Background: an optimization exercise with open tools, aiming at small area and a short achievable clock period. Do not read the settings as production practice.
At most, simulation tests tie the RTL to the original design; equivalence was not proved.
Not every run is shown, and edits may drop behaviour that the tests do not exercise.
The RTL of runs 1, 2, 9 and 10 was laid out without a check of its function.

## flow/run.sh

```bash
#!/bin/bash
# synth_recipe.tcl (not shown) runs the flow's synth.tcl, then flattens the netlist and writes it again
# the make line also repeats each setting of config.mk as NAME=value (left out here)
make -C /OpenROAD-flow-scripts/flow DESIGN_CONFIG=/design/flow/config.mk WORK_HOME=/design/flow/orfs CLKGATE_MAP_FILE= SYNTH_SCRIPT=/design/flow/synth_recipe.tcl finish
```

## flow/config.mk

```make
export PLATFORM = sky130hd
export DESIGN_NAME = user_logic
export DESIGN_NICKNAME = user_logic
export VERILOG_FILES = /design/flow/design.v
export SDC_FILE = /design/flow/constraint.sdc
export NUM_CORES = 4
export LEC_CHECK = 0
export ABC_AREA = 0
export CAP_MARGIN = 20
export CORE_MARGIN = 2
export CORE_UTILIZATION = 40
export SETUP_SLACK_MARGIN = 4.0
export SLEW_MARGIN = 20
export SYNTH_HIERARCHICAL = 1
export SYNTH_MINIMUM_KEEP_SIZE = 0
```

## flow/constraint.sdc

```tcl
create_clock -name core_clock -period 8.0 [get_ports {Bus2IP_Clk}]
set_input_delay 1.6000 -clock core_clock [delete_from_list [all_inputs] [get_ports {Bus2IP_Clk}]]
set_output_delay 1.6000 -clock core_clock [all_outputs]
set_load 0.01 [all_outputs]
```

## flow/design.v

```verilog
module user_logic
(
  Bus2IP_Clk,                      
  Bus2IP_Reset,                    
  Bus2IP_Data,                     
  Bus2IP_BE,                       
  Bus2IP_RdCE,                     
  Bus2IP_WrCE,                     
  IP2Bus_Data,                     
  IP2Bus_RdAck,                    
  IP2Bus_WrAck,                    
  IP2Bus_Error                     
);
parameter C_SLV_DWIDTH                   = 32;
parameter C_NUM_REG                      = 3;
input                                     Bus2IP_Clk;
input                                     Bus2IP_Reset;
input      [0 : C_SLV_DWIDTH-1]           Bus2IP_Data;
input      [0 : C_SLV_DWIDTH/8-1]         Bus2IP_BE;
input      [0 : C_NUM_REG-1]              Bus2IP_RdCE;
input      [0 : C_NUM_REG-1]              Bus2IP_WrCE;
output     [0 : C_SLV_DWIDTH-1]           IP2Bus_Data;
output                                    IP2Bus_RdAck;
output                                    IP2Bus_WrAck;
output                                    IP2Bus_Error;
  reg  [0:31] slv_reg0;    
  reg  [0:31] slv_reg1;    
  reg  [0:31] slv_reg2;    
  reg         rst_d;       
  integer     byte_index;
  reg [0:31] a_next, b_next;
  always @(*) begin
    a_next = slv_reg0;
    b_next = slv_reg1;
    if (Bus2IP_Reset == 1) begin
      a_next = 0;
      b_next = 0;
    end else
      case (Bus2IP_WrCE)
        3'b100 :
          for (byte_index = 0; byte_index <= 3; byte_index = byte_index + 1)
            if (Bus2IP_BE[byte_index] == 1)
              a_next[byte_index*8 +: 8] = Bus2IP_Data[byte_index*8 +: 8];
        3'b010 :
          for (byte_index = 0; byte_index <= 3; byte_index = byte_index + 1)
            if (Bus2IP_BE[byte_index] == 1)
              b_next[byte_index*8 +: 8] = Bus2IP_Data[byte_index*8 +: 8];
        default : ;
      endcase
  end
  always @(posedge Bus2IP_Clk) begin
    slv_reg0 <= a_next;
    slv_reg1 <= b_next;
  end
  wire n1 = slv_reg1[31];
  wire n2 = slv_reg1[30] & ~slv_reg1[31];
  wire n3 = n1 & slv_reg0[31];
  wire n4 = slv_reg1[30] & ~(n1 & slv_reg0[31]);
  wire n5, n6;
  mul_ao22 u_n5 (.a(n1), .b(slv_reg0[30]), .c(n2), .d(slv_reg0[31]), .y(n5));
  mul_x2 u_n6 (.a(n5), .b(slv_reg1[30]), .y(n6));
  wire n7, n8;
  mul_ao22 u_n7 (.a(n1), .b(slv_reg0[29]), .c(n2), .d(slv_reg0[30]), .y(n7));
  mul_x2 u_n8 (.a(n7), .b(slv_reg1[30]), .y(n8));
  wire n9, n10;
  mul_ao22 u_n9 (.a(n1), .b(slv_reg0[28]), .c(n2), .d(slv_reg0[29]), .y(n9));
  mul_x2 u_n10 (.a(n9), .b(slv_reg1[30]), .y(n10));
  wire n11, n12;
  mul_ao22 u_n11 (.a(n1), .b(slv_reg0[27]), .c(n2), .d(slv_reg0[28]), .y(n11));
  mul_x2 u_n12 (.a(n11), .b(slv_reg1[30]), .y(n12));
  wire n13, n14;
  mul_ao22 u_n13 (.a(n1), .b(slv_reg0[26]), .c(n2), .d(slv_reg0[27]), .y(n13));
  mul_x2 u_n14 (.a(n13), .b(slv_reg1[30]), .y(n14));
  wire n15, n16;
  mul_ao22 u_n15 (.a(n1), .b(slv_reg0[25]), .c(n2), .d(slv_reg0[26]), .y(n15));
  mul_x2 u_n16 (.a(n15), .b(slv_reg1[30]), .y(n16));
  wire n17, n18;
  mul_ao22 u_n17 (.a(n1), .b(slv_reg0[24]), .c(n2), .d(slv_reg0[25]), .y(n17));
  mul_x2 u_n18 (.a(n17), .b(slv_reg1[30]), .y(n18));
  wire n19, n20;
  mul_ao22 u_n19 (.a(n1), .b(slv_reg0[23]), .c(n2), .d(slv_reg0[24]), .y(n19));
  mul_x2 u_n20 (.a(n19), .b(slv_reg1[30]), .y(n20));
  wire n21, n22;
  mul_ao22 u_n21 (.a(n1), .b(slv_reg0[22]), .c(n2), .d(slv_reg0[23]), .y(n21));
  mul_x2 u_n22 (.a(n21), .b(slv_reg1[30]), .y(n22));
  wire n23, n24;
  mul_ao22 u_n23 (.a(n1), .b(slv_reg0[21]), .c(n2), .d(slv_reg0[22]), .y(n23));
  mul_x2 u_n24 (.a(n23), .b(slv_reg1[30]), .y(n24));
  wire n25, n26;
  mul_ao22 u_n25 (.a(n1), .b(slv_reg0[20]), .c(n2), .d(slv_reg0[21]), .y(n25));
  mul_x2 u_n26 (.a(n25), .b(slv_reg1[30]), .y(n26));
  wire n27, n28;
  mul_ao22 u_n27 (.a(n1), .b(slv_reg0[19]), .c(n2), .d(slv_reg0[20]), .y(n27));
  mul_x2 u_n28 (.a(n27), .b(slv_reg1[30]), .y(n28));
  wire n29, n30;
  mul_ao22 u_n29 (.a(n1), .b(slv_reg0[18]), .c(n2), .d(slv_reg0[19]), .y(n29));
  mul_x2 u_n30 (.a(n29), .b(slv_reg1[30]), .y(n30));
  wire n31, n32;
  mul_ao22 u_n31 (.a(n1), .b(slv_reg0[17]), .c(n2), .d(slv_reg0[18]), .y(n31));
  mul_x2 u_n32 (.a(n31), .b(slv_reg1[30]), .y(n32));
  wire n33, n34;
  mul_ao22 u_n33 (.a(n1), .b(slv_reg0[16]), .c(n2), .d(slv_reg0[17]), .y(n33));
  mul_x2 u_n34 (.a(n33), .b(slv_reg1[30]), .y(n34));
  wire n35, n36;
  mul_ao22 u_n35 (.a(n1), .b(slv_reg0[15]), .c(n2), .d(slv_reg0[16]), .y(n35));
  mul_x2 u_n36 (.a(n35), .b(slv_reg1[30]), .y(n36));
  wire n37, n38;
  mul_ao22 u_n37 (.a(n1), .b(slv_reg0[14]), .c(n2), .d(slv_reg0[15]), .y(n37));
  mul_x2 u_n38 (.a(n37), .b(slv_reg1[30]), .y(n38));
  wire n39, n40;
  mul_ao22 u_n39 (.a(n1), .b(slv_reg0[13]), .c(n2), .d(slv_reg0[14]), .y(n39));
  mul_x2 u_n40 (.a(n39), .b(slv_reg1[30]), .y(n40));
  wire n41, n42;
  mul_ao22 u_n41 (.a(n1), .b(slv_reg0[12]), .c(n2), .d(slv_reg0[13]), .y(n41));
  mul_x2 u_n42 (.a(n41), .b(slv_reg1[30]), .y(n42));
  wire n43, n44;
  mul_ao22 u_n43 (.a(n1), .b(slv_reg0[11]), .c(n2), .d(slv_reg0[12]), .y(n43));
  mul_x2 u_n44 (.a(n43), .b(slv_reg1[30]), .y(n44));
  wire n45, n46;
  mul_ao22 u_n45 (.a(n1), .b(slv_reg0[10]), .c(n2), .d(slv_reg0[11]), .y(n45));
  mul_x2 u_n46 (.a(n45), .b(slv_reg1[30]), .y(n46));
  wire n47, n48;
  mul_ao22 u_n47 (.a(n1), .b(slv_reg0[9]), .c(n2), .d(slv_reg0[10]), .y(n47));
  mul_x2 u_n48 (.a(n47), .b(slv_reg1[30]), .y(n48));
  wire n49, n50;
  mul_ao22 u_n49 (.a(n1), .b(slv_reg0[8]), .c(n2), .d(slv_reg0[9]), .y(n49));
  mul_x2 u_n50 (.a(n49), .b(slv_reg1[30]), .y(n50));
  wire n51, n52;
  mul_ao22 u_n51 (.a(n1), .b(slv_reg0[7]), .c(n2), .d(slv_reg0[8]), .y(n51));
  mul_x2 u_n52 (.a(n51), .b(slv_reg1[30]), .y(n52));
  wire n53, n54;
  mul_ao22 u_n53 (.a(n1), .b(slv_reg0[6]), .c(n2), .d(slv_reg0[7]), .y(n53));
  mul_x2 u_n54 (.a(n53), .b(slv_reg1[30]), .y(n54));
  wire n55, n56;
  mul_ao22 u_n55 (.a(n1), .b(slv_reg0[5]), .c(n2), .d(slv_reg0[6]), .y(n55));
  mul_x2 u_n56 (.a(n55), .b(slv_reg1[30]), .y(n56));
  wire n57, n58;
  mul_ao22 u_n57 (.a(n1), .b(slv_reg0[4]), .c(n2), .d(slv_reg0[5]), .y(n57));
  mul_x2 u_n58 (.a(n57), .b(slv_reg1[30]), .y(n58));
  wire n59, n60;
  mul_ao22 u_n59 (.a(n1), .b(slv_reg0[3]), .c(n2), .d(slv_reg0[4]), .y(n59));
  mul_x2 u_n60 (.a(n59), .b(slv_reg1[30]), .y(n60));
  wire n61, n62;
  mul_ao22 u_n61 (.a(n1), .b(slv_reg0[2]), .c(n2), .d(slv_reg0[3]), .y(n61));
  mul_x2 u_n62 (.a(n61), .b(slv_reg1[30]), .y(n62));
  wire n63, n64;
  mul_ao22 u_n63 (.a(n1), .b(slv_reg0[1]), .c(n2), .d(slv_reg0[2]), .y(n63));
  mul_x2 u_n64 (.a(n63), .b(slv_reg1[30]), .y(n64));
  wire n65, n66;
  mul_ao22 u_n65 (.a(n1), .b(slv_reg0[0]), .c(n2), .d(slv_reg0[1]), .y(n65));
  mul_x2 u_n66 (.a(n65), .b(slv_reg1[30]), .y(n66));
  wire n67 = slv_reg1[29] ^ slv_reg1[30];
  wire n68 = (slv_reg1[28] & ~slv_reg1[29] & ~slv_reg1[30]) | (~slv_reg1[28] & slv_reg1[29] & slv_reg1[30]);
  wire n69 = n67 & slv_reg0[31];
  wire n70 = slv_reg1[28] & ~(n67 & slv_reg0[31]);
  wire n71, n72;
  mul_ao22 u_n71 (.a(n67), .b(slv_reg0[30]), .c(n68), .d(slv_reg0[31]), .y(n71));
  mul_x2 u_n72 (.a(n71), .b(slv_reg1[28]), .y(n72));
  wire n73, n74;
  mul_ao22 u_n73 (.a(n67), .b(slv_reg0[29]), .c(n68), .d(slv_reg0[30]), .y(n73));
  mul_x2 u_n74 (.a(n73), .b(slv_reg1[28]), .y(n74));
  wire n75, n76;
  mul_ao22 u_n75 (.a(n67), .b(slv_reg0[28]), .c(n68), .d(slv_reg0[29]), .y(n75));
  mul_x2 u_n76 (.a(n75), .b(slv_reg1[28]), .y(n76));
  wire n77, n78;
  mul_ao22 u_n77 (.a(n67), .b(slv_reg0[27]), .c(n68), .d(slv_reg0[28]), .y(n77));
  mul_x2 u_n78 (.a(n77), .b(slv_reg1[28]), .y(n78));
  wire n79, n80;
  mul_ao22 u_n79 (.a(n67), .b(slv_reg0[26]), .c(n68), .d(slv_reg0[27]), .y(n79));
  mul_x2 u_n80 (.a(n79), .b(slv_reg1[28]), .y(n80));
  wire n81, n82;
  mul_ao22 u_n81 (.a(n67), .b(slv_reg0[25]), .c(n68), .d(slv_reg0[26]), .y(n81));
  mul_x2 u_n82 (.a(n81), .b(slv_reg1[28]), .y(n82));
  wire n83, n84;
  mul_ao22 u_n83 (.a(n67), .b(slv_reg0[24]), .c(n68), .d(slv_reg0[25]), .y(n83));
  mul_x2 u_n84 (.a(n83), .b(slv_reg1[28]), .y(n84));
  wire n85, n86;
  mul_ao22 u_n85 (.a(n67), .b(slv_reg0[23]), .c(n68), .d(slv_reg0[24]), .y(n85));
  mul_x2 u_n86 (.a(n85), .b(slv_reg1[28]), .y(n86));
  wire n87, n88;
  mul_ao22 u_n87 (.a(n67), .b(slv_reg0[22]), .c(n68), .d(slv_reg0[23]), .y(n87));
  mul_x2 u_n88 (.a(n87), .b(slv_reg1[28]), .y(n88));
  wire n89, n90;
  mul_ao22 u_n89 (.a(n67), .b(slv_reg0[21]), .c(n68), .d(slv_reg0[22]), .y(n89));
  mul_x2 u_n90 (.a(n89), .b(slv_reg1[28]), .y(n90));
  wire n91, n92;
  mul_ao22 u_n91 (.a(n67), .b(slv_reg0[20]), .c(n68), .d(slv_reg0[21]), .y(n91));
  mul_x2 u_n92 (.a(n91), .b(slv_reg1[28]), .y(n92));
  wire n93, n94;
  mul_ao22 u_n93 (.a(n67), .b(slv_reg0[19]), .c(n68), .d(slv_reg0[20]), .y(n93));
  mul_x2 u_n94 (.a(n93), .b(slv_reg1[28]), .y(n94));
  wire n95, n96;
  mul_ao22 u_n95 (.a(n67), .b(slv_reg0[18]), .c(n68), .d(slv_reg0[19]), .y(n95));
  mul_x2 u_n96 (.a(n95), .b(slv_reg1[28]), .y(n96));
  wire n97, n98;
  mul_ao22 u_n97 (.a(n67), .b(slv_reg0[17]), .c(n68), .d(slv_reg0[18]), .y(n97));
  mul_x2 u_n98 (.a(n97), .b(slv_reg1[28]), .y(n98));
  wire n99, n100;
  mul_ao22 u_n99 (.a(n67), .b(slv_reg0[16]), .c(n68), .d(slv_reg0[17]), .y(n99));
  mul_x2 u_n100 (.a(n99), .b(slv_reg1[28]), .y(n100));
  wire n101, n102;
  mul_ao22 u_n101 (.a(n67), .b(slv_reg0[15]), .c(n68), .d(slv_reg0[16]), .y(n101));
  mul_x2 u_n102 (.a(n101), .b(slv_reg1[28]), .y(n102));
  wire n103, n104;
  mul_ao22 u_n103 (.a(n67), .b(slv_reg0[14]), .c(n68), .d(slv_reg0[15]), .y(n103));
  mul_x2 u_n104 (.a(n103), .b(slv_reg1[28]), .y(n104));
  wire n105, n106;
  mul_ao22 u_n105 (.a(n67), .b(slv_reg0[13]), .c(n68), .d(slv_reg0[14]), .y(n105));
  mul_x2 u_n106 (.a(n105), .b(slv_reg1[28]), .y(n106));
  wire n107, n108;
  mul_ao22 u_n107 (.a(n67), .b(slv_reg0[12]), .c(n68), .d(slv_reg0[13]), .y(n107));
  mul_x2 u_n108 (.a(n107), .b(slv_reg1[28]), .y(n108));
  wire n109, n110;
  mul_ao22 u_n109 (.a(n67), .b(slv_reg0[11]), .c(n68), .d(slv_reg0[12]), .y(n109));
  mul_x2 u_n110 (.a(n109), .b(slv_reg1[28]), .y(n110));
  wire n111, n112;
  mul_ao22 u_n111 (.a(n67), .b(slv_reg0[10]), .c(n68), .d(slv_reg0[11]), .y(n111));
  mul_x2 u_n112 (.a(n111), .b(slv_reg1[28]), .y(n112));
  wire n113, n114;
  mul_ao22 u_n113 (.a(n67), .b(slv_reg0[9]), .c(n68), .d(slv_reg0[10]), .y(n113));
  mul_x2 u_n114 (.a(n113), .b(slv_reg1[28]), .y(n114));
  wire n115, n116;
  mul_ao22 u_n115 (.a(n67), .b(slv_reg0[8]), .c(n68), .d(slv_reg0[9]), .y(n115));
  mul_x2 u_n116 (.a(n115), .b(slv_reg1[28]), .y(n116));
  wire n117, n118;
  mul_ao22 u_n117 (.a(n67), .b(slv_reg0[7]), .c(n68), .d(slv_reg0[8]), .y(n117));
  mul_x2 u_n118 (.a(n117), .b(slv_reg1[28]), .y(n118));
  wire n119, n120;
  mul_ao22 u_n119 (.a(n67), .b(slv_reg0[6]), .c(n68), .d(slv_reg0[7]), .y(n119));
  mul_x2 u_n120 (.a(n119), .b(slv_reg1[28]), .y(n120));
  wire n121, n122;
  mul_ao22 u_n121 (.a(n67), .b(slv_reg0[5]), .c(n68), .d(slv_reg0[6]), .y(n121));
  mul_x2 u_n122 (.a(n121), .b(slv_reg1[28]), .y(n122));
  wire n123, n124;
  mul_ao22 u_n123 (.a(n67), .b(slv_reg0[4]), .c(n68), .d(slv_reg0[5]), .y(n123));
  mul_x2 u_n124 (.a(n123), .b(slv_reg1[28]), .y(n124));
  wire n125, n126;
  mul_ao22 u_n125 (.a(n67), .b(slv_reg0[3]), .c(n68), .d(slv_reg0[4]), .y(n125));
  mul_x2 u_n126 (.a(n125), .b(slv_reg1[28]), .y(n126));
  wire n127, n128;
  mul_ao22 u_n127 (.a(n67), .b(slv_reg0[2]), .c(n68), .d(slv_reg0[3]), .y(n127));
  mul_x2 u_n128 (.a(n127), .b(slv_reg1[28]), .y(n128));
  wire n129 = slv_reg1[27] ^ slv_reg1[28];
  wire n130 = (slv_reg1[26] & ~slv_reg1[27] & ~slv_reg1[28]) | (~slv_reg1[26] & slv_reg1[27] & slv_reg1[28]);
  wire n131 = n129 & slv_reg0[31];
  wire n132 = slv_reg1[26] & ~(n129 & slv_reg0[31]);
  wire n133, n134;
  mul_ao22 u_n133 (.a(n129), .b(slv_reg0[30]), .c(n130), .d(slv_reg0[31]), .y(n133));
  mul_x2 u_n134 (.a(n133), .b(slv_reg1[26]), .y(n134));
  wire n135, n136;
  mul_ao22 u_n135 (.a(n129), .b(slv_reg0[29]), .c(n130), .d(slv_reg0[30]), .y(n135));
  mul_x2 u_n136 (.a(n135), .b(slv_reg1[26]), .y(n136));
  wire n137, n138;
  mul_ao22 u_n137 (.a(n129), .b(slv_reg0[28]), .c(n130), .d(slv_reg0[29]), .y(n137));
  mul_x2 u_n138 (.a(n137), .b(slv_reg1[26]), .y(n138));
  wire n139, n140;
  mul_ao22 u_n139 (.a(n129), .b(slv_reg0[27]), .c(n130), .d(slv_reg0[28]), .y(n139));
  mul_x2 u_n140 (.a(n139), .b(slv_reg1[26]), .y(n140));
  wire n141, n142;
  mul_ao22 u_n141 (.a(n129), .b(slv_reg0[26]), .c(n130), .d(slv_reg0[27]), .y(n141));
  mul_x2 u_n142 (.a(n141), .b(slv_reg1[26]), .y(n142));
  wire n143, n144;
  mul_ao22 u_n143 (.a(n129), .b(slv_reg0[25]), .c(n130), .d(slv_reg0[26]), .y(n143));
  mul_x2 u_n144 (.a(n143), .b(slv_reg1[26]), .y(n144));
  wire n145, n146;
  mul_ao22 u_n145 (.a(n129), .b(slv_reg0[24]), .c(n130), .d(slv_reg0[25]), .y(n145));
  mul_x2 u_n146 (.a(n145), .b(slv_reg1[26]), .y(n146));
  wire n147, n148;
  mul_ao22 u_n147 (.a(n129), .b(slv_reg0[23]), .c(n130), .d(slv_reg0[24]), .y(n147));
  mul_x2 u_n148 (.a(n147), .b(slv_reg1[26]), .y(n148));
  wire n149, n150;
  mul_ao22 u_n149 (.a(n129), .b(slv_reg0[22]), .c(n130), .d(slv_reg0[23]), .y(n149));
  mul_x2 u_n150 (.a(n149), .b(slv_reg1[26]), .y(n150));
  wire n151, n152;
  mul_ao22 u_n151 (.a(n129), .b(slv_reg0[21]), .c(n130), .d(slv_reg0[22]), .y(n151));
  mul_x2 u_n152 (.a(n151), .b(slv_reg1[26]), .y(n152));
  wire n153, n154;
  mul_ao22 u_n153 (.a(n129), .b(slv_reg0[20]), .c(n130), .d(slv_reg0[21]), .y(n153));
  mul_x2 u_n154 (.a(n153), .b(slv_reg1[26]), .y(n154));
  wire n155, n156;
  mul_ao22 u_n155 (.a(n129), .b(slv_reg0[19]), .c(n130), .d(slv_reg0[20]), .y(n155));
  mul_x2 u_n156 (.a(n155), .b(slv_reg1[26]), .y(n156));
  wire n157, n158;
  mul_ao22 u_n157 (.a(n129), .b(slv_reg0[18]), .c(n130), .d(slv_reg0[19]), .y(n157));
  mul_x2 u_n158 (.a(n157), .b(slv_reg1[26]), .y(n158));
  wire n159, n160;
  mul_ao22 u_n159 (.a(n129), .b(slv_reg0[17]), .c(n130), .d(slv_reg0[18]), .y(n159));
  mul_x2 u_n160 (.a(n159), .b(slv_reg1[26]), .y(n160));
  wire n161, n162;
  mul_ao22 u_n161 (.a(n129), .b(slv_reg0[16]), .c(n130), .d(slv_reg0[17]), .y(n161));
  mul_x2 u_n162 (.a(n161), .b(slv_reg1[26]), .y(n162));
  wire n163, n164;
  mul_ao22 u_n163 (.a(n129), .b(slv_reg0[15]), .c(n130), .d(slv_reg0[16]), .y(n163));
  mul_x2 u_n164 (.a(n163), .b(slv_reg1[26]), .y(n164));
  wire n165, n166;
  mul_ao22 u_n165 (.a(n129), .b(slv_reg0[14]), .c(n130), .d(slv_reg0[15]), .y(n165));
  mul_x2 u_n166 (.a(n165), .b(slv_reg1[26]), .y(n166));
  wire n167, n168;
  mul_ao22 u_n167 (.a(n129), .b(slv_reg0[13]), .c(n130), .d(slv_reg0[14]), .y(n167));
  mul_x2 u_n168 (.a(n167), .b(slv_reg1[26]), .y(n168));
  wire n169, n170;
  mul_ao22 u_n169 (.a(n129), .b(slv_reg0[12]), .c(n130), .d(slv_reg0[13]), .y(n169));
  mul_x2 u_n170 (.a(n169), .b(slv_reg1[26]), .y(n170));
  wire n171, n172;
  mul_ao22 u_n171 (.a(n129), .b(slv_reg0[11]), .c(n130), .d(slv_reg0[12]), .y(n171));
  mul_x2 u_n172 (.a(n171), .b(slv_reg1[26]), .y(n172));
  wire n173, n174;
  mul_ao22 u_n173 (.a(n129), .b(slv_reg0[10]), .c(n130), .d(slv_reg0[11]), .y(n173));
  mul_x2 u_n174 (.a(n173), .b(slv_reg1[26]), .y(n174));
  wire n175, n176;
  mul_ao22 u_n175 (.a(n129), .b(slv_reg0[9]), .c(n130), .d(slv_reg0[10]), .y(n175));
  mul_x2 u_n176 (.a(n175), .b(slv_reg1[26]), .y(n176));
  wire n177, n178;
  mul_ao22 u_n177 (.a(n129), .b(slv_reg0[8]), .c(n130), .d(slv_reg0[9]), .y(n177));
  mul_x2 u_n178 (.a(n177), .b(slv_reg1[26]), .y(n178));
  wire n179, n180;
  mul_ao22 u_n179 (.a(n129), .b(slv_reg0[7]), .c(n130), .d(slv_reg0[8]), .y(n179));
  mul_x2 u_n180 (.a(n179), .b(slv_reg1[26]), .y(n180));
  wire n181, n182;
  mul_ao22 u_n181 (.a(n129), .b(slv_reg0[6]), .c(n130), .d(slv_reg0[7]), .y(n181));
  mul_x2 u_n182 (.a(n181), .b(slv_reg1[26]), .y(n182));
  wire n183, n184;
  mul_ao22 u_n183 (.a(n129), .b(slv_reg0[5]), .c(n130), .d(slv_reg0[6]), .y(n183));
  mul_x2 u_n184 (.a(n183), .b(slv_reg1[26]), .y(n184));
  wire n185, n186;
  mul_ao22 u_n185 (.a(n129), .b(slv_reg0[4]), .c(n130), .d(slv_reg0[5]), .y(n185));
  mul_x2 u_n186 (.a(n185), .b(slv_reg1[26]), .y(n186));
  wire n187 = slv_reg1[25] ^ slv_reg1[26];
  wire n188 = (slv_reg1[24] & ~slv_reg1[25] & ~slv_reg1[26]) | (~slv_reg1[24] & slv_reg1[25] & slv_reg1[26]);
  wire n189 = n187 & slv_reg0[31];
  wire n190 = slv_reg1[24] & ~(n187 & slv_reg0[31]);
  wire n191, n192;
  mul_ao22 u_n191 (.a(n187), .b(slv_reg0[30]), .c(n188), .d(slv_reg0[31]), .y(n191));
  mul_x2 u_n192 (.a(n191), .b(slv_reg1[24]), .y(n192));
  wire n193, n194;
  mul_ao22 u_n193 (.a(n187), .b(slv_reg0[29]), .c(n188), .d(slv_reg0[30]), .y(n193));
  mul_x2 u_n194 (.a(n193), .b(slv_reg1[24]), .y(n194));
  wire n195, n196;
  mul_ao22 u_n195 (.a(n187), .b(slv_reg0[28]), .c(n188), .d(slv_reg0[29]), .y(n195));
  mul_x2 u_n196 (.a(n195), .b(slv_reg1[24]), .y(n196));
  wire n197, n198;
  mul_ao22 u_n197 (.a(n187), .b(slv_reg0[27]), .c(n188), .d(slv_reg0[28]), .y(n197));
  mul_x2 u_n198 (.a(n197), .b(slv_reg1[24]), .y(n198));
  wire n199, n200;
  mul_ao22 u_n199 (.a(n187), .b(slv_reg0[26]), .c(n188), .d(slv_reg0[27]), .y(n199));
  mul_x2 u_n200 (.a(n199), .b(slv_reg1[24]), .y(n200));
  wire n201, n202;
  mul_ao22 u_n201 (.a(n187), .b(slv_reg0[25]), .c(n188), .d(slv_reg0[26]), .y(n201));
  mul_x2 u_n202 (.a(n201), .b(slv_reg1[24]), .y(n202));
  wire n203, n204;
  mul_ao22 u_n203 (.a(n187), .b(slv_reg0[24]), .c(n188), .d(slv_reg0[25]), .y(n203));
  mul_x2 u_n204 (.a(n203), .b(slv_reg1[24]), .y(n204));
  wire n205, n206;
  mul_ao22 u_n205 (.a(n187), .b(slv_reg0[23]), .c(n188), .d(slv_reg0[24]), .y(n205));
  mul_x2 u_n206 (.a(n205), .b(slv_reg1[24]), .y(n206));
  wire n207, n208;
  mul_ao22 u_n207 (.a(n187), .b(slv_reg0[22]), .c(n188), .d(slv_reg0[23]), .y(n207));
  mul_x2 u_n208 (.a(n207), .b(slv_reg1[24]), .y(n208));
  wire n209, n210;
  mul_ao22 u_n209 (.a(n187), .b(slv_reg0[21]), .c(n188), .d(slv_reg0[22]), .y(n209));
  mul_x2 u_n210 (.a(n209), .b(slv_reg1[24]), .y(n210));
  wire n211, n212;
  mul_ao22 u_n211 (.a(n187), .b(slv_reg0[20]), .c(n188), .d(slv_reg0[21]), .y(n211));
  mul_x2 u_n212 (.a(n211), .b(slv_reg1[24]), .y(n212));
  wire n213, n214;
  mul_ao22 u_n213 (.a(n187), .b(slv_reg0[19]), .c(n188), .d(slv_reg0[20]), .y(n213));
  mul_x2 u_n214 (.a(n213), .b(slv_reg1[24]), .y(n214));
  wire n215, n216;
  mul_ao22 u_n215 (.a(n187), .b(slv_reg0[18]), .c(n188), .d(slv_reg0[19]), .y(n215));
  mul_x2 u_n216 (.a(n215), .b(slv_reg1[24]), .y(n216));
  wire n217, n218;
  mul_ao22 u_n217 (.a(n187), .b(slv_reg0[17]), .c(n188), .d(slv_reg0[18]), .y(n217));
  mul_x2 u_n218 (.a(n217), .b(slv_reg1[24]), .y(n218));
  wire n219, n220;
  mul_ao22 u_n219 (.a(n187), .b(slv_reg0[16]), .c(n188), .d(slv_reg0[17]), .y(n219));
  mul_x2 u_n220 (.a(n219), .b(slv_reg1[24]), .y(n220));
  wire n221, n222;
  mul_ao22 u_n221 (.a(n187), .b(slv_reg0[15]), .c(n188), .d(slv_reg0[16]), .y(n221));
  mul_x2 u_n222 (.a(n221), .b(slv_reg1[24]), .y(n222));
  wire n223, n224;
  mul_ao22 u_n223 (.a(n187), .b(slv_reg0[14]), .c(n188), .d(slv_reg0[15]), .y(n223));
  mul_x2 u_n224 (.a(n223), .b(slv_reg1[24]), .y(n224));
  wire n225, n226;
  mul_ao22 u_n225 (.a(n187), .b(slv_reg0[13]), .c(n188), .d(slv_reg0[14]), .y(n225));
  mul_x2 u_n226 (.a(n225), .b(slv_reg1[24]), .y(n226));
  wire n227, n228;
  mul_ao22 u_n227 (.a(n187), .b(slv_reg0[12]), .c(n188), .d(slv_reg0[13]), .y(n227));
  mul_x2 u_n228 (.a(n227), .b(slv_reg1[24]), .y(n228));
  wire n229, n230;
  mul_ao22 u_n229 (.a(n187), .b(slv_reg0[11]), .c(n188), .d(slv_reg0[12]), .y(n229));
  mul_x2 u_n230 (.a(n229), .b(slv_reg1[24]), .y(n230));
  wire n231, n232;
  mul_ao22 u_n231 (.a(n187), .b(slv_reg0[10]), .c(n188), .d(slv_reg0[11]), .y(n231));
  mul_x2 u_n232 (.a(n231), .b(slv_reg1[24]), .y(n232));
  wire n233, n234;
  mul_ao22 u_n233 (.a(n187), .b(slv_reg0[9]), .c(n188), .d(slv_reg0[10]), .y(n233));
  mul_x2 u_n234 (.a(n233), .b(slv_reg1[24]), .y(n234));
  wire n235, n236;
  mul_ao22 u_n235 (.a(n187), .b(slv_reg0[8]), .c(n188), .d(slv_reg0[9]), .y(n235));
  mul_x2 u_n236 (.a(n235), .b(slv_reg1[24]), .y(n236));
  wire n237, n238;
  mul_ao22 u_n237 (.a(n187), .b(slv_reg0[7]), .c(n188), .d(slv_reg0[8]), .y(n237));
  mul_x2 u_n238 (.a(n237), .b(slv_reg1[24]), .y(n238));
  wire n239, n240;
  mul_ao22 u_n239 (.a(n187), .b(slv_reg0[6]), .c(n188), .d(slv_reg0[7]), .y(n239));
  mul_x2 u_n240 (.a(n239), .b(slv_reg1[24]), .y(n240));
  wire n241 = slv_reg1[23] ^ slv_reg1[24];
  wire n242 = (slv_reg1[22] & ~slv_reg1[23] & ~slv_reg1[24]) | (~slv_reg1[22] & slv_reg1[23] & slv_reg1[24]);
  wire n243 = n241 & slv_reg0[31];
  wire n244 = slv_reg1[22] & ~(n241 & slv_reg0[31]);
  wire n245, n246;
  mul_ao22 u_n245 (.a(n241), .b(slv_reg0[30]), .c(n242), .d(slv_reg0[31]), .y(n245));
  mul_x2 u_n246 (.a(n245), .b(slv_reg1[22]), .y(n246));
  wire n247, n248;
  mul_ao22 u_n247 (.a(n241), .b(slv_reg0[29]), .c(n242), .d(slv_reg0[30]), .y(n247));
  mul_x2 u_n248 (.a(n247), .b(slv_reg1[22]), .y(n248));
  wire n249, n250;
  mul_ao22 u_n249 (.a(n241), .b(slv_reg0[28]), .c(n242), .d(slv_reg0[29]), .y(n249));
  mul_x2 u_n250 (.a(n249), .b(slv_reg1[22]), .y(n250));
  wire n251, n252;
  mul_ao22 u_n251 (.a(n241), .b(slv_reg0[27]), .c(n242), .d(slv_reg0[28]), .y(n251));
  mul_x2 u_n252 (.a(n251), .b(slv_reg1[22]), .y(n252));
  wire n253, n254;
  mul_ao22 u_n253 (.a(n241), .b(slv_reg0[26]), .c(n242), .d(slv_reg0[27]), .y(n253));
  mul_x2 u_n254 (.a(n253), .b(slv_reg1[22]), .y(n254));
  wire n255, n256;
  mul_ao22 u_n255 (.a(n241), .b(slv_reg0[25]), .c(n242), .d(slv_reg0[26]), .y(n255));
  mul_x2 u_n256 (.a(n255), .b(slv_reg1[22]), .y(n256));
  wire n257, n258;
  mul_ao22 u_n257 (.a(n241), .b(slv_reg0[24]), .c(n242), .d(slv_reg0[25]), .y(n257));
  mul_x2 u_n258 (.a(n257), .b(slv_reg1[22]), .y(n258));
  wire n259, n260;
  mul_ao22 u_n259 (.a(n241), .b(slv_reg0[23]), .c(n242), .d(slv_reg0[24]), .y(n259));
  mul_x2 u_n260 (.a(n259), .b(slv_reg1[22]), .y(n260));
  wire n261, n262;
  mul_ao22 u_n261 (.a(n241), .b(slv_reg0[22]), .c(n242), .d(slv_reg0[23]), .y(n261));
  mul_x2 u_n262 (.a(n261), .b(slv_reg1[22]), .y(n262));
  wire n263, n264;
  mul_ao22 u_n263 (.a(n241), .b(slv_reg0[21]), .c(n242), .d(slv_reg0[22]), .y(n263));
  mul_x2 u_n264 (.a(n263), .b(slv_reg1[22]), .y(n264));
  wire n265, n266;
  mul_ao22 u_n265 (.a(n241), .b(slv_reg0[20]), .c(n242), .d(slv_reg0[21]), .y(n265));
  mul_x2 u_n266 (.a(n265), .b(slv_reg1[22]), .y(n266));
  wire n267, n268;
  mul_ao22 u_n267 (.a(n241), .b(slv_reg0[19]), .c(n242), .d(slv_reg0[20]), .y(n267));
  mul_x2 u_n268 (.a(n267), .b(slv_reg1[22]), .y(n268));
  wire n269, n270;
  mul_ao22 u_n269 (.a(n241), .b(slv_reg0[18]), .c(n242), .d(slv_reg0[19]), .y(n269));
  mul_x2 u_n270 (.a(n269), .b(slv_reg1[22]), .y(n270));
  wire n271, n272;
  mul_ao22 u_n271 (.a(n241), .b(slv_reg0[17]), .c(n242), .d(slv_reg0[18]), .y(n271));
  mul_x2 u_n272 (.a(n271), .b(slv_reg1[22]), .y(n272));
  wire n273, n274;
  mul_ao22 u_n273 (.a(n241), .b(slv_reg0[16]), .c(n242), .d(slv_reg0[17]), .y(n273));
  mul_x2 u_n274 (.a(n273), .b(slv_reg1[22]), .y(n274));
  wire n275, n276;
  mul_ao22 u_n275 (.a(n241), .b(slv_reg0[15]), .c(n242), .d(slv_reg0[16]), .y(n275));
  mul_x2 u_n276 (.a(n275), .b(slv_reg1[22]), .y(n276));
  wire n277, n278;
  mul_ao22 u_n277 (.a(n241), .b(slv_reg0[14]), .c(n242), .d(slv_reg0[15]), .y(n277));
  mul_x2 u_n278 (.a(n277), .b(slv_reg1[22]), .y(n278));
  wire n279, n280;
  mul_ao22 u_n279 (.a(n241), .b(slv_reg0[13]), .c(n242), .d(slv_reg0[14]), .y(n279));
  mul_x2 u_n280 (.a(n279), .b(slv_reg1[22]), .y(n280));
  wire n281, n282;
  mul_ao22 u_n281 (.a(n241), .b(slv_reg0[12]), .c(n242), .d(slv_reg0[13]), .y(n281));
  mul_x2 u_n282 (.a(n281), .b(slv_reg1[22]), .y(n282));
  wire n283, n284;
  mul_ao22 u_n283 (.a(n241), .b(slv_reg0[11]), .c(n242), .d(slv_reg0[12]), .y(n283));
  mul_x2 u_n284 (.a(n283), .b(slv_reg1[22]), .y(n284));
  wire n285, n286;
  mul_ao22 u_n285 (.a(n241), .b(slv_reg0[10]), .c(n242), .d(slv_reg0[11]), .y(n285));
  mul_x2 u_n286 (.a(n285), .b(slv_reg1[22]), .y(n286));
  wire n287, n288;
  mul_ao22 u_n287 (.a(n241), .b(slv_reg0[9]), .c(n242), .d(slv_reg0[10]), .y(n287));
  mul_x2 u_n288 (.a(n287), .b(slv_reg1[22]), .y(n288));
  wire n289, n290;
  mul_ao22 u_n289 (.a(n241), .b(slv_reg0[8]), .c(n242), .d(slv_reg0[9]), .y(n289));
  mul_x2 u_n290 (.a(n289), .b(slv_reg1[22]), .y(n290));
  wire n291 = slv_reg1[21] ^ slv_reg1[22];
  wire n292 = (slv_reg1[20] & ~slv_reg1[21] & ~slv_reg1[22]) | (~slv_reg1[20] & slv_reg1[21] & slv_reg1[22]);
  wire n293 = n291 & slv_reg0[31];
  wire n294 = slv_reg1[20] & ~(n291 & slv_reg0[31]);
  wire n295, n296;
  mul_ao22 u_n295 (.a(n291), .b(slv_reg0[30]), .c(n292), .d(slv_reg0[31]), .y(n295));
  mul_x2 u_n296 (.a(n295), .b(slv_reg1[20]), .y(n296));
  wire n297, n298;
  mul_ao22 u_n297 (.a(n291), .b(slv_reg0[29]), .c(n292), .d(slv_reg0[30]), .y(n297));
  mul_x2 u_n298 (.a(n297), .b(slv_reg1[20]), .y(n298));
  wire n299, n300;
  mul_ao22 u_n299 (.a(n291), .b(slv_reg0[28]), .c(n292), .d(slv_reg0[29]), .y(n299));
  mul_x2 u_n300 (.a(n299), .b(slv_reg1[20]), .y(n300));
  wire n301, n302;
  mul_ao22 u_n301 (.a(n291), .b(slv_reg0[27]), .c(n292), .d(slv_reg0[28]), .y(n301));
  mul_x2 u_n302 (.a(n301), .b(slv_reg1[20]), .y(n302));
  wire n303, n304;
  mul_ao22 u_n303 (.a(n291), .b(slv_reg0[26]), .c(n292), .d(slv_reg0[27]), .y(n303));
  mul_x2 u_n304 (.a(n303), .b(slv_reg1[20]), .y(n304));
  wire n305, n306;
  mul_ao22 u_n305 (.a(n291), .b(slv_reg0[25]), .c(n292), .d(slv_reg0[26]), .y(n305));
  mul_x2 u_n306 (.a(n305), .b(slv_reg1[20]), .y(n306));
  wire n307, n308;
  mul_ao22 u_n307 (.a(n291), .b(slv_reg0[24]), .c(n292), .d(slv_reg0[25]), .y(n307));
  mul_x2 u_n308 (.a(n307), .b(slv_reg1[20]), .y(n308));
  wire n309, n310;
  mul_ao22 u_n309 (.a(n291), .b(slv_reg0[23]), .c(n292), .d(slv_reg0[24]), .y(n309));
  mul_x2 u_n310 (.a(n309), .b(slv_reg1[20]), .y(n310));
  wire n311, n312;
  mul_ao22 u_n311 (.a(n291), .b(slv_reg0[22]), .c(n292), .d(slv_reg0[23]), .y(n311));
  mul_x2 u_n312 (.a(n311), .b(slv_reg1[20]), .y(n312));
  wire n313, n314;
  mul_ao22 u_n313 (.a(n291), .b(slv_reg0[21]), .c(n292), .d(slv_reg0[22]), .y(n313));
  mul_x2 u_n314 (.a(n313), .b(slv_reg1[20]), .y(n314));
  wire n315, n316;
  mul_ao22 u_n315 (.a(n291), .b(slv_reg0[20]), .c(n292), .d(slv_reg0[21]), .y(n315));
  mul_x2 u_n316 (.a(n315), .b(slv_reg1[20]), .y(n316));
  wire n317, n318;
  mul_ao22 u_n317 (.a(n291), .b(slv_reg0[19]), .c(n292), .d(slv_reg0[20]), .y(n317));
  mul_x2 u_n318 (.a(n317), .b(slv_reg1[20]), .y(n318));
  wire n319, n320;
  mul_ao22 u_n319 (.a(n291), .b(slv_reg0[18]), .c(n292), .d(slv_reg0[19]), .y(n319));
  mul_x2 u_n320 (.a(n319), .b(slv_reg1[20]), .y(n320));
  wire n321, n322;
  mul_ao22 u_n321 (.a(n291), .b(slv_reg0[17]), .c(n292), .d(slv_reg0[18]), .y(n321));
  mul_x2 u_n322 (.a(n321), .b(slv_reg1[20]), .y(n322));
  wire n323, n324;
  mul_ao22 u_n323 (.a(n291), .b(slv_reg0[16]), .c(n292), .d(slv_reg0[17]), .y(n323));
  mul_x2 u_n324 (.a(n323), .b(slv_reg1[20]), .y(n324));
  wire n325, n326;
  mul_ao22 u_n325 (.a(n291), .b(slv_reg0[15]), .c(n292), .d(slv_reg0[16]), .y(n325));
  mul_x2 u_n326 (.a(n325), .b(slv_reg1[20]), .y(n326));
  wire n327, n328;
  mul_ao22 u_n327 (.a(n291), .b(slv_reg0[14]), .c(n292), .d(slv_reg0[15]), .y(n327));
  mul_x2 u_n328 (.a(n327), .b(slv_reg1[20]), .y(n328));
  wire n329, n330;
  mul_ao22 u_n329 (.a(n291), .b(slv_reg0[13]), .c(n292), .d(slv_reg0[14]), .y(n329));
  mul_x2 u_n330 (.a(n329), .b(slv_reg1[20]), .y(n330));
  wire n331, n332;
  mul_ao22 u_n331 (.a(n291), .b(slv_reg0[12]), .c(n292), .d(slv_reg0[13]), .y(n331));
  mul_x2 u_n332 (.a(n331), .b(slv_reg1[20]), .y(n332));
  wire n333, n334;
  mul_ao22 u_n333 (.a(n291), .b(slv_reg0[11]), .c(n292), .d(slv_reg0[12]), .y(n333));
  mul_x2 u_n334 (.a(n333), .b(slv_reg1[20]), .y(n334));
  wire n335, n336;
  mul_ao22 u_n335 (.a(n291), .b(slv_reg0[10]), .c(n292), .d(slv_reg0[11]), .y(n335));
  mul_x2 u_n336 (.a(n335), .b(slv_reg1[20]), .y(n336));
  wire n337 = slv_reg1[19] ^ slv_reg1[20];
  wire n338 = (slv_reg1[18] & ~slv_reg1[19] & ~slv_reg1[20]) | (~slv_reg1[18] & slv_reg1[19] & slv_reg1[20]);
  wire n339 = n337 & slv_reg0[31];
  wire n340 = slv_reg1[18] & ~(n337 & slv_reg0[31]);
  wire n341, n342;
  mul_ao22 u_n341 (.a(n337), .b(slv_reg0[30]), .c(n338), .d(slv_reg0[31]), .y(n341));
  mul_x2 u_n342 (.a(n341), .b(slv_reg1[18]), .y(n342));
  wire n343, n344;
  mul_ao22 u_n343 (.a(n337), .b(slv_reg0[29]), .c(n338), .d(slv_reg0[30]), .y(n343));
  mul_x2 u_n344 (.a(n343), .b(slv_reg1[18]), .y(n344));
  wire n345, n346;
  mul_ao22 u_n345 (.a(n337), .b(slv_reg0[28]), .c(n338), .d(slv_reg0[29]), .y(n345));
  mul_x2 u_n346 (.a(n345), .b(slv_reg1[18]), .y(n346));
  wire n347, n348;
  mul_ao22 u_n347 (.a(n337), .b(slv_reg0[27]), .c(n338), .d(slv_reg0[28]), .y(n347));
  mul_x2 u_n348 (.a(n347), .b(slv_reg1[18]), .y(n348));
  wire n349, n350;
  mul_ao22 u_n349 (.a(n337), .b(slv_reg0[26]), .c(n338), .d(slv_reg0[27]), .y(n349));
  mul_x2 u_n350 (.a(n349), .b(slv_reg1[18]), .y(n350));
  wire n351, n352;
  mul_ao22 u_n351 (.a(n337), .b(slv_reg0[25]), .c(n338), .d(slv_reg0[26]), .y(n351));
  mul_x2 u_n352 (.a(n351), .b(slv_reg1[18]), .y(n352));
  wire n353, n354;
  mul_ao22 u_n353 (.a(n337), .b(slv_reg0[24]), .c(n338), .d(slv_reg0[25]), .y(n353));
  mul_x2 u_n354 (.a(n353), .b(slv_reg1[18]), .y(n354));
  wire n355, n356;
  mul_ao22 u_n355 (.a(n337), .b(slv_reg0[23]), .c(n338), .d(slv_reg0[24]), .y(n355));
  mul_x2 u_n356 (.a(n355), .b(slv_reg1[18]), .y(n356));
  wire n357, n358;
  mul_ao22 u_n357 (.a(n337), .b(slv_reg0[22]), .c(n338), .d(slv_reg0[23]), .y(n357));
  mul_x2 u_n358 (.a(n357), .b(slv_reg1[18]), .y(n358));
  wire n359, n360;
  mul_ao22 u_n359 (.a(n337), .b(slv_reg0[21]), .c(n338), .d(slv_reg0[22]), .y(n359));
  mul_x2 u_n360 (.a(n359), .b(slv_reg1[18]), .y(n360));
  wire n361, n362;
  mul_ao22 u_n361 (.a(n337), .b(slv_reg0[20]), .c(n338), .d(slv_reg0[21]), .y(n361));
  mul_x2 u_n362 (.a(n361), .b(slv_reg1[18]), .y(n362));
  wire n363, n364;
  mul_ao22 u_n363 (.a(n337), .b(slv_reg0[19]), .c(n338), .d(slv_reg0[20]), .y(n363));
  mul_x2 u_n364 (.a(n363), .b(slv_reg1[18]), .y(n364));
  wire n365, n366;
  mul_ao22 u_n365 (.a(n337), .b(slv_reg0[18]), .c(n338), .d(slv_reg0[19]), .y(n365));
  mul_x2 u_n366 (.a(n365), .b(slv_reg1[18]), .y(n366));
  wire n367, n368;
  mul_ao22 u_n367 (.a(n337), .b(slv_reg0[17]), .c(n338), .d(slv_reg0[18]), .y(n367));
  mul_x2 u_n368 (.a(n367), .b(slv_reg1[18]), .y(n368));
  wire n369, n370;
  mul_ao22 u_n369 (.a(n337), .b(slv_reg0[16]), .c(n338), .d(slv_reg0[17]), .y(n369));
  mul_x2 u_n370 (.a(n369), .b(slv_reg1[18]), .y(n370));
  wire n371, n372;
  mul_ao22 u_n371 (.a(n337), .b(slv_reg0[15]), .c(n338), .d(slv_reg0[16]), .y(n371));
  mul_x2 u_n372 (.a(n371), .b(slv_reg1[18]), .y(n372));
  wire n373, n374;
  mul_ao22 u_n373 (.a(n337), .b(slv_reg0[14]), .c(n338), .d(slv_reg0[15]), .y(n373));
  mul_x2 u_n374 (.a(n373), .b(slv_reg1[18]), .y(n374));
  wire n375, n376;
  mul_ao22 u_n375 (.a(n337), .b(slv_reg0[13]), .c(n338), .d(slv_reg0[14]), .y(n375));
  mul_x2 u_n376 (.a(n375), .b(slv_reg1[18]), .y(n376));
  wire n377, n378;
  mul_ao22 u_n377 (.a(n337), .b(slv_reg0[12]), .c(n338), .d(slv_reg0[13]), .y(n377));
  mul_x2 u_n378 (.a(n377), .b(slv_reg1[18]), .y(n378));
  wire n379 = slv_reg1[17] ^ slv_reg1[18];
  wire n380 = (slv_reg1[16] & ~slv_reg1[17] & ~slv_reg1[18]) | (~slv_reg1[16] & slv_reg1[17] & slv_reg1[18]);
  wire n381 = n379 & slv_reg0[31];
  wire n382 = slv_reg1[16] & ~(n379 & slv_reg0[31]);
  wire n383, n384;
  mul_ao22 u_n383 (.a(n379), .b(slv_reg0[30]), .c(n380), .d(slv_reg0[31]), .y(n383));
  mul_x2 u_n384 (.a(n383), .b(slv_reg1[16]), .y(n384));
  wire n385, n386;
  mul_ao22 u_n385 (.a(n379), .b(slv_reg0[29]), .c(n380), .d(slv_reg0[30]), .y(n385));
  mul_x2 u_n386 (.a(n385), .b(slv_reg1[16]), .y(n386));
  wire n387, n388;
  mul_ao22 u_n387 (.a(n379), .b(slv_reg0[28]), .c(n380), .d(slv_reg0[29]), .y(n387));
  mul_x2 u_n388 (.a(n387), .b(slv_reg1[16]), .y(n388));
  wire n389, n390;
  mul_ao22 u_n389 (.a(n379), .b(slv_reg0[27]), .c(n380), .d(slv_reg0[28]), .y(n389));
  mul_x2 u_n390 (.a(n389), .b(slv_reg1[16]), .y(n390));
  wire n391, n392;
  mul_ao22 u_n391 (.a(n379), .b(slv_reg0[26]), .c(n380), .d(slv_reg0[27]), .y(n391));
  mul_x2 u_n392 (.a(n391), .b(slv_reg1[16]), .y(n392));
  wire n393, n394;
  mul_ao22 u_n393 (.a(n379), .b(slv_reg0[25]), .c(n380), .d(slv_reg0[26]), .y(n393));
  mul_x2 u_n394 (.a(n393), .b(slv_reg1[16]), .y(n394));
  wire n395, n396;
  mul_ao22 u_n395 (.a(n379), .b(slv_reg0[24]), .c(n380), .d(slv_reg0[25]), .y(n395));
  mul_x2 u_n396 (.a(n395), .b(slv_reg1[16]), .y(n396));
  wire n397, n398;
  mul_ao22 u_n397 (.a(n379), .b(slv_reg0[23]), .c(n380), .d(slv_reg0[24]), .y(n397));
  mul_x2 u_n398 (.a(n397), .b(slv_reg1[16]), .y(n398));
  wire n399, n400;
  mul_ao22 u_n399 (.a(n379), .b(slv_reg0[22]), .c(n380), .d(slv_reg0[23]), .y(n399));
  mul_x2 u_n400 (.a(n399), .b(slv_reg1[16]), .y(n400));
  wire n401, n402;
  mul_ao22 u_n401 (.a(n379), .b(slv_reg0[21]), .c(n380), .d(slv_reg0[22]), .y(n401));
  mul_x2 u_n402 (.a(n401), .b(slv_reg1[16]), .y(n402));
  wire n403, n404;
  mul_ao22 u_n403 (.a(n379), .b(slv_reg0[20]), .c(n380), .d(slv_reg0[21]), .y(n403));
  mul_x2 u_n404 (.a(n403), .b(slv_reg1[16]), .y(n404));
  wire n405, n406;
  mul_ao22 u_n405 (.a(n379), .b(slv_reg0[19]), .c(n380), .d(slv_reg0[20]), .y(n405));
  mul_x2 u_n406 (.a(n405), .b(slv_reg1[16]), .y(n406));
  wire n407, n408;
  mul_ao22 u_n407 (.a(n379), .b(slv_reg0[18]), .c(n380), .d(slv_reg0[19]), .y(n407));
  mul_x2 u_n408 (.a(n407), .b(slv_reg1[16]), .y(n408));
  wire n409, n410;
  mul_ao22 u_n409 (.a(n379), .b(slv_reg0[17]), .c(n380), .d(slv_reg0[18]), .y(n409));
  mul_x2 u_n410 (.a(n409), .b(slv_reg1[16]), .y(n410));
  wire n411, n412;
  mul_ao22 u_n411 (.a(n379), .b(slv_reg0[16]), .c(n380), .d(slv_reg0[17]), .y(n411));
  mul_x2 u_n412 (.a(n411), .b(slv_reg1[16]), .y(n412));
  wire n413, n414;
  mul_ao22 u_n413 (.a(n379), .b(slv_reg0[15]), .c(n380), .d(slv_reg0[16]), .y(n413));
  mul_x2 u_n414 (.a(n413), .b(slv_reg1[16]), .y(n414));
  wire n415, n416;
  mul_ao22 u_n415 (.a(n379), .b(slv_reg0[14]), .c(n380), .d(slv_reg0[15]), .y(n415));
  mul_x2 u_n416 (.a(n415), .b(slv_reg1[16]), .y(n416));
  wire n417 = slv_reg1[15] ^ slv_reg1[16];
  wire n418 = (slv_reg1[14] & ~slv_reg1[15] & ~slv_reg1[16]) | (~slv_reg1[14] & slv_reg1[15] & slv_reg1[16]);
  wire n419 = n417 & slv_reg0[31];
  wire n420 = slv_reg1[14] & ~(n417 & slv_reg0[31]);
  wire n421, n422;
  mul_ao22 u_n421 (.a(n417), .b(slv_reg0[30]), .c(n418), .d(slv_reg0[31]), .y(n421));
  mul_x2 u_n422 (.a(n421), .b(slv_reg1[14]), .y(n422));
  wire n423, n424;
  mul_ao22 u_n423 (.a(n417), .b(slv_reg0[29]), .c(n418), .d(slv_reg0[30]), .y(n423));
  mul_x2 u_n424 (.a(n423), .b(slv_reg1[14]), .y(n424));
  wire n425, n426;
  mul_ao22 u_n425 (.a(n417), .b(slv_reg0[28]), .c(n418), .d(slv_reg0[29]), .y(n425));
  mul_x2 u_n426 (.a(n425), .b(slv_reg1[14]), .y(n426));
  wire n427, n428;
  mul_ao22 u_n427 (.a(n417), .b(slv_reg0[27]), .c(n418), .d(slv_reg0[28]), .y(n427));
  mul_x2 u_n428 (.a(n427), .b(slv_reg1[14]), .y(n428));
  wire n429, n430;
  mul_ao22 u_n429 (.a(n417), .b(slv_reg0[26]), .c(n418), .d(slv_reg0[27]), .y(n429));
  mul_x2 u_n430 (.a(n429), .b(slv_reg1[14]), .y(n430));
  wire n431, n432;
  mul_ao22 u_n431 (.a(n417), .b(slv_reg0[25]), .c(n418), .d(slv_reg0[26]), .y(n431));
  mul_x2 u_n432 (.a(n431), .b(slv_reg1[14]), .y(n432));
  wire n433, n434;
  mul_ao22 u_n433 (.a(n417), .b(slv_reg0[24]), .c(n418), .d(slv_reg0[25]), .y(n433));
  mul_x2 u_n434 (.a(n433), .b(slv_reg1[14]), .y(n434));
  wire n435, n436;
  mul_ao22 u_n435 (.a(n417), .b(slv_reg0[23]), .c(n418), .d(slv_reg0[24]), .y(n435));
  mul_x2 u_n436 (.a(n435), .b(slv_reg1[14]), .y(n436));
  wire n437, n438;
  mul_ao22 u_n437 (.a(n417), .b(slv_reg0[22]), .c(n418), .d(slv_reg0[23]), .y(n437));
  mul_x2 u_n438 (.a(n437), .b(slv_reg1[14]), .y(n438));
  wire n439, n440;
  mul_ao22 u_n439 (.a(n417), .b(slv_reg0[21]), .c(n418), .d(slv_reg0[22]), .y(n439));
  mul_x2 u_n440 (.a(n439), .b(slv_reg1[14]), .y(n440));
  wire n441, n442;
  mul_ao22 u_n441 (.a(n417), .b(slv_reg0[20]), .c(n418), .d(slv_reg0[21]), .y(n441));
  mul_x2 u_n442 (.a(n441), .b(slv_reg1[14]), .y(n442));
  wire n443, n444;
  mul_ao22 u_n443 (.a(n417), .b(slv_reg0[19]), .c(n418), .d(slv_reg0[20]), .y(n443));
  mul_x2 u_n444 (.a(n443), .b(slv_reg1[14]), .y(n444));
  wire n445, n446;
  mul_ao22 u_n445 (.a(n417), .b(slv_reg0[18]), .c(n418), .d(slv_reg0[19]), .y(n445));
  mul_x2 u_n446 (.a(n445), .b(slv_reg1[14]), .y(n446));
  wire n447, n448;
  mul_ao22 u_n447 (.a(n417), .b(slv_reg0[17]), .c(n418), .d(slv_reg0[18]), .y(n447));
  mul_x2 u_n448 (.a(n447), .b(slv_reg1[14]), .y(n448));
  wire n449, n450;
  mul_ao22 u_n449 (.a(n417), .b(slv_reg0[16]), .c(n418), .d(slv_reg0[17]), .y(n449));
  mul_x2 u_n450 (.a(n449), .b(slv_reg1[14]), .y(n450));
  wire n451 = slv_reg1[13] ^ slv_reg1[14];
  wire n452 = (slv_reg1[12] & ~slv_reg1[13] & ~slv_reg1[14]) | (~slv_reg1[12] & slv_reg1[13] & slv_reg1[14]);
  wire n453 = n451 & slv_reg0[31];
  wire n454 = slv_reg1[12] & ~(n451 & slv_reg0[31]);
  wire n455, n456;
  mul_ao22 u_n455 (.a(n451), .b(slv_reg0[30]), .c(n452), .d(slv_reg0[31]), .y(n455));
  mul_x2 u_n456 (.a(n455), .b(slv_reg1[12]), .y(n456));
  wire n457, n458;
  mul_ao22 u_n457 (.a(n451), .b(slv_reg0[29]), .c(n452), .d(slv_reg0[30]), .y(n457));
  mul_x2 u_n458 (.a(n457), .b(slv_reg1[12]), .y(n458));
  wire n459, n460;
  mul_ao22 u_n459 (.a(n451), .b(slv_reg0[28]), .c(n452), .d(slv_reg0[29]), .y(n459));
  mul_x2 u_n460 (.a(n459), .b(slv_reg1[12]), .y(n460));
  wire n461, n462;
  mul_ao22 u_n461 (.a(n451), .b(slv_reg0[27]), .c(n452), .d(slv_reg0[28]), .y(n461));
  mul_x2 u_n462 (.a(n461), .b(slv_reg1[12]), .y(n462));
  wire n463, n464;
  mul_ao22 u_n463 (.a(n451), .b(slv_reg0[26]), .c(n452), .d(slv_reg0[27]), .y(n463));
  mul_x2 u_n464 (.a(n463), .b(slv_reg1[12]), .y(n464));
  wire n465, n466;
  mul_ao22 u_n465 (.a(n451), .b(slv_reg0[25]), .c(n452), .d(slv_reg0[26]), .y(n465));
  mul_x2 u_n466 (.a(n465), .b(slv_reg1[12]), .y(n466));
  wire n467, n468;
  mul_ao22 u_n467 (.a(n451), .b(slv_reg0[24]), .c(n452), .d(slv_reg0[25]), .y(n467));
  mul_x2 u_n468 (.a(n467), .b(slv_reg1[12]), .y(n468));
  wire n469, n470;
  mul_ao22 u_n469 (.a(n451), .b(slv_reg0[23]), .c(n452), .d(slv_reg0[24]), .y(n469));
  mul_x2 u_n470 (.a(n469), .b(slv_reg1[12]), .y(n470));
  wire n471, n472;
  mul_ao22 u_n471 (.a(n451), .b(slv_reg0[22]), .c(n452), .d(slv_reg0[23]), .y(n471));
  mul_x2 u_n472 (.a(n471), .b(slv_reg1[12]), .y(n472));
  wire n473, n474;
  mul_ao22 u_n473 (.a(n451), .b(slv_reg0[21]), .c(n452), .d(slv_reg0[22]), .y(n473));
  mul_x2 u_n474 (.a(n473), .b(slv_reg1[12]), .y(n474));
  wire n475, n476;
  mul_ao22 u_n475 (.a(n451), .b(slv_reg0[20]), .c(n452), .d(slv_reg0[21]), .y(n475));
  mul_x2 u_n476 (.a(n475), .b(slv_reg1[12]), .y(n476));
  wire n477, n478;
  mul_ao22 u_n477 (.a(n451), .b(slv_reg0[19]), .c(n452), .d(slv_reg0[20]), .y(n477));
  mul_x2 u_n478 (.a(n477), .b(slv_reg1[12]), .y(n478));
  wire n479, n480;
  mul_ao22 u_n479 (.a(n451), .b(slv_reg0[18]), .c(n452), .d(slv_reg0[19]), .y(n479));
  mul_x2 u_n480 (.a(n479), .b(slv_reg1[12]), .y(n480));
  wire n481 = slv_reg1[11] ^ slv_reg1[12];
  wire n482 = (slv_reg1[10] & ~slv_reg1[11] & ~slv_reg1[12]) | (~slv_reg1[10] & slv_reg1[11] & slv_reg1[12]);
  wire n483 = n481 & slv_reg0[31];
  wire n484 = slv_reg1[10] & ~(n481 & slv_reg0[31]);
  wire n485, n486;
  mul_ao22 u_n485 (.a(n481), .b(slv_reg0[30]), .c(n482), .d(slv_reg0[31]), .y(n485));
  mul_x2 u_n486 (.a(n485), .b(slv_reg1[10]), .y(n486));
  wire n487, n488;
  mul_ao22 u_n487 (.a(n481), .b(slv_reg0[29]), .c(n482), .d(slv_reg0[30]), .y(n487));
  mul_x2 u_n488 (.a(n487), .b(slv_reg1[10]), .y(n488));
  wire n489, n490;
  mul_ao22 u_n489 (.a(n481), .b(slv_reg0[28]), .c(n482), .d(slv_reg0[29]), .y(n489));
  mul_x2 u_n490 (.a(n489), .b(slv_reg1[10]), .y(n490));
  wire n491, n492;
  mul_ao22 u_n491 (.a(n481), .b(slv_reg0[27]), .c(n482), .d(slv_reg0[28]), .y(n491));
  mul_x2 u_n492 (.a(n491), .b(slv_reg1[10]), .y(n492));
  wire n493, n494;
  mul_ao22 u_n493 (.a(n481), .b(slv_reg0[26]), .c(n482), .d(slv_reg0[27]), .y(n493));
  mul_x2 u_n494 (.a(n493), .b(slv_reg1[10]), .y(n494));
  wire n495, n496;
  mul_ao22 u_n495 (.a(n481), .b(slv_reg0[25]), .c(n482), .d(slv_reg0[26]), .y(n495));
  mul_x2 u_n496 (.a(n495), .b(slv_reg1[10]), .y(n496));
  wire n497, n498;
  mul_ao22 u_n497 (.a(n481), .b(slv_reg0[24]), .c(n482), .d(slv_reg0[25]), .y(n497));
  mul_x2 u_n498 (.a(n497), .b(slv_reg1[10]), .y(n498));
  wire n499, n500;
  mul_ao22 u_n499 (.a(n481), .b(slv_reg0[23]), .c(n482), .d(slv_reg0[24]), .y(n499));
  mul_x2 u_n500 (.a(n499), .b(slv_reg1[10]), .y(n500));
  wire n501, n502;
  mul_ao22 u_n501 (.a(n481), .b(slv_reg0[22]), .c(n482), .d(slv_reg0[23]), .y(n501));
  mul_x2 u_n502 (.a(n501), .b(slv_reg1[10]), .y(n502));
  wire n503, n504;
  mul_ao22 u_n503 (.a(n481), .b(slv_reg0[21]), .c(n482), .d(slv_reg0[22]), .y(n503));
  mul_x2 u_n504 (.a(n503), .b(slv_reg1[10]), .y(n504));
  wire n505, n506;
  mul_ao22 u_n505 (.a(n481), .b(slv_reg0[20]), .c(n482), .d(slv_reg0[21]), .y(n505));
  mul_x2 u_n506 (.a(n505), .b(slv_reg1[10]), .y(n506));
  wire n507 = slv_reg1[9] ^ slv_reg1[10];
  wire n508 = (slv_reg1[8] & ~slv_reg1[9] & ~slv_reg1[10]) | (~slv_reg1[8] & slv_reg1[9] & slv_reg1[10]);
  wire n509 = n507 & slv_reg0[31];
  wire n510 = slv_reg1[8] & ~(n507 & slv_reg0[31]);
  wire n511, n512;
  mul_ao22 u_n511 (.a(n507), .b(slv_reg0[30]), .c(n508), .d(slv_reg0[31]), .y(n511));
  mul_x2 u_n512 (.a(n511), .b(slv_reg1[8]), .y(n512));
  wire n513, n514;
  mul_ao22 u_n513 (.a(n507), .b(slv_reg0[29]), .c(n508), .d(slv_reg0[30]), .y(n513));
  mul_x2 u_n514 (.a(n513), .b(slv_reg1[8]), .y(n514));
  wire n515, n516;
  mul_ao22 u_n515 (.a(n507), .b(slv_reg0[28]), .c(n508), .d(slv_reg0[29]), .y(n515));
  mul_x2 u_n516 (.a(n515), .b(slv_reg1[8]), .y(n516));
  wire n517, n518;
  mul_ao22 u_n517 (.a(n507), .b(slv_reg0[27]), .c(n508), .d(slv_reg0[28]), .y(n517));
  mul_x2 u_n518 (.a(n517), .b(slv_reg1[8]), .y(n518));
  wire n519, n520;
  mul_ao22 u_n519 (.a(n507), .b(slv_reg0[26]), .c(n508), .d(slv_reg0[27]), .y(n519));
  mul_x2 u_n520 (.a(n519), .b(slv_reg1[8]), .y(n520));
  wire n521, n522;
  mul_ao22 u_n521 (.a(n507), .b(slv_reg0[25]), .c(n508), .d(slv_reg0[26]), .y(n521));
  mul_x2 u_n522 (.a(n521), .b(slv_reg1[8]), .y(n522));
  wire n523, n524;
  mul_ao22 u_n523 (.a(n507), .b(slv_reg0[24]), .c(n508), .d(slv_reg0[25]), .y(n523));
  mul_x2 u_n524 (.a(n523), .b(slv_reg1[8]), .y(n524));
  wire n525, n526;
  mul_ao22 u_n525 (.a(n507), .b(slv_reg0[23]), .c(n508), .d(slv_reg0[24]), .y(n525));
  mul_x2 u_n526 (.a(n525), .b(slv_reg1[8]), .y(n526));
  wire n527, n528;
  mul_ao22 u_n527 (.a(n507), .b(slv_reg0[22]), .c(n508), .d(slv_reg0[23]), .y(n527));
  mul_x2 u_n528 (.a(n527), .b(slv_reg1[8]), .y(n528));
  wire n529 = slv_reg1[7] ^ slv_reg1[8];
  wire n530 = (slv_reg1[6] & ~slv_reg1[7] & ~slv_reg1[8]) | (~slv_reg1[6] & slv_reg1[7] & slv_reg1[8]);
  wire n531 = n529 & slv_reg0[31];
  wire n532 = slv_reg1[6] & ~(n529 & slv_reg0[31]);
  wire n533, n534;
  mul_ao22 u_n533 (.a(n529), .b(slv_reg0[30]), .c(n530), .d(slv_reg0[31]), .y(n533));
  mul_x2 u_n534 (.a(n533), .b(slv_reg1[6]), .y(n534));
  wire n535, n536;
  mul_ao22 u_n535 (.a(n529), .b(slv_reg0[29]), .c(n530), .d(slv_reg0[30]), .y(n535));
  mul_x2 u_n536 (.a(n535), .b(slv_reg1[6]), .y(n536));
  wire n537, n538;
  mul_ao22 u_n537 (.a(n529), .b(slv_reg0[28]), .c(n530), .d(slv_reg0[29]), .y(n537));
  mul_x2 u_n538 (.a(n537), .b(slv_reg1[6]), .y(n538));
  wire n539, n540;
  mul_ao22 u_n539 (.a(n529), .b(slv_reg0[27]), .c(n530), .d(slv_reg0[28]), .y(n539));
  mul_x2 u_n540 (.a(n539), .b(slv_reg1[6]), .y(n540));
  wire n541, n542;
  mul_ao22 u_n541 (.a(n529), .b(slv_reg0[26]), .c(n530), .d(slv_reg0[27]), .y(n541));
  mul_x2 u_n542 (.a(n541), .b(slv_reg1[6]), .y(n542));
  wire n543, n544;
  mul_ao22 u_n543 (.a(n529), .b(slv_reg0[25]), .c(n530), .d(slv_reg0[26]), .y(n543));
  mul_x2 u_n544 (.a(n543), .b(slv_reg1[6]), .y(n544));
  wire n545, n546;
  mul_ao22 u_n545 (.a(n529), .b(slv_reg0[24]), .c(n530), .d(slv_reg0[25]), .y(n545));
  mul_x2 u_n546 (.a(n545), .b(slv_reg1[6]), .y(n546));
  wire n547 = slv_reg1[5] ^ slv_reg1[6];
  wire n548 = (slv_reg1[4] & ~slv_reg1[5] & ~slv_reg1[6]) | (~slv_reg1[4] & slv_reg1[5] & slv_reg1[6]);
  wire n549 = n547 & slv_reg0[31];
  wire n550 = slv_reg1[4] & ~(n547 & slv_reg0[31]);
  wire n551, n552;
  mul_ao22 u_n551 (.a(n547), .b(slv_reg0[30]), .c(n548), .d(slv_reg0[31]), .y(n551));
  mul_x2 u_n552 (.a(n551), .b(slv_reg1[4]), .y(n552));
  wire n553, n554;
  mul_ao22 u_n553 (.a(n547), .b(slv_reg0[29]), .c(n548), .d(slv_reg0[30]), .y(n553));
  mul_x2 u_n554 (.a(n553), .b(slv_reg1[4]), .y(n554));
  wire n555, n556;
  mul_ao22 u_n555 (.a(n547), .b(slv_reg0[28]), .c(n548), .d(slv_reg0[29]), .y(n555));
  mul_x2 u_n556 (.a(n555), .b(slv_reg1[4]), .y(n556));
  wire n557, n558;
  mul_ao22 u_n557 (.a(n547), .b(slv_reg0[27]), .c(n548), .d(slv_reg0[28]), .y(n557));
  mul_x2 u_n558 (.a(n557), .b(slv_reg1[4]), .y(n558));
  wire n559, n560;
  mul_ao22 u_n559 (.a(n547), .b(slv_reg0[26]), .c(n548), .d(slv_reg0[27]), .y(n559));
  mul_x2 u_n560 (.a(n559), .b(slv_reg1[4]), .y(n560));
  wire n561 = slv_reg1[3] ^ slv_reg1[4];
  wire n562 = (slv_reg1[2] & ~slv_reg1[3] & ~slv_reg1[4]) | (~slv_reg1[2] & slv_reg1[3] & slv_reg1[4]);
  wire n563 = n561 & slv_reg0[31];
  wire n564 = slv_reg1[2] & ~(n561 & slv_reg0[31]);
  wire n565, n566;
  mul_ao22 u_n565 (.a(n561), .b(slv_reg0[30]), .c(n562), .d(slv_reg0[31]), .y(n565));
  mul_x2 u_n566 (.a(n565), .b(slv_reg1[2]), .y(n566));
  wire n567, n568;
  mul_ao22 u_n567 (.a(n561), .b(slv_reg0[29]), .c(n562), .d(slv_reg0[30]), .y(n567));
  mul_x2 u_n568 (.a(n567), .b(slv_reg1[2]), .y(n568));
  wire n569, n570;
  mul_ao22 u_n569 (.a(n561), .b(slv_reg0[28]), .c(n562), .d(slv_reg0[29]), .y(n569));
  mul_x2 u_n570 (.a(n569), .b(slv_reg1[2]), .y(n570));
  wire n571 = slv_reg1[1] ^ slv_reg1[2];
  wire n572 = (slv_reg1[0] & ~slv_reg1[1] & ~slv_reg1[2]) | (~slv_reg1[0] & slv_reg1[1] & slv_reg1[2]);
  wire n573 = n571 & slv_reg0[31];
  wire n574 = slv_reg1[0] & ~(n571 & slv_reg0[31]);
  wire n575, n576;
  mul_ao22 u_n575 (.a(n571), .b(slv_reg0[30]), .c(n572), .d(slv_reg0[31]), .y(n575));
  mul_x2 u_n576 (.a(n575), .b(slv_reg1[0]), .y(n576));
  wire n577, n578;
  mul_ha u_n577 (.a(n4), .b(n6), .s(n577), .co(n578));
  wire n579, n580;
  mul_fa u_n579 (.a(n69), .b(n8), .c(n578), .s(n579), .co(n580));
  wire n581, n582;
  mul_fa u_n581 (.a(n10), .b(n70), .c(n72), .s(n581), .co(n582));
  wire n583, n584;
  mul_ha u_n583 (.a(n580), .b(n581), .s(n583), .co(n584));
  wire n585, n586;
  mul_fa u_n585 (.a(n131), .b(n12), .c(n74), .s(n585), .co(n586));
  wire n587, n588;
  mul_fa u_n587 (.a(n582), .b(n585), .c(n584), .s(n587), .co(n588));
  wire n589, n590;
  mul_fa u_n589 (.a(n132), .b(n134), .c(n14), .s(n589), .co(n590));
  wire n591, n592;
  mul_fa u_n591 (.a(n76), .b(n586), .c(n589), .s(n591), .co(n592));
  wire n593, n594;
  mul_ha u_n593 (.a(n588), .b(n591), .s(n593), .co(n594));
  wire n595, n596;
  mul_fa u_n595 (.a(n189), .b(n136), .c(n16), .s(n595), .co(n596));
  wire n597, n598;
  mul_fa u_n597 (.a(n78), .b(n590), .c(n595), .s(n597), .co(n598));
  wire n599, n600;
  mul_fa u_n599 (.a(n138), .b(n18), .c(n190), .s(n599), .co(n600));
  wire n601, n602;
  mul_fa u_n601 (.a(n192), .b(n80), .c(n596), .s(n601), .co(n602));
  wire n603, n604;
  mul_fa u_n603 (.a(n599), .b(n598), .c(n601), .s(n603), .co(n604));
  wire n605, n606;
  mul_fa u_n605 (.a(n243), .b(n140), .c(n194), .s(n605), .co(n606));
  wire n607, n608;
  mul_fa u_n607 (.a(n20), .b(n82), .c(n600), .s(n607), .co(n608));
  wire n609, n610;
  mul_fa u_n609 (.a(n605), .b(n602), .c(n607), .s(n609), .co(n610));
  wire n611, n612;
  mul_fa u_n611 (.a(n142), .b(n196), .c(n22), .s(n611), .co(n612));
  wire n613, n614;
  mul_fa u_n613 (.a(n244), .b(n246), .c(n84), .s(n613), .co(n614));
  wire n615, n616;
  mul_fa u_n615 (.a(n606), .b(n611), .c(n613), .s(n615), .co(n616));
  wire n617, n618;
  mul_fa u_n617 (.a(n293), .b(n144), .c(n198), .s(n617), .co(n618));
  wire n619, n620;
  mul_fa u_n619 (.a(n24), .b(n248), .c(n86), .s(n619), .co(n620));
  wire n621, n622;
  mul_fa u_n621 (.a(n612), .b(n614), .c(n617), .s(n621), .co(n622));
  wire n623, n624;
  mul_fa u_n623 (.a(n619), .b(n616), .c(n621), .s(n623), .co(n624));
  wire n625, n626;
  mul_fa u_n625 (.a(n146), .b(n200), .c(n250), .s(n625), .co(n626));
  wire n627, n628;
  mul_fa u_n627 (.a(n26), .b(n294), .c(n296), .s(n627), .co(n628));
  wire n629, n630;
  mul_fa u_n629 (.a(n88), .b(n618), .c(n620), .s(n629), .co(n630));
  wire n631, n632;
  mul_fa u_n631 (.a(n625), .b(n627), .c(n622), .s(n631), .co(n632));
  wire n633, n634;
  mul_fa u_n633 (.a(n339), .b(n148), .c(n202), .s(n633), .co(n634));
  wire n635, n636;
  mul_fa u_n635 (.a(n252), .b(n28), .c(n298), .s(n635), .co(n636));
  wire n637, n638;
  mul_fa u_n637 (.a(n90), .b(n626), .c(n628), .s(n637), .co(n638));
  wire n639, n640;
  mul_fa u_n639 (.a(n633), .b(n635), .c(n630), .s(n639), .co(n640));
  wire n641, n642;
  mul_fa u_n641 (.a(n150), .b(n204), .c(n254), .s(n641), .co(n642));
  wire n643, n644;
  mul_fa u_n643 (.a(n30), .b(n300), .c(n340), .s(n643), .co(n644));
  wire n645, n646;
  mul_fa u_n645 (.a(n342), .b(n92), .c(n634), .s(n645), .co(n646));
  wire n647, n648;
  mul_fa u_n647 (.a(n636), .b(n641), .c(n643), .s(n647), .co(n648));
  wire n649, n650;
  mul_fa u_n649 (.a(n638), .b(n645), .c(n647), .s(n649), .co(n650));
  wire n651, n652;
  mul_fa u_n651 (.a(n381), .b(n152), .c(n206), .s(n651), .co(n652));
  wire n653, n654;
  mul_fa u_n653 (.a(n256), .b(n302), .c(n32), .s(n653), .co(n654));
  wire n655, n656;
  mul_fa u_n655 (.a(n344), .b(n94), .c(n642), .s(n655), .co(n656));
  wire n657, n658;
  mul_fa u_n657 (.a(n644), .b(n651), .c(n653), .s(n657), .co(n658));
  wire n659, n660;
  mul_fa u_n659 (.a(n646), .b(n648), .c(n655), .s(n659), .co(n660));
  wire n661, n662;
  mul_fa u_n661 (.a(n154), .b(n208), .c(n258), .s(n661), .co(n662));
  wire n663, n664;
  mul_fa u_n663 (.a(n304), .b(n34), .c(n346), .s(n663), .co(n664));
  wire n665, n666;
  mul_fa u_n665 (.a(n382), .b(n384), .c(n96), .s(n665), .co(n666));
  wire n667, n668;
  mul_fa u_n667 (.a(n652), .b(n654), .c(n661), .s(n667), .co(n668));
  wire n669, n670;
  mul_fa u_n669 (.a(n663), .b(n665), .c(n656), .s(n669), .co(n670));
  wire n671, n672;
  mul_fa u_n671 (.a(n419), .b(n156), .c(n210), .s(n671), .co(n672));
  wire n673, n674;
  mul_fa u_n673 (.a(n260), .b(n306), .c(n348), .s(n673), .co(n674));
  wire n675, n676;
  mul_fa u_n675 (.a(n36), .b(n386), .c(n98), .s(n675), .co(n676));
  wire n677, n678;
  mul_fa u_n677 (.a(n662), .b(n664), .c(n666), .s(n677), .co(n678));
  wire n679, n680;
  mul_fa u_n679 (.a(n671), .b(n673), .c(n675), .s(n679), .co(n680));
  wire n681, n682;
  mul_fa u_n681 (.a(n668), .b(n677), .c(n679), .s(n681), .co(n682));
  wire n683, n684;
  mul_fa u_n683 (.a(n100), .b(n158), .c(n212), .s(n683), .co(n684));
  wire n685, n686;
  mul_fa u_n685 (.a(n262), .b(n308), .c(n350), .s(n685), .co(n686));
  wire n687, n688;
  mul_fa u_n687 (.a(n38), .b(n388), .c(n420), .s(n687), .co(n688));
  wire n689, n690;
  mul_fa u_n689 (.a(n422), .b(n672), .c(n674), .s(n689), .co(n690));
  wire n691, n692;
  mul_fa u_n691 (.a(n676), .b(n683), .c(n685), .s(n691), .co(n692));
  wire n693, n694;
  mul_fa u_n693 (.a(n687), .b(n678), .c(n680), .s(n693), .co(n694));
  wire n695, n696;
  mul_fa u_n695 (.a(n453), .b(n102), .c(n160), .s(n695), .co(n696));
  wire n697, n698;
  mul_fa u_n697 (.a(n214), .b(n264), .c(n310), .s(n697), .co(n698));
  wire n699, n700;
  mul_fa u_n699 (.a(n352), .b(n390), .c(n40), .s(n699), .co(n700));
  wire n701, n702;
  mul_fa u_n701 (.a(n424), .b(n684), .c(n686), .s(n701), .co(n702));
  wire n703, n704;
  mul_fa u_n703 (.a(n688), .b(n695), .c(n697), .s(n703), .co(n704));
  wire n705, n706;
  mul_fa u_n705 (.a(n699), .b(n690), .c(n692), .s(n705), .co(n706));
  wire n707, n708;
  mul_fa u_n707 (.a(n104), .b(n162), .c(n216), .s(n707), .co(n708));
  wire n709, n710;
  mul_fa u_n709 (.a(n266), .b(n312), .c(n354), .s(n709), .co(n710));
  wire n711, n712;
  mul_fa u_n711 (.a(n392), .b(n42), .c(n426), .s(n711), .co(n712));
  wire n713, n714;
  mul_fa u_n713 (.a(n454), .b(n456), .c(n696), .s(n713), .co(n714));
  wire n715, n716;
  mul_fa u_n715 (.a(n698), .b(n700), .c(n707), .s(n715), .co(n716));
  wire n717, n718;
  mul_fa u_n717 (.a(n709), .b(n711), .c(n702), .s(n717), .co(n718));
  wire n719, n720;
  mul_fa u_n719 (.a(n704), .b(n713), .c(n715), .s(n719), .co(n720));
  wire n721, n722;
  mul_fa u_n721 (.a(n483), .b(n106), .c(n164), .s(n721), .co(n722));
  wire n723, n724;
  mul_fa u_n723 (.a(n218), .b(n268), .c(n314), .s(n723), .co(n724));
  wire n725, n726;
  mul_fa u_n725 (.a(n356), .b(n394), .c(n428), .s(n725), .co(n726));
  wire n727, n728;
  mul_fa u_n727 (.a(n44), .b(n458), .c(n708), .s(n727), .co(n728));
  wire n729, n730;
  mul_fa u_n729 (.a(n710), .b(n712), .c(n721), .s(n729), .co(n730));
  wire n731, n732;
  mul_fa u_n731 (.a(n723), .b(n725), .c(n714), .s(n731), .co(n732));
  wire n733, n734;
  mul_fa u_n733 (.a(n716), .b(n727), .c(n729), .s(n733), .co(n734));
  wire n735, n736;
  mul_fa u_n735 (.a(n108), .b(n166), .c(n220), .s(n735), .co(n736));
  wire n737, n738;
  mul_fa u_n737 (.a(n270), .b(n316), .c(n358), .s(n737), .co(n738));
  wire n739, n740;
  mul_fa u_n739 (.a(n396), .b(n430), .c(n46), .s(n739), .co(n740));
  wire n741, n742;
  mul_fa u_n741 (.a(n460), .b(n484), .c(n486), .s(n741), .co(n742));
  wire n743, n744;
  mul_fa u_n743 (.a(n722), .b(n724), .c(n726), .s(n743), .co(n744));
  wire n745, n746;
  mul_fa u_n745 (.a(n735), .b(n737), .c(n739), .s(n745), .co(n746));
  wire n747, n748;
  mul_fa u_n747 (.a(n741), .b(n728), .c(n730), .s(n747), .co(n748));
  wire n749, n750;
  mul_fa u_n749 (.a(n743), .b(n745), .c(n732), .s(n749), .co(n750));
  wire n751, n752;
  mul_fa u_n751 (.a(n509), .b(n110), .c(n168), .s(n751), .co(n752));
  wire n753, n754;
  mul_fa u_n753 (.a(n222), .b(n272), .c(n318), .s(n753), .co(n754));
  wire n755, n756;
  mul_fa u_n755 (.a(n360), .b(n398), .c(n432), .s(n755), .co(n756));
  wire n757, n758;
  mul_fa u_n757 (.a(n462), .b(n48), .c(n488), .s(n757), .co(n758));
  wire n759, n760;
  mul_fa u_n759 (.a(n736), .b(n738), .c(n740), .s(n759), .co(n760));
  wire n761, n762;
  mul_fa u_n761 (.a(n742), .b(n751), .c(n753), .s(n761), .co(n762));
  wire n763, n764;
  mul_fa u_n763 (.a(n755), .b(n757), .c(n744), .s(n763), .co(n764));
  wire n765, n766;
  mul_fa u_n765 (.a(n746), .b(n759), .c(n761), .s(n765), .co(n766));
  wire n767, n768;
  mul_fa u_n767 (.a(n112), .b(n170), .c(n224), .s(n767), .co(n768));
  wire n769, n770;
  mul_fa u_n769 (.a(n274), .b(n320), .c(n362), .s(n769), .co(n770));
  wire n771, n772;
  mul_fa u_n771 (.a(n400), .b(n434), .c(n464), .s(n771), .co(n772));
  wire n773, n774;
  mul_fa u_n773 (.a(n490), .b(n50), .c(n510), .s(n773), .co(n774));
  wire n775, n776;
  mul_fa u_n775 (.a(n512), .b(n752), .c(n754), .s(n775), .co(n776));
  wire n777, n778;
  mul_fa u_n777 (.a(n756), .b(n758), .c(n767), .s(n777), .co(n778));
  wire n779, n780;
  mul_fa u_n779 (.a(n769), .b(n771), .c(n773), .s(n779), .co(n780));
  wire n781, n782;
  mul_fa u_n781 (.a(n760), .b(n762), .c(n775), .s(n781), .co(n782));
  wire n783, n784;
  mul_fa u_n783 (.a(n777), .b(n779), .c(n764), .s(n783), .co(n784));
  wire n785, n786;
  mul_fa u_n785 (.a(n531), .b(n114), .c(n172), .s(n785), .co(n786));
  wire n787, n788;
  mul_fa u_n787 (.a(n226), .b(n276), .c(n322), .s(n787), .co(n788));
  wire n789, n790;
  mul_fa u_n789 (.a(n364), .b(n402), .c(n436), .s(n789), .co(n790));
  wire n791, n792;
  mul_fa u_n791 (.a(n466), .b(n492), .c(n514), .s(n791), .co(n792));
  wire n793, n794;
  mul_fa u_n793 (.a(n52), .b(n768), .c(n770), .s(n793), .co(n794));
  wire n795, n796;
  mul_fa u_n795 (.a(n772), .b(n774), .c(n785), .s(n795), .co(n796));
  wire n797, n798;
  mul_fa u_n797 (.a(n787), .b(n789), .c(n791), .s(n797), .co(n798));
  wire n799, n800;
  mul_fa u_n799 (.a(n776), .b(n778), .c(n780), .s(n799), .co(n800));
  wire n801, n802;
  mul_fa u_n801 (.a(n793), .b(n795), .c(n797), .s(n801), .co(n802));
  wire n803, n804;
  mul_fa u_n803 (.a(n116), .b(n174), .c(n228), .s(n803), .co(n804));
  wire n805, n806;
  mul_fa u_n805 (.a(n278), .b(n324), .c(n366), .s(n805), .co(n806));
  wire n807, n808;
  mul_fa u_n807 (.a(n404), .b(n438), .c(n468), .s(n807), .co(n808));
  wire n809, n810;
  mul_fa u_n809 (.a(n494), .b(n516), .c(n532), .s(n809), .co(n810));
  wire n811, n812;
  mul_fa u_n811 (.a(n534), .b(n54), .c(n786), .s(n811), .co(n812));
  wire n813, n814;
  mul_fa u_n813 (.a(n788), .b(n790), .c(n792), .s(n813), .co(n814));
  wire n815, n816;
  mul_fa u_n815 (.a(n803), .b(n805), .c(n807), .s(n815), .co(n816));
  wire n817, n818;
  mul_fa u_n817 (.a(n809), .b(n794), .c(n796), .s(n817), .co(n818));
  wire n819, n820;
  mul_fa u_n819 (.a(n798), .b(n811), .c(n813), .s(n819), .co(n820));
  wire n821, n822;
  mul_fa u_n821 (.a(n549), .b(n118), .c(n176), .s(n821), .co(n822));
  wire n823, n824;
  mul_fa u_n823 (.a(n230), .b(n280), .c(n326), .s(n823), .co(n824));
  wire n825, n826;
  mul_fa u_n825 (.a(n368), .b(n406), .c(n440), .s(n825), .co(n826));
  wire n827, n828;
  mul_fa u_n827 (.a(n470), .b(n496), .c(n518), .s(n827), .co(n828));
  wire n829, n830;
  mul_fa u_n829 (.a(n536), .b(n56), .c(n804), .s(n829), .co(n830));
  wire n831, n832;
  mul_fa u_n831 (.a(n806), .b(n808), .c(n810), .s(n831), .co(n832));
  wire n833, n834;
  mul_fa u_n833 (.a(n821), .b(n823), .c(n825), .s(n833), .co(n834));
  wire n835, n836;
  mul_fa u_n835 (.a(n827), .b(n812), .c(n814), .s(n835), .co(n836));
  wire n837, n838;
  mul_fa u_n837 (.a(n816), .b(n829), .c(n831), .s(n837), .co(n838));
  wire n839, n840;
  mul_fa u_n839 (.a(n120), .b(n178), .c(n232), .s(n839), .co(n840));
  wire n841, n842;
  mul_fa u_n841 (.a(n282), .b(n328), .c(n370), .s(n841), .co(n842));
  wire n843, n844;
  mul_fa u_n843 (.a(n408), .b(n442), .c(n472), .s(n843), .co(n844));
  wire n845, n846;
  mul_fa u_n845 (.a(n498), .b(n520), .c(n538), .s(n845), .co(n846));
  wire n847, n848;
  mul_fa u_n847 (.a(n550), .b(n552), .c(n58), .s(n847), .co(n848));
  wire n849, n850;
  mul_fa u_n849 (.a(n822), .b(n824), .c(n826), .s(n849), .co(n850));
  wire n851, n852;
  mul_fa u_n851 (.a(n828), .b(n839), .c(n841), .s(n851), .co(n852));
  wire n853, n854;
  mul_fa u_n853 (.a(n843), .b(n845), .c(n847), .s(n853), .co(n854));
  wire n855, n856;
  mul_fa u_n855 (.a(n830), .b(n832), .c(n834), .s(n855), .co(n856));
  wire n857, n858;
  mul_fa u_n857 (.a(n849), .b(n851), .c(n853), .s(n857), .co(n858));
  wire n859, n860;
  mul_fa u_n859 (.a(n563), .b(n122), .c(n180), .s(n859), .co(n860));
  wire n861, n862;
  mul_fa u_n861 (.a(n234), .b(n284), .c(n330), .s(n861), .co(n862));
  wire n863, n864;
  mul_fa u_n863 (.a(n372), .b(n410), .c(n444), .s(n863), .co(n864));
  wire n865, n866;
  mul_fa u_n865 (.a(n474), .b(n500), .c(n522), .s(n865), .co(n866));
  wire n867, n868;
  mul_fa u_n867 (.a(n540), .b(n554), .c(n60), .s(n867), .co(n868));
  wire n869, n870;
  mul_fa u_n869 (.a(n840), .b(n842), .c(n844), .s(n869), .co(n870));
  wire n871, n872;
  mul_fa u_n871 (.a(n846), .b(n848), .c(n859), .s(n871), .co(n872));
  wire n873, n874;
  mul_fa u_n873 (.a(n861), .b(n863), .c(n865), .s(n873), .co(n874));
  wire n875, n876;
  mul_fa u_n875 (.a(n867), .b(n850), .c(n852), .s(n875), .co(n876));
  wire n877, n878;
  mul_fa u_n877 (.a(n854), .b(n869), .c(n871), .s(n877), .co(n878));
  wire n879, n880;
  mul_fa u_n879 (.a(n124), .b(n182), .c(n236), .s(n879), .co(n880));
  wire n881, n882;
  mul_fa u_n881 (.a(n286), .b(n332), .c(n374), .s(n881), .co(n882));
  wire n883, n884;
  mul_fa u_n883 (.a(n412), .b(n446), .c(n476), .s(n883), .co(n884));
  wire n885, n886;
  mul_fa u_n885 (.a(n502), .b(n524), .c(n542), .s(n885), .co(n886));
  wire n887, n888;
  mul_fa u_n887 (.a(n556), .b(n564), .c(n566), .s(n887), .co(n888));
  wire n889, n890;
  mul_fa u_n889 (.a(n62), .b(n860), .c(n862), .s(n889), .co(n890));
  wire n891, n892;
  mul_fa u_n891 (.a(n864), .b(n866), .c(n868), .s(n891), .co(n892));
  wire n893, n894;
  mul_fa u_n893 (.a(n879), .b(n881), .c(n883), .s(n893), .co(n894));
  wire n895, n896;
  mul_fa u_n895 (.a(n885), .b(n887), .c(n870), .s(n895), .co(n896));
  wire n897, n898;
  mul_fa u_n897 (.a(n872), .b(n874), .c(n889), .s(n897), .co(n898));
  wire n899, n900;
  mul_fa u_n899 (.a(n573), .b(n126), .c(n184), .s(n899), .co(n900));
  wire n901, n902;
  mul_fa u_n901 (.a(n238), .b(n288), .c(n334), .s(n901), .co(n902));
  wire n903, n904;
  mul_fa u_n903 (.a(n376), .b(n414), .c(n448), .s(n903), .co(n904));
  wire n905, n906;
  mul_fa u_n905 (.a(n478), .b(n504), .c(n526), .s(n905), .co(n906));
  wire n907, n908;
  mul_fa u_n907 (.a(n544), .b(n558), .c(n568), .s(n907), .co(n908));
  wire n909, n910;
  mul_fa u_n909 (.a(n64), .b(n880), .c(n882), .s(n909), .co(n910));
  wire n911, n912;
  mul_fa u_n911 (.a(n884), .b(n886), .c(n888), .s(n911), .co(n912));
  wire n913, n914;
  mul_fa u_n913 (.a(n899), .b(n901), .c(n903), .s(n913), .co(n914));
  wire n915, n916;
  mul_fa u_n915 (.a(n905), .b(n907), .c(n890), .s(n915), .co(n916));
  wire n917, n918;
  mul_fa u_n917 (.a(n892), .b(n894), .c(n909), .s(n917), .co(n918));
  wire n919, n920;
  mul_fa u_n919 (.a(n911), .b(n913), .c(n896), .s(n919), .co(n920));
  wire n921;
  mul_x2 u_n921 (.a(n128), .b(n186), .y(n921));
  wire n922;
  mul_x2 u_n922 (.a(n240), .b(n290), .y(n922));
  wire n923;
  mul_x2 u_n923 (.a(n336), .b(n378), .y(n923));
  wire n924;
  mul_x2 u_n924 (.a(n416), .b(n450), .y(n924));
  wire n925;
  mul_x2 u_n925 (.a(n480), .b(n506), .y(n925));
  wire n926;
  mul_x2 u_n926 (.a(n528), .b(n546), .y(n926));
  wire n927;
  mul_x2 u_n927 (.a(n560), .b(n570), .y(n927));
  wire n928;
  mul_x2 u_n928 (.a(n574), .b(n576), .y(n928));
  wire n929;
  mul_x2 u_n929 (.a(n66), .b(n921), .y(n929));
  wire n930;
  mul_x2 u_n930 (.a(n922), .b(n923), .y(n930));
  wire n931;
  mul_x2 u_n931 (.a(n924), .b(n925), .y(n931));
  wire n932;
  mul_x2 u_n932 (.a(n926), .b(n927), .y(n932));
  wire n933;
  mul_x2 u_n933 (.a(n928), .b(n900), .y(n933));
  wire n934;
  mul_x2 u_n934 (.a(n902), .b(n904), .y(n934));
  wire n935;
  mul_x2 u_n935 (.a(n906), .b(n908), .y(n935));
  wire n936;
  mul_x2 u_n936 (.a(n929), .b(n930), .y(n936));
  wire n937;
  mul_x2 u_n937 (.a(n931), .b(n932), .y(n937));
  wire n938;
  mul_x2 u_n938 (.a(n933), .b(n934), .y(n938));
  wire n939;
  mul_x2 u_n939 (.a(n935), .b(n936), .y(n939));
  wire n940;
  mul_x2 u_n940 (.a(n937), .b(n910), .y(n940));
  wire n941;
  mul_x2 u_n941 (.a(n912), .b(n938), .y(n941));
  wire n942;
  mul_x2 u_n942 (.a(n914), .b(n939), .y(n942));
  wire n943;
  mul_x2 u_n943 (.a(n940), .b(n941), .y(n943));
  wire n944;
  mul_x2 u_n944 (.a(n942), .b(n916), .y(n944));
  wire n945;
  mul_x2 u_n945 (.a(n918), .b(n943), .y(n945));
  reg         p0_0;
  reg         p1_0;
  reg         p2_0;
  reg         p3_0;
  reg         p4_0;
  reg         p5_0;
  reg         p6_0;
  reg         p6_1;
  reg         p6_2;
  reg         p7_0;
  reg         p8_0;
  reg         p8_1;
  reg         p9_0;
  reg         p9_1;
  reg         p9_2;
  reg         p10_0;
  reg         p11_0;
  reg         p11_1;
  reg         p11_2;
  reg         p12_0;
  reg         p12_1;
  reg         p12_2;
  reg         p13_0;
  reg         p13_1;
  reg         p14_0;
  reg         p14_1;
  reg         p14_2;
  reg         p15_0;
  reg         p15_1;
  reg         p15_2;
  reg         p15_3;
  reg         p16_0;
  reg         p16_1;
  reg         p17_0;
  reg         p17_1;
  reg         p17_2;
  reg         p17_3;
  reg         p18_0;
  reg         p18_1;
  reg         p18_2;
  reg         p18_3;
  reg         p19_0;
  reg         p19_1;
  reg         p19_2;
  reg         p20_0;
  reg         p20_1;
  reg         p20_2;
  reg         p20_3;
  reg         p21_0;
  reg         p21_1;
  reg         p21_2;
  reg         p22_0;
  reg         p22_1;
  reg         p22_2;
  reg         p22_3;
  reg         p23_0;
  reg         p23_1;
  reg         p23_2;
  reg         p24_0;
  reg         p24_1;
  reg         p24_2;
  reg         p24_3;
  reg         p25_0;
  reg         p25_1;
  reg         p25_2;
  reg         p25_3;
  reg         p25_4;
  reg         p26_0;
  reg         p26_1;
  reg         p26_2;
  reg         p26_3;
  reg         p26_4;
  reg         p27_0;
  reg         p27_1;
  reg         p27_2;
  reg         p27_3;
  reg         p28_0;
  reg         p28_1;
  reg         p28_2;
  reg         p28_3;
  reg         p28_4;
  reg         p29_0;
  reg         p29_1;
  reg         p29_2;
  reg         p29_3;
  reg         p29_4;
  reg         p29_5;
  reg         p30_0;
  reg         p30_1;
  reg         p30_2;
  reg         p30_3;
  reg         p31_0;
  reg         p31_1;
  reg         p31_2;
  always @(posedge Bus2IP_Clk) begin
    rst_d <= Bus2IP_Reset;
    p0_0 <= n3;
    p1_0 <= n577;
    p2_0 <= n579;
    p3_0 <= n583;
    p4_0 <= n587;
    p5_0 <= n593;
    p6_0 <= n592;
    p6_1 <= n597;
    p6_2 <= n594;
    p7_0 <= n603;
    p8_0 <= n604;
    p8_1 <= n609;
    p9_0 <= n608;
    p9_1 <= n615;
    p9_2 <= n610;
    p10_0 <= n623;
    p11_0 <= n629;
    p11_1 <= n624;
    p11_2 <= n631;
    p12_0 <= n637;
    p12_1 <= n632;
    p12_2 <= n639;
    p13_0 <= n640;
    p13_1 <= n649;
    p14_0 <= n657;
    p14_1 <= n650;
    p14_2 <= n659;
    p15_0 <= n658;
    p15_1 <= n667;
    p15_2 <= n660;
    p15_3 <= n669;
    p16_0 <= n670;
    p16_1 <= n681;
    p17_0 <= n689;
    p17_1 <= n691;
    p17_2 <= n682;
    p17_3 <= n693;
    p18_0 <= n701;
    p18_1 <= n703;
    p18_2 <= n694;
    p18_3 <= n705;
    p19_0 <= n706;
    p19_1 <= n717;
    p19_2 <= n719;
    p20_0 <= n718;
    p20_1 <= n731;
    p20_2 <= n720;
    p20_3 <= n733;
    p21_0 <= n734;
    p21_1 <= n747;
    p21_2 <= n749;
    p22_0 <= n748;
    p22_1 <= n763;
    p22_2 <= n765;
    p22_3 <= n750;
    p23_0 <= n766;
    p23_1 <= n781;
    p23_2 <= n783;
    p24_0 <= n782;
    p24_1 <= n799;
    p24_2 <= n801;
    p24_3 <= n784;
    p25_0 <= n815;
    p25_1 <= n800;
    p25_2 <= n802;
    p25_3 <= n817;
    p25_4 <= n819;
    p26_0 <= n833;
    p26_1 <= n818;
    p26_2 <= n820;
    p26_3 <= n835;
    p26_4 <= n837;
    p27_0 <= n836;
    p27_1 <= n838;
    p27_2 <= n855;
    p27_3 <= n857;
    p28_0 <= n873;
    p28_1 <= n856;
    p28_2 <= n858;
    p28_3 <= n875;
    p28_4 <= n877;
    p29_0 <= n891;
    p29_1 <= n893;
    p29_2 <= n876;
    p29_3 <= n895;
    p29_4 <= n878;
    p29_5 <= n897;
    p30_0 <= n898;
    p30_1 <= n915;
    p30_2 <= n917;
    p30_3 <= n919;
    p31_0 <= n944;
    p31_1 <= n945;
    p31_2 <= n920;
  end
  wire n946, n947;
  mul_fa u_n946 (.a(p6_0), .b(p6_1), .c(p6_2), .s(n946), .co(n947));
  wire n948, n949;
  mul_fa u_n948 (.a(p9_0), .b(p9_1), .c(p9_2), .s(n948), .co(n949));
  wire n950, n951;
  mul_fa u_n950 (.a(p11_0), .b(p11_1), .c(p11_2), .s(n950), .co(n951));
  wire n952, n953;
  mul_fa u_n952 (.a(p12_0), .b(p12_1), .c(p12_2), .s(n952), .co(n953));
  wire n954, n955;
  mul_fa u_n954 (.a(p13_0), .b(p13_1), .c(n953), .s(n954), .co(n955));
  wire n956, n957;
  mul_fa u_n956 (.a(p14_0), .b(p14_1), .c(p14_2), .s(n956), .co(n957));
  wire n958, n959;
  mul_fa u_n958 (.a(p15_0), .b(p15_1), .c(p15_2), .s(n958), .co(n959));
  wire n960, n961;
  mul_fa u_n960 (.a(p15_3), .b(n957), .c(n958), .s(n960), .co(n961));
  wire n962, n963;
  mul_fa u_n962 (.a(p16_0), .b(p16_1), .c(n959), .s(n962), .co(n963));
  wire n964, n965;
  mul_fa u_n964 (.a(p17_0), .b(p17_1), .c(p17_2), .s(n964), .co(n965));
  wire n966, n967;
  mul_fa u_n966 (.a(p17_3), .b(n964), .c(n963), .s(n966), .co(n967));
  wire n968, n969;
  mul_fa u_n968 (.a(p18_0), .b(p18_1), .c(p18_2), .s(n968), .co(n969));
  wire n970, n971;
  mul_fa u_n970 (.a(p18_3), .b(n965), .c(n968), .s(n970), .co(n971));
  wire n972, n973;
  mul_fa u_n972 (.a(p19_0), .b(p19_1), .c(p19_2), .s(n972), .co(n973));
  wire n974, n975;
  mul_fa u_n974 (.a(n969), .b(n972), .c(n971), .s(n974), .co(n975));
  wire n976, n977;
  mul_fa u_n976 (.a(p20_0), .b(p20_1), .c(p20_2), .s(n976), .co(n977));
  wire n978, n979;
  mul_fa u_n978 (.a(p20_3), .b(n973), .c(n976), .s(n978), .co(n979));
  wire n980, n981;
  mul_fa u_n980 (.a(p21_0), .b(p21_1), .c(p21_2), .s(n980), .co(n981));
  wire n982, n983;
  mul_fa u_n982 (.a(n977), .b(n980), .c(n979), .s(n982), .co(n983));
  wire n984, n985;
  mul_fa u_n984 (.a(p22_0), .b(p22_1), .c(p22_2), .s(n984), .co(n985));
  wire n986, n987;
  mul_fa u_n986 (.a(p22_3), .b(n981), .c(n984), .s(n986), .co(n987));
  wire n988, n989;
  mul_fa u_n988 (.a(p23_0), .b(p23_1), .c(p23_2), .s(n988), .co(n989));
  wire n990, n991;
  mul_fa u_n990 (.a(n985), .b(n988), .c(n987), .s(n990), .co(n991));
  wire n992, n993;
  mul_fa u_n992 (.a(p24_0), .b(p24_1), .c(p24_2), .s(n992), .co(n993));
  wire n994, n995;
  mul_fa u_n994 (.a(p24_3), .b(n989), .c(n992), .s(n994), .co(n995));
  wire n996, n997;
  mul_fa u_n996 (.a(p25_0), .b(p25_1), .c(p25_2), .s(n996), .co(n997));
  wire n998, n999;
  mul_fa u_n998 (.a(p25_3), .b(p25_4), .c(n993), .s(n998), .co(n999));
  wire n1000, n1001;
  mul_fa u_n1000 (.a(n996), .b(n995), .c(n998), .s(n1000), .co(n1001));
  wire n1002, n1003;
  mul_fa u_n1002 (.a(p26_0), .b(p26_1), .c(p26_2), .s(n1002), .co(n1003));
  wire n1004, n1005;
  mul_fa u_n1004 (.a(p26_3), .b(p26_4), .c(n997), .s(n1004), .co(n1005));
  wire n1006, n1007;
  mul_fa u_n1006 (.a(n1002), .b(n999), .c(n1004), .s(n1006), .co(n1007));
  wire n1008, n1009;
  mul_fa u_n1008 (.a(p27_0), .b(p27_1), .c(p27_2), .s(n1008), .co(n1009));
  wire n1010, n1011;
  mul_fa u_n1010 (.a(p27_3), .b(n1003), .c(n1008), .s(n1010), .co(n1011));
  wire n1012, n1013;
  mul_fa u_n1012 (.a(n1005), .b(n1010), .c(n1007), .s(n1012), .co(n1013));
  wire n1014, n1015;
  mul_fa u_n1014 (.a(p28_0), .b(p28_1), .c(p28_2), .s(n1014), .co(n1015));
  wire n1016, n1017;
  mul_fa u_n1016 (.a(p28_3), .b(p28_4), .c(n1009), .s(n1016), .co(n1017));
  wire n1018, n1019;
  mul_fa u_n1018 (.a(n1014), .b(n1011), .c(n1016), .s(n1018), .co(n1019));
  wire n1020, n1021;
  mul_fa u_n1020 (.a(p29_0), .b(p29_1), .c(p29_2), .s(n1020), .co(n1021));
  wire n1022, n1023;
  mul_fa u_n1022 (.a(p29_3), .b(p29_4), .c(p29_5), .s(n1022), .co(n1023));
  wire n1024, n1025;
  mul_fa u_n1024 (.a(n1015), .b(n1020), .c(n1022), .s(n1024), .co(n1025));
  wire n1026, n1027;
  mul_fa u_n1026 (.a(n1017), .b(n1024), .c(n1019), .s(n1026), .co(n1027));
  wire n1028, n1029;
  mul_fa u_n1028 (.a(p30_0), .b(p30_1), .c(p30_2), .s(n1028), .co(n1029));
  wire n1030, n1031;
  mul_fa u_n1030 (.a(p30_3), .b(n1021), .c(n1023), .s(n1030), .co(n1031));
  wire n1032, n1033;
  mul_fa u_n1032 (.a(n1028), .b(n1025), .c(n1030), .s(n1032), .co(n1033));
  wire n1034;
  mul_x2 u_n1034 (.a(p31_0), .b(p31_1), .y(n1034));
  wire n1035;
  mul_x2 u_n1035 (.a(p31_2), .b(n1034), .y(n1035));
  wire n1036;
  mul_x2 u_n1036 (.a(n1029), .b(n1035), .y(n1036));
  wire n1037;
  mul_x2 u_n1037 (.a(n1036), .b(n1031), .y(n1037));
  wire n1038;
  mul_x2 u_n1038 (.a(n1037), .b(n1033), .y(n1038));
  wire [31:0] prod = {n1038, n1032, n1026, n1018, n1012, n1001, n1000, n994, n990, n986, n982, n978, n974, n970, n966, n961, n960, n956, n954, n951, n950, p10_0, n948, p8_0, p7_0, n946, p5_0, p4_0, p3_0, p2_0, p1_0, p0_0} + {1'b0, n1027, 1'b0, n1013, 1'b0, n1006, 1'b0, n991, 1'b0, n983, 1'b0, n975, 1'b0, n967, 1'b0, n962, 1'b0, n955, 1'b0, n952, 1'b0, n949, 1'b0, p8_1, n947, 1'b0, 1'b0, 1'b0, 1'b0, 1'b0, 1'b0, 1'b0};
  always @(posedge Bus2IP_Clk) begin
    if (Bus2IP_Reset | rst_d)
      slv_reg2 <= 0;
    else
      slv_reg2 <= {prod[31], prod[30], prod[29], prod[28], prod[27], prod[26], prod[25], prod[24], prod[23], prod[22], prod[21], prod[20], prod[19], prod[18], prod[17], prod[16], prod[15], prod[14], prod[13], prod[12], prod[11], prod[10], prod[9], prod[8], prod[7], prod[6], prod[5], prod[4], prod[3], prod[2], prod[1], prod[0]};
  end
  genvar gi;
  generate for (gi = 0; gi < 32; gi = gi + 1) begin : g_rd
    wire many;
    if (gi % 8 == 0) begin : g_dec
      mul_maj3 u_many (.a(Bus2IP_RdCE[0]), .b(Bus2IP_RdCE[1]), .c(Bus2IP_RdCE[2]), .y(many));
    end else begin : g_use
      assign many = g_rd[gi - gi % 8].many;
    end
    mul_omux u_omux (.many(many), .s0(Bus2IP_RdCE[0]), .s1(Bus2IP_RdCE[1]), .s2(Bus2IP_RdCE[2]),
                     .d0(slv_reg0[gi]), .d1(slv_reg1[gi]), .d2(slv_reg2[gi]), .y(IP2Bus_Data[gi]));
  end endgenerate
  assign IP2Bus_WrAck = Bus2IP_WrCE[0] | Bus2IP_WrCE[1] | Bus2IP_WrCE[2];
  assign IP2Bus_RdAck = Bus2IP_RdCE[0] | Bus2IP_RdCE[1] | Bus2IP_RdCE[2];
  assign IP2Bus_Error = 1'b0;
endmodule
module mul_fa (input a, input b, input c, output s, output co);
  assign s  = a ^ b ^ c;
  assign co = (a & b) | (a & c) | (b & c);
endmodule
module mul_ha (input a, input b, output s, output co);
  assign s  = a ^ b;
  assign co = a & b;
endmodule
module mul_ao22 (input a, input b, input c, input d, output y);
  assign y = (a & b) | (c & d);
endmodule
module mul_x2 (input a, input b, output y);
  assign y = a ^ b;
endmodule
module mul_maj3 (input a, input b, input c, output y);
  assign y = (a & b) | (a & c) | (b & c);
endmodule
module mul_omux (input many, input s0, input s1, input s2, input d0, input d1, input d2, output y);
  assign y = ~many & ((s0 & d0) | (s1 & d1) | (s2 & d2));
endmodule
```

==> flow_summary.ini, run 1 <==
[clock_network]
path_clk_slew_ns = 0.08
cts_resized = 220
ctsHoldBuffers = 0
root_buffer = clkbuf_16
ctsHtreeMaxLevel = 4
cts_setup_buffers = 13
numCtsBuffers = 17
clk_latency_ns = 0.47
cts_tree = done
clk_path_buf_depth = 2

[global_routing]
grt_max_degree = 71
grt_use_met3_pct = 5.425
grt_overflow = 0
grt_first_pass_wirelength_um = 86410
use_met2_pct = 44.12
grt-busiest-layer = met2

[synthesis]
synth_area_leaders = fa_1 (27%), dfxtp_1 (24%), xor2_1 (17%), a22o_1 (14%), nand2_1 (4.1%)
synth_top_cell_by_area = fa_1
synthDistinctLibCells = 54
syn_area_per_cell_um2 = 10.54
muxShareOfSynthArea_pct = 0.2559
synth_compound_area_share_pct = 20.87
syn_area_um2 = 16140
synth_edf_count = 0
synth_warnings = 7
postSynthCellCount = 1531
yosys.area_share.simple_pct = 9.304
synth_top_area_share_pct = 26.55
synth_top_family_by_area = adder cells
synth_nets = 1805
synth_ff_type = dfxtp_1
synthTopCellsByCount = xor2_1 (309), a22o_1 (256), fa_1 (214)

[sta]
layout_min_cycle_time_ns = 4.348
tns_ns = 0
holdWs_ns = 0.4302
fin_crit_sh_pct = 54.35
finClkSkew_ns = 0.02073
hold_viol = 0
worst_slew_pin_slew_ns = 1.060

[worst_hold_path]
whs_path_depth = 1
min_to = slv_reg2[28]$_SDFF_PP0_
hold_path.class = reg -> reg
hp-start = p3_0$_DFF_P_

[route]
postRouteAntennaNets = 0
drt_first_iter_violations = 1573
first_pass_iters = 7
vias_per_cell = 6.036
drc = 0
wl_met3_um = 5159

[finish]
nFlopsAndLatches = 191
final_common_cell = xor2_1
multiInputGateArea_um2 = 12430
seq_area_um2 = 3840
multiInputCombCellCount = 1312
dominant-cell-class = multi-input combinational cells
clock_buffers = 19
sh_seq_area_pct = 20.22
multi_input_area_share_pct = 65.44
clk_share_pct = 3.340
syn2layout_area_growth_pct = 17.69
num_antenna_cells = 1
final_layout_size_suffix_gt1_share_pct = 11.67

[place]
place.port_buffers = 77
dp.final_hpwl_um = 38110
gp_congestion = 0.8934

[flow_run]
cap_violations = 0

[die]
ioPinCount = 79
die_area_um2 = 41970
fp.dieW_um = 204.9
rows = 73
tap_cells = 525
initial_utilization_pct = 40.52

[critical_path]
crit_end = IP2Bus_Data[12]
ff2ff_path_depth = 8
path_class = in -> out
cp-start-kind = input pin
required_ns = 6.40
rrSetupSlack_ns = 4.16
reg2reg_from = slv_reg1[8]$_SDFFE_PP0P_
path_max_fanout = 18
crit_arrival_ns = 2.75

[outcome]
status = complete, no violations
## run 1: modules after synthesis, one instance, submodules excluded
module / cells inside / cell area [um^2] / flip-flops and latches / copies in the design
mul_ao22: 1 / 8.758 / 0 / 256
mul_x2: 1 / 8.758 / 0 / 286
mul_fa: 1 / 20.02 / 0 / 213
mul_omux: 2 / 13.76 / 0 / 32
mul_ha: 1 / 12.51 / 0 / 3
user_logic: 705 / 6604 / 191 / 1
mul_maj3: 1 / 11.26 / 0 / 4
## run 1: worst max-delay path, cell delays in order
cell	delay, ns
buf_12	0.10
buf_4	0.14
buf_16	0.16
a222oi_1	0.54
nor2_4	0.06
buf_6	0.14
## run 1: per-stage QoR
step           area, um^2  setup WS, ns  util (%)
2_1_floorplan       16190         4.025         -
3_3_place_gp        17910         2.358     44.98
3_5_place_dp        17910         2.352     44.98
4_1_cts             18840         3.705     47.31
5_1_grt             18990         3.649     47.69
6_report            18990         3.652     47.69
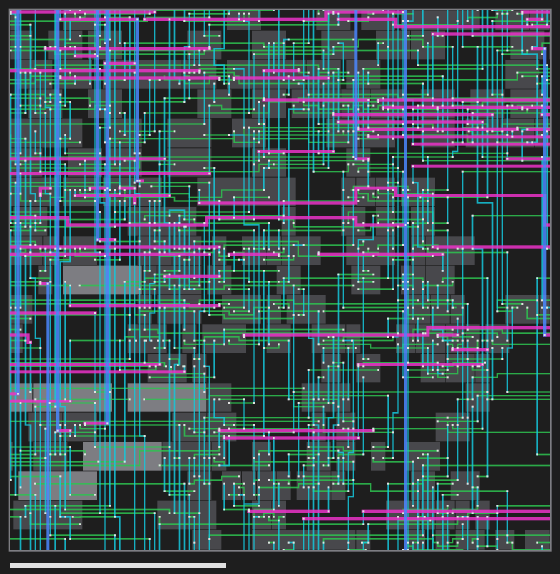
(run_1/closeup.png)
Bar = 20 um. Region (77, 77) to (127, 127) um. Cells in grey, sequential cells in the stronger grey; small squares are vias.
legend:
  M3:
    colour: magenta
  M2:
    colour: cyan
  M4:
    colour: blue
  M1:
    colour: green
cells with their middle in the window: 167
netlist names of flops here include: `slv_reg2` (4), `rst_d` (1)
sequential cells in the window: 5
most frequent: a22o_1 (30), xor2_1 (24), nor2_1 (14)

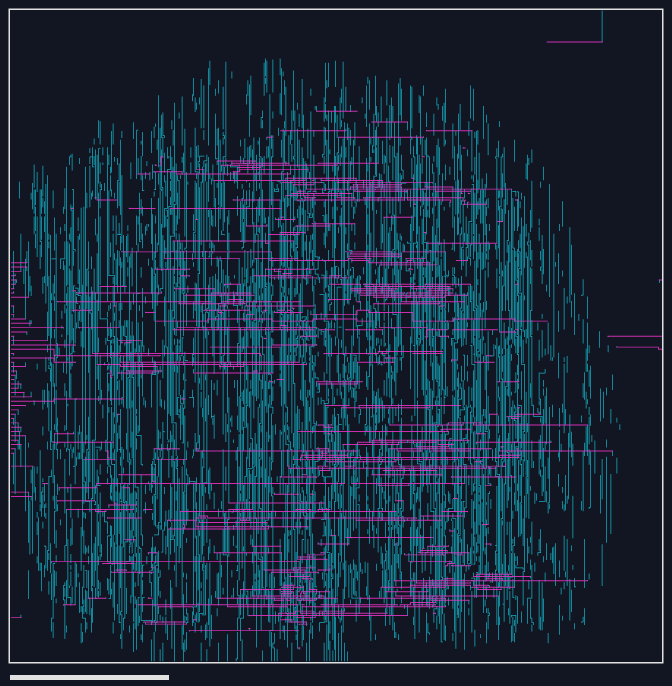
(run_1/layers.png)
Bar = 50 um. Two of the layers only.
legend:
  M2:
    colour: cyan
    wire_length: 26.2 mm
  M3:
    colour: magenta
    wire_length: 5160 um
via count: 13360
GRT Overall Usage: 27.62%
Total Routed Length: 56510 um
routed len/inst: 25.52 um

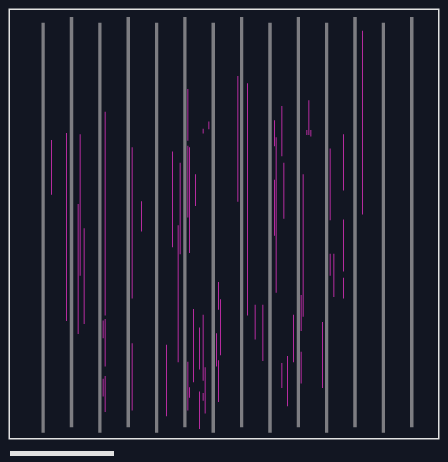
(run_1/m4.png)
Bar = 50 um. Supply wires on this layer in grey.
nets with wire on the layer: 47
main direction: vertical
longest straight run: 111 um

==> run_1/chip.png <==
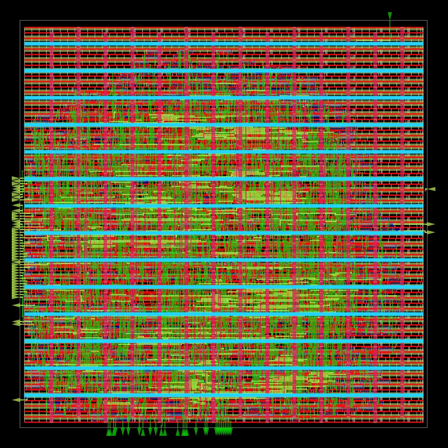

==> run 2: too many edits to list; what changed since run 1 <==
flow/design.v: 1611 -> 1623 lines; modules unchanged: 6
  user_logic: edited, 1591 -> 1591 lines
  mul_o22ai: new, 3 lines
  mul_o21ai: new, 3 lines
  mul_nand2: new, 3 lines
  mul_a31oi: new, 3 lines
==> module mul_nand2 as of run 2 <==
module mul_nand2 (input a, input b, output y);
  assign y = ~(a & b);
endmodule
==> module mul_o21ai as of run 2 <==
module mul_o21ai (input a, input b, input c, output y);
  assign y = ~((a | b) & c);
endmodule
==> module mul_a31oi as of run 2 <==
module mul_a31oi (input a, input b, input c, input d, output y);
  assign y = ~((a & b & c) | d);
endmodule
==> module mul_o22ai as of run 2 <==
module mul_o22ai (input a, input b, input c, input d, output y);
  assign y = ~((a | b) & (c | d));
endmodule
==> flow/flow/run.sh (new file) <==
#!/bin/bash
set -euo pipefail
bash standard.sh "BUFFER_PORTS_ARGS=-buffer_cell sky130_fd_sc_hd__buf_2" \
  "CTS_ARGS=-sink_clustering_enable -repair_clock_nets -dont_use_dummy_load -sink_clustering_size 20" \
  finish > make.log 2>&1
==> flow/standard.sh (new file) <==
#!/bin/bash
# synth_recipe.tcl (not shown) runs the flow's synth.tcl, then flattens the netlist and writes it again
# the make line also repeats each setting of config.mk as NAME=value (left out here)
make -C /OpenROAD-flow-scripts/flow DESIGN_CONFIG=/design/flow/config.mk WORK_HOME=/design/flow/orfs CLKGATE_MAP_FILE= SYNTH_SCRIPT=/design/flow/synth_recipe.tcl "${@:-finish}"
removed: flow/run.sh
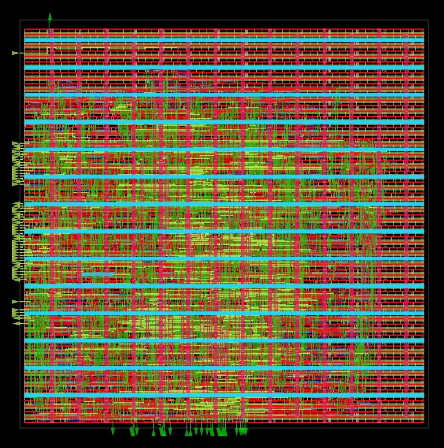
(run_2/chip.png)
io pins: 79
final core utilization: 46.46%

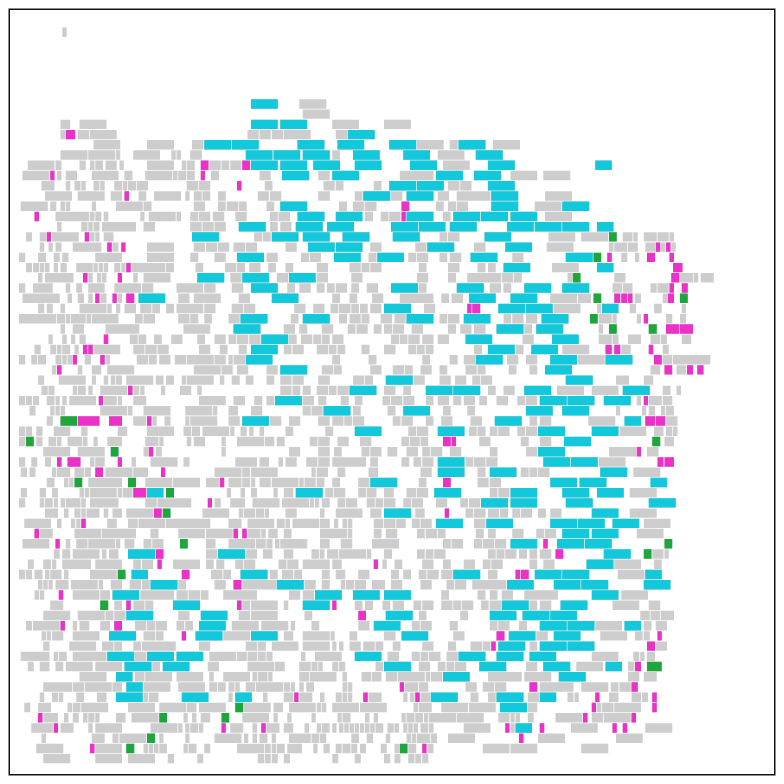
(run_2/gates.png)
legend:
  nor cells:
    colour: magenta
    cells: 126
    where: all over the die
  fa/ha/maj cells:
    colour: cyan
    cells: 231
  and/or cells:
    colour: green
    cells: 28
Cell Count, Final, Fillers Out: 2279
fraction of area in multi-input gates: 65.72%

==> flow_summary.ini, run 2 <==
[synthesis]
synth_nets = 1909
synth_top_family_by_area = adder cells
syn_area_per_cell_um2 = 9.707
yosys.area_share.simple_pct = 10.78
synth_compound_area_share_pct = 15.52
synth_area_leaders = fa_1 (27%), dfxtp_1 (23%), xor2_1 (17%), o22ai_1 (11%), nand2_1 (4.8%)
synthDistinctLibCells = 53
synth_warnings = 7
synth_top_area_share_pct = 27.14
postSynthCellCount = 1634
synth_top_cell_by_area = fa_1
synth_ff_type = dfxtp_1
synth_edf_count = 0
muxShareOfSynthArea_pct = 2.146
syn_area_um2 = 15860
synthTopCellsByCount = xor2_1 (308), o22ai_1 (270), fa_1 (215)

[sta]
finClkSkew_ns = 0.03372
tns_ns = 0
setup_slack_ns = 4.006
fin_crit_sh_pct = 49.93
hold_viol = 0
holdWs_ns = 0.4189
layout_min_cycle_time_ns = 3.994

[die]
tap_cells = 518
initial_utilization_pct = 40.76
die_area_um2 = 41260
rows = 72
fp.dieW_um = 203.1

[critical_path]
required_ns = 6.40
path_buf_inv = 2
path_max_fanout = 8
cp-start-kind = input pin
cp_slowest_cell = a31oi_2
cp_top_family = compound AO/OA/AOI/OAI gates
crit_arrival_ns = 2.39
path_class = in -> out
max_stage_delay_ns = 0.18

[clock_network]
clk_path_buf_depth = 2
cts_setup_buffers = 3
ctsHoldBuffers = 0
ctsHtreeMaxLevel = 4
numCtsBuffers = 17
cts_resized = 33
cts_tree = done
root_buffer = clkbuf_16
clk_latency_ns = 0.47
path_clk_slew_ns = 0.08

[place]
place_area_um2 = 16990
gp_congestion = 0.8802
place.port_buffers = 77
dp.final_hpwl_um = 37270

[route]
postRouteAntennaNets = 0
wl_met3_um = 6454
dr_total_vias = 13860
vias_per_cell = 6.081
drc = 0

[finish]
final_layout_size_suffix_gt1_share_pct = 11.37
clock_buffers = 17
seq_area_um2 = 3727
num_antenna_cells = 2
clk_share_pct = 2.353
nNonClkBuffers = 129
sh_seq_area_pct = 20.62
nFlopsAndLatches = 186
dominant-cell-class = multi-input combinational cells
multiInputGateArea_um2 = 11880
multiInputCombCellCount = 1348
final_common_cell = xor2_1

[global_routing]
grt_use_met3_pct = 6.120
grt-busiest-layer = met2
grt_first_pass_wirelength_um = 83050
grt_antenna_before_repair = 2
grt_max_degree = 67
use_met2_pct = 40.88
grt_overflow = 0

[flow_run]
cap_violations = 0

[outcome]
status = complete, no violations

[worst_hold_path]
hold_path.class = reg -> reg
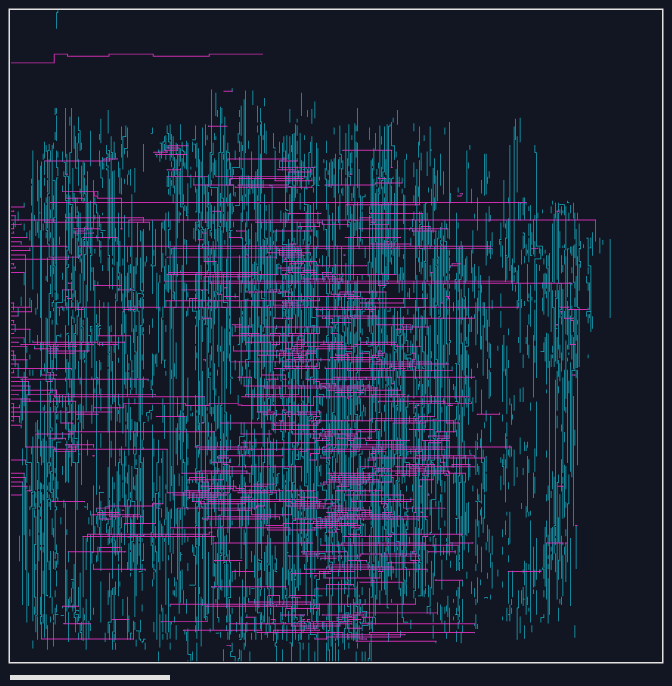
(run_2/layers.png)
Bar = 50 um. Two of the layers only.
legend:
  M3:
    colour: magenta
    wire_length: 6450 um
  M2:
    colour: cyan
    wire_length: 25.4 mm
Total Routed Length: 57700 um
routed len/inst: 25.32 um
GRT Overall Usage: 26.73%

[run 2: cell types whose count changed after synthesis, sizes merged, moves of 13 or more]
cell and change:
o22ai +269, a22o -256, inv +61, a222oi -31, mux2i +31, a21oi -29, a31oi +26, nand2 +25
and2 -19, o21ai -14, buf +13
[run 2: final timing paths]
kind	startpoint	end	slack (ns)	cells after the start
worst max-delay path	Bus2IP_RdCE[1]	IP2Bus_Data[8]	4.01	5
worst min-delay path	p5_0$_DFF_P_	slv_reg2[26]$_SDFF_PP0_	0.42	1
worst max register to register	one_r5$_DFF_P_	p27_1$_DFF_P_	4.06	8
worst min register to register	p5_0$_DFF_P_	slv_reg2[26]$_SDFF_PP0_	0.42	1
==> run_2/m4.png <==
Bar = 50 um. Supply wires on this layer in grey.
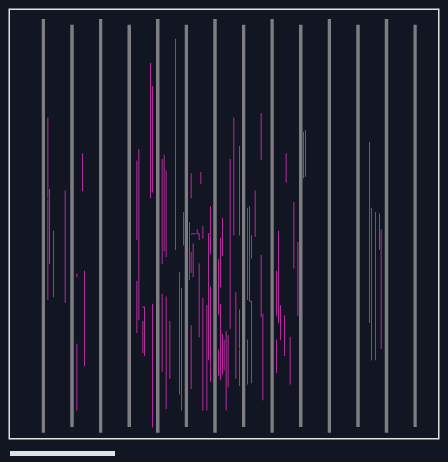

--- run 3 (changed files replaced; the others as in run 2) ---
removed: flow/flow/run.sh
removed: flow/standard.sh
==> flow/design.v <==
module user_logic
(
  Bus2IP_Clk,                      
  Bus2IP_Reset,                    
  Bus2IP_Data,                     
  Bus2IP_BE,                       
  Bus2IP_RdCE,                     
  Bus2IP_WrCE,                     
  IP2Bus_Data,                     
  IP2Bus_RdAck,                    
  IP2Bus_WrAck,                    
  IP2Bus_Error                     
);
parameter C_SLV_DWIDTH                   = 32;
parameter C_NUM_REG                      = 3;
input                                     Bus2IP_Clk;
input                                     Bus2IP_Reset;
input      [0 : C_SLV_DWIDTH-1]           Bus2IP_Data;
input      [0 : C_SLV_DWIDTH/8-1]         Bus2IP_BE;
input      [0 : C_NUM_REG-1]              Bus2IP_RdCE;
input      [0 : C_NUM_REG-1]              Bus2IP_WrCE;
output     [0 : C_SLV_DWIDTH-1]           IP2Bus_Data;
output                                    IP2Bus_RdAck;
output                                    IP2Bus_WrAck;
output                                    IP2Bus_Error;
  reg  [0:31] slv_reg0;    
  reg  [0:31] slv_reg1;    
  reg  [0:31] slv_reg2;    
  reg         rst_d;       
  reg  [31:0] p_s;         
  integer     byte_index;
  wire n1 = slv_reg1[31];
  wire n2 = slv_reg1[30] & ~slv_reg1[31];
  wire n3 = n1 & slv_reg0[31];
  wire n4 = slv_reg1[30] & ~(n1 & slv_reg0[31]);
  wire n5 = ((n1 & slv_reg0[30]) | (n2 & slv_reg0[31])) ^ slv_reg1[30];
  wire n6 = ((n1 & slv_reg0[29]) | (n2 & slv_reg0[30])) ^ slv_reg1[30];
  wire n7 = ((n1 & slv_reg0[28]) | (n2 & slv_reg0[29])) ^ slv_reg1[30];
  wire n8 = ((n1 & slv_reg0[27]) | (n2 & slv_reg0[28])) ^ slv_reg1[30];
  wire n9 = ((n1 & slv_reg0[26]) | (n2 & slv_reg0[27])) ^ slv_reg1[30];
  wire n10 = ((n1 & slv_reg0[25]) | (n2 & slv_reg0[26])) ^ slv_reg1[30];
  wire n11 = ((n1 & slv_reg0[24]) | (n2 & slv_reg0[25])) ^ slv_reg1[30];
  wire n12 = ((n1 & slv_reg0[23]) | (n2 & slv_reg0[24])) ^ slv_reg1[30];
  wire n13 = ((n1 & slv_reg0[22]) | (n2 & slv_reg0[23])) ^ slv_reg1[30];
  wire n14 = ((n1 & slv_reg0[21]) | (n2 & slv_reg0[22])) ^ slv_reg1[30];
  wire n15 = ((n1 & slv_reg0[20]) | (n2 & slv_reg0[21])) ^ slv_reg1[30];
  wire n16 = ((n1 & slv_reg0[19]) | (n2 & slv_reg0[20])) ^ slv_reg1[30];
  wire n17 = ((n1 & slv_reg0[18]) | (n2 & slv_reg0[19])) ^ slv_reg1[30];
  wire n18 = ((n1 & slv_reg0[17]) | (n2 & slv_reg0[18])) ^ slv_reg1[30];
  wire n19 = ((n1 & slv_reg0[16]) | (n2 & slv_reg0[17])) ^ slv_reg1[30];
  wire n20 = ((n1 & slv_reg0[15]) | (n2 & slv_reg0[16])) ^ slv_reg1[30];
  wire n21 = ((n1 & slv_reg0[14]) | (n2 & slv_reg0[15])) ^ slv_reg1[30];
  wire n22 = ((n1 & slv_reg0[13]) | (n2 & slv_reg0[14])) ^ slv_reg1[30];
  wire n23 = ((n1 & slv_reg0[12]) | (n2 & slv_reg0[13])) ^ slv_reg1[30];
  wire n24 = ((n1 & slv_reg0[11]) | (n2 & slv_reg0[12])) ^ slv_reg1[30];
  wire n25 = ((n1 & slv_reg0[10]) | (n2 & slv_reg0[11])) ^ slv_reg1[30];
  wire n26 = ((n1 & slv_reg0[9]) | (n2 & slv_reg0[10])) ^ slv_reg1[30];
  wire n27 = ((n1 & slv_reg0[8]) | (n2 & slv_reg0[9])) ^ slv_reg1[30];
  wire n28 = ((n1 & slv_reg0[7]) | (n2 & slv_reg0[8])) ^ slv_reg1[30];
  wire n29 = ((n1 & slv_reg0[6]) | (n2 & slv_reg0[7])) ^ slv_reg1[30];
  wire n30 = ((n1 & slv_reg0[5]) | (n2 & slv_reg0[6])) ^ slv_reg1[30];
  wire n31 = ((n1 & slv_reg0[4]) | (n2 & slv_reg0[5])) ^ slv_reg1[30];
  wire n32 = ((n1 & slv_reg0[3]) | (n2 & slv_reg0[4])) ^ slv_reg1[30];
  wire n33 = ((n1 & slv_reg0[2]) | (n2 & slv_reg0[3])) ^ slv_reg1[30];
  wire n34 = ((n1 & slv_reg0[1]) | (n2 & slv_reg0[2])) ^ slv_reg1[30];
  wire n35 = ((n1 & slv_reg0[0]) | (n2 & slv_reg0[1])) ^ slv_reg1[30];
  wire n36 = slv_reg1[29] ^ slv_reg1[30];
  wire n37 = (slv_reg1[28] & ~slv_reg1[29] & ~slv_reg1[30]) | (~slv_reg1[28] & slv_reg1[29] & slv_reg1[30]);
  wire n38 = n36 & slv_reg0[31];
  wire n39 = slv_reg1[28] & ~(n36 & slv_reg0[31]);
  wire n40 = ((n36 & slv_reg0[30]) | (n37 & slv_reg0[31])) ^ slv_reg1[28];
  wire n41 = ((n36 & slv_reg0[29]) | (n37 & slv_reg0[30])) ^ slv_reg1[28];
  wire n42 = ((n36 & slv_reg0[28]) | (n37 & slv_reg0[29])) ^ slv_reg1[28];
  wire n43 = ((n36 & slv_reg0[27]) | (n37 & slv_reg0[28])) ^ slv_reg1[28];
  wire n44 = ((n36 & slv_reg0[26]) | (n37 & slv_reg0[27])) ^ slv_reg1[28];
  wire n45 = ((n36 & slv_reg0[25]) | (n37 & slv_reg0[26])) ^ slv_reg1[28];
  wire n46 = ((n36 & slv_reg0[24]) | (n37 & slv_reg0[25])) ^ slv_reg1[28];
  wire n47 = ((n36 & slv_reg0[23]) | (n37 & slv_reg0[24])) ^ slv_reg1[28];
  wire n48 = ((n36 & slv_reg0[22]) | (n37 & slv_reg0[23])) ^ slv_reg1[28];
  wire n49 = ((n36 & slv_reg0[21]) | (n37 & slv_reg0[22])) ^ slv_reg1[28];
  wire n50 = ((n36 & slv_reg0[20]) | (n37 & slv_reg0[21])) ^ slv_reg1[28];
  wire n51 = ((n36 & slv_reg0[19]) | (n37 & slv_reg0[20])) ^ slv_reg1[28];
  wire n52 = ((n36 & slv_reg0[18]) | (n37 & slv_reg0[19])) ^ slv_reg1[28];
  wire n53 = ((n36 & slv_reg0[17]) | (n37 & slv_reg0[18])) ^ slv_reg1[28];
  wire n54 = ((n36 & slv_reg0[16]) | (n37 & slv_reg0[17])) ^ slv_reg1[28];
  wire n55 = ((n36 & slv_reg0[15]) | (n37 & slv_reg0[16])) ^ slv_reg1[28];
  wire n56 = ((n36 & slv_reg0[14]) | (n37 & slv_reg0[15])) ^ slv_reg1[28];
  wire n57 = ((n36 & slv_reg0[13]) | (n37 & slv_reg0[14])) ^ slv_reg1[28];
  wire n58 = ((n36 & slv_reg0[12]) | (n37 & slv_reg0[13])) ^ slv_reg1[28];
  wire n59 = ((n36 & slv_reg0[11]) | (n37 & slv_reg0[12])) ^ slv_reg1[28];
  wire n60 = ((n36 & slv_reg0[10]) | (n37 & slv_reg0[11])) ^ slv_reg1[28];
  wire n61 = ((n36 & slv_reg0[9]) | (n37 & slv_reg0[10])) ^ slv_reg1[28];
  wire n62 = ((n36 & slv_reg0[8]) | (n37 & slv_reg0[9])) ^ slv_reg1[28];
  wire n63 = ((n36 & slv_reg0[7]) | (n37 & slv_reg0[8])) ^ slv_reg1[28];
  wire n64 = ((n36 & slv_reg0[6]) | (n37 & slv_reg0[7])) ^ slv_reg1[28];
  wire n65 = ((n36 & slv_reg0[5]) | (n37 & slv_reg0[6])) ^ slv_reg1[28];
  wire n66 = ((n36 & slv_reg0[4]) | (n37 & slv_reg0[5])) ^ slv_reg1[28];
  wire n67 = ((n36 & slv_reg0[3]) | (n37 & slv_reg0[4])) ^ slv_reg1[28];
  wire n68 = ((n36 & slv_reg0[2]) | (n37 & slv_reg0[3])) ^ slv_reg1[28];
  wire n69 = slv_reg1[27] ^ slv_reg1[28];
  wire n70 = (slv_reg1[26] & ~slv_reg1[27] & ~slv_reg1[28]) | (~slv_reg1[26] & slv_reg1[27] & slv_reg1[28]);
  wire n71 = n69 & slv_reg0[31];
  wire n72 = slv_reg1[26] & ~(n69 & slv_reg0[31]);
  wire n73 = ((n69 & slv_reg0[30]) | (n70 & slv_reg0[31])) ^ slv_reg1[26];
  wire n74 = ((n69 & slv_reg0[29]) | (n70 & slv_reg0[30])) ^ slv_reg1[26];
  wire n75 = ((n69 & slv_reg0[28]) | (n70 & slv_reg0[29])) ^ slv_reg1[26];
  wire n76 = ((n69 & slv_reg0[27]) | (n70 & slv_reg0[28])) ^ slv_reg1[26];
  wire n77 = ((n69 & slv_reg0[26]) | (n70 & slv_reg0[27])) ^ slv_reg1[26];
  wire n78 = ((n69 & slv_reg0[25]) | (n70 & slv_reg0[26])) ^ slv_reg1[26];
  wire n79 = ((n69 & slv_reg0[24]) | (n70 & slv_reg0[25])) ^ slv_reg1[26];
  wire n80 = ((n69 & slv_reg0[23]) | (n70 & slv_reg0[24])) ^ slv_reg1[26];
  wire n81 = ((n69 & slv_reg0[22]) | (n70 & slv_reg0[23])) ^ slv_reg1[26];
  wire n82 = ((n69 & slv_reg0[21]) | (n70 & slv_reg0[22])) ^ slv_reg1[26];
  wire n83 = ((n69 & slv_reg0[20]) | (n70 & slv_reg0[21])) ^ slv_reg1[26];
  wire n84 = ((n69 & slv_reg0[19]) | (n70 & slv_reg0[20])) ^ slv_reg1[26];
  wire n85 = ((n69 & slv_reg0[18]) | (n70 & slv_reg0[19])) ^ slv_reg1[26];
  wire n86 = ((n69 & slv_reg0[17]) | (n70 & slv_reg0[18])) ^ slv_reg1[26];
  wire n87 = ((n69 & slv_reg0[16]) | (n70 & slv_reg0[17])) ^ slv_reg1[26];
  wire n88 = ((n69 & slv_reg0[15]) | (n70 & slv_reg0[16])) ^ slv_reg1[26];
  wire n89 = ((n69 & slv_reg0[14]) | (n70 & slv_reg0[15])) ^ slv_reg1[26];
  wire n90 = ((n69 & slv_reg0[13]) | (n70 & slv_reg0[14])) ^ slv_reg1[26];
  wire n91 = ((n69 & slv_reg0[12]) | (n70 & slv_reg0[13])) ^ slv_reg1[26];
  wire n92 = ((n69 & slv_reg0[11]) | (n70 & slv_reg0[12])) ^ slv_reg1[26];
  wire n93 = ((n69 & slv_reg0[10]) | (n70 & slv_reg0[11])) ^ slv_reg1[26];
  wire n94 = ((n69 & slv_reg0[9]) | (n70 & slv_reg0[10])) ^ slv_reg1[26];
  wire n95 = ((n69 & slv_reg0[8]) | (n70 & slv_reg0[9])) ^ slv_reg1[26];
  wire n96 = ((n69 & slv_reg0[7]) | (n70 & slv_reg0[8])) ^ slv_reg1[26];
  wire n97 = ((n69 & slv_reg0[6]) | (n70 & slv_reg0[7])) ^ slv_reg1[26];
  wire n98 = ((n69 & slv_reg0[5]) | (n70 & slv_reg0[6])) ^ slv_reg1[26];
  wire n99 = ((n69 & slv_reg0[4]) | (n70 & slv_reg0[5])) ^ slv_reg1[26];
  wire n100 = slv_reg1[25] ^ slv_reg1[26];
  wire n101 = (slv_reg1[24] & ~slv_reg1[25] & ~slv_reg1[26]) | (~slv_reg1[24] & slv_reg1[25] & slv_reg1[26]);
  wire n102 = n100 & slv_reg0[31];
  wire n103 = slv_reg1[24] & ~(n100 & slv_reg0[31]);
  wire n104 = ((n100 & slv_reg0[30]) | (n101 & slv_reg0[31])) ^ slv_reg1[24];
  wire n105 = ((n100 & slv_reg0[29]) | (n101 & slv_reg0[30])) ^ slv_reg1[24];
  wire n106 = ((n100 & slv_reg0[28]) | (n101 & slv_reg0[29])) ^ slv_reg1[24];
  wire n107 = ((n100 & slv_reg0[27]) | (n101 & slv_reg0[28])) ^ slv_reg1[24];
  wire n108 = ((n100 & slv_reg0[26]) | (n101 & slv_reg0[27])) ^ slv_reg1[24];
  wire n109 = ((n100 & slv_reg0[25]) | (n101 & slv_reg0[26])) ^ slv_reg1[24];
  wire n110 = ((n100 & slv_reg0[24]) | (n101 & slv_reg0[25])) ^ slv_reg1[24];
  wire n111 = ((n100 & slv_reg0[23]) | (n101 & slv_reg0[24])) ^ slv_reg1[24];
  wire n112 = ((n100 & slv_reg0[22]) | (n101 & slv_reg0[23])) ^ slv_reg1[24];
  wire n113 = ((n100 & slv_reg0[21]) | (n101 & slv_reg0[22])) ^ slv_reg1[24];
  wire n114 = ((n100 & slv_reg0[20]) | (n101 & slv_reg0[21])) ^ slv_reg1[24];
  wire n115 = ((n100 & slv_reg0[19]) | (n101 & slv_reg0[20])) ^ slv_reg1[24];
  wire n116 = ((n100 & slv_reg0[18]) | (n101 & slv_reg0[19])) ^ slv_reg1[24];
  wire n117 = ((n100 & slv_reg0[17]) | (n101 & slv_reg0[18])) ^ slv_reg1[24];
  wire n118 = ((n100 & slv_reg0[16]) | (n101 & slv_reg0[17])) ^ slv_reg1[24];
  wire n119 = ((n100 & slv_reg0[15]) | (n101 & slv_reg0[16])) ^ slv_reg1[24];
  wire n120 = ((n100 & slv_reg0[14]) | (n101 & slv_reg0[15])) ^ slv_reg1[24];
  wire n121 = ((n100 & slv_reg0[13]) | (n101 & slv_reg0[14])) ^ slv_reg1[24];
  wire n122 = ((n100 & slv_reg0[12]) | (n101 & slv_reg0[13])) ^ slv_reg1[24];
  wire n123 = ((n100 & slv_reg0[11]) | (n101 & slv_reg0[12])) ^ slv_reg1[24];
  wire n124 = ((n100 & slv_reg0[10]) | (n101 & slv_reg0[11])) ^ slv_reg1[24];
  wire n125 = ((n100 & slv_reg0[9]) | (n101 & slv_reg0[10])) ^ slv_reg1[24];
  wire n126 = ((n100 & slv_reg0[8]) | (n101 & slv_reg0[9])) ^ slv_reg1[24];
  wire n127 = ((n100 & slv_reg0[7]) | (n101 & slv_reg0[8])) ^ slv_reg1[24];
  wire n128 = ((n100 & slv_reg0[6]) | (n101 & slv_reg0[7])) ^ slv_reg1[24];
  wire n129 = slv_reg1[23] ^ slv_reg1[24];
  wire n130 = (slv_reg1[22] & ~slv_reg1[23] & ~slv_reg1[24]) | (~slv_reg1[22] & slv_reg1[23] & slv_reg1[24]);
  wire n131 = n129 & slv_reg0[31];
  wire n132 = slv_reg1[22] & ~(n129 & slv_reg0[31]);
  wire n133 = ((n129 & slv_reg0[30]) | (n130 & slv_reg0[31])) ^ slv_reg1[22];
  wire n134 = ((n129 & slv_reg0[29]) | (n130 & slv_reg0[30])) ^ slv_reg1[22];
  wire n135 = ((n129 & slv_reg0[28]) | (n130 & slv_reg0[29])) ^ slv_reg1[22];
  wire n136 = ((n129 & slv_reg0[27]) | (n130 & slv_reg0[28])) ^ slv_reg1[22];
  wire n137 = ((n129 & slv_reg0[26]) | (n130 & slv_reg0[27])) ^ slv_reg1[22];
  wire n138 = ((n129 & slv_reg0[25]) | (n130 & slv_reg0[26])) ^ slv_reg1[22];
  wire n139 = ((n129 & slv_reg0[24]) | (n130 & slv_reg0[25])) ^ slv_reg1[22];
  wire n140 = ((n129 & slv_reg0[23]) | (n130 & slv_reg0[24])) ^ slv_reg1[22];
  wire n141 = ((n129 & slv_reg0[22]) | (n130 & slv_reg0[23])) ^ slv_reg1[22];
  wire n142 = ((n129 & slv_reg0[21]) | (n130 & slv_reg0[22])) ^ slv_reg1[22];
  wire n143 = ((n129 & slv_reg0[20]) | (n130 & slv_reg0[21])) ^ slv_reg1[22];
  wire n144 = ((n129 & slv_reg0[19]) | (n130 & slv_reg0[20])) ^ slv_reg1[22];
  wire n145 = ((n129 & slv_reg0[18]) | (n130 & slv_reg0[19])) ^ slv_reg1[22];
  wire n146 = ((n129 & slv_reg0[17]) | (n130 & slv_reg0[18])) ^ slv_reg1[22];
  wire n147 = ((n129 & slv_reg0[16]) | (n130 & slv_reg0[17])) ^ slv_reg1[22];
  wire n148 = ((n129 & slv_reg0[15]) | (n130 & slv_reg0[16])) ^ slv_reg1[22];
  wire n149 = ((n129 & slv_reg0[14]) | (n130 & slv_reg0[15])) ^ slv_reg1[22];
  wire n150 = ((n129 & slv_reg0[13]) | (n130 & slv_reg0[14])) ^ slv_reg1[22];
  wire n151 = ((n129 & slv_reg0[12]) | (n130 & slv_reg0[13])) ^ slv_reg1[22];
  wire n152 = ((n129 & slv_reg0[11]) | (n130 & slv_reg0[12])) ^ slv_reg1[22];
  wire n153 = ((n129 & slv_reg0[10]) | (n130 & slv_reg0[11])) ^ slv_reg1[22];
  wire n154 = ((n129 & slv_reg0[9]) | (n130 & slv_reg0[10])) ^ slv_reg1[22];
  wire n155 = ((n129 & slv_reg0[8]) | (n130 & slv_reg0[9])) ^ slv_reg1[22];
  wire n156 = slv_reg1[21] ^ slv_reg1[22];
  wire n157 = (slv_reg1[20] & ~slv_reg1[21] & ~slv_reg1[22]) | (~slv_reg1[20] & slv_reg1[21] & slv_reg1[22]);
  wire n158 = n156 & slv_reg0[31];
  wire n159 = slv_reg1[20] & ~(n156 & slv_reg0[31]);
  wire n160 = ((n156 & slv_reg0[30]) | (n157 & slv_reg0[31])) ^ slv_reg1[20];
  wire n161 = ((n156 & slv_reg0[29]) | (n157 & slv_reg0[30])) ^ slv_reg1[20];
  wire n162 = ((n156 & slv_reg0[28]) | (n157 & slv_reg0[29])) ^ slv_reg1[20];
  wire n163 = ((n156 & slv_reg0[27]) | (n157 & slv_reg0[28])) ^ slv_reg1[20];
  wire n164 = ((n156 & slv_reg0[26]) | (n157 & slv_reg0[27])) ^ slv_reg1[20];
  wire n165 = ((n156 & slv_reg0[25]) | (n157 & slv_reg0[26])) ^ slv_reg1[20];
  wire n166 = ((n156 & slv_reg0[24]) | (n157 & slv_reg0[25])) ^ slv_reg1[20];
  wire n167 = ((n156 & slv_reg0[23]) | (n157 & slv_reg0[24])) ^ slv_reg1[20];
  wire n168 = ((n156 & slv_reg0[22]) | (n157 & slv_reg0[23])) ^ slv_reg1[20];
  wire n169 = ((n156 & slv_reg0[21]) | (n157 & slv_reg0[22])) ^ slv_reg1[20];
  wire n170 = ((n156 & slv_reg0[20]) | (n157 & slv_reg0[21])) ^ slv_reg1[20];
  wire n171 = ((n156 & slv_reg0[19]) | (n157 & slv_reg0[20])) ^ slv_reg1[20];
  wire n172 = ((n156 & slv_reg0[18]) | (n157 & slv_reg0[19])) ^ slv_reg1[20];
  wire n173 = ((n156 & slv_reg0[17]) | (n157 & slv_reg0[18])) ^ slv_reg1[20];
  wire n174 = ((n156 & slv_reg0[16]) | (n157 & slv_reg0[17])) ^ slv_reg1[20];
  wire n175 = ((n156 & slv_reg0[15]) | (n157 & slv_reg0[16])) ^ slv_reg1[20];
  wire n176 = ((n156 & slv_reg0[14]) | (n157 & slv_reg0[15])) ^ slv_reg1[20];
  wire n177 = ((n156 & slv_reg0[13]) | (n157 & slv_reg0[14])) ^ slv_reg1[20];
  wire n178 = ((n156 & slv_reg0[12]) | (n157 & slv_reg0[13])) ^ slv_reg1[20];
  wire n179 = ((n156 & slv_reg0[11]) | (n157 & slv_reg0[12])) ^ slv_reg1[20];
  wire n180 = ((n156 & slv_reg0[10]) | (n157 & slv_reg0[11])) ^ slv_reg1[20];
  wire n181 = slv_reg1[19] ^ slv_reg1[20];
  wire n182 = (slv_reg1[18] & ~slv_reg1[19] & ~slv_reg1[20]) | (~slv_reg1[18] & slv_reg1[19] & slv_reg1[20]);
  wire n183 = n181 & slv_reg0[31];
  wire n184 = slv_reg1[18] & ~(n181 & slv_reg0[31]);
  wire n185 = ((n181 & slv_reg0[30]) | (n182 & slv_reg0[31])) ^ slv_reg1[18];
  wire n186 = ((n181 & slv_reg0[29]) | (n182 & slv_reg0[30])) ^ slv_reg1[18];
  wire n187 = ((n181 & slv_reg0[28]) | (n182 & slv_reg0[29])) ^ slv_reg1[18];
  wire n188 = ((n181 & slv_reg0[27]) | (n182 & slv_reg0[28])) ^ slv_reg1[18];
  wire n189 = ((n181 & slv_reg0[26]) | (n182 & slv_reg0[27])) ^ slv_reg1[18];
  wire n190 = ((n181 & slv_reg0[25]) | (n182 & slv_reg0[26])) ^ slv_reg1[18];
  wire n191 = ((n181 & slv_reg0[24]) | (n182 & slv_reg0[25])) ^ slv_reg1[18];
  wire n192 = ((n181 & slv_reg0[23]) | (n182 & slv_reg0[24])) ^ slv_reg1[18];
  wire n193 = ((n181 & slv_reg0[22]) | (n182 & slv_reg0[23])) ^ slv_reg1[18];
  wire n194 = ((n181 & slv_reg0[21]) | (n182 & slv_reg0[22])) ^ slv_reg1[18];
  wire n195 = ((n181 & slv_reg0[20]) | (n182 & slv_reg0[21])) ^ slv_reg1[18];
  wire n196 = ((n181 & slv_reg0[19]) | (n182 & slv_reg0[20])) ^ slv_reg1[18];
  wire n197 = ((n181 & slv_reg0[18]) | (n182 & slv_reg0[19])) ^ slv_reg1[18];
  wire n198 = ((n181 & slv_reg0[17]) | (n182 & slv_reg0[18])) ^ slv_reg1[18];
  wire n199 = ((n181 & slv_reg0[16]) | (n182 & slv_reg0[17])) ^ slv_reg1[18];
  wire n200 = ((n181 & slv_reg0[15]) | (n182 & slv_reg0[16])) ^ slv_reg1[18];
  wire n201 = ((n181 & slv_reg0[14]) | (n182 & slv_reg0[15])) ^ slv_reg1[18];
  wire n202 = ((n181 & slv_reg0[13]) | (n182 & slv_reg0[14])) ^ slv_reg1[18];
  wire n203 = ((n181 & slv_reg0[12]) | (n182 & slv_reg0[13])) ^ slv_reg1[18];
  wire n204 = slv_reg1[17] ^ slv_reg1[18];
  wire n205 = (slv_reg1[16] & ~slv_reg1[17] & ~slv_reg1[18]) | (~slv_reg1[16] & slv_reg1[17] & slv_reg1[18]);
  wire n206 = n204 & slv_reg0[31];
  wire n207 = slv_reg1[16] & ~(n204 & slv_reg0[31]);
  wire n208 = ((n204 & slv_reg0[30]) | (n205 & slv_reg0[31])) ^ slv_reg1[16];
  wire n209 = ((n204 & slv_reg0[29]) | (n205 & slv_reg0[30])) ^ slv_reg1[16];
  wire n210 = ((n204 & slv_reg0[28]) | (n205 & slv_reg0[29])) ^ slv_reg1[16];
  wire n211 = ((n204 & slv_reg0[27]) | (n205 & slv_reg0[28])) ^ slv_reg1[16];
  wire n212 = ((n204 & slv_reg0[26]) | (n205 & slv_reg0[27])) ^ slv_reg1[16];
  wire n213 = ((n204 & slv_reg0[25]) | (n205 & slv_reg0[26])) ^ slv_reg1[16];
  wire n214 = ((n204 & slv_reg0[24]) | (n205 & slv_reg0[25])) ^ slv_reg1[16];
  wire n215 = ((n204 & slv_reg0[23]) | (n205 & slv_reg0[24])) ^ slv_reg1[16];
  wire n216 = ((n204 & slv_reg0[22]) | (n205 & slv_reg0[23])) ^ slv_reg1[16];
  wire n217 = ((n204 & slv_reg0[21]) | (n205 & slv_reg0[22])) ^ slv_reg1[16];
  wire n218 = ((n204 & slv_reg0[20]) | (n205 & slv_reg0[21])) ^ slv_reg1[16];
  wire n219 = ((n204 & slv_reg0[19]) | (n205 & slv_reg0[20])) ^ slv_reg1[16];
  wire n220 = ((n204 & slv_reg0[18]) | (n205 & slv_reg0[19])) ^ slv_reg1[16];
  wire n221 = ((n204 & slv_reg0[17]) | (n205 & slv_reg0[18])) ^ slv_reg1[16];
  wire n222 = ((n204 & slv_reg0[16]) | (n205 & slv_reg0[17])) ^ slv_reg1[16];
  wire n223 = ((n204 & slv_reg0[15]) | (n205 & slv_reg0[16])) ^ slv_reg1[16];
  wire n224 = ((n204 & slv_reg0[14]) | (n205 & slv_reg0[15])) ^ slv_reg1[16];
  wire n225 = slv_reg1[15] ^ slv_reg1[16];
  wire n226 = (slv_reg1[14] & ~slv_reg1[15] & ~slv_reg1[16]) | (~slv_reg1[14] & slv_reg1[15] & slv_reg1[16]);
  wire n227 = n225 & slv_reg0[31];
  wire n228 = slv_reg1[14] & ~(n225 & slv_reg0[31]);
  wire n229 = ((n225 & slv_reg0[30]) | (n226 & slv_reg0[31])) ^ slv_reg1[14];
  wire n230 = ((n225 & slv_reg0[29]) | (n226 & slv_reg0[30])) ^ slv_reg1[14];
  wire n231 = ((n225 & slv_reg0[28]) | (n226 & slv_reg0[29])) ^ slv_reg1[14];
  wire n232 = ((n225 & slv_reg0[27]) | (n226 & slv_reg0[28])) ^ slv_reg1[14];
  wire n233 = ((n225 & slv_reg0[26]) | (n226 & slv_reg0[27])) ^ slv_reg1[14];
  wire n234 = ((n225 & slv_reg0[25]) | (n226 & slv_reg0[26])) ^ slv_reg1[14];
  wire n235 = ((n225 & slv_reg0[24]) | (n226 & slv_reg0[25])) ^ slv_reg1[14];
  wire n236 = ((n225 & slv_reg0[23]) | (n226 & slv_reg0[24])) ^ slv_reg1[14];
  wire n237 = ((n225 & slv_reg0[22]) | (n226 & slv_reg0[23])) ^ slv_reg1[14];
  wire n238 = ((n225 & slv_reg0[21]) | (n226 & slv_reg0[22])) ^ slv_reg1[14];
  wire n239 = ((n225 & slv_reg0[20]) | (n226 & slv_reg0[21])) ^ slv_reg1[14];
  wire n240 = ((n225 & slv_reg0[19]) | (n226 & slv_reg0[20])) ^ slv_reg1[14];
  wire n241 = ((n225 & slv_reg0[18]) | (n226 & slv_reg0[19])) ^ slv_reg1[14];
  wire n242 = ((n225 & slv_reg0[17]) | (n226 & slv_reg0[18])) ^ slv_reg1[14];
  wire n243 = ((n225 & slv_reg0[16]) | (n226 & slv_reg0[17])) ^ slv_reg1[14];
  wire n244 = slv_reg1[13] ^ slv_reg1[14];
  wire n245 = (slv_reg1[12] & ~slv_reg1[13] & ~slv_reg1[14]) | (~slv_reg1[12] & slv_reg1[13] & slv_reg1[14]);
  wire n246 = n244 & slv_reg0[31];
  wire n247 = slv_reg1[12] & ~(n244 & slv_reg0[31]);
  wire n248 = ((n244 & slv_reg0[30]) | (n245 & slv_reg0[31])) ^ slv_reg1[12];
  wire n249 = ((n244 & slv_reg0[29]) | (n245 & slv_reg0[30])) ^ slv_reg1[12];
  wire n250 = ((n244 & slv_reg0[28]) | (n245 & slv_reg0[29])) ^ slv_reg1[12];
  wire n251 = ((n244 & slv_reg0[27]) | (n245 & slv_reg0[28])) ^ slv_reg1[12];
  wire n252 = ((n244 & slv_reg0[26]) | (n245 & slv_reg0[27])) ^ slv_reg1[12];
  wire n253 = ((n244 & slv_reg0[25]) | (n245 & slv_reg0[26])) ^ slv_reg1[12];
  wire n254 = ((n244 & slv_reg0[24]) | (n245 & slv_reg0[25])) ^ slv_reg1[12];
  wire n255 = ((n244 & slv_reg0[23]) | (n245 & slv_reg0[24])) ^ slv_reg1[12];
  wire n256 = ((n244 & slv_reg0[22]) | (n245 & slv_reg0[23])) ^ slv_reg1[12];
  wire n257 = ((n244 & slv_reg0[21]) | (n245 & slv_reg0[22])) ^ slv_reg1[12];
  wire n258 = ((n244 & slv_reg0[20]) | (n245 & slv_reg0[21])) ^ slv_reg1[12];
  wire n259 = ((n244 & slv_reg0[19]) | (n245 & slv_reg0[20])) ^ slv_reg1[12];
  wire n260 = ((n244 & slv_reg0[18]) | (n245 & slv_reg0[19])) ^ slv_reg1[12];
  wire n261 = slv_reg1[11] ^ slv_reg1[12];
  wire n262 = (slv_reg1[10] & ~slv_reg1[11] & ~slv_reg1[12]) | (~slv_reg1[10] & slv_reg1[11] & slv_reg1[12]);
  wire n263 = n261 & slv_reg0[31];
  wire n264 = slv_reg1[10] & ~(n261 & slv_reg0[31]);
  wire n265 = ((n261 & slv_reg0[30]) | (n262 & slv_reg0[31])) ^ slv_reg1[10];
  wire n266 = ((n261 & slv_reg0[29]) | (n262 & slv_reg0[30])) ^ slv_reg1[10];
  wire n267 = ((n261 & slv_reg0[28]) | (n262 & slv_reg0[29])) ^ slv_reg1[10];
  wire n268 = ((n261 & slv_reg0[27]) | (n262 & slv_reg0[28])) ^ slv_reg1[10];
  wire n269 = ((n261 & slv_reg0[26]) | (n262 & slv_reg0[27])) ^ slv_reg1[10];
  wire n270 = ((n261 & slv_reg0[25]) | (n262 & slv_reg0[26])) ^ slv_reg1[10];
  wire n271 = ((n261 & slv_reg0[24]) | (n262 & slv_reg0[25])) ^ slv_reg1[10];
  wire n272 = ((n261 & slv_reg0[23]) | (n262 & slv_reg0[24])) ^ slv_reg1[10];
  wire n273 = ((n261 & slv_reg0[22]) | (n262 & slv_reg0[23])) ^ slv_reg1[10];
  wire n274 = ((n261 & slv_reg0[21]) | (n262 & slv_reg0[22])) ^ slv_reg1[10];
  wire n275 = ((n261 & slv_reg0[20]) | (n262 & slv_reg0[21])) ^ slv_reg1[10];
  wire n276 = slv_reg1[9] ^ slv_reg1[10];
  wire n277 = (slv_reg1[8] & ~slv_reg1[9] & ~slv_reg1[10]) | (~slv_reg1[8] & slv_reg1[9] & slv_reg1[10]);
  wire n278 = n276 & slv_reg0[31];
  wire n279 = slv_reg1[8] & ~(n276 & slv_reg0[31]);
  wire n280 = ((n276 & slv_reg0[30]) | (n277 & slv_reg0[31])) ^ slv_reg1[8];
  wire n281 = ((n276 & slv_reg0[29]) | (n277 & slv_reg0[30])) ^ slv_reg1[8];
  wire n282 = ((n276 & slv_reg0[28]) | (n277 & slv_reg0[29])) ^ slv_reg1[8];
  wire n283 = ((n276 & slv_reg0[27]) | (n277 & slv_reg0[28])) ^ slv_reg1[8];
  wire n284 = ((n276 & slv_reg0[26]) | (n277 & slv_reg0[27])) ^ slv_reg1[8];
  wire n285 = ((n276 & slv_reg0[25]) | (n277 & slv_reg0[26])) ^ slv_reg1[8];
  wire n286 = ((n276 & slv_reg0[24]) | (n277 & slv_reg0[25])) ^ slv_reg1[8];
  wire n287 = ((n276 & slv_reg0[23]) | (n277 & slv_reg0[24])) ^ slv_reg1[8];
  wire n288 = ((n276 & slv_reg0[22]) | (n277 & slv_reg0[23])) ^ slv_reg1[8];
  wire n289 = slv_reg1[7] ^ slv_reg1[8];
  wire n290 = (slv_reg1[6] & ~slv_reg1[7] & ~slv_reg1[8]) | (~slv_reg1[6] & slv_reg1[7] & slv_reg1[8]);
  wire n291 = n289 & slv_reg0[31];
  wire n292 = slv_reg1[6] & ~(n289 & slv_reg0[31]);
  wire n293 = ((n289 & slv_reg0[30]) | (n290 & slv_reg0[31])) ^ slv_reg1[6];
  wire n294 = ((n289 & slv_reg0[29]) | (n290 & slv_reg0[30])) ^ slv_reg1[6];
  wire n295 = ((n289 & slv_reg0[28]) | (n290 & slv_reg0[29])) ^ slv_reg1[6];
  wire n296 = ((n289 & slv_reg0[27]) | (n290 & slv_reg0[28])) ^ slv_reg1[6];
  wire n297 = ((n289 & slv_reg0[26]) | (n290 & slv_reg0[27])) ^ slv_reg1[6];
  wire n298 = ((n289 & slv_reg0[25]) | (n290 & slv_reg0[26])) ^ slv_reg1[6];
  wire n299 = ((n289 & slv_reg0[24]) | (n290 & slv_reg0[25])) ^ slv_reg1[6];
  wire n300 = slv_reg1[5] ^ slv_reg1[6];
  wire n301 = (slv_reg1[4] & ~slv_reg1[5] & ~slv_reg1[6]) | (~slv_reg1[4] & slv_reg1[5] & slv_reg1[6]);
  wire n302 = n300 & slv_reg0[31];
  wire n303 = slv_reg1[4] & ~(n300 & slv_reg0[31]);
  wire n304 = ((n300 & slv_reg0[30]) | (n301 & slv_reg0[31])) ^ slv_reg1[4];
  wire n305 = ((n300 & slv_reg0[29]) | (n301 & slv_reg0[30])) ^ slv_reg1[4];
  wire n306 = ((n300 & slv_reg0[28]) | (n301 & slv_reg0[29])) ^ slv_reg1[4];
  wire n307 = ((n300 & slv_reg0[27]) | (n301 & slv_reg0[28])) ^ slv_reg1[4];
  wire n308 = ((n300 & slv_reg0[26]) | (n301 & slv_reg0[27])) ^ slv_reg1[4];
  wire n309 = slv_reg1[3] ^ slv_reg1[4];
  wire n310 = (slv_reg1[2] & ~slv_reg1[3] & ~slv_reg1[4]) | (~slv_reg1[2] & slv_reg1[3] & slv_reg1[4]);
  wire n311 = n309 & slv_reg0[31];
  wire n312 = slv_reg1[2] & ~(n309 & slv_reg0[31]);
  wire n313 = ((n309 & slv_reg0[30]) | (n310 & slv_reg0[31])) ^ slv_reg1[2];
  wire n314 = ((n309 & slv_reg0[29]) | (n310 & slv_reg0[30])) ^ slv_reg1[2];
  wire n315 = ((n309 & slv_reg0[28]) | (n310 & slv_reg0[29])) ^ slv_reg1[2];
  wire n316 = slv_reg1[1] ^ slv_reg1[2];
  wire n317 = (slv_reg1[0] & ~slv_reg1[1] & ~slv_reg1[2]) | (~slv_reg1[0] & slv_reg1[1] & slv_reg1[2]);
  wire n318 = n316 & slv_reg0[31];
  wire n319 = slv_reg1[0] & ~(n316 & slv_reg0[31]);
  wire n320 = ((n316 & slv_reg0[30]) | (n317 & slv_reg0[31])) ^ slv_reg1[0];
  wire n321, n322;
  mul_ha u_n321 (.a(n4), .b(n5), .s(n321), .co(n322));
  wire n323, n324;
  mul_fa u_n323 (.a(n38), .b(n6), .c(n322), .s(n323), .co(n324));
  wire n325, n326;
  mul_fa u_n325 (.a(n39), .b(n40), .c(n7), .s(n325), .co(n326));
  wire n327, n328;
  mul_ha u_n327 (.a(n324), .b(n325), .s(n327), .co(n328));
  wire n329, n330;
  mul_fa u_n329 (.a(n71), .b(n41), .c(n8), .s(n329), .co(n330));
  wire n331, n332;
  mul_fa u_n331 (.a(n326), .b(n329), .c(n328), .s(n331), .co(n332));
  wire n333, n334;
  mul_fa u_n333 (.a(n42), .b(n72), .c(n73), .s(n333), .co(n334));
  wire n335, n336;
  mul_fa u_n335 (.a(n9), .b(n330), .c(n333), .s(n335), .co(n336));
  wire n337, n338;
  mul_ha u_n337 (.a(n332), .b(n335), .s(n337), .co(n338));
  wire n339, n340;
  mul_fa u_n339 (.a(n102), .b(n10), .c(n43), .s(n339), .co(n340));
  wire n341, n342;
  mul_fa u_n341 (.a(n74), .b(n334), .c(n339), .s(n341), .co(n342));
  wire n343, n344;
  mul_fa u_n343 (.a(n336), .b(n341), .c(n338), .s(n343), .co(n344));
  wire n345, n346;
  mul_fa u_n345 (.a(n103), .b(n104), .c(n11), .s(n345), .co(n346));
  wire n347, n348;
  mul_fa u_n347 (.a(n44), .b(n75), .c(n340), .s(n347), .co(n348));
  wire n349, n350;
  mul_fa u_n349 (.a(n345), .b(n342), .c(n347), .s(n349), .co(n350));
  wire n351, n352;
  mul_fa u_n351 (.a(n131), .b(n105), .c(n12), .s(n351), .co(n352));
  wire n353, n354;
  mul_fa u_n353 (.a(n45), .b(n76), .c(n346), .s(n353), .co(n354));
  wire n355, n356;
  mul_fa u_n355 (.a(n351), .b(n348), .c(n353), .s(n355), .co(n356));
  wire n357, n358;
  mul_fa u_n357 (.a(n106), .b(n13), .c(n132), .s(n357), .co(n358));
  wire n359, n360;
  mul_fa u_n359 (.a(n133), .b(n46), .c(n77), .s(n359), .co(n360));
  wire n361, n362;
  mul_fa u_n361 (.a(n352), .b(n357), .c(n359), .s(n361), .co(n362));
  wire n363, n364;
  mul_fa u_n363 (.a(n354), .b(n361), .c(n356), .s(n363), .co(n364));
  wire n365, n366;
  mul_fa u_n365 (.a(n158), .b(n107), .c(n134), .s(n365), .co(n366));
  wire n367, n368;
  mul_fa u_n367 (.a(n14), .b(n47), .c(n78), .s(n367), .co(n368));
  wire n369, n370;
  mul_fa u_n369 (.a(n358), .b(n360), .c(n365), .s(n369), .co(n370));
  wire n371, n372;
  mul_fa u_n371 (.a(n367), .b(n362), .c(n369), .s(n371), .co(n372));
  wire n373, n374;
  mul_fa u_n373 (.a(n108), .b(n135), .c(n15), .s(n373), .co(n374));
  wire n375, n376;
  mul_fa u_n375 (.a(n159), .b(n160), .c(n48), .s(n375), .co(n376));
  wire n377, n378;
  mul_fa u_n377 (.a(n79), .b(n366), .c(n368), .s(n377), .co(n378));
  wire n379, n380;
  mul_fa u_n379 (.a(n373), .b(n375), .c(n370), .s(n379), .co(n380));
  wire n381, n382;
  mul_fa u_n381 (.a(n377), .b(n372), .c(n379), .s(n381), .co(n382));
  wire n383, n384;
  mul_fa u_n383 (.a(n183), .b(n109), .c(n136), .s(n383), .co(n384));
  wire n385, n386;
  mul_fa u_n385 (.a(n16), .b(n161), .c(n49), .s(n385), .co(n386));
  wire n387, n388;
  mul_fa u_n387 (.a(n80), .b(n374), .c(n376), .s(n387), .co(n388));
  wire n389, n390;
  mul_fa u_n389 (.a(n383), .b(n385), .c(n378), .s(n389), .co(n390));
  wire n391, n392;
  mul_fa u_n391 (.a(n387), .b(n380), .c(n389), .s(n391), .co(n392));
  wire n393, n394;
  mul_fa u_n393 (.a(n110), .b(n137), .c(n162), .s(n393), .co(n394));
  wire n395, n396;
  mul_fa u_n395 (.a(n17), .b(n184), .c(n185), .s(n395), .co(n396));
  wire n397, n398;
  mul_fa u_n397 (.a(n50), .b(n81), .c(n384), .s(n397), .co(n398));
  wire n399, n400;
  mul_fa u_n399 (.a(n386), .b(n393), .c(n395), .s(n399), .co(n400));
  wire n401, n402;
  mul_fa u_n401 (.a(n388), .b(n397), .c(n399), .s(n401), .co(n402));
  wire n403, n404;
  mul_fa u_n403 (.a(n390), .b(n401), .c(n392), .s(n403), .co(n404));
  wire n405, n406;
  mul_fa u_n405 (.a(n206), .b(n111), .c(n138), .s(n405), .co(n406));
  wire n407, n408;
  mul_fa u_n407 (.a(n163), .b(n18), .c(n186), .s(n407), .co(n408));
  wire n409, n410;
  mul_fa u_n409 (.a(n51), .b(n82), .c(n394), .s(n409), .co(n410));
  wire n411, n412;
  mul_fa u_n411 (.a(n396), .b(n405), .c(n407), .s(n411), .co(n412));
  wire n413, n414;
  mul_fa u_n413 (.a(n398), .b(n400), .c(n409), .s(n413), .co(n414));
  wire n415, n416;
  mul_fa u_n415 (.a(n411), .b(n402), .c(n413), .s(n415), .co(n416));
  wire n417, n418;
  mul_fa u_n417 (.a(n112), .b(n139), .c(n164), .s(n417), .co(n418));
  wire n419, n420;
  mul_fa u_n419 (.a(n187), .b(n19), .c(n207), .s(n419), .co(n420));
  wire n421, n422;
  mul_fa u_n421 (.a(n208), .b(n52), .c(n83), .s(n421), .co(n422));
  wire n423, n424;
  mul_fa u_n423 (.a(n406), .b(n408), .c(n417), .s(n423), .co(n424));
  wire n425, n426;
  mul_fa u_n425 (.a(n419), .b(n421), .c(n410), .s(n425), .co(n426));
  wire n427, n428;
  mul_fa u_n427 (.a(n412), .b(n423), .c(n414), .s(n427), .co(n428));
  wire n429, n430;
  mul_fa u_n429 (.a(n425), .b(n416), .c(n427), .s(n429), .co(n430));
  wire n431, n432;
  mul_fa u_n431 (.a(n227), .b(n113), .c(n140), .s(n431), .co(n432));
  wire n433, n434;
  mul_fa u_n433 (.a(n165), .b(n188), .c(n20), .s(n433), .co(n434));
  wire n435, n436;
  mul_fa u_n435 (.a(n209), .b(n53), .c(n84), .s(n435), .co(n436));
  wire n437, n438;
  mul_fa u_n437 (.a(n418), .b(n420), .c(n422), .s(n437), .co(n438));
  wire n439, n440;
  mul_fa u_n439 (.a(n431), .b(n433), .c(n435), .s(n439), .co(n440));
  wire n441, n442;
  mul_fa u_n441 (.a(n424), .b(n437), .c(n439), .s(n441), .co(n442));
  wire n443, n444;
  mul_fa u_n443 (.a(n426), .b(n441), .c(n428), .s(n443), .co(n444));
  wire n445, n446;
  mul_fa u_n445 (.a(n114), .b(n141), .c(n166), .s(n445), .co(n446));
  wire n447, n448;
  mul_fa u_n447 (.a(n189), .b(n21), .c(n210), .s(n447), .co(n448));
  wire n449, n450;
  mul_fa u_n449 (.a(n228), .b(n229), .c(n54), .s(n449), .co(n450));
  wire n451, n452;
  mul_fa u_n451 (.a(n85), .b(n432), .c(n434), .s(n451), .co(n452));
  wire n453, n454;
  mul_fa u_n453 (.a(n436), .b(n445), .c(n447), .s(n453), .co(n454));
  wire n455, n456;
  mul_fa u_n455 (.a(n449), .b(n438), .c(n440), .s(n455), .co(n456));
  wire n457, n458;
  mul_fa u_n457 (.a(n451), .b(n453), .c(n442), .s(n457), .co(n458));
  wire n459, n460;
  mul_fa u_n459 (.a(n455), .b(n457), .c(n444), .s(n459), .co(n460));
  wire n461, n462;
  mul_fa u_n461 (.a(n246), .b(n115), .c(n142), .s(n461), .co(n462));
  wire n463, n464;
  mul_fa u_n463 (.a(n167), .b(n190), .c(n211), .s(n463), .co(n464));
  wire n465, n466;
  mul_fa u_n465 (.a(n22), .b(n230), .c(n55), .s(n465), .co(n466));
  wire n467, n468;
  mul_fa u_n467 (.a(n86), .b(n446), .c(n448), .s(n467), .co(n468));
  wire n469, n470;
  mul_fa u_n469 (.a(n450), .b(n461), .c(n463), .s(n469), .co(n470));
  wire n471, n472;
  mul_fa u_n471 (.a(n465), .b(n452), .c(n454), .s(n471), .co(n472));
  wire n473, n474;
  mul_fa u_n473 (.a(n467), .b(n469), .c(n456), .s(n473), .co(n474));
  wire n475, n476;
  mul_fa u_n475 (.a(n471), .b(n458), .c(n473), .s(n475), .co(n476));
  wire n477, n478;
  mul_fa u_n477 (.a(n116), .b(n143), .c(n168), .s(n477), .co(n478));
  wire n479, n480;
  mul_fa u_n479 (.a(n191), .b(n212), .c(n23), .s(n479), .co(n480));
  wire n481, n482;
  mul_fa u_n481 (.a(n231), .b(n247), .c(n248), .s(n481), .co(n482));
  wire n483, n484;
  mul_fa u_n483 (.a(n56), .b(n87), .c(n462), .s(n483), .co(n484));
  wire n485, n486;
  mul_fa u_n485 (.a(n464), .b(n466), .c(n477), .s(n485), .co(n486));
  wire n487, n488;
  mul_fa u_n487 (.a(n479), .b(n481), .c(n468), .s(n487), .co(n488));
  wire n489, n490;
  mul_fa u_n489 (.a(n470), .b(n483), .c(n485), .s(n489), .co(n490));
  wire n491, n492;
  mul_fa u_n491 (.a(n472), .b(n487), .c(n489), .s(n491), .co(n492));
  wire n493, n494;
  mul_fa u_n493 (.a(n474), .b(n491), .c(n476), .s(n493), .co(n494));
  wire n495, n496;
  mul_fa u_n495 (.a(n263), .b(n117), .c(n144), .s(n495), .co(n496));
  wire n497, n498;
  mul_fa u_n497 (.a(n169), .b(n192), .c(n213), .s(n497), .co(n498));
  wire n499, n500;
  mul_fa u_n499 (.a(n232), .b(n24), .c(n249), .s(n499), .co(n500));
  wire n501, n502;
  mul_fa u_n501 (.a(n57), .b(n88), .c(n478), .s(n501), .co(n502));
  wire n503, n504;
  mul_fa u_n503 (.a(n480), .b(n482), .c(n495), .s(n503), .co(n504));
  wire n505, n506;
  mul_fa u_n505 (.a(n497), .b(n499), .c(n484), .s(n505), .co(n506));
  wire n507, n508;
  mul_fa u_n507 (.a(n486), .b(n501), .c(n503), .s(n507), .co(n508));
  wire n509, n510;
  mul_fa u_n509 (.a(n488), .b(n505), .c(n490), .s(n509), .co(n510));
  wire n511, n512;
  mul_fa u_n511 (.a(n507), .b(n492), .c(n509), .s(n511), .co(n512));
  wire n513, n514;
  mul_fa u_n513 (.a(n118), .b(n145), .c(n170), .s(n513), .co(n514));
  wire n515, n516;
  mul_fa u_n515 (.a(n193), .b(n214), .c(n233), .s(n515), .co(n516));
  wire n517, n518;
  mul_fa u_n517 (.a(n25), .b(n250), .c(n264), .s(n517), .co(n518));
  wire n519, n520;
  mul_fa u_n519 (.a(n265), .b(n58), .c(n89), .s(n519), .co(n520));
  wire n521, n522;
  mul_fa u_n521 (.a(n496), .b(n498), .c(n500), .s(n521), .co(n522));
  wire n523, n524;
  mul_fa u_n523 (.a(n513), .b(n515), .c(n517), .s(n523), .co(n524));
  wire n525, n526;
  mul_fa u_n525 (.a(n519), .b(n502), .c(n504), .s(n525), .co(n526));
  wire n527, n528;
  mul_fa u_n527 (.a(n521), .b(n523), .c(n506), .s(n527), .co(n528));
  wire n529, n530;
  mul_fa u_n529 (.a(n508), .b(n525), .c(n527), .s(n529), .co(n530));
  wire n531, n532;
  mul_fa u_n531 (.a(n510), .b(n529), .c(n512), .s(n531), .co(n532));
  wire n533, n534;
  mul_fa u_n533 (.a(n278), .b(n119), .c(n146), .s(n533), .co(n534));
  wire n535, n536;
  mul_fa u_n535 (.a(n171), .b(n194), .c(n215), .s(n535), .co(n536));
  wire n537, n538;
  mul_fa u_n537 (.a(n234), .b(n251), .c(n26), .s(n537), .co(n538));
  wire n539, n540;
  mul_fa u_n539 (.a(n266), .b(n59), .c(n90), .s(n539), .co(n540));
  wire n541, n542;
  mul_fa u_n541 (.a(n514), .b(n516), .c(n518), .s(n541), .co(n542));
  wire n543, n544;
  mul_fa u_n543 (.a(n520), .b(n533), .c(n535), .s(n543), .co(n544));
  wire n545, n546;
  mul_fa u_n545 (.a(n537), .b(n539), .c(n522), .s(n545), .co(n546));
  wire n547, n548;
  mul_fa u_n547 (.a(n524), .b(n541), .c(n543), .s(n547), .co(n548));
  wire n549, n550;
  mul_fa u_n549 (.a(n526), .b(n545), .c(n547), .s(n549), .co(n550));
  wire n551, n552;
  mul_fa u_n551 (.a(n528), .b(n549), .c(n530), .s(n551), .co(n552));
  wire n553, n554;
  mul_fa u_n553 (.a(n120), .b(n147), .c(n172), .s(n553), .co(n554));
  wire n555, n556;
  mul_fa u_n555 (.a(n195), .b(n216), .c(n235), .s(n555), .co(n556));
  wire n557, n558;
  mul_fa u_n557 (.a(n252), .b(n267), .c(n27), .s(n557), .co(n558));
  wire n559, n560;
  mul_fa u_n559 (.a(n279), .b(n280), .c(n60), .s(n559), .co(n560));
  wire n561, n562;
  mul_fa u_n561 (.a(n91), .b(n534), .c(n536), .s(n561), .co(n562));
  wire n563, n564;
  mul_fa u_n563 (.a(n538), .b(n540), .c(n553), .s(n563), .co(n564));
  wire n565, n566;
  mul_fa u_n565 (.a(n555), .b(n557), .c(n559), .s(n565), .co(n566));
  wire n567, n568;
  mul_fa u_n567 (.a(n542), .b(n544), .c(n561), .s(n567), .co(n568));
  wire n569, n570;
  mul_fa u_n569 (.a(n563), .b(n565), .c(n546), .s(n569), .co(n570));
  wire n571, n572;
  mul_fa u_n571 (.a(n548), .b(n567), .c(n569), .s(n571), .co(n572));
  wire n573, n574;
  mul_fa u_n573 (.a(n550), .b(n571), .c(n552), .s(n573), .co(n574));
  wire n575, n576;
  mul_fa u_n575 (.a(n291), .b(n121), .c(n148), .s(n575), .co(n576));
  wire n577, n578;
  mul_fa u_n577 (.a(n173), .b(n196), .c(n217), .s(n577), .co(n578));
  wire n579, n580;
  mul_fa u_n579 (.a(n236), .b(n253), .c(n268), .s(n579), .co(n580));
  wire n581, n582;
  mul_fa u_n581 (.a(n28), .b(n281), .c(n61), .s(n581), .co(n582));
  wire n583, n584;
  mul_fa u_n583 (.a(n92), .b(n554), .c(n556), .s(n583), .co(n584));
  wire n585, n586;
  mul_fa u_n585 (.a(n558), .b(n560), .c(n575), .s(n585), .co(n586));
  wire n587, n588;
  mul_fa u_n587 (.a(n577), .b(n579), .c(n581), .s(n587), .co(n588));
  wire n589, n590;
  mul_fa u_n589 (.a(n562), .b(n564), .c(n566), .s(n589), .co(n590));
  wire n591, n592;
  mul_fa u_n591 (.a(n583), .b(n585), .c(n587), .s(n591), .co(n592));
  wire n593, n594;
  mul_fa u_n593 (.a(n568), .b(n589), .c(n591), .s(n593), .co(n594));
  wire n595, n596;
  mul_fa u_n595 (.a(n570), .b(n593), .c(n572), .s(n595), .co(n596));
  wire n597, n598;
  mul_fa u_n597 (.a(n122), .b(n149), .c(n174), .s(n597), .co(n598));
  wire n599, n600;
  mul_fa u_n599 (.a(n197), .b(n218), .c(n237), .s(n599), .co(n600));
  wire n601, n602;
  mul_fa u_n601 (.a(n254), .b(n269), .c(n282), .s(n601), .co(n602));
  wire n603, n604;
  mul_fa u_n603 (.a(n29), .b(n292), .c(n293), .s(n603), .co(n604));
  wire n605, n606;
  mul_fa u_n605 (.a(n62), .b(n93), .c(n576), .s(n605), .co(n606));
  wire n607, n608;
  mul_fa u_n607 (.a(n578), .b(n580), .c(n582), .s(n607), .co(n608));
  wire n609, n610;
  mul_fa u_n609 (.a(n597), .b(n599), .c(n601), .s(n609), .co(n610));
  wire n611, n612;
  mul_fa u_n611 (.a(n603), .b(n584), .c(n586), .s(n611), .co(n612));
  wire n613, n614;
  mul_fa u_n613 (.a(n588), .b(n605), .c(n607), .s(n613), .co(n614));
  wire n615, n616;
  mul_fa u_n615 (.a(n609), .b(n590), .c(n592), .s(n615), .co(n616));
  wire n617, n618;
  mul_fa u_n617 (.a(n611), .b(n613), .c(n594), .s(n617), .co(n618));
  wire n619, n620;
  mul_fa u_n619 (.a(n615), .b(n617), .c(n596), .s(n619), .co(n620));
  wire n621, n622;
  mul_fa u_n621 (.a(n302), .b(n123), .c(n150), .s(n621), .co(n622));
  wire n623, n624;
  mul_fa u_n623 (.a(n175), .b(n198), .c(n219), .s(n623), .co(n624));
  wire n625, n626;
  mul_fa u_n625 (.a(n238), .b(n255), .c(n270), .s(n625), .co(n626));
  wire n627, n628;
  mul_fa u_n627 (.a(n283), .b(n294), .c(n30), .s(n627), .co(n628));
  wire n629, n630;
  mul_fa u_n629 (.a(n63), .b(n94), .c(n598), .s(n629), .co(n630));
  wire n631, n632;
  mul_fa u_n631 (.a(n600), .b(n602), .c(n604), .s(n631), .co(n632));
  wire n633, n634;
  mul_fa u_n633 (.a(n621), .b(n623), .c(n625), .s(n633), .co(n634));
  wire n635, n636;
  mul_fa u_n635 (.a(n627), .b(n606), .c(n608), .s(n635), .co(n636));
  wire n637, n638;
  mul_fa u_n637 (.a(n610), .b(n629), .c(n631), .s(n637), .co(n638));
  wire n639, n640;
  mul_fa u_n639 (.a(n633), .b(n612), .c(n614), .s(n639), .co(n640));
  wire n641, n642;
  mul_fa u_n641 (.a(n635), .b(n637), .c(n616), .s(n641), .co(n642));
  wire n643, n644;
  mul_fa u_n643 (.a(n639), .b(n618), .c(n641), .s(n643), .co(n644));
  wire n645, n646;
  mul_fa u_n645 (.a(n124), .b(n151), .c(n176), .s(n645), .co(n646));
  wire n647, n648;
  mul_fa u_n647 (.a(n199), .b(n220), .c(n239), .s(n647), .co(n648));
  wire n649, n650;
  mul_fa u_n649 (.a(n256), .b(n271), .c(n284), .s(n649), .co(n650));
  wire n651, n652;
  mul_fa u_n651 (.a(n295), .b(n303), .c(n304), .s(n651), .co(n652));
  wire n653, n654;
  mul_fa u_n653 (.a(n31), .b(n64), .c(n95), .s(n653), .co(n654));
  wire n655, n656;
  mul_fa u_n655 (.a(n622), .b(n624), .c(n626), .s(n655), .co(n656));
  wire n657, n658;
  mul_fa u_n657 (.a(n628), .b(n645), .c(n647), .s(n657), .co(n658));
  wire n659, n660;
  mul_fa u_n659 (.a(n649), .b(n651), .c(n653), .s(n659), .co(n660));
  wire n661, n662;
  mul_fa u_n661 (.a(n630), .b(n632), .c(n634), .s(n661), .co(n662));
  wire n663, n664;
  mul_fa u_n663 (.a(n655), .b(n657), .c(n659), .s(n663), .co(n664));
  wire n665, n666;
  mul_fa u_n665 (.a(n636), .b(n638), .c(n661), .s(n665), .co(n666));
  wire n667, n668;
  mul_fa u_n667 (.a(n663), .b(n640), .c(n665), .s(n667), .co(n668));
  wire n669, n670;
  mul_fa u_n669 (.a(n642), .b(n667), .c(n644), .s(n669), .co(n670));
  wire n671, n672;
  mul_fa u_n671 (.a(n311), .b(n125), .c(n152), .s(n671), .co(n672));
  wire n673, n674;
  mul_fa u_n673 (.a(n177), .b(n200), .c(n221), .s(n673), .co(n674));
  wire n675, n676;
  mul_fa u_n675 (.a(n240), .b(n257), .c(n272), .s(n675), .co(n676));
  wire n677, n678;
  mul_fa u_n677 (.a(n285), .b(n296), .c(n305), .s(n677), .co(n678));
  wire n679, n680;
  mul_fa u_n679 (.a(n32), .b(n65), .c(n96), .s(n679), .co(n680));
  wire n681, n682;
  mul_fa u_n681 (.a(n646), .b(n648), .c(n650), .s(n681), .co(n682));
  wire n683, n684;
  mul_fa u_n683 (.a(n652), .b(n654), .c(n671), .s(n683), .co(n684));
  wire n685, n686;
  mul_fa u_n685 (.a(n673), .b(n675), .c(n677), .s(n685), .co(n686));
  wire n687, n688;
  mul_fa u_n687 (.a(n679), .b(n656), .c(n658), .s(n687), .co(n688));
  wire n689, n690;
  mul_fa u_n689 (.a(n660), .b(n681), .c(n683), .s(n689), .co(n690));
  wire n691, n692;
  mul_fa u_n691 (.a(n685), .b(n662), .c(n664), .s(n691), .co(n692));
  wire n693, n694;
  mul_fa u_n693 (.a(n687), .b(n689), .c(n666), .s(n693), .co(n694));
  wire n695, n696;
  mul_fa u_n695 (.a(n691), .b(n668), .c(n693), .s(n695), .co(n696));
  wire n697, n698;
  mul_fa u_n697 (.a(n126), .b(n153), .c(n178), .s(n697), .co(n698));
  wire n699, n700;
  mul_fa u_n699 (.a(n201), .b(n222), .c(n241), .s(n699), .co(n700));
  wire n701, n702;
  mul_fa u_n701 (.a(n258), .b(n273), .c(n286), .s(n701), .co(n702));
  wire n703, n704;
  mul_fa u_n703 (.a(n297), .b(n306), .c(n312), .s(n703), .co(n704));
  wire n705, n706;
  mul_fa u_n705 (.a(n313), .b(n33), .c(n66), .s(n705), .co(n706));
  wire n707, n708;
  mul_fa u_n707 (.a(n97), .b(n672), .c(n674), .s(n707), .co(n708));
  wire n709, n710;
  mul_fa u_n709 (.a(n676), .b(n678), .c(n680), .s(n709), .co(n710));
  wire n711, n712;
  mul_fa u_n711 (.a(n697), .b(n699), .c(n701), .s(n711), .co(n712));
  wire n713, n714;
  mul_fa u_n713 (.a(n703), .b(n705), .c(n682), .s(n713), .co(n714));
  wire n715, n716;
  mul_fa u_n715 (.a(n684), .b(n686), .c(n707), .s(n715), .co(n716));
  wire n717, n718;
  mul_fa u_n717 (.a(n709), .b(n711), .c(n688), .s(n717), .co(n718));
  wire n719, n720;
  mul_fa u_n719 (.a(n713), .b(n690), .c(n715), .s(n719), .co(n720));
  wire n721, n722;
  mul_fa u_n721 (.a(n692), .b(n717), .c(n719), .s(n721), .co(n722));
  wire n723, n724;
  mul_fa u_n723 (.a(n694), .b(n721), .c(n696), .s(n723), .co(n724));
  wire n725, n726;
  mul_fa u_n725 (.a(n318), .b(n127), .c(n154), .s(n725), .co(n726));
  wire n727, n728;
  mul_fa u_n727 (.a(n179), .b(n202), .c(n223), .s(n727), .co(n728));
  wire n729, n730;
  mul_fa u_n729 (.a(n242), .b(n259), .c(n274), .s(n729), .co(n730));
  wire n731, n732;
  mul_fa u_n731 (.a(n287), .b(n298), .c(n307), .s(n731), .co(n732));
  wire n733, n734;
  mul_fa u_n733 (.a(n314), .b(n34), .c(n67), .s(n733), .co(n734));
  wire n735, n736;
  mul_fa u_n735 (.a(n98), .b(n698), .c(n700), .s(n735), .co(n736));
  wire n737, n738;
  mul_fa u_n737 (.a(n702), .b(n704), .c(n706), .s(n737), .co(n738));
  wire n739, n740;
  mul_fa u_n739 (.a(n725), .b(n727), .c(n729), .s(n739), .co(n740));
  wire n741, n742;
  mul_fa u_n741 (.a(n731), .b(n733), .c(n708), .s(n741), .co(n742));
  wire n743, n744;
  mul_fa u_n743 (.a(n710), .b(n712), .c(n735), .s(n743), .co(n744));
  wire n745, n746;
  mul_fa u_n745 (.a(n737), .b(n739), .c(n714), .s(n745), .co(n746));
  wire n747, n748;
  mul_fa u_n747 (.a(n716), .b(n741), .c(n743), .s(n747), .co(n748));
  wire n749, n750;
  mul_fa u_n749 (.a(n718), .b(n745), .c(n720), .s(n749), .co(n750));
  wire n751, n752;
  mul_fa u_n751 (.a(n747), .b(n722), .c(n749), .s(n751), .co(n752));
  wire n753 = n128 ^ n155;
  wire n754 = n180 ^ n203;
  wire n755 = n224 ^ n243;
  wire n756 = n260 ^ n275;
  wire n757 = n288 ^ n299;
  wire n758 = n308 ^ n315;
  wire n759 = n319 ^ n320;
  wire n760 = n35 ^ n68;
  wire n761 = n99 ^ n753;
  wire n762 = n754 ^ n755;
  wire n763 = n756 ^ n757;
  wire n764 = n758 ^ n759;
  wire n765 = n760 ^ n726;
  wire n766 = n728 ^ n730;
  wire n767 = n732 ^ n734;
  wire n768 = n761 ^ n762;
  wire n769 = n763 ^ n764;
  wire n770 = n765 ^ n766;
  wire n771 = n767 ^ n768;
  wire n772 = n769 ^ n736;
  wire n773 = n738 ^ n770;
  wire n774 = n740 ^ n771;
  wire n775 = n772 ^ n773;
  wire n776 = n774 ^ n742;
  wire n777 = n744 ^ n775;
  wire n778 = n776 ^ n777;
  wire n779 = n746 ^ n748;
  wire n780 = n778 ^ n779;
  wire n781 = n750 ^ n780;
  wire n782 = n781 ^ n752;
  wire [31:0] cs_s = {n782, n751, n723, n695, n669, n643, n619, n595, n573, n551, n531, n511, n493, n475, n459, n430, n429, n415, n403, n382, n381, n371, n363, n350, n349, n343, n337, n331, n327, n323, n321, n3};
  wire [31:0] cs_c = {1'b0, n724, 1'b0, n670, 1'b0, n620, 1'b0, n574, 1'b0, n532, 1'b0, n494, 1'b0, n460, 1'b0, n443, 1'b0, n404, 1'b0, n391, 1'b0, n364, 1'b0, n355, n344, 1'b0, 1'b0, 1'b0, 1'b0, 1'b0, 1'b0, 1'b0};
  reg         p_c7;
  reg         p_c8;
  reg         p_c10;
  reg         p_c12;
  reg         p_c14;
  reg         p_c16;
  reg         p_c18;
  reg         p_c20;
  reg         p_c22;
  reg         p_c24;
  reg         p_c26;
  reg         p_c28;
  reg         p_c30;
  always @(posedge Bus2IP_Clk) begin
    rst_d <= Bus2IP_Reset;
    p_s[0] <= cs_s[0];
    p_s[1] <= cs_s[1];
    p_s[2] <= cs_s[2];
    p_s[3] <= cs_s[3];
    p_s[4] <= cs_s[4];
    p_s[5] <= cs_s[5];
    p_s[6] <= cs_s[6];
    p_s[7] <= cs_s[7];
    p_c7 <= cs_c[7];
    p_s[8] <= cs_s[8];
    p_c8 <= cs_c[8];
    p_s[9] <= cs_s[9];
    p_s[10] <= cs_s[10];
    p_c10 <= cs_c[10];
    p_s[11] <= cs_s[11];
    p_s[12] <= cs_s[12];
    p_c12 <= cs_c[12];
    p_s[13] <= cs_s[13];
    p_s[14] <= cs_s[14];
    p_c14 <= cs_c[14];
    p_s[15] <= cs_s[15];
    p_s[16] <= cs_s[16];
    p_c16 <= cs_c[16];
    p_s[17] <= cs_s[17];
    p_s[18] <= cs_s[18];
    p_c18 <= cs_c[18];
    p_s[19] <= cs_s[19];
    p_s[20] <= cs_s[20];
    p_c20 <= cs_c[20];
    p_s[21] <= cs_s[21];
    p_s[22] <= cs_s[22];
    p_c22 <= cs_c[22];
    p_s[23] <= cs_s[23];
    p_s[24] <= cs_s[24];
    p_c24 <= cs_c[24];
    p_s[25] <= cs_s[25];
    p_s[26] <= cs_s[26];
    p_c26 <= cs_c[26];
    p_s[27] <= cs_s[27];
    p_s[28] <= cs_s[28];
    p_c28 <= cs_c[28];
    p_s[29] <= cs_s[29];
    p_s[30] <= cs_s[30];
    p_c30 <= cs_c[30];
    p_s[31] <= cs_s[31];
  end
  wire [31:0] prod = p_s + {1'b0, p_c30, 1'b0, p_c28, 1'b0, p_c26, 1'b0, p_c24, 1'b0, p_c22, 1'b0, p_c20, 1'b0, p_c18, 1'b0, p_c16, 1'b0, p_c14, 1'b0, p_c12, 1'b0, p_c10, 1'b0, p_c8, p_c7, 1'b0, 1'b0, 1'b0, 1'b0, 1'b0, 1'b0, 1'b0};
  always @(posedge Bus2IP_Clk) begin
    if (Bus2IP_Reset | rst_d)
      slv_reg2 <= 0;
    else
      slv_reg2 <= {prod[31], prod[30], prod[29], prod[28], prod[27], prod[26], prod[25], prod[24], prod[23], prod[22], prod[21], prod[20], prod[19], prod[18], prod[17], prod[16], prod[15], prod[14], prod[13], prod[12], prod[11], prod[10], prod[9], prod[8], prod[7], prod[6], prod[5], prod[4], prod[3], prod[2], prod[1], prod[0]};
  end
  always @(posedge Bus2IP_Clk) begin
    if (Bus2IP_Reset == 1) begin
      slv_reg0 <= 0;
      slv_reg1 <= 0;
    end else
      case (Bus2IP_WrCE)
        3'b100 :
          for (byte_index = 0; byte_index <= 3; byte_index = byte_index + 1)
            if (Bus2IP_BE[byte_index] == 1)
              slv_reg0[byte_index*8 +: 8] <= Bus2IP_Data[byte_index*8 +: 8];
        3'b010 :
          for (byte_index = 0; byte_index <= 3; byte_index = byte_index + 1)
            if (Bus2IP_BE[byte_index] == 1)
              slv_reg1[byte_index*8 +: 8] <= Bus2IP_Data[byte_index*8 +: 8];
        default : ;
      endcase
  end
  reg [0:31] slv_ip2bus_data;
  always @(*)
    case (Bus2IP_RdCE)
      3'b100  : slv_ip2bus_data = slv_reg0;
      3'b010  : slv_ip2bus_data = slv_reg1;
      3'b001  : slv_ip2bus_data = slv_reg2;
      default : slv_ip2bus_data = 0;
    endcase
  assign IP2Bus_Data  = slv_ip2bus_data;
  assign IP2Bus_WrAck = Bus2IP_WrCE[0] | Bus2IP_WrCE[1] | Bus2IP_WrCE[2];
  assign IP2Bus_RdAck = Bus2IP_RdCE[0] | Bus2IP_RdCE[1] | Bus2IP_RdCE[2];
  assign IP2Bus_Error = 1'b0;
endmodule
module mul_fa (input a, input b, input c, output s, output co);
  assign s  = a ^ b ^ c;
  assign co = (a & b) | (a & c) | (b & c);
endmodule
module mul_ha (input a, input b, output s, output co);
  assign s  = a ^ b;
  assign co = a & b;
endmodule
==> flow/run.sh <==
#!/bin/bash
# synth_recipe.tcl (not shown) runs the flow's synth.tcl, then flattens the netlist and writes it again
# the make line also repeats each setting of config.mk as NAME=value (left out here)
make -C /OpenROAD-flow-scripts/flow DESIGN_CONFIG=/design/flow/config.mk WORK_HOME=/design/flow/orfs CLKGATE_MAP_FILE= SYNTH_SCRIPT=/design/flow/synth_recipe.tcl finish
==> flow/config.mk <==
export PLATFORM = sky130hd
export DESIGN_NAME = user_logic
export DESIGN_NICKNAME = user_logic
export VERILOG_FILES = /design/flow/design.v
export SDC_FILE = /design/flow/constraint.sdc
export NUM_CORES = 4
export LEC_CHECK = 0
export ABC_AREA = 1
export CAP_MARGIN = 20
export CORE_MARGIN = 2
export CORE_UTILIZATION = 40
export SETUP_SLACK_MARGIN = 3.5
export SLEW_MARGIN = 20
export SYNTH_HIERARCHICAL = 1
export SYNTH_MINIMUM_KEEP_SIZE = 0
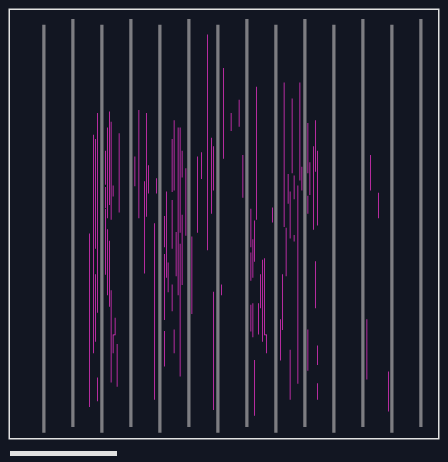
(run_3/m4.png)
Bar = 50 um. Supply wires on this layer in grey.
via count: 14540
Total Routed Length: 60130 um

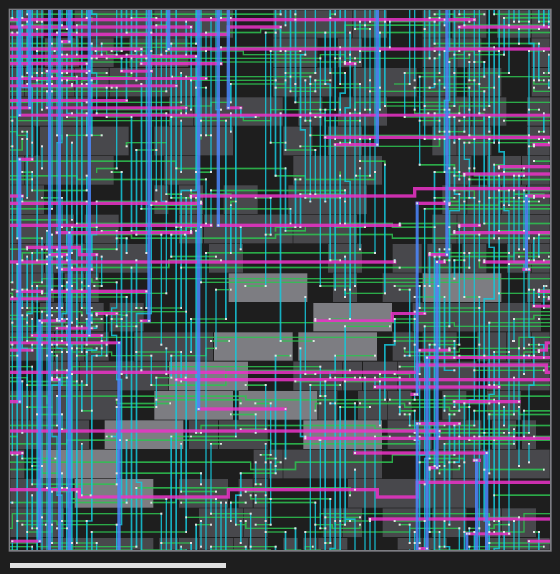
(run_3/closeup.png)
Bar = 20 um. Region (75, 75) to (125, 125) um. Cells in grey, sequential cells in the stronger grey; small squares are vias.
legend:
  M4:
    colour: blue
  M3:
    colour: magenta
  M1:
    colour: green
  M2:
    colour: cyan
cells with their middle in the window: 151
netlist names of flops here include: `p_s` (7), `slv_reg2` (2)
most frequent: xor2_1 (39), o22ai_1 (38)
sequential cells in the window: 12

==> flow_summary.ini, run 3 <==
[outcome]
status = complete, no violations

[worst_hold_path]
whs_path_depth = 2
hp-start = p_s[1]$_DFF_P_
min_to = slv_reg2[30]$_SDFF_PP0_
hold_path.class = reg -> reg

[sta]
holdWs_ns = 0.4152
fmax_ghz = 0.2092
hold_viol = 0
slew_viol_final = 0
finalSetupViolCount = 0
finClkSkew_ns = 0.01340
layout_min_cycle_time_ns = 4.780
worst_slew_pin_slew_ns = 0.8710
slew_headroom_pct = 41.87
fin_crit_sh_pct = 59.74
rsz0062_at_grt = yes
setup_slack_ns = 3.221
tns_ns = 0

[route]
met1Wirelength_um = 22610
top_layer = met5
wl_met3_um = 6841
dr_wl_met2_um = 27820
vias_per_cell = 5.960
postRouteAntennaNets = 0
first_pass_iters = 8
drc = 0
drt_first_iter_violations = 1410

[place]
gp_congestion = 0.9103
dp.final_hpwl_um = 39240
place.port_buffers = 77
pre_cts_ws_ns = 1.956
placed_cells = 2304

[finish]
clock_buffers = 18
syn2layout_area_growth_pct = 24.07
final_cell_mix = xor2_1 (236), nand2_1 (213), o22ai_1 (209)
sh_seq_area_pct = 15.24
num_antenna_cells = 0
clk_share_pct = 3.108
nNonClkBuffers = 203
multiInputCombCellCount = 1389
nFlopsAndLatches = 142
nNetsFinal = 2191
multiInputGateArea_um2 = 12130
multi_input_area_share_pct = 63.40
nonClkBufAreaFrac_pct = 11.07
dominant-cell-class = multi-input combinational cells
num-fill-cells = 3591
stdcell_count = 2440
final_layout_size_suffix_gt1_share_pct = 21.25
n_all_inverters = 164
final_common_cell = xor2_1
seq_area_um2 = 2915

[die]
fp.dieW_um = 200.3
ioPinCount = 79
initial_utilization_pct = 40.73
core_area_um2 = 37840
tap_cells = 511
die_h_um = 200.3
rows = 71
die_area_um2 = 40120

[synthesis]
ys_async_sr_fraction_pct = 0
synth_nets = 2110
synthTopCellsByCount = xor2_1 (247), o22ai_1 (242), nand2_1 (239)
synth_warnings = 7
postSynthCellCount = 1836
yosysMostFrequentCell = xor2_1
synthDistinctLibCells = 42
syn_area_um2 = 15410
synth_top_cell_by_area = fa_1
synth_edf_count = 0
syn_area_per_cell_um2 = 8.396
ys_seq_area_share_pct = 18.44
synth_area_leaders = fa_1 (28%), dfxtp_1 (18%), xor2_1 (14%), o22ai_1 (9.8%), nand2_1 (5.8%)
synth_ff_type = dfxtp_1
synth_top_area_share_pct = 27.79
synth-seq-cells = 142

[global_routing]
grt_use_met3_pct = 9.567
grt-busiest-layer = met2
grt_first_pass_wirelength_um = 89820
grt_max_degree = 65
grt_antenna_before_repair = 2
use_met1_pct = 36.04
use_met2_pct = 48.03
grt_overflow = 0
first_global_vias = 14830

[critical_path]
path_max_fanout = 13
cp_slowest_cell = inv_1
reg2reg_from = slv_reg0[11]$_SDFFE_PP0P_
crit_start = slv_reg0[11]$_SDFFE_PP0P_
max_stage_delay_ns = 0.61
r2r_end = p_s[31]$_DFF_P_
worstPathCellList = inv_1 > o22ai_2 > xor2_2 > fa_2 > fa_2 > fa_2 > fa_2 > fa_2 > fa_2 > xnor2_1 > inv_1 > or2_1 > nand2_1 > nand2_1 > nand2_1 > inv_1 > nand2_1 > nand2_1
cp-start-kind = flip-flop
path_common_cell = fa_2
ff2ff_path_depth = 18
crit_arrival_ns = 5.14
path_class = reg -> reg
endpoint_kind = flip-flop
crit_end = p_s[31]$_DFF_P_
rrSetupSlack_ns = 3.22
required_ns = 8.36

[clock_network]
ctsHoldBuffers = 0
numCtsBuffers = 17
cts_tree = done
cts_setup_buffers = 76
clk_latency_ns = 0.46
cts_sinks = 142
root_buffer = clkbuf_16
ctsHtreeMaxLevel = 4
cts_resized = 247
clk_path_buf_depth = 2
path_clk_slew_ns = 0.07

[flow_run]
cap_violations = 0
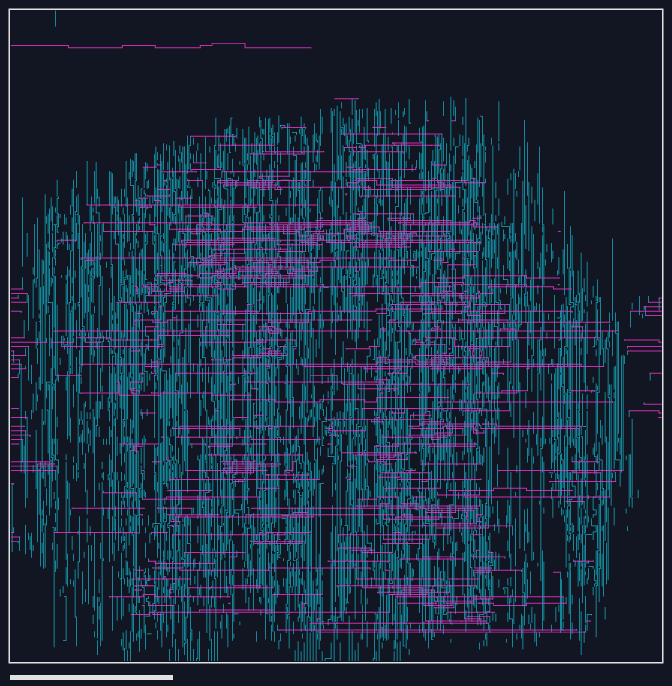
(run_3/layers.png)
Bar = 50 um. Two of the layers only.
legend:
  M3:
    colour: magenta
    wire_length: 6840 um
  M2:
    colour: cyan
    wire_length: 27.8 mm
GRT Overall Usage: 29.76%
routed len/inst: 24.64 um

==> run 3: cell count changes after synthesis, sizes merged, moves of 39 or more <==
cell    before  now
o21ai       11  108
clkbuf      16  107
inv         67  147
nand3        4   75
xor2       308  247
dfxtp      186  142
nand2      203  244
a21oi       46   85
==> run 3: kinds of logic (layout without fill, tap and decap cells) <==
logic type | Yosys count | in the layout | synth area share (%)
AO/OA/AOI/OAI | 484 | 484 | 18.64
AND/OR/NAND/NOR | 415 | 417 | 11.19
buffers and inverters | 307 | 398 | 8.003
XOR/XNOR | 257 | 257 | 14.60
adder cells (fa/ha/maj) | 230 | 230 | 29.09
flip-flops | 142 | 142 | 18.44
other | 1 | 1 | 0.02433
==> run 3: worst max-delay path, delay by kind of cell (launching register included) <==
kind	cells	cell delay, ns
AOI/OAI and AO/OA	1	0.21
xor gates and xnor gates	2	0.35
adders and majority gates	6	2.56
buffers and inverters	3	0.71
DFF	1	0.32
and+or+nand+nor	6	0.50
==> run 3: metrics by stage <==
step	instance area, um^2	util (%)
detailed placement	16490	43.56
CTS	18650	49.29
global route	19120	50.54
finish	19120	50.54
floorplan	15550	-
global placement	16490	43.56
==> run_3/chip.png <==
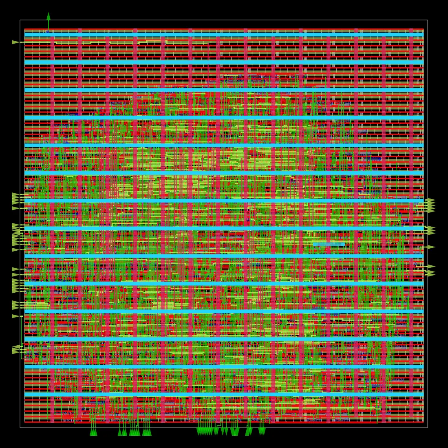

--- run 4 (diff from run 3) ---
--- a/flow/config.mk
+++ b/flow/config.mk
@@ -9,7 +9,6 @@
 export CAP_MARGIN = 20
 export CORE_MARGIN = 2
 export CORE_UTILIZATION = 40
-export SETUP_SLACK_MARGIN = 3.5
 export SLEW_MARGIN = 20
 export SYNTH_HIERARCHICAL = 1
 export SYNTH_MINIMUM_KEEP_SIZE = 0
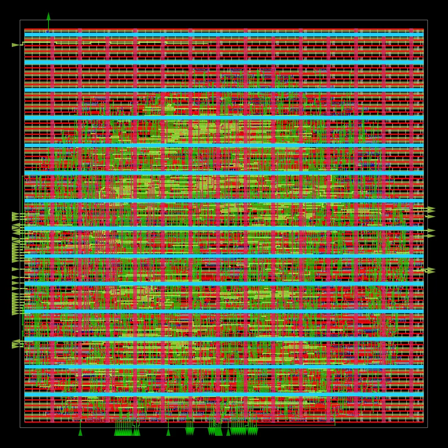
(run_4/chip.png)
Die Wd: 200.3 um
Cell Rows: 71

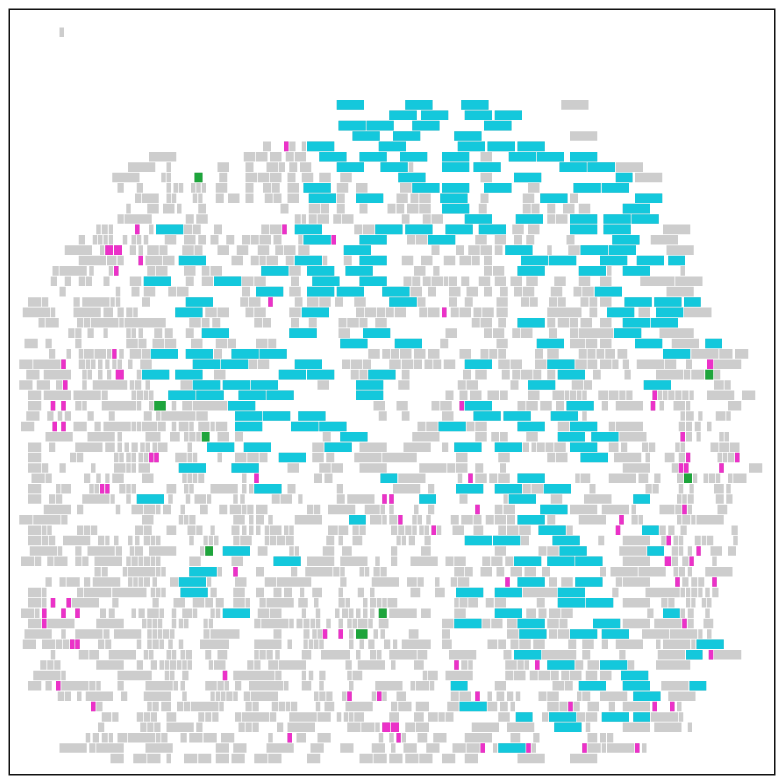
(run_4/gates.png)
legend:
  and/or cells:
    colour: green
    cells: 8
  nor cells:
    colour: magenta
    cells: 81
  fa/ha/maj cells:
    colour: cyan
    cells: 230
commonest non-fill, non-tap cell in the layout: xor2_1
fraction of area in multi-input gates: 66.67%
Cell Count, Final, Fillers Out: 2338

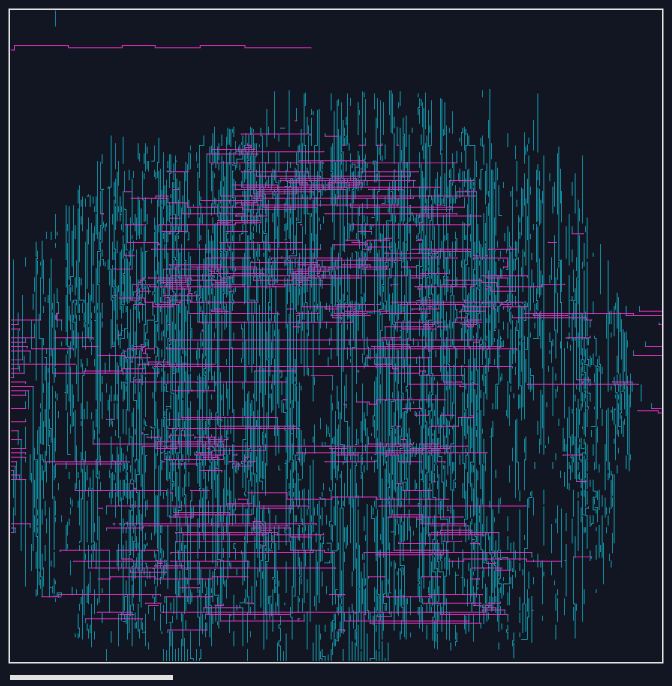
(run_4/layers.png)
Bar = 50 um. Two of the layers only.
Total Routed Length: 55050 um
GRT Overall Usage: 27.45%

==> flow_summary.ini, run 4 <==
[route]
dr_wl_met2_um = 24910
first_pass_iters = 5
met1Wirelength_um = 22170
drc = 0
postRouteAntennaNets = 0
wl_per_cell_um = 23.54
dr_total_vias = 13790
vias_per_cell = 5.899
drt_first_iter_violations = 1545
top_layer = met4
wl_met3_um = 5594

[sta]
rsz0062_at_grt = no
holdWs_ns = 0.4133
fin_crit_sh_pct = 76.25
slew_viol_final = 0
slew_headroom_pct = 25.80
setup_slack_ns = 1.900
finalSetupViolCount = 0
fmax_ghz = 0.1639
layout_min_cycle_time_ns = 6.100
worst_slew_pin_slew_ns = 1.110
finClkSkew_ns = 0.01540
hold_viol = 0
tns_ns = 0

[critical_path]
path_max_fanout = 24
path_common_cell = nand2_1
endpoint_kind = flip-flop
reg2reg_from = slv_reg1[24]$_SDFFE_PP0P_
path_buf_inv = 3
cp_top_family = adder cells
cp-start-kind = flip-flop
r2r_end = p_s[31]$_DFF_P_
crit_start = slv_reg1[24]$_SDFFE_PP0P_
worstPathCellList = buf_4 > nand2_1 > nand2_1 > o22ai_1 > xor2_1 > fa_1 > fa_1 > fa_1 > fa_1 > fa_1 > fa_1 > xnor2_1 > inv_1 > or2_1 > nand2_1 > nand2_1 > nand2_1 > inv_1 > nand2_1 > nand2_1
ff2ff_path_depth = 20
crit_end = p_s[31]$_DFF_P_
crit_arrival_ns = 6.45
rrSetupSlack_ns = 1.90
path_class = reg -> reg
cp_slowest_cell = nand2_1
critical_path_depth = 20
required_ns = 8.35

[place]
place_area_um2 = 16430
placed_cells = 2306
gp_congestion = 0.9677
place.port_buffers = 77
dp.final_hpwl_um = 40090
pre_cts_ws_ns = 2.016

[global_routing]
use_met2_pct = 42.81
grt-busiest-layer = met2
grt_use_met3_pct = 7.240
grt_first_pass_wirelength_um = 83640
use_met1_pct = 35.93
grt_overflow = 0
grt_max_degree = 65
grt_antenna_before_repair = 0

[worst_hold_path]
hp-start = p_s[3]$_DFF_P_
hold_path.class = reg -> reg

[synthesis]
yosys.area_share.simple_pct = 11.19
ys_seq_area_share_pct = 18.44
synth-seq-cells = 142
synth_compound_area_share_pct = 18.64
synth_edf_count = 0
synthDistinctLibCells = 42
synth_area_leaders = fa_1 (28%), dfxtp_1 (18%), xor2_1 (14%), o22ai_1 (9.8%), nand2_1 (5.8%)
muxShareOfSynthArea_pct = 0
synth_nets = 2110
synth_top_area_share_pct = 27.79
ys_async_sr_fraction_pct = 0
synth_warnings = 7
synthTopCellsByCount = xor2_1 (247), o22ai_1 (242), nand2_1 (239)
synth_top_cell_by_area = fa_1
synth_ff_type = dfxtp_1
postSynthCellCount = 1836
synth_top_family_by_area = adder cells
synthAdderAreaFrac_pct = 29.09
syn_area_um2 = 15410
yosysMostFrequentCell = xor2_1
syn_area_per_cell_um2 = 8.396

[finish]
num-fill-cells = 3795
final_area_um2 = 17020
sh_seq_area_pct = 16.74
nFlopsAndLatches = 142
num_antenna_cells = 0
syn2layout_area_growth_pct = 10.38
seq_area_um2 = 2848
final_layout_size_suffix_gt1_share_pct = 5.145
clock_buffers = 18
dominant-cell-class = multi-input combinational cells
final_cell_mix = xor2_1 (247), o22ai_1 (242), nand2_1 (239)
nNetsFinal = 2088
clk_share_pct = 3.449
nNonClkBuffers = 108
n_all_inverters = 158
multiInputGateArea_um2 = 11340
fin_util_pct = 44.96
nonClkBufAreaFrac_pct = 5.897

[outcome]
status = complete, no violations

[clock_network]
root_buffer = clkbuf_16
cts_tree = done
numCtsBuffers = 17
ctsHoldBuffers = 0
ctsHtreeMaxLevel = 4
cts_resized = 0
clk_path_buf_depth = 2
cts_setup_buffers = 0
path_clk_slew_ns = 0.07

[die]
ioPinCount = 79
tap_cells = 511
core_area_um2 = 37840
initial_utilization_pct = 40.73
die_area_um2 = 40120

[flow_run]
cap_violations = 0
==> run 4: changes by cell type in the layout (fill, tap and decap cells not counted), moves of 26 or more <==
cell and delta:
clkdlybuf4s50_1 +36, nand2_1 +26, o22ai_1 +33, fa_2 -62
buf_4 -54, o22ai_2 -28, fa_1 +62
==> run 4: worst min path at each step <==
| stage | endpoint | slack [ns] | cells after the start |
|---|---|---|---|
| floorplan | slv_reg2[25]$_SDFF_PP0_ | 0.39 | 2 |
| global placement | slv_reg2[28]$_SDFF_PP0_ | 0.39 | 2 |
| detailed placement | slv_reg2[31]$_SDFF_PP0_ | 0.40 | 2 |
| CTS | slv_reg2[31]$_SDFF_PP0_ | 0.41 | 2 |
| global route | slv_reg2[25]$_SDFF_PP0_ | 0.43 | 2 |
| finish | slv_reg2[28]$_SDFF_PP0_ | 0.41 | 2 |
==> run 4: per-module statistics from Yosys (local to each module, per instance) <==
| module | cells inside | times used |
|---|---|---|
| mul_fa | 1 | 213 |
| user_logic | 1620 | 1 |
| mul_ha | 1 | 3 |
==> run_4/m4.png <==
Bar = 50 um. Supply wires on this layer in grey.
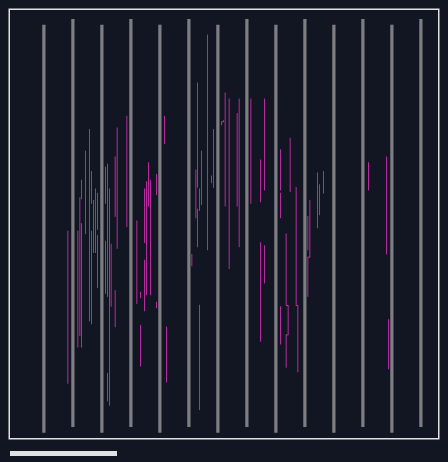

## Run 5: large edit since run 4, in outline
flow/design.v: 921 -> 1013 lines; modules unchanged: 2
  user_logic: edited, 913 -> 1005 lines
--- a/flow/config.mk
+++ b/flow/config.mk
@@ -10,4 +10,5 @@
 export CORE_MARGIN = 2
 export CORE_UTILIZATION = 40
+export SETUP_SLACK_MARGIN = 3.5
 export SLEW_MARGIN = 20
 export SYNTH_HIERARCHICAL = 1
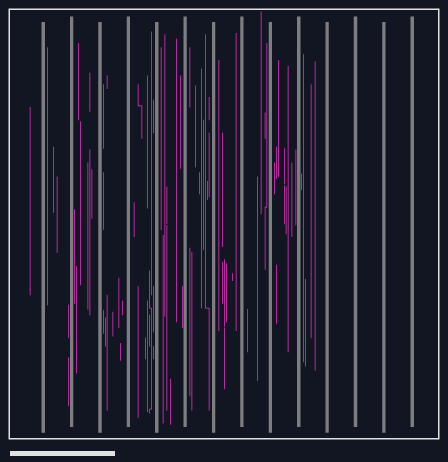
(run_5/m4.png)
Bar = 50 um. Supply wires on this layer in grey.
via count: 14550
Total Routed Length: 58620 um

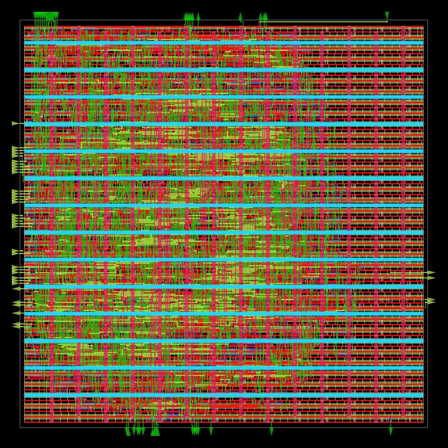
(run_5/chip.png)
Final Instance Area: 17920 um^2
chip height: 204.6 um
Cell Count, Final, Fillers Out: 2429
Cell Rows: 73
die area: 41850 um^2

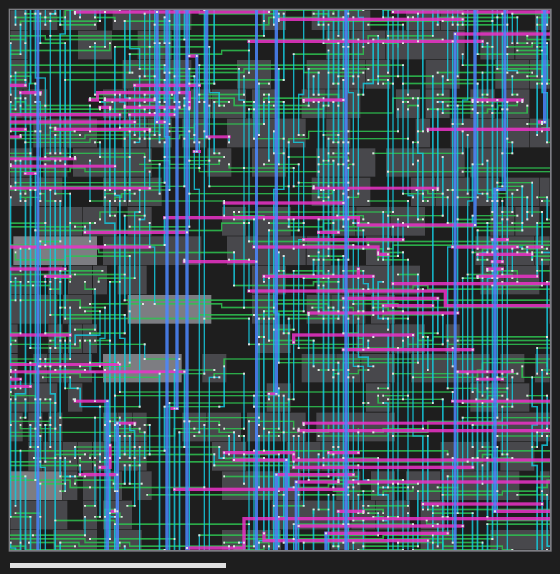
(run_5/closeup.png)
Bar = 20 um. Region (77, 77) to (127, 127) um. Cells in grey, sequential cells in the stronger grey; small squares are vias.
legend:
  M3:
    colour: magenta
  M2:
    colour: cyan
  M1:
    colour: green
  M4:
    colour: blue
sequential cells in the window: 4
cells with their middle in the window: 181
most frequent: o22ai_1 (60), xor2_1 (54)
netlist names of flops here include: `slv_reg1` (3), `slv_reg0` (1)

==> flow_summary.ini, run 5 <==
[outcome]
status = complete, no violations

[finish]
reg.largest.list = slv_reg0 (32), slv_reg1 (32), slv_reg2 (32)
final_layout_size_suffix_gt1_share_pct = 8.456
syn2layout_area_growth_pct = 11.38
nNetsFinal = 2165
final_common_cell = nand2_1
num-fill-cells = 3906
fin_util_pct = 45.11
final_cell_mix = nand2_1 (290), xor2_1 (246), o22ai_1 (239)
num_antenna_cells = 0

[worst_hold_path]
whs_path_depth = 2
hp-start = p4_0$_DFF_P_
hold_path.class = reg -> reg
min_to = slv_reg2[27]$_SDFF_PP0_

[sta]
tns_ns = 0
rsz0062_at_grt = no
layout_min_cycle_time_ns = 4.441
fmax_ghz = 0.2252
finClkSkew_ns = 0.01691
slew_viol_final = 0
worst_slew_pin_slew_ns = 1.147
hold_viol = 0
holdWs_ns = 0.4128
slew_headroom_pct = 23.45
finalSetupViolCount = 0
setup_slack_ns = 3.559
fin_crit_sh_pct = 55.51

[route]
vias_per_cell = 5.991
postRouteAntennaNets = 0
drt_first_iter_violations = 1615
top_layer = met4
wl_met3_um = 5214
met1Wirelength_um = 23170
dr_wl_met2_um = 25940
wl_per_cell_um = 24.13
drc = 0
first_pass_iters = 5

[critical_path]
cp_top_family = buffers and inverters
ff2ff_path_depth = 21
path_buf_inv = 2
r2r_end = p31_0$_DFF_P_
path_class = in -> out
endpoint_kind = primary output
worstPathCellList = clkdlybuf4s50_1 > nor2_4 > nand2_1 > clkdlybuf4s50_1
crit_end = IP2Bus_WrAck
path_common_cell = clkdlybuf4s50_1
cp-start-kind = input pin
rrSetupSlack_ns = 3.71
max_stage_delay_ns = 0.48
cp_slowest_cell = clkdlybuf4s50_1
critical_path_depth = 4
required_ns = 6.40
path_max_fanout = 5
reg2reg_from = slv_reg1[28]$_SDFFE_PP0P_
crit_arrival_ns = 2.84
crit_start = Bus2IP_WrCE[1]

[die]
ioPinCount = 79
core_area_um2 = 39730
initial_utilization_pct = 40.50
fp.dieW_um = 204.6

[synthesis]
synth_edf_count = 0
synth_warnings = 7
synthDistinctLibCells = 44
synth_area_leaders = fa_1 (27%), dfxtp_1 (21%), xor2_1 (13%), o22ai_1 (9.3%), nand2_1 (6.9%)
postSynthCellCount = 1893
ys_async_sr_fraction_pct = 0
syn_area_um2 = 16090
synth_nets = 2167
synth-seq-cells = 170
ys_seq_area_share_pct = 21.15
synthTopCellsByCount = nand2_1 (294), xor2_1 (246), o22ai_1 (239)
yosysMostFrequentCell = nand2_1
synth_top_area_share_pct = 26.62
synth_ff_type = dfxtp_1
syn_area_per_cell_um2 = 8.501
synth_top_cell_by_area = fa_1

[global_routing]
grt-busiest-layer = met2
grt_first_pass_wirelength_um = 87770
use_met1_pct = 36.20
grt_max_degree = 67
grt_antenna_before_repair = 0
grt_use_met3_pct = 5.218
use_met2_pct = 43.61
grt_overflow = 0
grt_usage_pct = 28.16
first_global_vias = 14490

[clock_network]
ctsHoldBuffers = 0
path_clk_slew_ns = 0.07
ctsHtreeMaxLevel = 4
numCtsBuffers = 17
cts_resized = 162
clk_path_buf_depth = 2
cts_tree = done
root_buffer = clkbuf_16
cts_sinks = 170
clk_latency_ns = 0.47
cts_setup_buffers = 9

[place]
pre_cts_ws_ns = 2.376
place.port_buffers = 77
dp.final_hpwl_um = 39130
place_area_um2 = 17090
gp_congestion = 0.8645

[flow_run]
cap_violations = 0
-- run 5: cell type report --
class                           instances  area (um^2)  area share (%)
Clock inverter                         15        151.4          0.8447
Sequential cell                       170         3427           19.12
Timing Repair inverter                  2        10.01         0.05585
Tap cell                              525        656.9           3.665
Clock buffer                           17        425.4           2.373
Timing Repair Buffer                  122         1114           6.213
Inverter                              162        628.1           3.504
Multi-Input combinational cell       1416        11510           64.22
-- run 5: Yosys stat by module (local to each module, per instance) --
module | flip-flops and latches | area [um^2] | copies in the design | cells inside
user_logic | 170 | 11790 | 1 | 1677
mul_fa | 0 | 20.02 | 213 | 1
mul_ha | 0 | 12.51 | 3 | 1
-- run 5: per-stage QoR --
stage | std cells
global route | 2429
global placement | 2376
floorplan | 1893
detailed placement | 2376
CTS | 2421
finish | 2429
-- run 5: cell families after synthesis --
| kind of cell | synth area share, % |
|---|---|
| adder cells (fa/ha/maj) | 27.87 |
| buffers and inverters | 7.744 |
| AO/OA/AOI/OAI | 16.82 |
| AND/OR/NAND/NOR | 12.64 |
| other | 0.02330 |
| XOR/XNOR | 13.76 |
| flip-flops | 21.15 |
==> run_5/layers.png <==
Bar = 50 um. Two of the layers only.
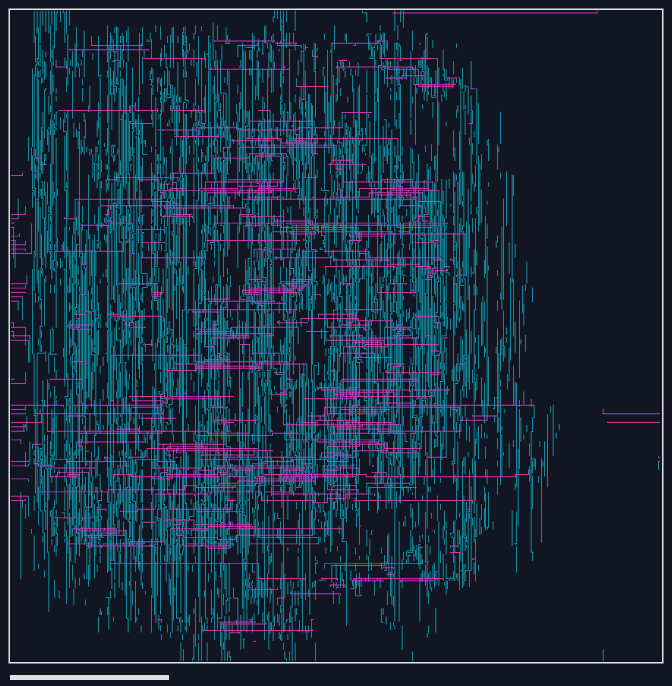

--- run 6 (diff from run 5) ---
--- a/flow/config.mk
+++ b/flow/config.mk
@@ -9,7 +9,7 @@
 export CAP_MARGIN = 20
 export CORE_MARGIN = 2
 export CORE_UTILIZATION = 40
-export SETUP_SLACK_MARGIN = 3.5
+export SETUP_SLACK_MARGIN = 4.5
 export SLEW_MARGIN = 20
 export SYNTH_HIERARCHICAL = 1
 export SYNTH_MINIMUM_KEEP_SIZE = 0
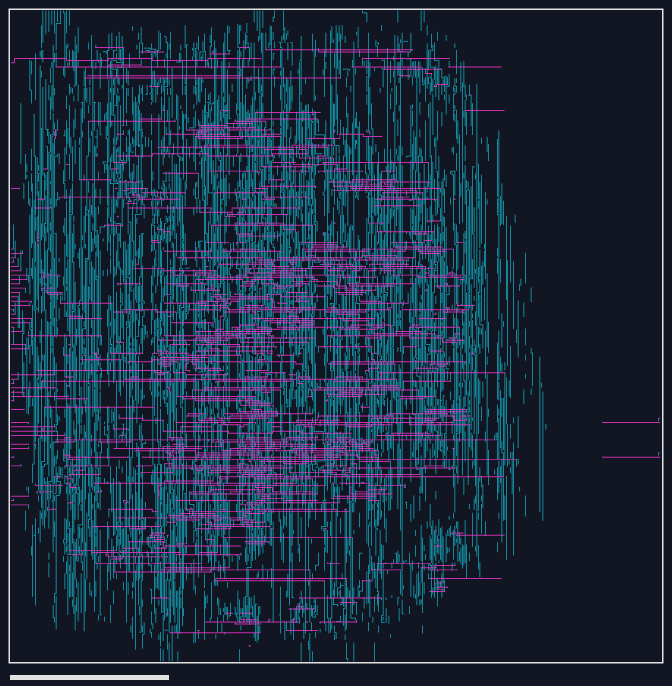
(run_6/layers.png)
Bar = 50 um. Two of the layers only.
legend:
  M3:
    colour: magenta
    wire_length: 7420 um
  M2:
    colour: cyan
    wire_length: 28.1 mm
via count: 15640
routed len/inst: 25.39 um
Total Routed Length: 65260 um
GRT Overall Usage: 29.75%

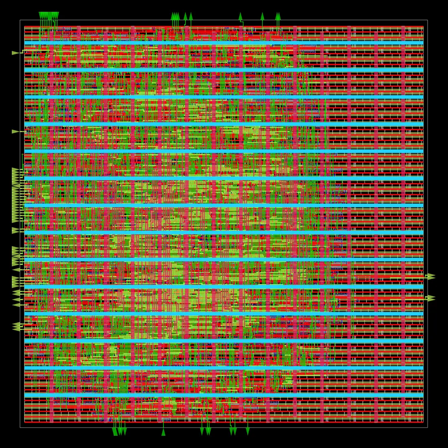
(run_6/chip.png)
final core utilization: 51.52%
Cell Count, Final, Fillers Out: 2570
Die Wd: 204.6 um
Final Instance Area: 20470 um^2

==> flow_summary.ini, run 6 <==
[outcome]
status = complete, no violations

[critical_path]
reg2reg_from = slv_reg0[12]$_SDFFE_PP0P_
cp-start-kind = input pin
cp_slowest_cell = nor3_4
required_ns = 6.40
max_stage_delay_ns = 0.20
ff2ff_path_depth = 24
endpoint_kind = primary output
worstPathCellList = buf_12 > nor3_4 > buf_12 > buf_16 > buf_8 > nand2_1 > o211ai_1 > buf_2
rrSetupSlack_ns = 4.34
path_common_cell = buf_12
crit_end = IP2Bus_Data[14]
crit_start = Bus2IP_RdCE[2]

[sta]
slew_viol_final = 0
worst_slew_pin_slew_ns = 0.7800
rsz0062_at_grt = yes
finalSetupViolCount = 0
hold_viol = 0
fmax_ghz = 0.2331
tns_ns = 0
slew_headroom_pct = 48.00
finClkSkew_ns = 0.01785

[synthesis]
synth_top_cell_by_area = fa_1
synth_edf_count = 0
synth_warnings = 7
postSynthCellCount = 1893
synth_nets = 2167
syn_area_um2 = 16090
ys_seq_area_share_pct = 21.15
synthDistinctLibCells = 44
synth_ff_type = dfxtp_1

[clock_network]
clk_path_buf_depth = 2
path_clk_slew_ns = 0.07
cts_setup_buffers = 76
numCtsBuffers = 17
clk_latency_ns = 0.46
cts_resized = 339
cts_sinks = 170
root_buffer = clkbuf_16
cts_tree = done
ctsHtreeMaxLevel = 4

[finish]
multiInputGateArea_um2 = 12320
reg.largest.list = slv_reg0 (32), slv_reg1 (32), slv_reg2 (32)
nNetsFinal = 2306
final_common_cell = nand2_1
num_antenna_cells = 0
final_cell_mix = nand2_1 (247), xor2_1 (233), o22ai_1 (204)

[route]
drc = 0
first_pass_iters = 6
drt_first_iter_violations = 1882
top_layer = met4
dr_wl_met2_um = 28090
postRouteAntennaNets = 0
met1Wirelength_um = 24020
vias_per_cell = 6.086

[place]
dp.final_hpwl_um = 39170
gp_congestion = 0.8959

[die]
core_area_um2 = 39730
die_area_um2 = 41850
ioPinCount = 79
rows = 73
initial_utilization_pct = 40.50

[global_routing]
grt_use_met3_pct = 6.347
grt_antenna_before_repair = 0
first_global_vias = 15030
grt-busiest-layer = met2
use_met1_pct = 38.09
grt_overflow = 0

[worst_hold_path]
hold_path.class = reg -> reg
hp-start = p6_0$_DFF_P_

[flow_run]
cap_violations = 0
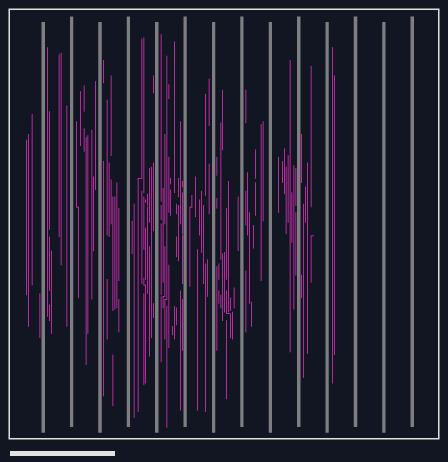
(run_6/m4.png)
Bar = 50 um. Supply wires on this layer in grey.

run 6: cell counts after synthesis:
Identical to the previous run, type by type.
run 6: logic make-up after synthesis:
logic type,Yosys count,synth area share (%)
flops,170,21.15
compound gates,430,16.82
buf+inv,308,7.744
simple gates,502,12.64
fa+ha+maj,230,27.87
other cells,1,0.02330
xor+xnor,252,13.76
run 6: stage by stage:
step / worst slack, ns / hold WS (ns)
after floorplan: 4.182 / 0.3936
after global placement: 2.586 / 0.4038
after detailed placement: 2.539 / 0.4053
after CTS: 3.711 / 0.4178
after global routing: 3.681 / 0.4355
final: 3.711 / 0.4149
run 6: area by class of cell:
type / instances / area share [%]
clock buffers: 17 / 2.078
clock inverters: 15 / 0.8985
inverters: 162 / 3.655
multi-input cells: 1418 / 60.19
flip-flops and latches: 170 / 16.92
well taps: 525 / 3.209
repair buffers: 252 / 12.65
repair inverters: 11 / 0.3973
run 6: modules after synthesis (local to each module, per instance):
module	flops+latches	copies in the design
user_logic	170	1
mul_ha	0	3
mul_fa	0	213
run 6: critical path, delay by kind of cell:
family                 cells  cell delay, ns
and+or+nand+nor            2            0.25
buffers and inverters      5            0.72
AOI/OAI and AO/OA          1            0.10
==> run_6/gates.png <==
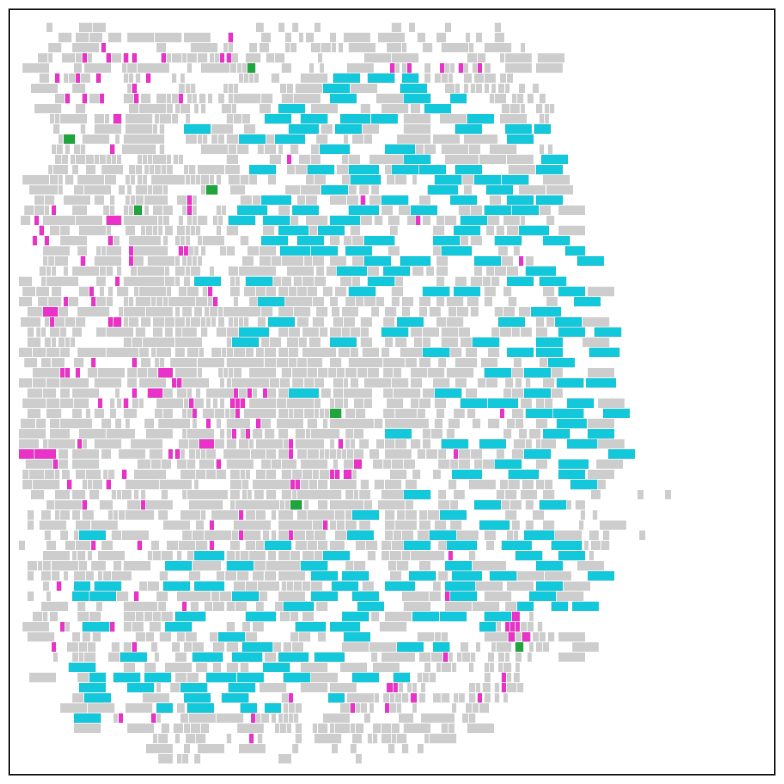

--- run 7 (diff from run 6) ---
--- a/flow/config.mk
+++ b/flow/config.mk
@@ -9,7 +9,7 @@
 export CAP_MARGIN = 20
 export CORE_MARGIN = 2
 export CORE_UTILIZATION = 40
-export SETUP_SLACK_MARGIN = 4.5
+export SETUP_SLACK_MARGIN = 3.85
 export SLEW_MARGIN = 20
 export SYNTH_HIERARCHICAL = 1
 export SYNTH_MINIMUM_KEEP_SIZE = 0
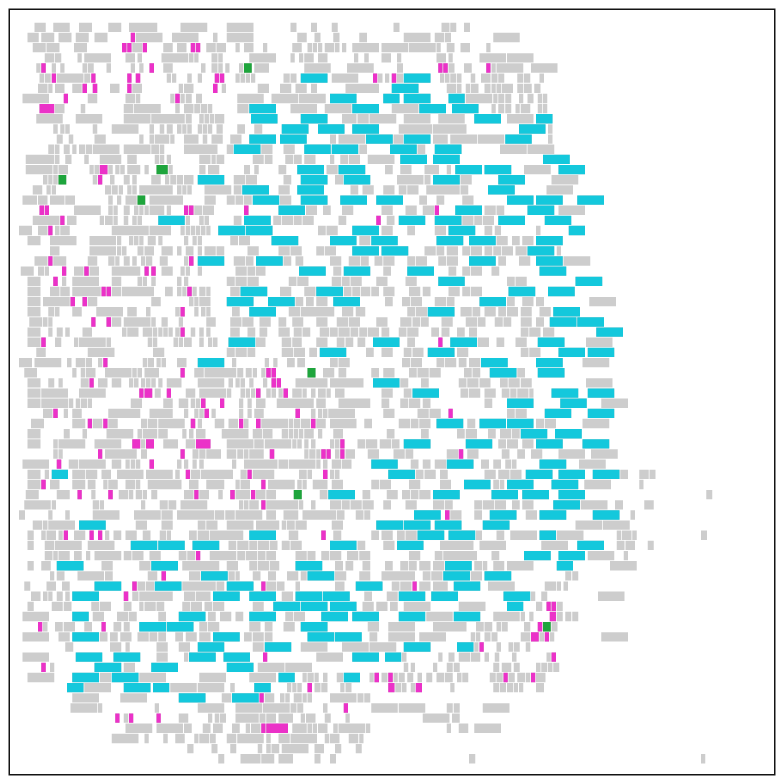
(run_7/gates.png)
legend:
  nor cells:
    colour: magenta
    cells: 140
  fa/ha/maj cells:
    colour: cyan
    cells: 230
  and/or cells:
    colour: green
    cells: 7
commonest non-fill, non-tap cell in the layout: nand2_1
fraction of area in multi-input gates: 63.26%
Cell Count, Final, Fillers Out: 2454

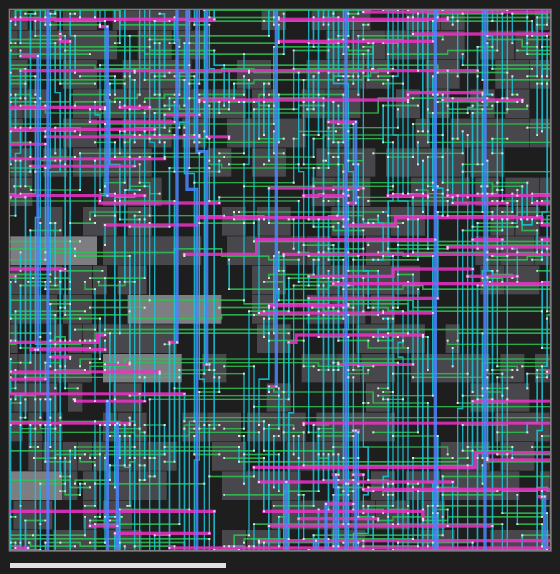
(run_7/closeup.png)
Bar = 20 um. Region (77, 77) to (127, 127) um. Cells in grey, sequential cells in the stronger grey; small squares are vias.

==> flow_summary.ini, run 7 <==
[finish]
dominant-cell-class = multi-input combinational cells
fin_util_pct = 46.12
n_all_inverters = 165
multiInputGateArea_um2 = 11590
multiInputCombCellCount = 1417
num_antenna_cells = 0
nonClkBufAreaFrac_pct = 7.484
clk_share_pct = 3.148
nNetsFinal = 2190
final_cell_mix = nand2_1 (274), xor2_1 (245), o22ai_1 (239)
sh_seq_area_pct = 18.76
clock_buffers = 17

[route]
dr_wl_met2_um = 26450
postRouteAntennaNets = 0
drc = 0
wl_per_cell_um = 24.33

[synthesis]
synthDistinctLibCells = 44
synth_ff_type = dfxtp_1
synth_compound_area_share_pct = 16.82
synth_nets = 2167
synth_edf_count = 0
synth_warnings = 7
synth_top_cell_by_area = fa_1
synth_xor_area_share_pct = 13.76
syn_area_um2 = 16090
muxShareOfSynthArea_pct = 0
synth_top_family_by_area = adder cells
yosys.area_share.simple_pct = 12.64
ys_seq_area_share_pct = 21.15
postSynthCellCount = 1893

[die]
core_area_um2 = 39730
ioPinCount = 79
tap_cells = 525
fp.dieW_um = 204.6
die_area_um2 = 41850

[global_routing]
grt_overflow = 0
grt_antenna_before_repair = 0
first_global_vias = 14640
grt_use_met3_pct = 4.932

[critical_path]
rrSetupSlack_ns = 3.91
cp_slowest_cell = nor3_4
required_ns = 6.40
endpoint_kind = primary output
cp-start-kind = input pin
cp_top_family = buffers and inverters
critical_path_depth = 8
path_buf_inv = 5
max_stage_delay_ns = 0.21

[sta]
hold_viol = 0
worst_slew_pin_slew_ns = 1.130
finalSetupViolCount = 0
holdWs_ns = 0.4122
rsz0062_at_grt = yes
fmax_ghz = 0.2348

[clock_network]
root_buffer = clkbuf_16
ctsHtreeMaxLevel = 4
cts_tree = done
clk_latency_ns = 0.46
path_clk_slew_ns = 0.07
clk_path_buf_depth = 2
cts_resized = 217
numCtsBuffers = 17

[place]
dp.final_hpwl_um = 39130

[outcome]
status = complete, no violations

[flow_run]
cap_violations = 0
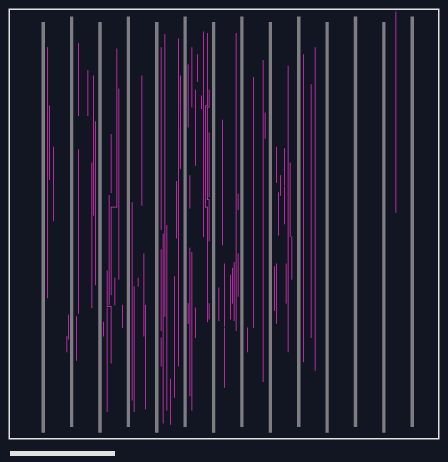
(run_7/m4.png)
Bar = 50 um. Supply wires on this layer in grey.
main direction: vertical
share of all routed wire: 7.1%
longest straight run: 156 um
nets with wire on the layer: 64
wire length on this layer: 4240 um
via count: 14590
Total Routed Length: 59700 um

run 7: changes by cell type in the layout (fill, tap and decap cells not counted), moves of 27 or more:
cell,delta
o22ai_1,+35
fa_1,+53
buf_4,-75
nand2_1,+27
fa_2,-53
o22ai_2,-27
run 7: stage by stage:
step                cell area, um^2  setup slack [ns]  cells
finish                        18320             3.741   2454
global route                  18320             3.709   2454
CTS                           17950             3.769   2430
detailed placement            17090             2.376   2376
global placement              17090             2.465   2376
floorplan                     16090             3.947   1893
run 7: final timing paths:
check                             to                      start
max reg2reg            p22_1$_DFF_P_  slv_reg1[19]$_SDFFE_PP0P_
min          slv_reg2[27]$_SDFF_PP0_               p4_0$_DFF_P_
max                  IP2Bus_Data[19]             Bus2IP_RdCE[0]
min reg2reg  slv_reg2[27]$_SDFF_PP0_               p4_0$_DFF_P_
run 7: worst min-delay path: stages (launching register included):
cell     delay, ns
dfxtp_1       0.30
inv_1         0.04
nor2_1        0.03
==> run_7/chip.png <==
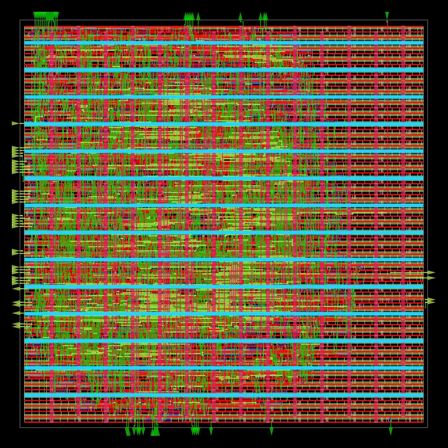

--- run 8 (diff from run 7) ---
--- a/flow/config.mk
+++ b/flow/config.mk
@@ -9,7 +9,7 @@
 export CAP_MARGIN = 20
 export CORE_MARGIN = 2
 export CORE_UTILIZATION = 40
-export SETUP_SLACK_MARGIN = 3.85
+export SETUP_SLACK_MARGIN = 4.0
 export SLEW_MARGIN = 20
 export SYNTH_HIERARCHICAL = 1
 export SYNTH_MINIMUM_KEEP_SIZE = 0
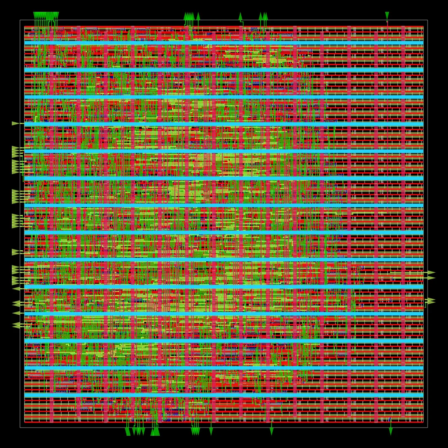
(run_8/chip.png)
Cell Count, Final, Fillers Out: 2453
final core utilization: 46.24%

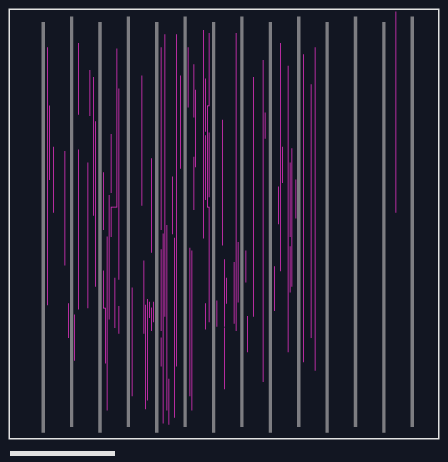
(run_8/m4.png)
Bar = 50 um. Supply wires on this layer in grey.
Total Routed Length: 60030 um
via count: 14710

==> flow_summary.ini, run 8 <==
[outcome]
status = complete, no violations

[clock_network]
numCtsBuffers = 17
clk_latency_ns = 0.46
cts_sinks = 170
cts_tree = done
root_buffer = clkbuf_16
path_clk_slew_ns = 0.07
ctsHtreeMaxLevel = 4
clk_path_buf_depth = 2

[route]
postRouteAntennaNets = 0
dr_wl_met2_um = 26260
drc = 0
wl_per_cell_um = 24.47

[sta]
hold_viol = 0
tns_ns = 0
rsz0062_at_grt = yes
finalSetupViolCount = 0
holdWs_ns = 0.4122
setup_slack_ns = 3.745
fmax_ghz = 0.2350
layout_min_cycle_time_ns = 4.255
worst_slew_pin_slew_ns = 1.135

[synthesis]
yosys.area_share.simple_pct = 12.64
muxShareOfSynthArea_pct = 0
postSynthCellCount = 1893
synth_xor_area_share_pct = 13.76
synth_warnings = 7
synth_edf_count = 0
ys_seq_area_share_pct = 21.15
synth_top_family_by_area = adder cells
synth_compound_area_share_pct = 16.82
synth_nets = 2167
yosysMostFrequentCell = nand2_1
synthTopCellsByCount = nand2_1 (294), xor2_1 (246), o22ai_1 (239)
synth_top_cell_by_area = fa_1
synth_ff_type = dfxtp_1
synth-seq-cells = 170
synthDistinctLibCells = 44
syn_area_um2 = 16090

[critical_path]
required_ns = 6.40
rrSetupSlack_ns = 3.97
endpoint_kind = primary output
cp-start-kind = input pin

[place]
dp.final_hpwl_um = 39130
place.port_buffers = 77
placed_cells = 2376
place_area_um2 = 17090
pre_cts_ws_ns = 2.376

[finish]
clock_buffers = 17
final_common_cell = nand2_1
nNonClkBuffers = 144
n_all_inverters = 165
final_area_um2 = 18370
sh_seq_area_pct = 18.72
clk_share_pct = 3.140
dominant-cell-class = multi-input combinational cells
multi_input_area_share_pct = 63.40
nNetsFinal = 2189
multiInputCombCellCount = 1417
nonClkBufAreaFrac_pct = 7.403
final_cell_mix = nand2_1 (269), xor2_1 (245), o22ai_1 (239)
multiInputGateArea_um2 = 11650
num_antenna_cells = 0

[flow_run]
cap_violations = 0

[global_routing]
grt_overflow = 0
grt_antenna_before_repair = 0
grt_use_met3_pct = 5.011
first_global_vias = 14700

[die]
fp.dieW_um = 204.6
tap_cells = 525
ioPinCount = 79
core_area_um2 = 39730
die_area_um2 = 41850
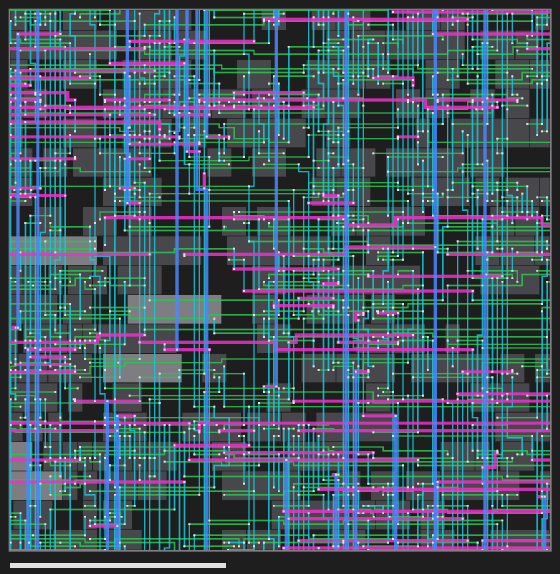
(run_8/closeup.png)
Bar = 20 um. Region (77, 77) to (127, 127) um. Cells in grey, sequential cells in the stronger grey; small squares are vias.
legend:
  M3:
    colour: magenta
  M4:
    colour: blue
  M1:
    colour: green
  M2:
    colour: cyan
most frequent: o22ai_1 (60), xor2_1 (53)
sequential cells in the window: 4
netlist names of flops here include: `slv_reg1` (3), `slv_reg0` (1)
cells with their middle in the window: 183

-- run 8: path summary, 6_finish.rpt --
kind,end,cells after the start,startpoint
worst max-delay path,IP2Bus_Data[25],8,Bus2IP_RdCE[0]
worst min-delay path,slv_reg2[27]$_SDFF_PP0_,2,p4_0$_DFF_P_
worst max register to register,p31_0$_DFF_P_,18,slv_reg1[10]$_SDFFE_PP0P_
worst min register to register,slv_reg2[27]$_SDFF_PP0_,2,p4_0$_DFF_P_
-- run 8: critical path: stages --
cell,delay [ns]
buf_12,0.10
nor3_4,0.21
buf_6,0.16
buf_12,0.11
buf_16,0.15
nand2_2,0.05
o211ai_1,0.10
buf_2,0.17
-- run 8: repair_timing --
item / in CTS / in global routing
gates cloned: 6 / 6
buffers inserted: 18 / 14
resized for setup: 225 / 44
endpoints found under the hold margin: 0 / 0
hold buffers: 0 / 0
endpoints found under the setup margin: 98 / 52
pin swaps: 14 / 16
-- run 8: modules after synthesis, one instance, submodules excluded --
module      copies in the design  flops+latches
mul_fa                       213              0
user_logic                     1            170
mul_ha                         3              0
==> run_8/gates.png <==
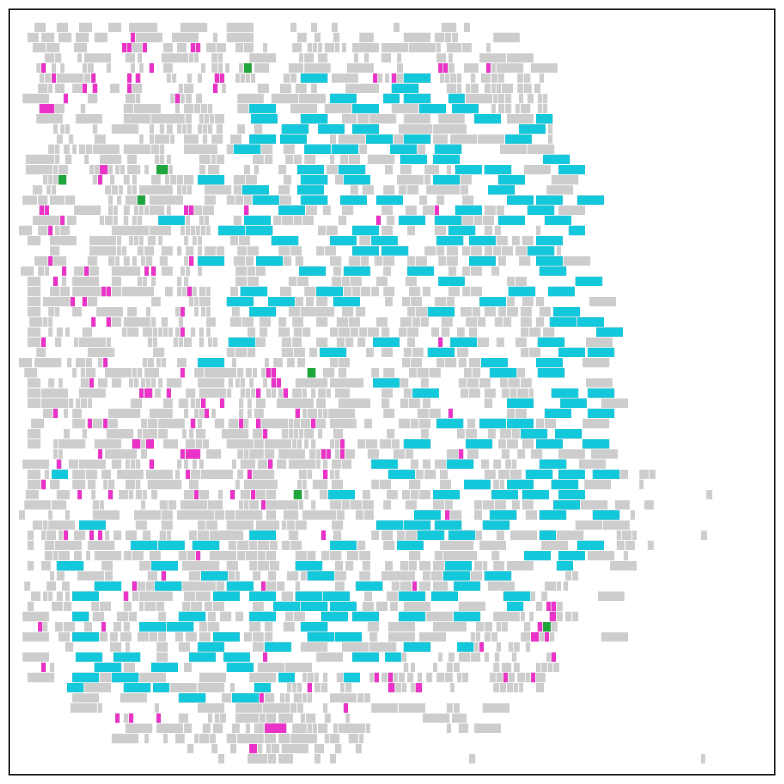

## Run 9: large edit since run 8, in outline
flow/design.v: 1013 -> 1249 lines; modules unchanged: 2
  user_logic: edited, 1005 -> 1235 lines
  mul_bs: new, 3 lines
  mul_x2: new, 3 lines
==> module mul_x2 as of run 9 <==
module mul_x2 (input a, input b, output y);
  assign y = a ^ b;
endmodule
==> module mul_bs as of run 9 <==
module mul_bs (input one, input two, input neg, input x1, input x0, output pp);
  assign pp = ((one & x1) | (two & x0)) ^ neg;
endmodule
--- a/flow/config.mk
+++ b/flow/config.mk
@@ -6,9 +6,9 @@
 export NUM_CORES = 4
 export LEC_CHECK = 0
-export ABC_AREA = 1
+export ABC_AREA = 0
 export CAP_MARGIN = 20
 export CORE_MARGIN = 2
 export CORE_UTILIZATION = 40
-export SETUP_SLACK_MARGIN = 4.0
+export SETUP_SLACK_MARGIN = 3.5
 export SLEW_MARGIN = 20
 export SYNTH_HIERARCHICAL = 1
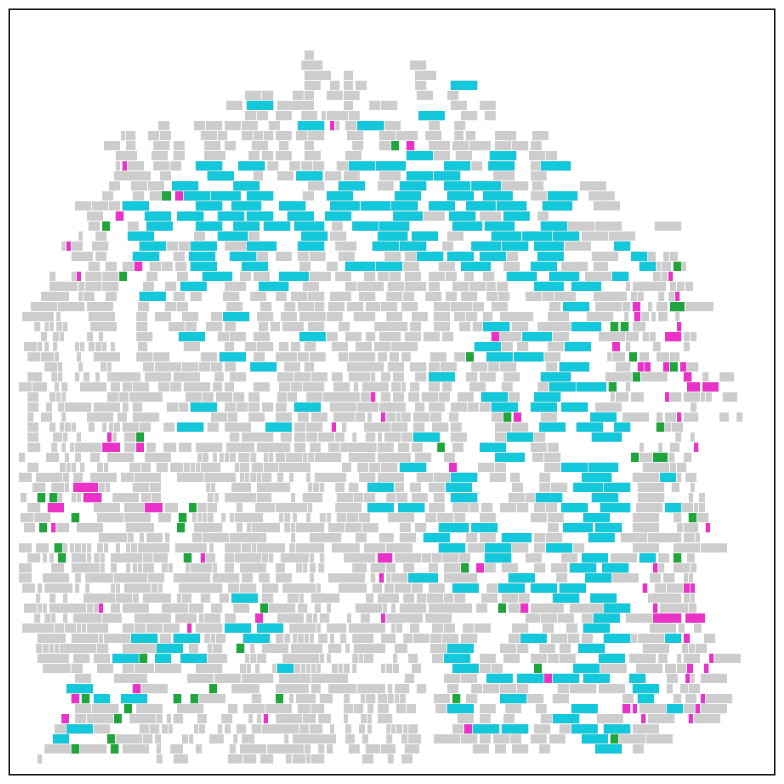
(run_9/gates.png)
legend:
  nor cells:
    colour: magenta
    cells: 73
  and/or cells:
    colour: green
    cells: 49
  fa/ha/maj cells:
    colour: cyan
    cells: 230
Cell Count, Final, Fillers Out: 2324
commonest non-fill, non-tap cell in the layout: a22oi_2
fraction of area in multi-input gates: 66.76%

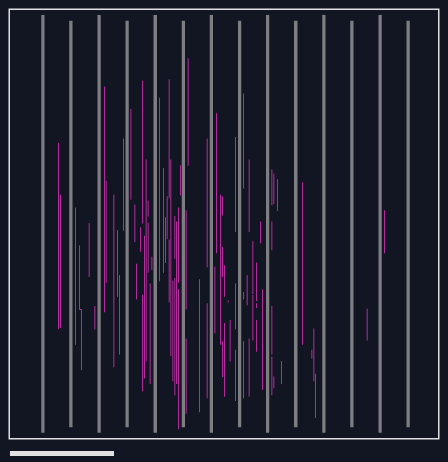
(run_9/m4.png)
Bar = 50 um. Supply wires on this layer in grey.
longest straight run: 109 um
wire length on this layer: 3070 um
main direction: vertical
Total Routed Length: 62580 um
via count: 14030

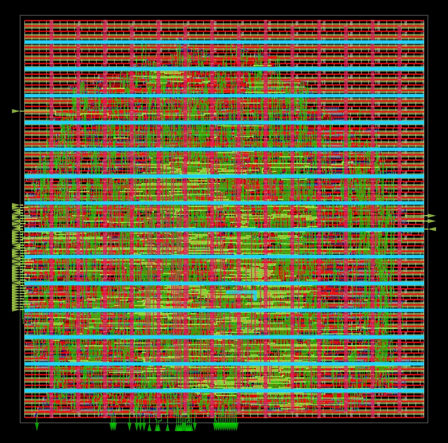
(run_9/chip.png)
final core utilization: 51.76%
Cell Rows: 74

==> flow_summary.ini, run 9 <==
[outcome]
status = complete, no violations

[route]
wl_per_cell_um = 26.93
drc = 0
vias_per_cell = 6.035
postRouteAntennaNets = 0

[flow_run]
cap_violations = 0

[synthesis]
ys_seq_area_share_pct = 17.30
synth_compound_area_share_pct = 26.72
synth_top_family_by_area = adder cells
postSynthCellCount = 1564
yosys.area_share.simple_pct = 10.07
synth_ff_type = dfxtp_1
synthTopCellsByCount = xnor2_1 (262), a22oi_2 (256), nand2_1 (215)
synth_top_cell_by_area = fa_1
synthDistinctLibCells = 57
syn_area_um2 = 16440
synth-seq-cells = 142
synth_xor_area_share_pct = 16.68
muxShareOfSynthArea_pct = 0.4339
synth_nets = 1838

[global_routing]
grt_max_degree = 73
first_global_vias = 14660
grt_antenna_before_repair = 2
grt_overflow = 0

[finish]
multiInputCombCellCount = 1359
nNetsFinal = 2049
final_cell_mix = a22oi_2 (256), xnor2_1 (239), nand2_1 (214)
multiInputGateArea_um2 = 14080
nNonClkBuffers = 247
clock_buffers = 18
n_all_inverters = 8
dominant-cell-class = multi-input combinational cells
clk_share_pct = 2.801
sh_seq_area_pct = 13.97
num_antenna_cells = 4
reg.largest.list = slv_reg0 (32), slv_reg1 (32), slv_reg2 (32)
nonClkBufAreaFrac_pct = 13.13

[clock_network]
ctsHoldBuffers = 0
numCtsBuffers = 17
cts_sinks = 142
cts_tree = done
ctsHtreeMaxLevel = 4
path_clk_slew_ns = 0.07
clk_latency_ns = 0.46

[place]
placed_cells = 2159
place.port_buffers = 77
place_area_um2 = 18430
dp.final_hpwl_um = 40430
pre_cts_ws_ns = 2.057

[critical_path]
path_buf_inv = 1
required_ns = 8.38
max_stage_delay_ns = 0.57
cp-start-kind = flip-flop
worstPathCellList = nand2_1 > o21ai_4 > buf_12 > a22oi_2 > xnor2_1 > fa_1 > fa_1 > fa_1 > fa_1 > fa_2 > fa_2 > fa_2
cp_slowest_cell = fa_2
cp_top_family = adder cells
path_common_cell = fa_1

[sta]
holdWs_ns = 0.4286
fmax_ghz = 0.2180
rsz0062_at_grt = yes
worst_slew_pin_slew_ns = 0.9760
hold_viol = 0
tns_ns = 0

[die]
die_area_um2 = 42730
fp.dieW_um = 206.7
core_area_um2 = 40740
ioPinCount = 79
-- run 9: cell types whose count changed in the layout (fill, tap and decap cells not counted), moves of 49 or more --
cell,previous run,this run
fa_2,0,49
dfxtp_1,158,98
xnor2_1,5,239
inv_1,135,8
nand2_1,269,214
o22ai_1,239,1
a211oi_1,55,1
fa_1,214,165
xor2_1,245,37
buf_4,44,105
nor2_1,128,34
a22oi_2,0,256
-- run 9: layer usage --
layer,up-vias,track usage [%],wire length [um]
met1,7107,37.87,24960
met2,762,48.10,28940
li1,5967,-,-
met4,2,13.93,3067
met5,-,0,17
met3,187,7.786,5591
-- run 9: path summary, 6_finish.rpt --
check                       startpoint                      end  slack, ns  cells after the start
max          slv_reg1[19]$_SDFFE_PP0P_            p29_0$_DFF_P_       3.41                     12
min                       p2_0$_DFF_P_  slv_reg2[29]$_SDFF_PP0_       0.43                      1
max reg2reg  slv_reg1[19]$_SDFFE_PP0P_            p29_0$_DFF_P_       3.41                     12
min reg2reg               p2_0$_DFF_P_  slv_reg2[29]$_SDFF_PP0_       0.43                      1
-- run 9: what timing repair did --
item	4_1_cts	5_1_grt
pin swaps	31	20
endpoints found under the setup margin	61	41
buffers inserted	106	17
cloned	4	2
gates resized for setup	187	62
==> run_9/closeup.png <==
Bar = 20 um. Region (78, 78) to (128, 128) um. Cells in grey, sequential cells in the stronger grey; small squares are vias.
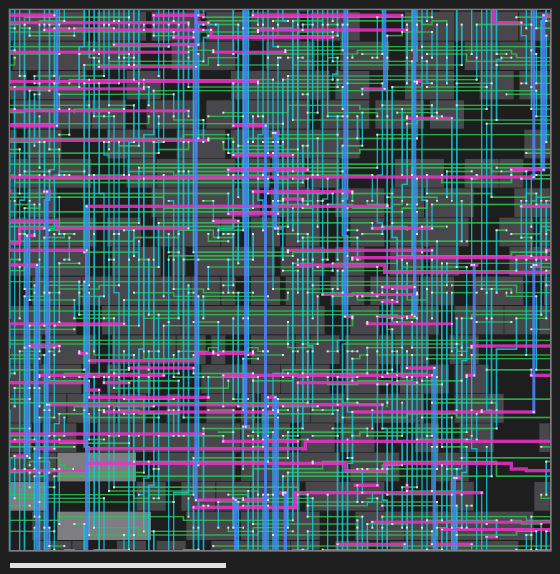

--- run 10: outline of the changes from run 9 ---
flow/design.v: 1249 -> 1573 lines; modules unchanged: 3
  user_logic: edited, 1235 -> 1553 lines
  mul_ao22: new, 3 lines
  mul_maj3: new, 3 lines
  mul_omux: new, 3 lines
  removed: mul_bs
==> module mul_ao22 as of run 10 <==
module mul_ao22 (input a, input b, input c, input d, output y);
  assign y = (a & b) | (c & d);
endmodule
==> module mul_omux as of run 10 <==
module mul_omux (input many, input s0, input s1, input s2, input d0, input d1, input d2, output y);
  assign y = ~many & ((s0 & d0) | (s1 & d1) | (s2 & d2));
endmodule
==> module mul_maj3 as of run 10 <==
module mul_maj3 (input a, input b, input c, output y);
  assign y = (a & b) | (a & c) | (b & c);
endmodule
--- a/flow/config.mk
+++ b/flow/config.mk
@@ -10,5 +10,5 @@
 export CORE_MARGIN = 2
 export CORE_UTILIZATION = 40
-export SETUP_SLACK_MARGIN = 3.5
+export SETUP_SLACK_MARGIN = 4.0
 export SLEW_MARGIN = 20
 export SYNTH_HIERARCHICAL = 1
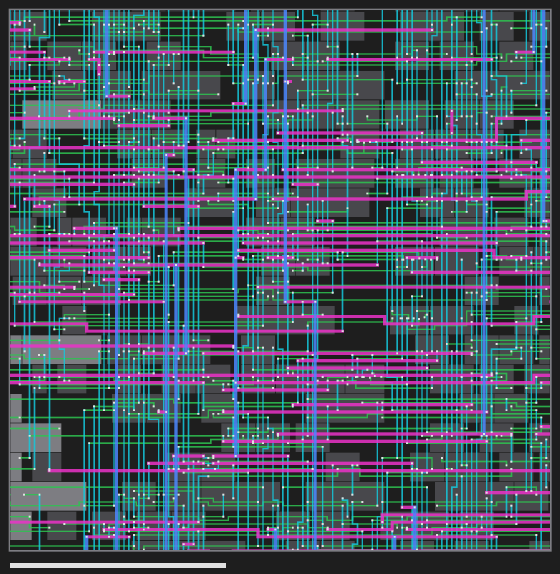
(run_10/closeup.png)
Bar = 20 um. Region (78, 78) to (128, 128) um. Cells in grey, sequential cells in the stronger grey; small squares are vias.
legend:
  M1:
    colour: green
  M3:
    colour: magenta
  M2:
    colour: cyan
  M4:
    colour: blue
sequential cells in the window: 4
cells with their middle in the window: 138
most frequent: xor2_1 (48), a22o_1 (45), fa_1 (8)

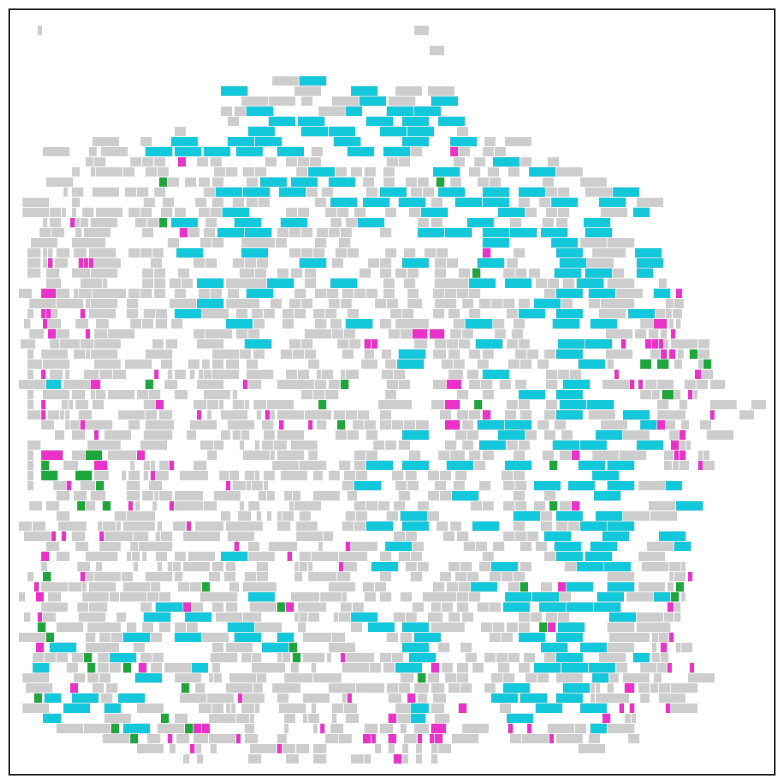
(run_10/gates.png)
legend:
  nor cells:
    colour: magenta
    cells: 125
  and/or cells:
    colour: green
    cells: 44
  fa/ha/maj cells:
    colour: cyan
    cells: 235
Cell Count, Final, Fillers Out: 2126
commonest non-fill, non-tap cell in the layout: xor2_1

==> flow_summary.ini, run 10 <==
[synthesis]
synth_compound_area_share_pct = 20.31
muxShareOfSynthArea_pct = 2.222
synth_ff_type = dfxtp_1
synthDistinctLibCells = 58
syn_area_um2 = 16220
synth_nets = 1743
synth_top_cell_by_area = fa_1
ys_seq_area_share_pct = 22.96
synth_xor_area_share_pct = 16.90
synth_top_family_by_area = adder cells
yosys.area_share.simple_pct = 8.454
synthTopCellsByCount = xor2_1 (308), a22o_1 (256), fa_1 (215)

[finish]
n_all_inverters = 6
nNonClkBuffers = 132
multiInputGateArea_um2 = 12410
multi_input_area_share_pct = 66.18
dominant-cell-class = multi-input combinational cells
sh_seq_area_pct = 20.03
nNetsFinal = 1863
multiInputCombCellCount = 1245
clk_share_pct = 3.322
fin_util_pct = 47.00
clock_buffers = 21
final_cell_mix = xor2_1 (308), a22o_1 (256), fa_1 (215)

[sta]
rsz0062_at_grt = yes
hold_viol = 0
holdWs_ns = 0.4310
tns_ns = 0
worst_slew_pin_slew_ns = 1.075
fmax_ghz = 0.2314

[critical_path]
max_stage_delay_ns = 0.41
worstPathCellList = buf_12 > buf_12 > maj3_4 > buf_6 > nor2_4 > buf_6
cp_slowest_cell = maj3_4
required_ns = 6.40
cp-start-kind = input pin
path_buf_inv = 4

[die]
ioPinCount = 79
core_area_um2 = 39910
fp.dieW_um = 205.4
die_area_um2 = 42180

[clock_network]
clk_latency_ns = 0.47
cts_sinks = 186
path_clk_slew_ns = 0.07
ctsHoldBuffers = 0
numCtsBuffers = 17
ctsHtreeMaxLevel = 4

[global_routing]
grt_use_met3_pct = 8.299
use_met1_pct = 36.58
grt-busiest-layer = met2
first_global_vias = 13180
grt_max_degree = 69
grt_overflow = 0
use_met2_pct = 43.13

[route]
dr_wl_met2_um = 26140
drc = 0
vias_per_cell = 6.102
top_layer = met5
met1Wirelength_um = 22950
postRouteAntennaNets = 0

[place]
placed_cells = 2072
place.port_buffers = 77

[outcome]
status = complete, no violations

[flow_run]
cap_violations = 0
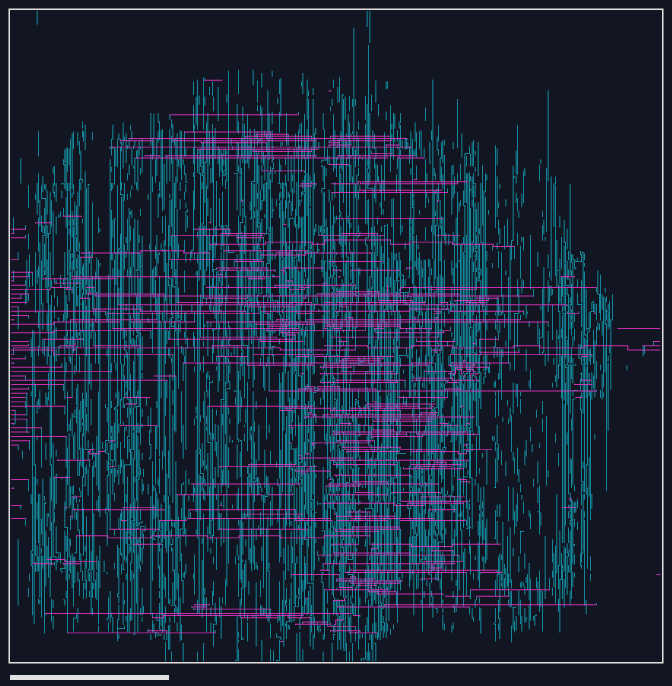
(run_10/layers.png)
Bar = 50 um. Two of the layers only.
legend:
  M3:
    colour: magenta
    wire_length: 6610 um
  M2:
    colour: cyan
    wire_length: 26.1 mm
routed len/inst: 26.98 um
via count: 12970

## run 10: modules after synthesis, one instance, submodules excluded
module	cells	flip-flops and latches	times used	area, um^2
mul_ao22	1	0	256	8.758
mul_fa	1	0	214	20.02
mul_ha	1	0	4	12.51
mul_maj3	1	0	4	11.26
mul_omux	2	0	32	13.76
mul_x2	1	0	286	8.758
user_logic	640	186	1	6654
## run 10: path summary, 6_finish.rpt
kind | startpoint | end | slack [ns] | depth (start not counted)
worst max-delay path | Bus2IP_RdCE[0] | IP2Bus_Data[12] | 3.68 | 6
worst max register to register | two_r0$_DFF_P_ | p15_0$_DFF_P_ | 4.09 | 8
worst min register to register | p6_0$_DFF_P_ | slv_reg2[25]$_SDFF_PP0_ | 0.43 | 1
worst min-delay path | p6_0$_DFF_P_ | slv_reg2[25]$_SDFF_PP0_ | 0.43 | 1
## run 10: repair_timing
item / 4_1_cts / 5_1_grt
setup endpoints to repair: 37 / 49
cloned: 4 / 3
resized for setup: 208 / 33
setup buffers: 14 / 1
pin swaps: 44 / 21

==> notes/layouts.md <==
Pictures saved along the way, in no particular order.

Close-up of the layout.
(a)
Bar = 20 um. Region (77, 77) to (127, 127) um. Cells in grey, sequential cells in the stronger grey; small squares are vias.
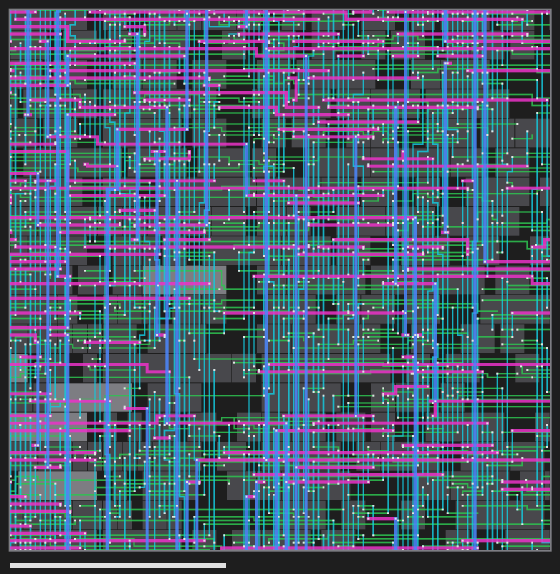
(b)
Bar = 20 um. Region (77, 77) to (127, 127) um. Cells in grey, sequential cells in the stronger grey; small squares are vias.
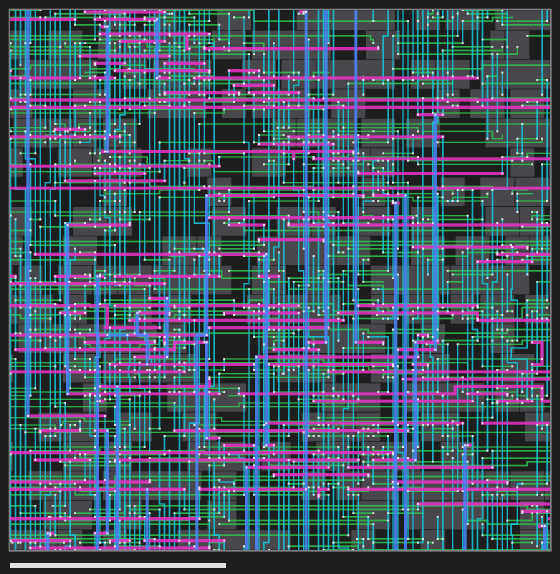
(c)
Bar = 20 um. Region (75, 75) to (125, 125) um. Cells in grey, sequential cells in the stronger grey; small squares are vias.
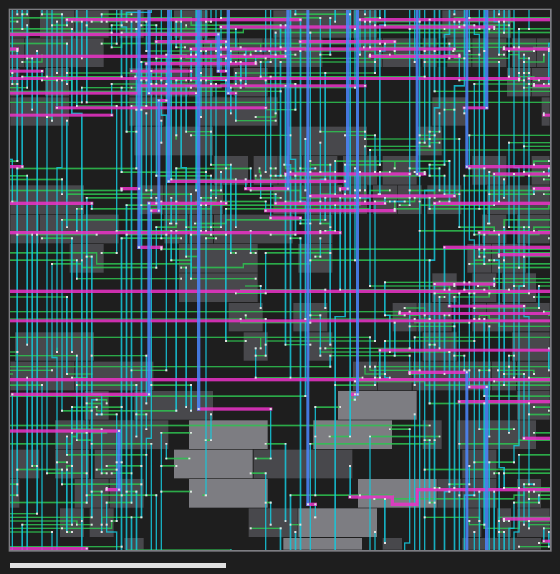
(b) comes from run 2.
(a) comes from run 6.
(c) comes from run 4.

Key to (a):
legend:
  M4:
    colour: blue
  M1:
    colour: green
  M3:
    colour: magenta
  M2:
    colour: cyan
sequential cells in the window: 4
most frequent: xor2_1 (49), o22ai_1 (47), buf_4 (25)
netlist names of flops here include: `slv_reg1` (3), `slv_reg0` (1)
cells with their middle in the window: 213


==> gallery <==
Routed metal, one colour a layer.
Bar = 50 um. Two of the layers only.
panel A
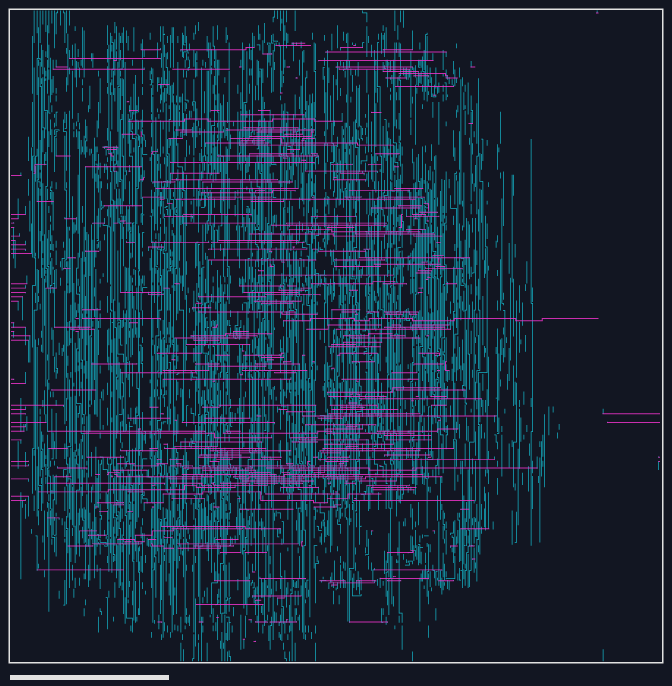
panel B
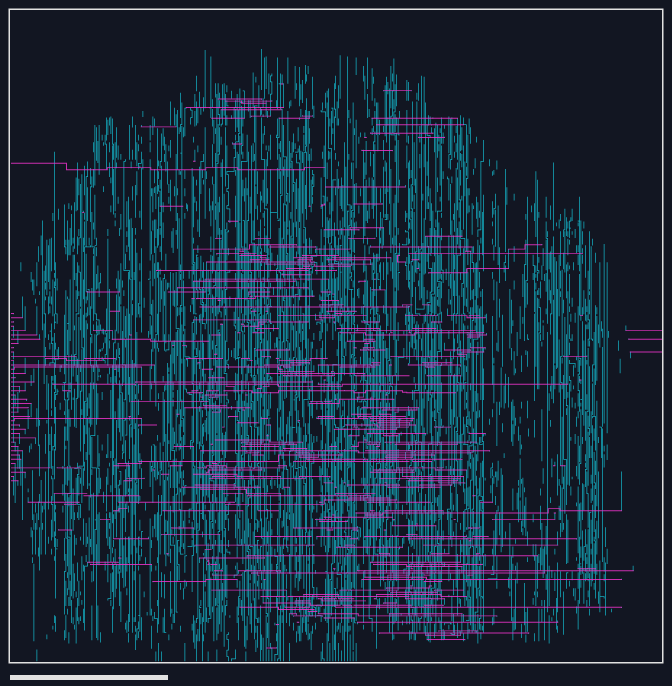
- run 9 = panel B
- run 7 = panel A

Key to panel B:
legend:
  M2:
    colour: cyan
    wire_length: 28.9 mm
  M3:
    colour: magenta
    wire_length: 5590 um

==> re-timing with driven ports <==
How much do the figures lean on ideal ports? The routed layouts below were timed once more, with nothing changed but the port constraints.
Step 1 (the two cells are an assumption about what drives the block):
set clk [get_ports {Bus2IP_Clk}]
set_driving_cell -lib_cell sky130_fd_sc_hd__clkbuf_16 $clk
set_driving_cell -lib_cell sky130_fd_sc_hd__buf_2 [delete_from_list [all_inputs] $clk]
Step 2, shift: input delay + t, output delay - t, t = (earliest + latest rising clock arrival at the registers) / 2. This alone moves slack from input paths to output paths.
a / b / c = no drivers / after step 1 / after step 2; a / b = the first two.
| run | shift t [ns] | setup slack, ns | latest minus earliest clock arrival (ns) |
|---|---|---|---|
| run 1 | 0.512 | 3.652 / 3.606 / 3.606 | 0.021 / 0.021 |
| run 2 | 0.505 | 4.006 / 3.833 / 3.833 | 0.033 / 0.034 |
| run 3 | 0.507 | 3.221 / 3.221 / 3.221 | 0.014 / 0.014 |
| run 4 | 0.504 | 1.900 / 1.900 / 1.900 | 0.015 / 0.015 |
| run 5 | 0.513 | 3.559 / 3.528 / 3.528 | 0.018 / 0.018 |
| run 6 | 0.506 | 3.711 / 3.664 / 3.664 | 0.017 / 0.018 |
| run 7 | 0.509 | 3.741 / 3.690 / 3.690 | 0.016 / 0.016 |
| run 8 | 0.508 | 3.745 / 3.694 / 3.694 | 0.015 / 0.015 |
| run 9 | 0.502 | 3.413 / 3.413 / 3.413 | 0.019 / 0.019 |
| run 10 | 0.514 | 3.678 / 3.629 / 3.629 | 0.019 / 0.019 |
After both steps setup and hold are still met in every run listed. For run 2, which loses most, drivers alone change the setup slack by -0.173 ns; drivers and shift together by -0.173 ns.
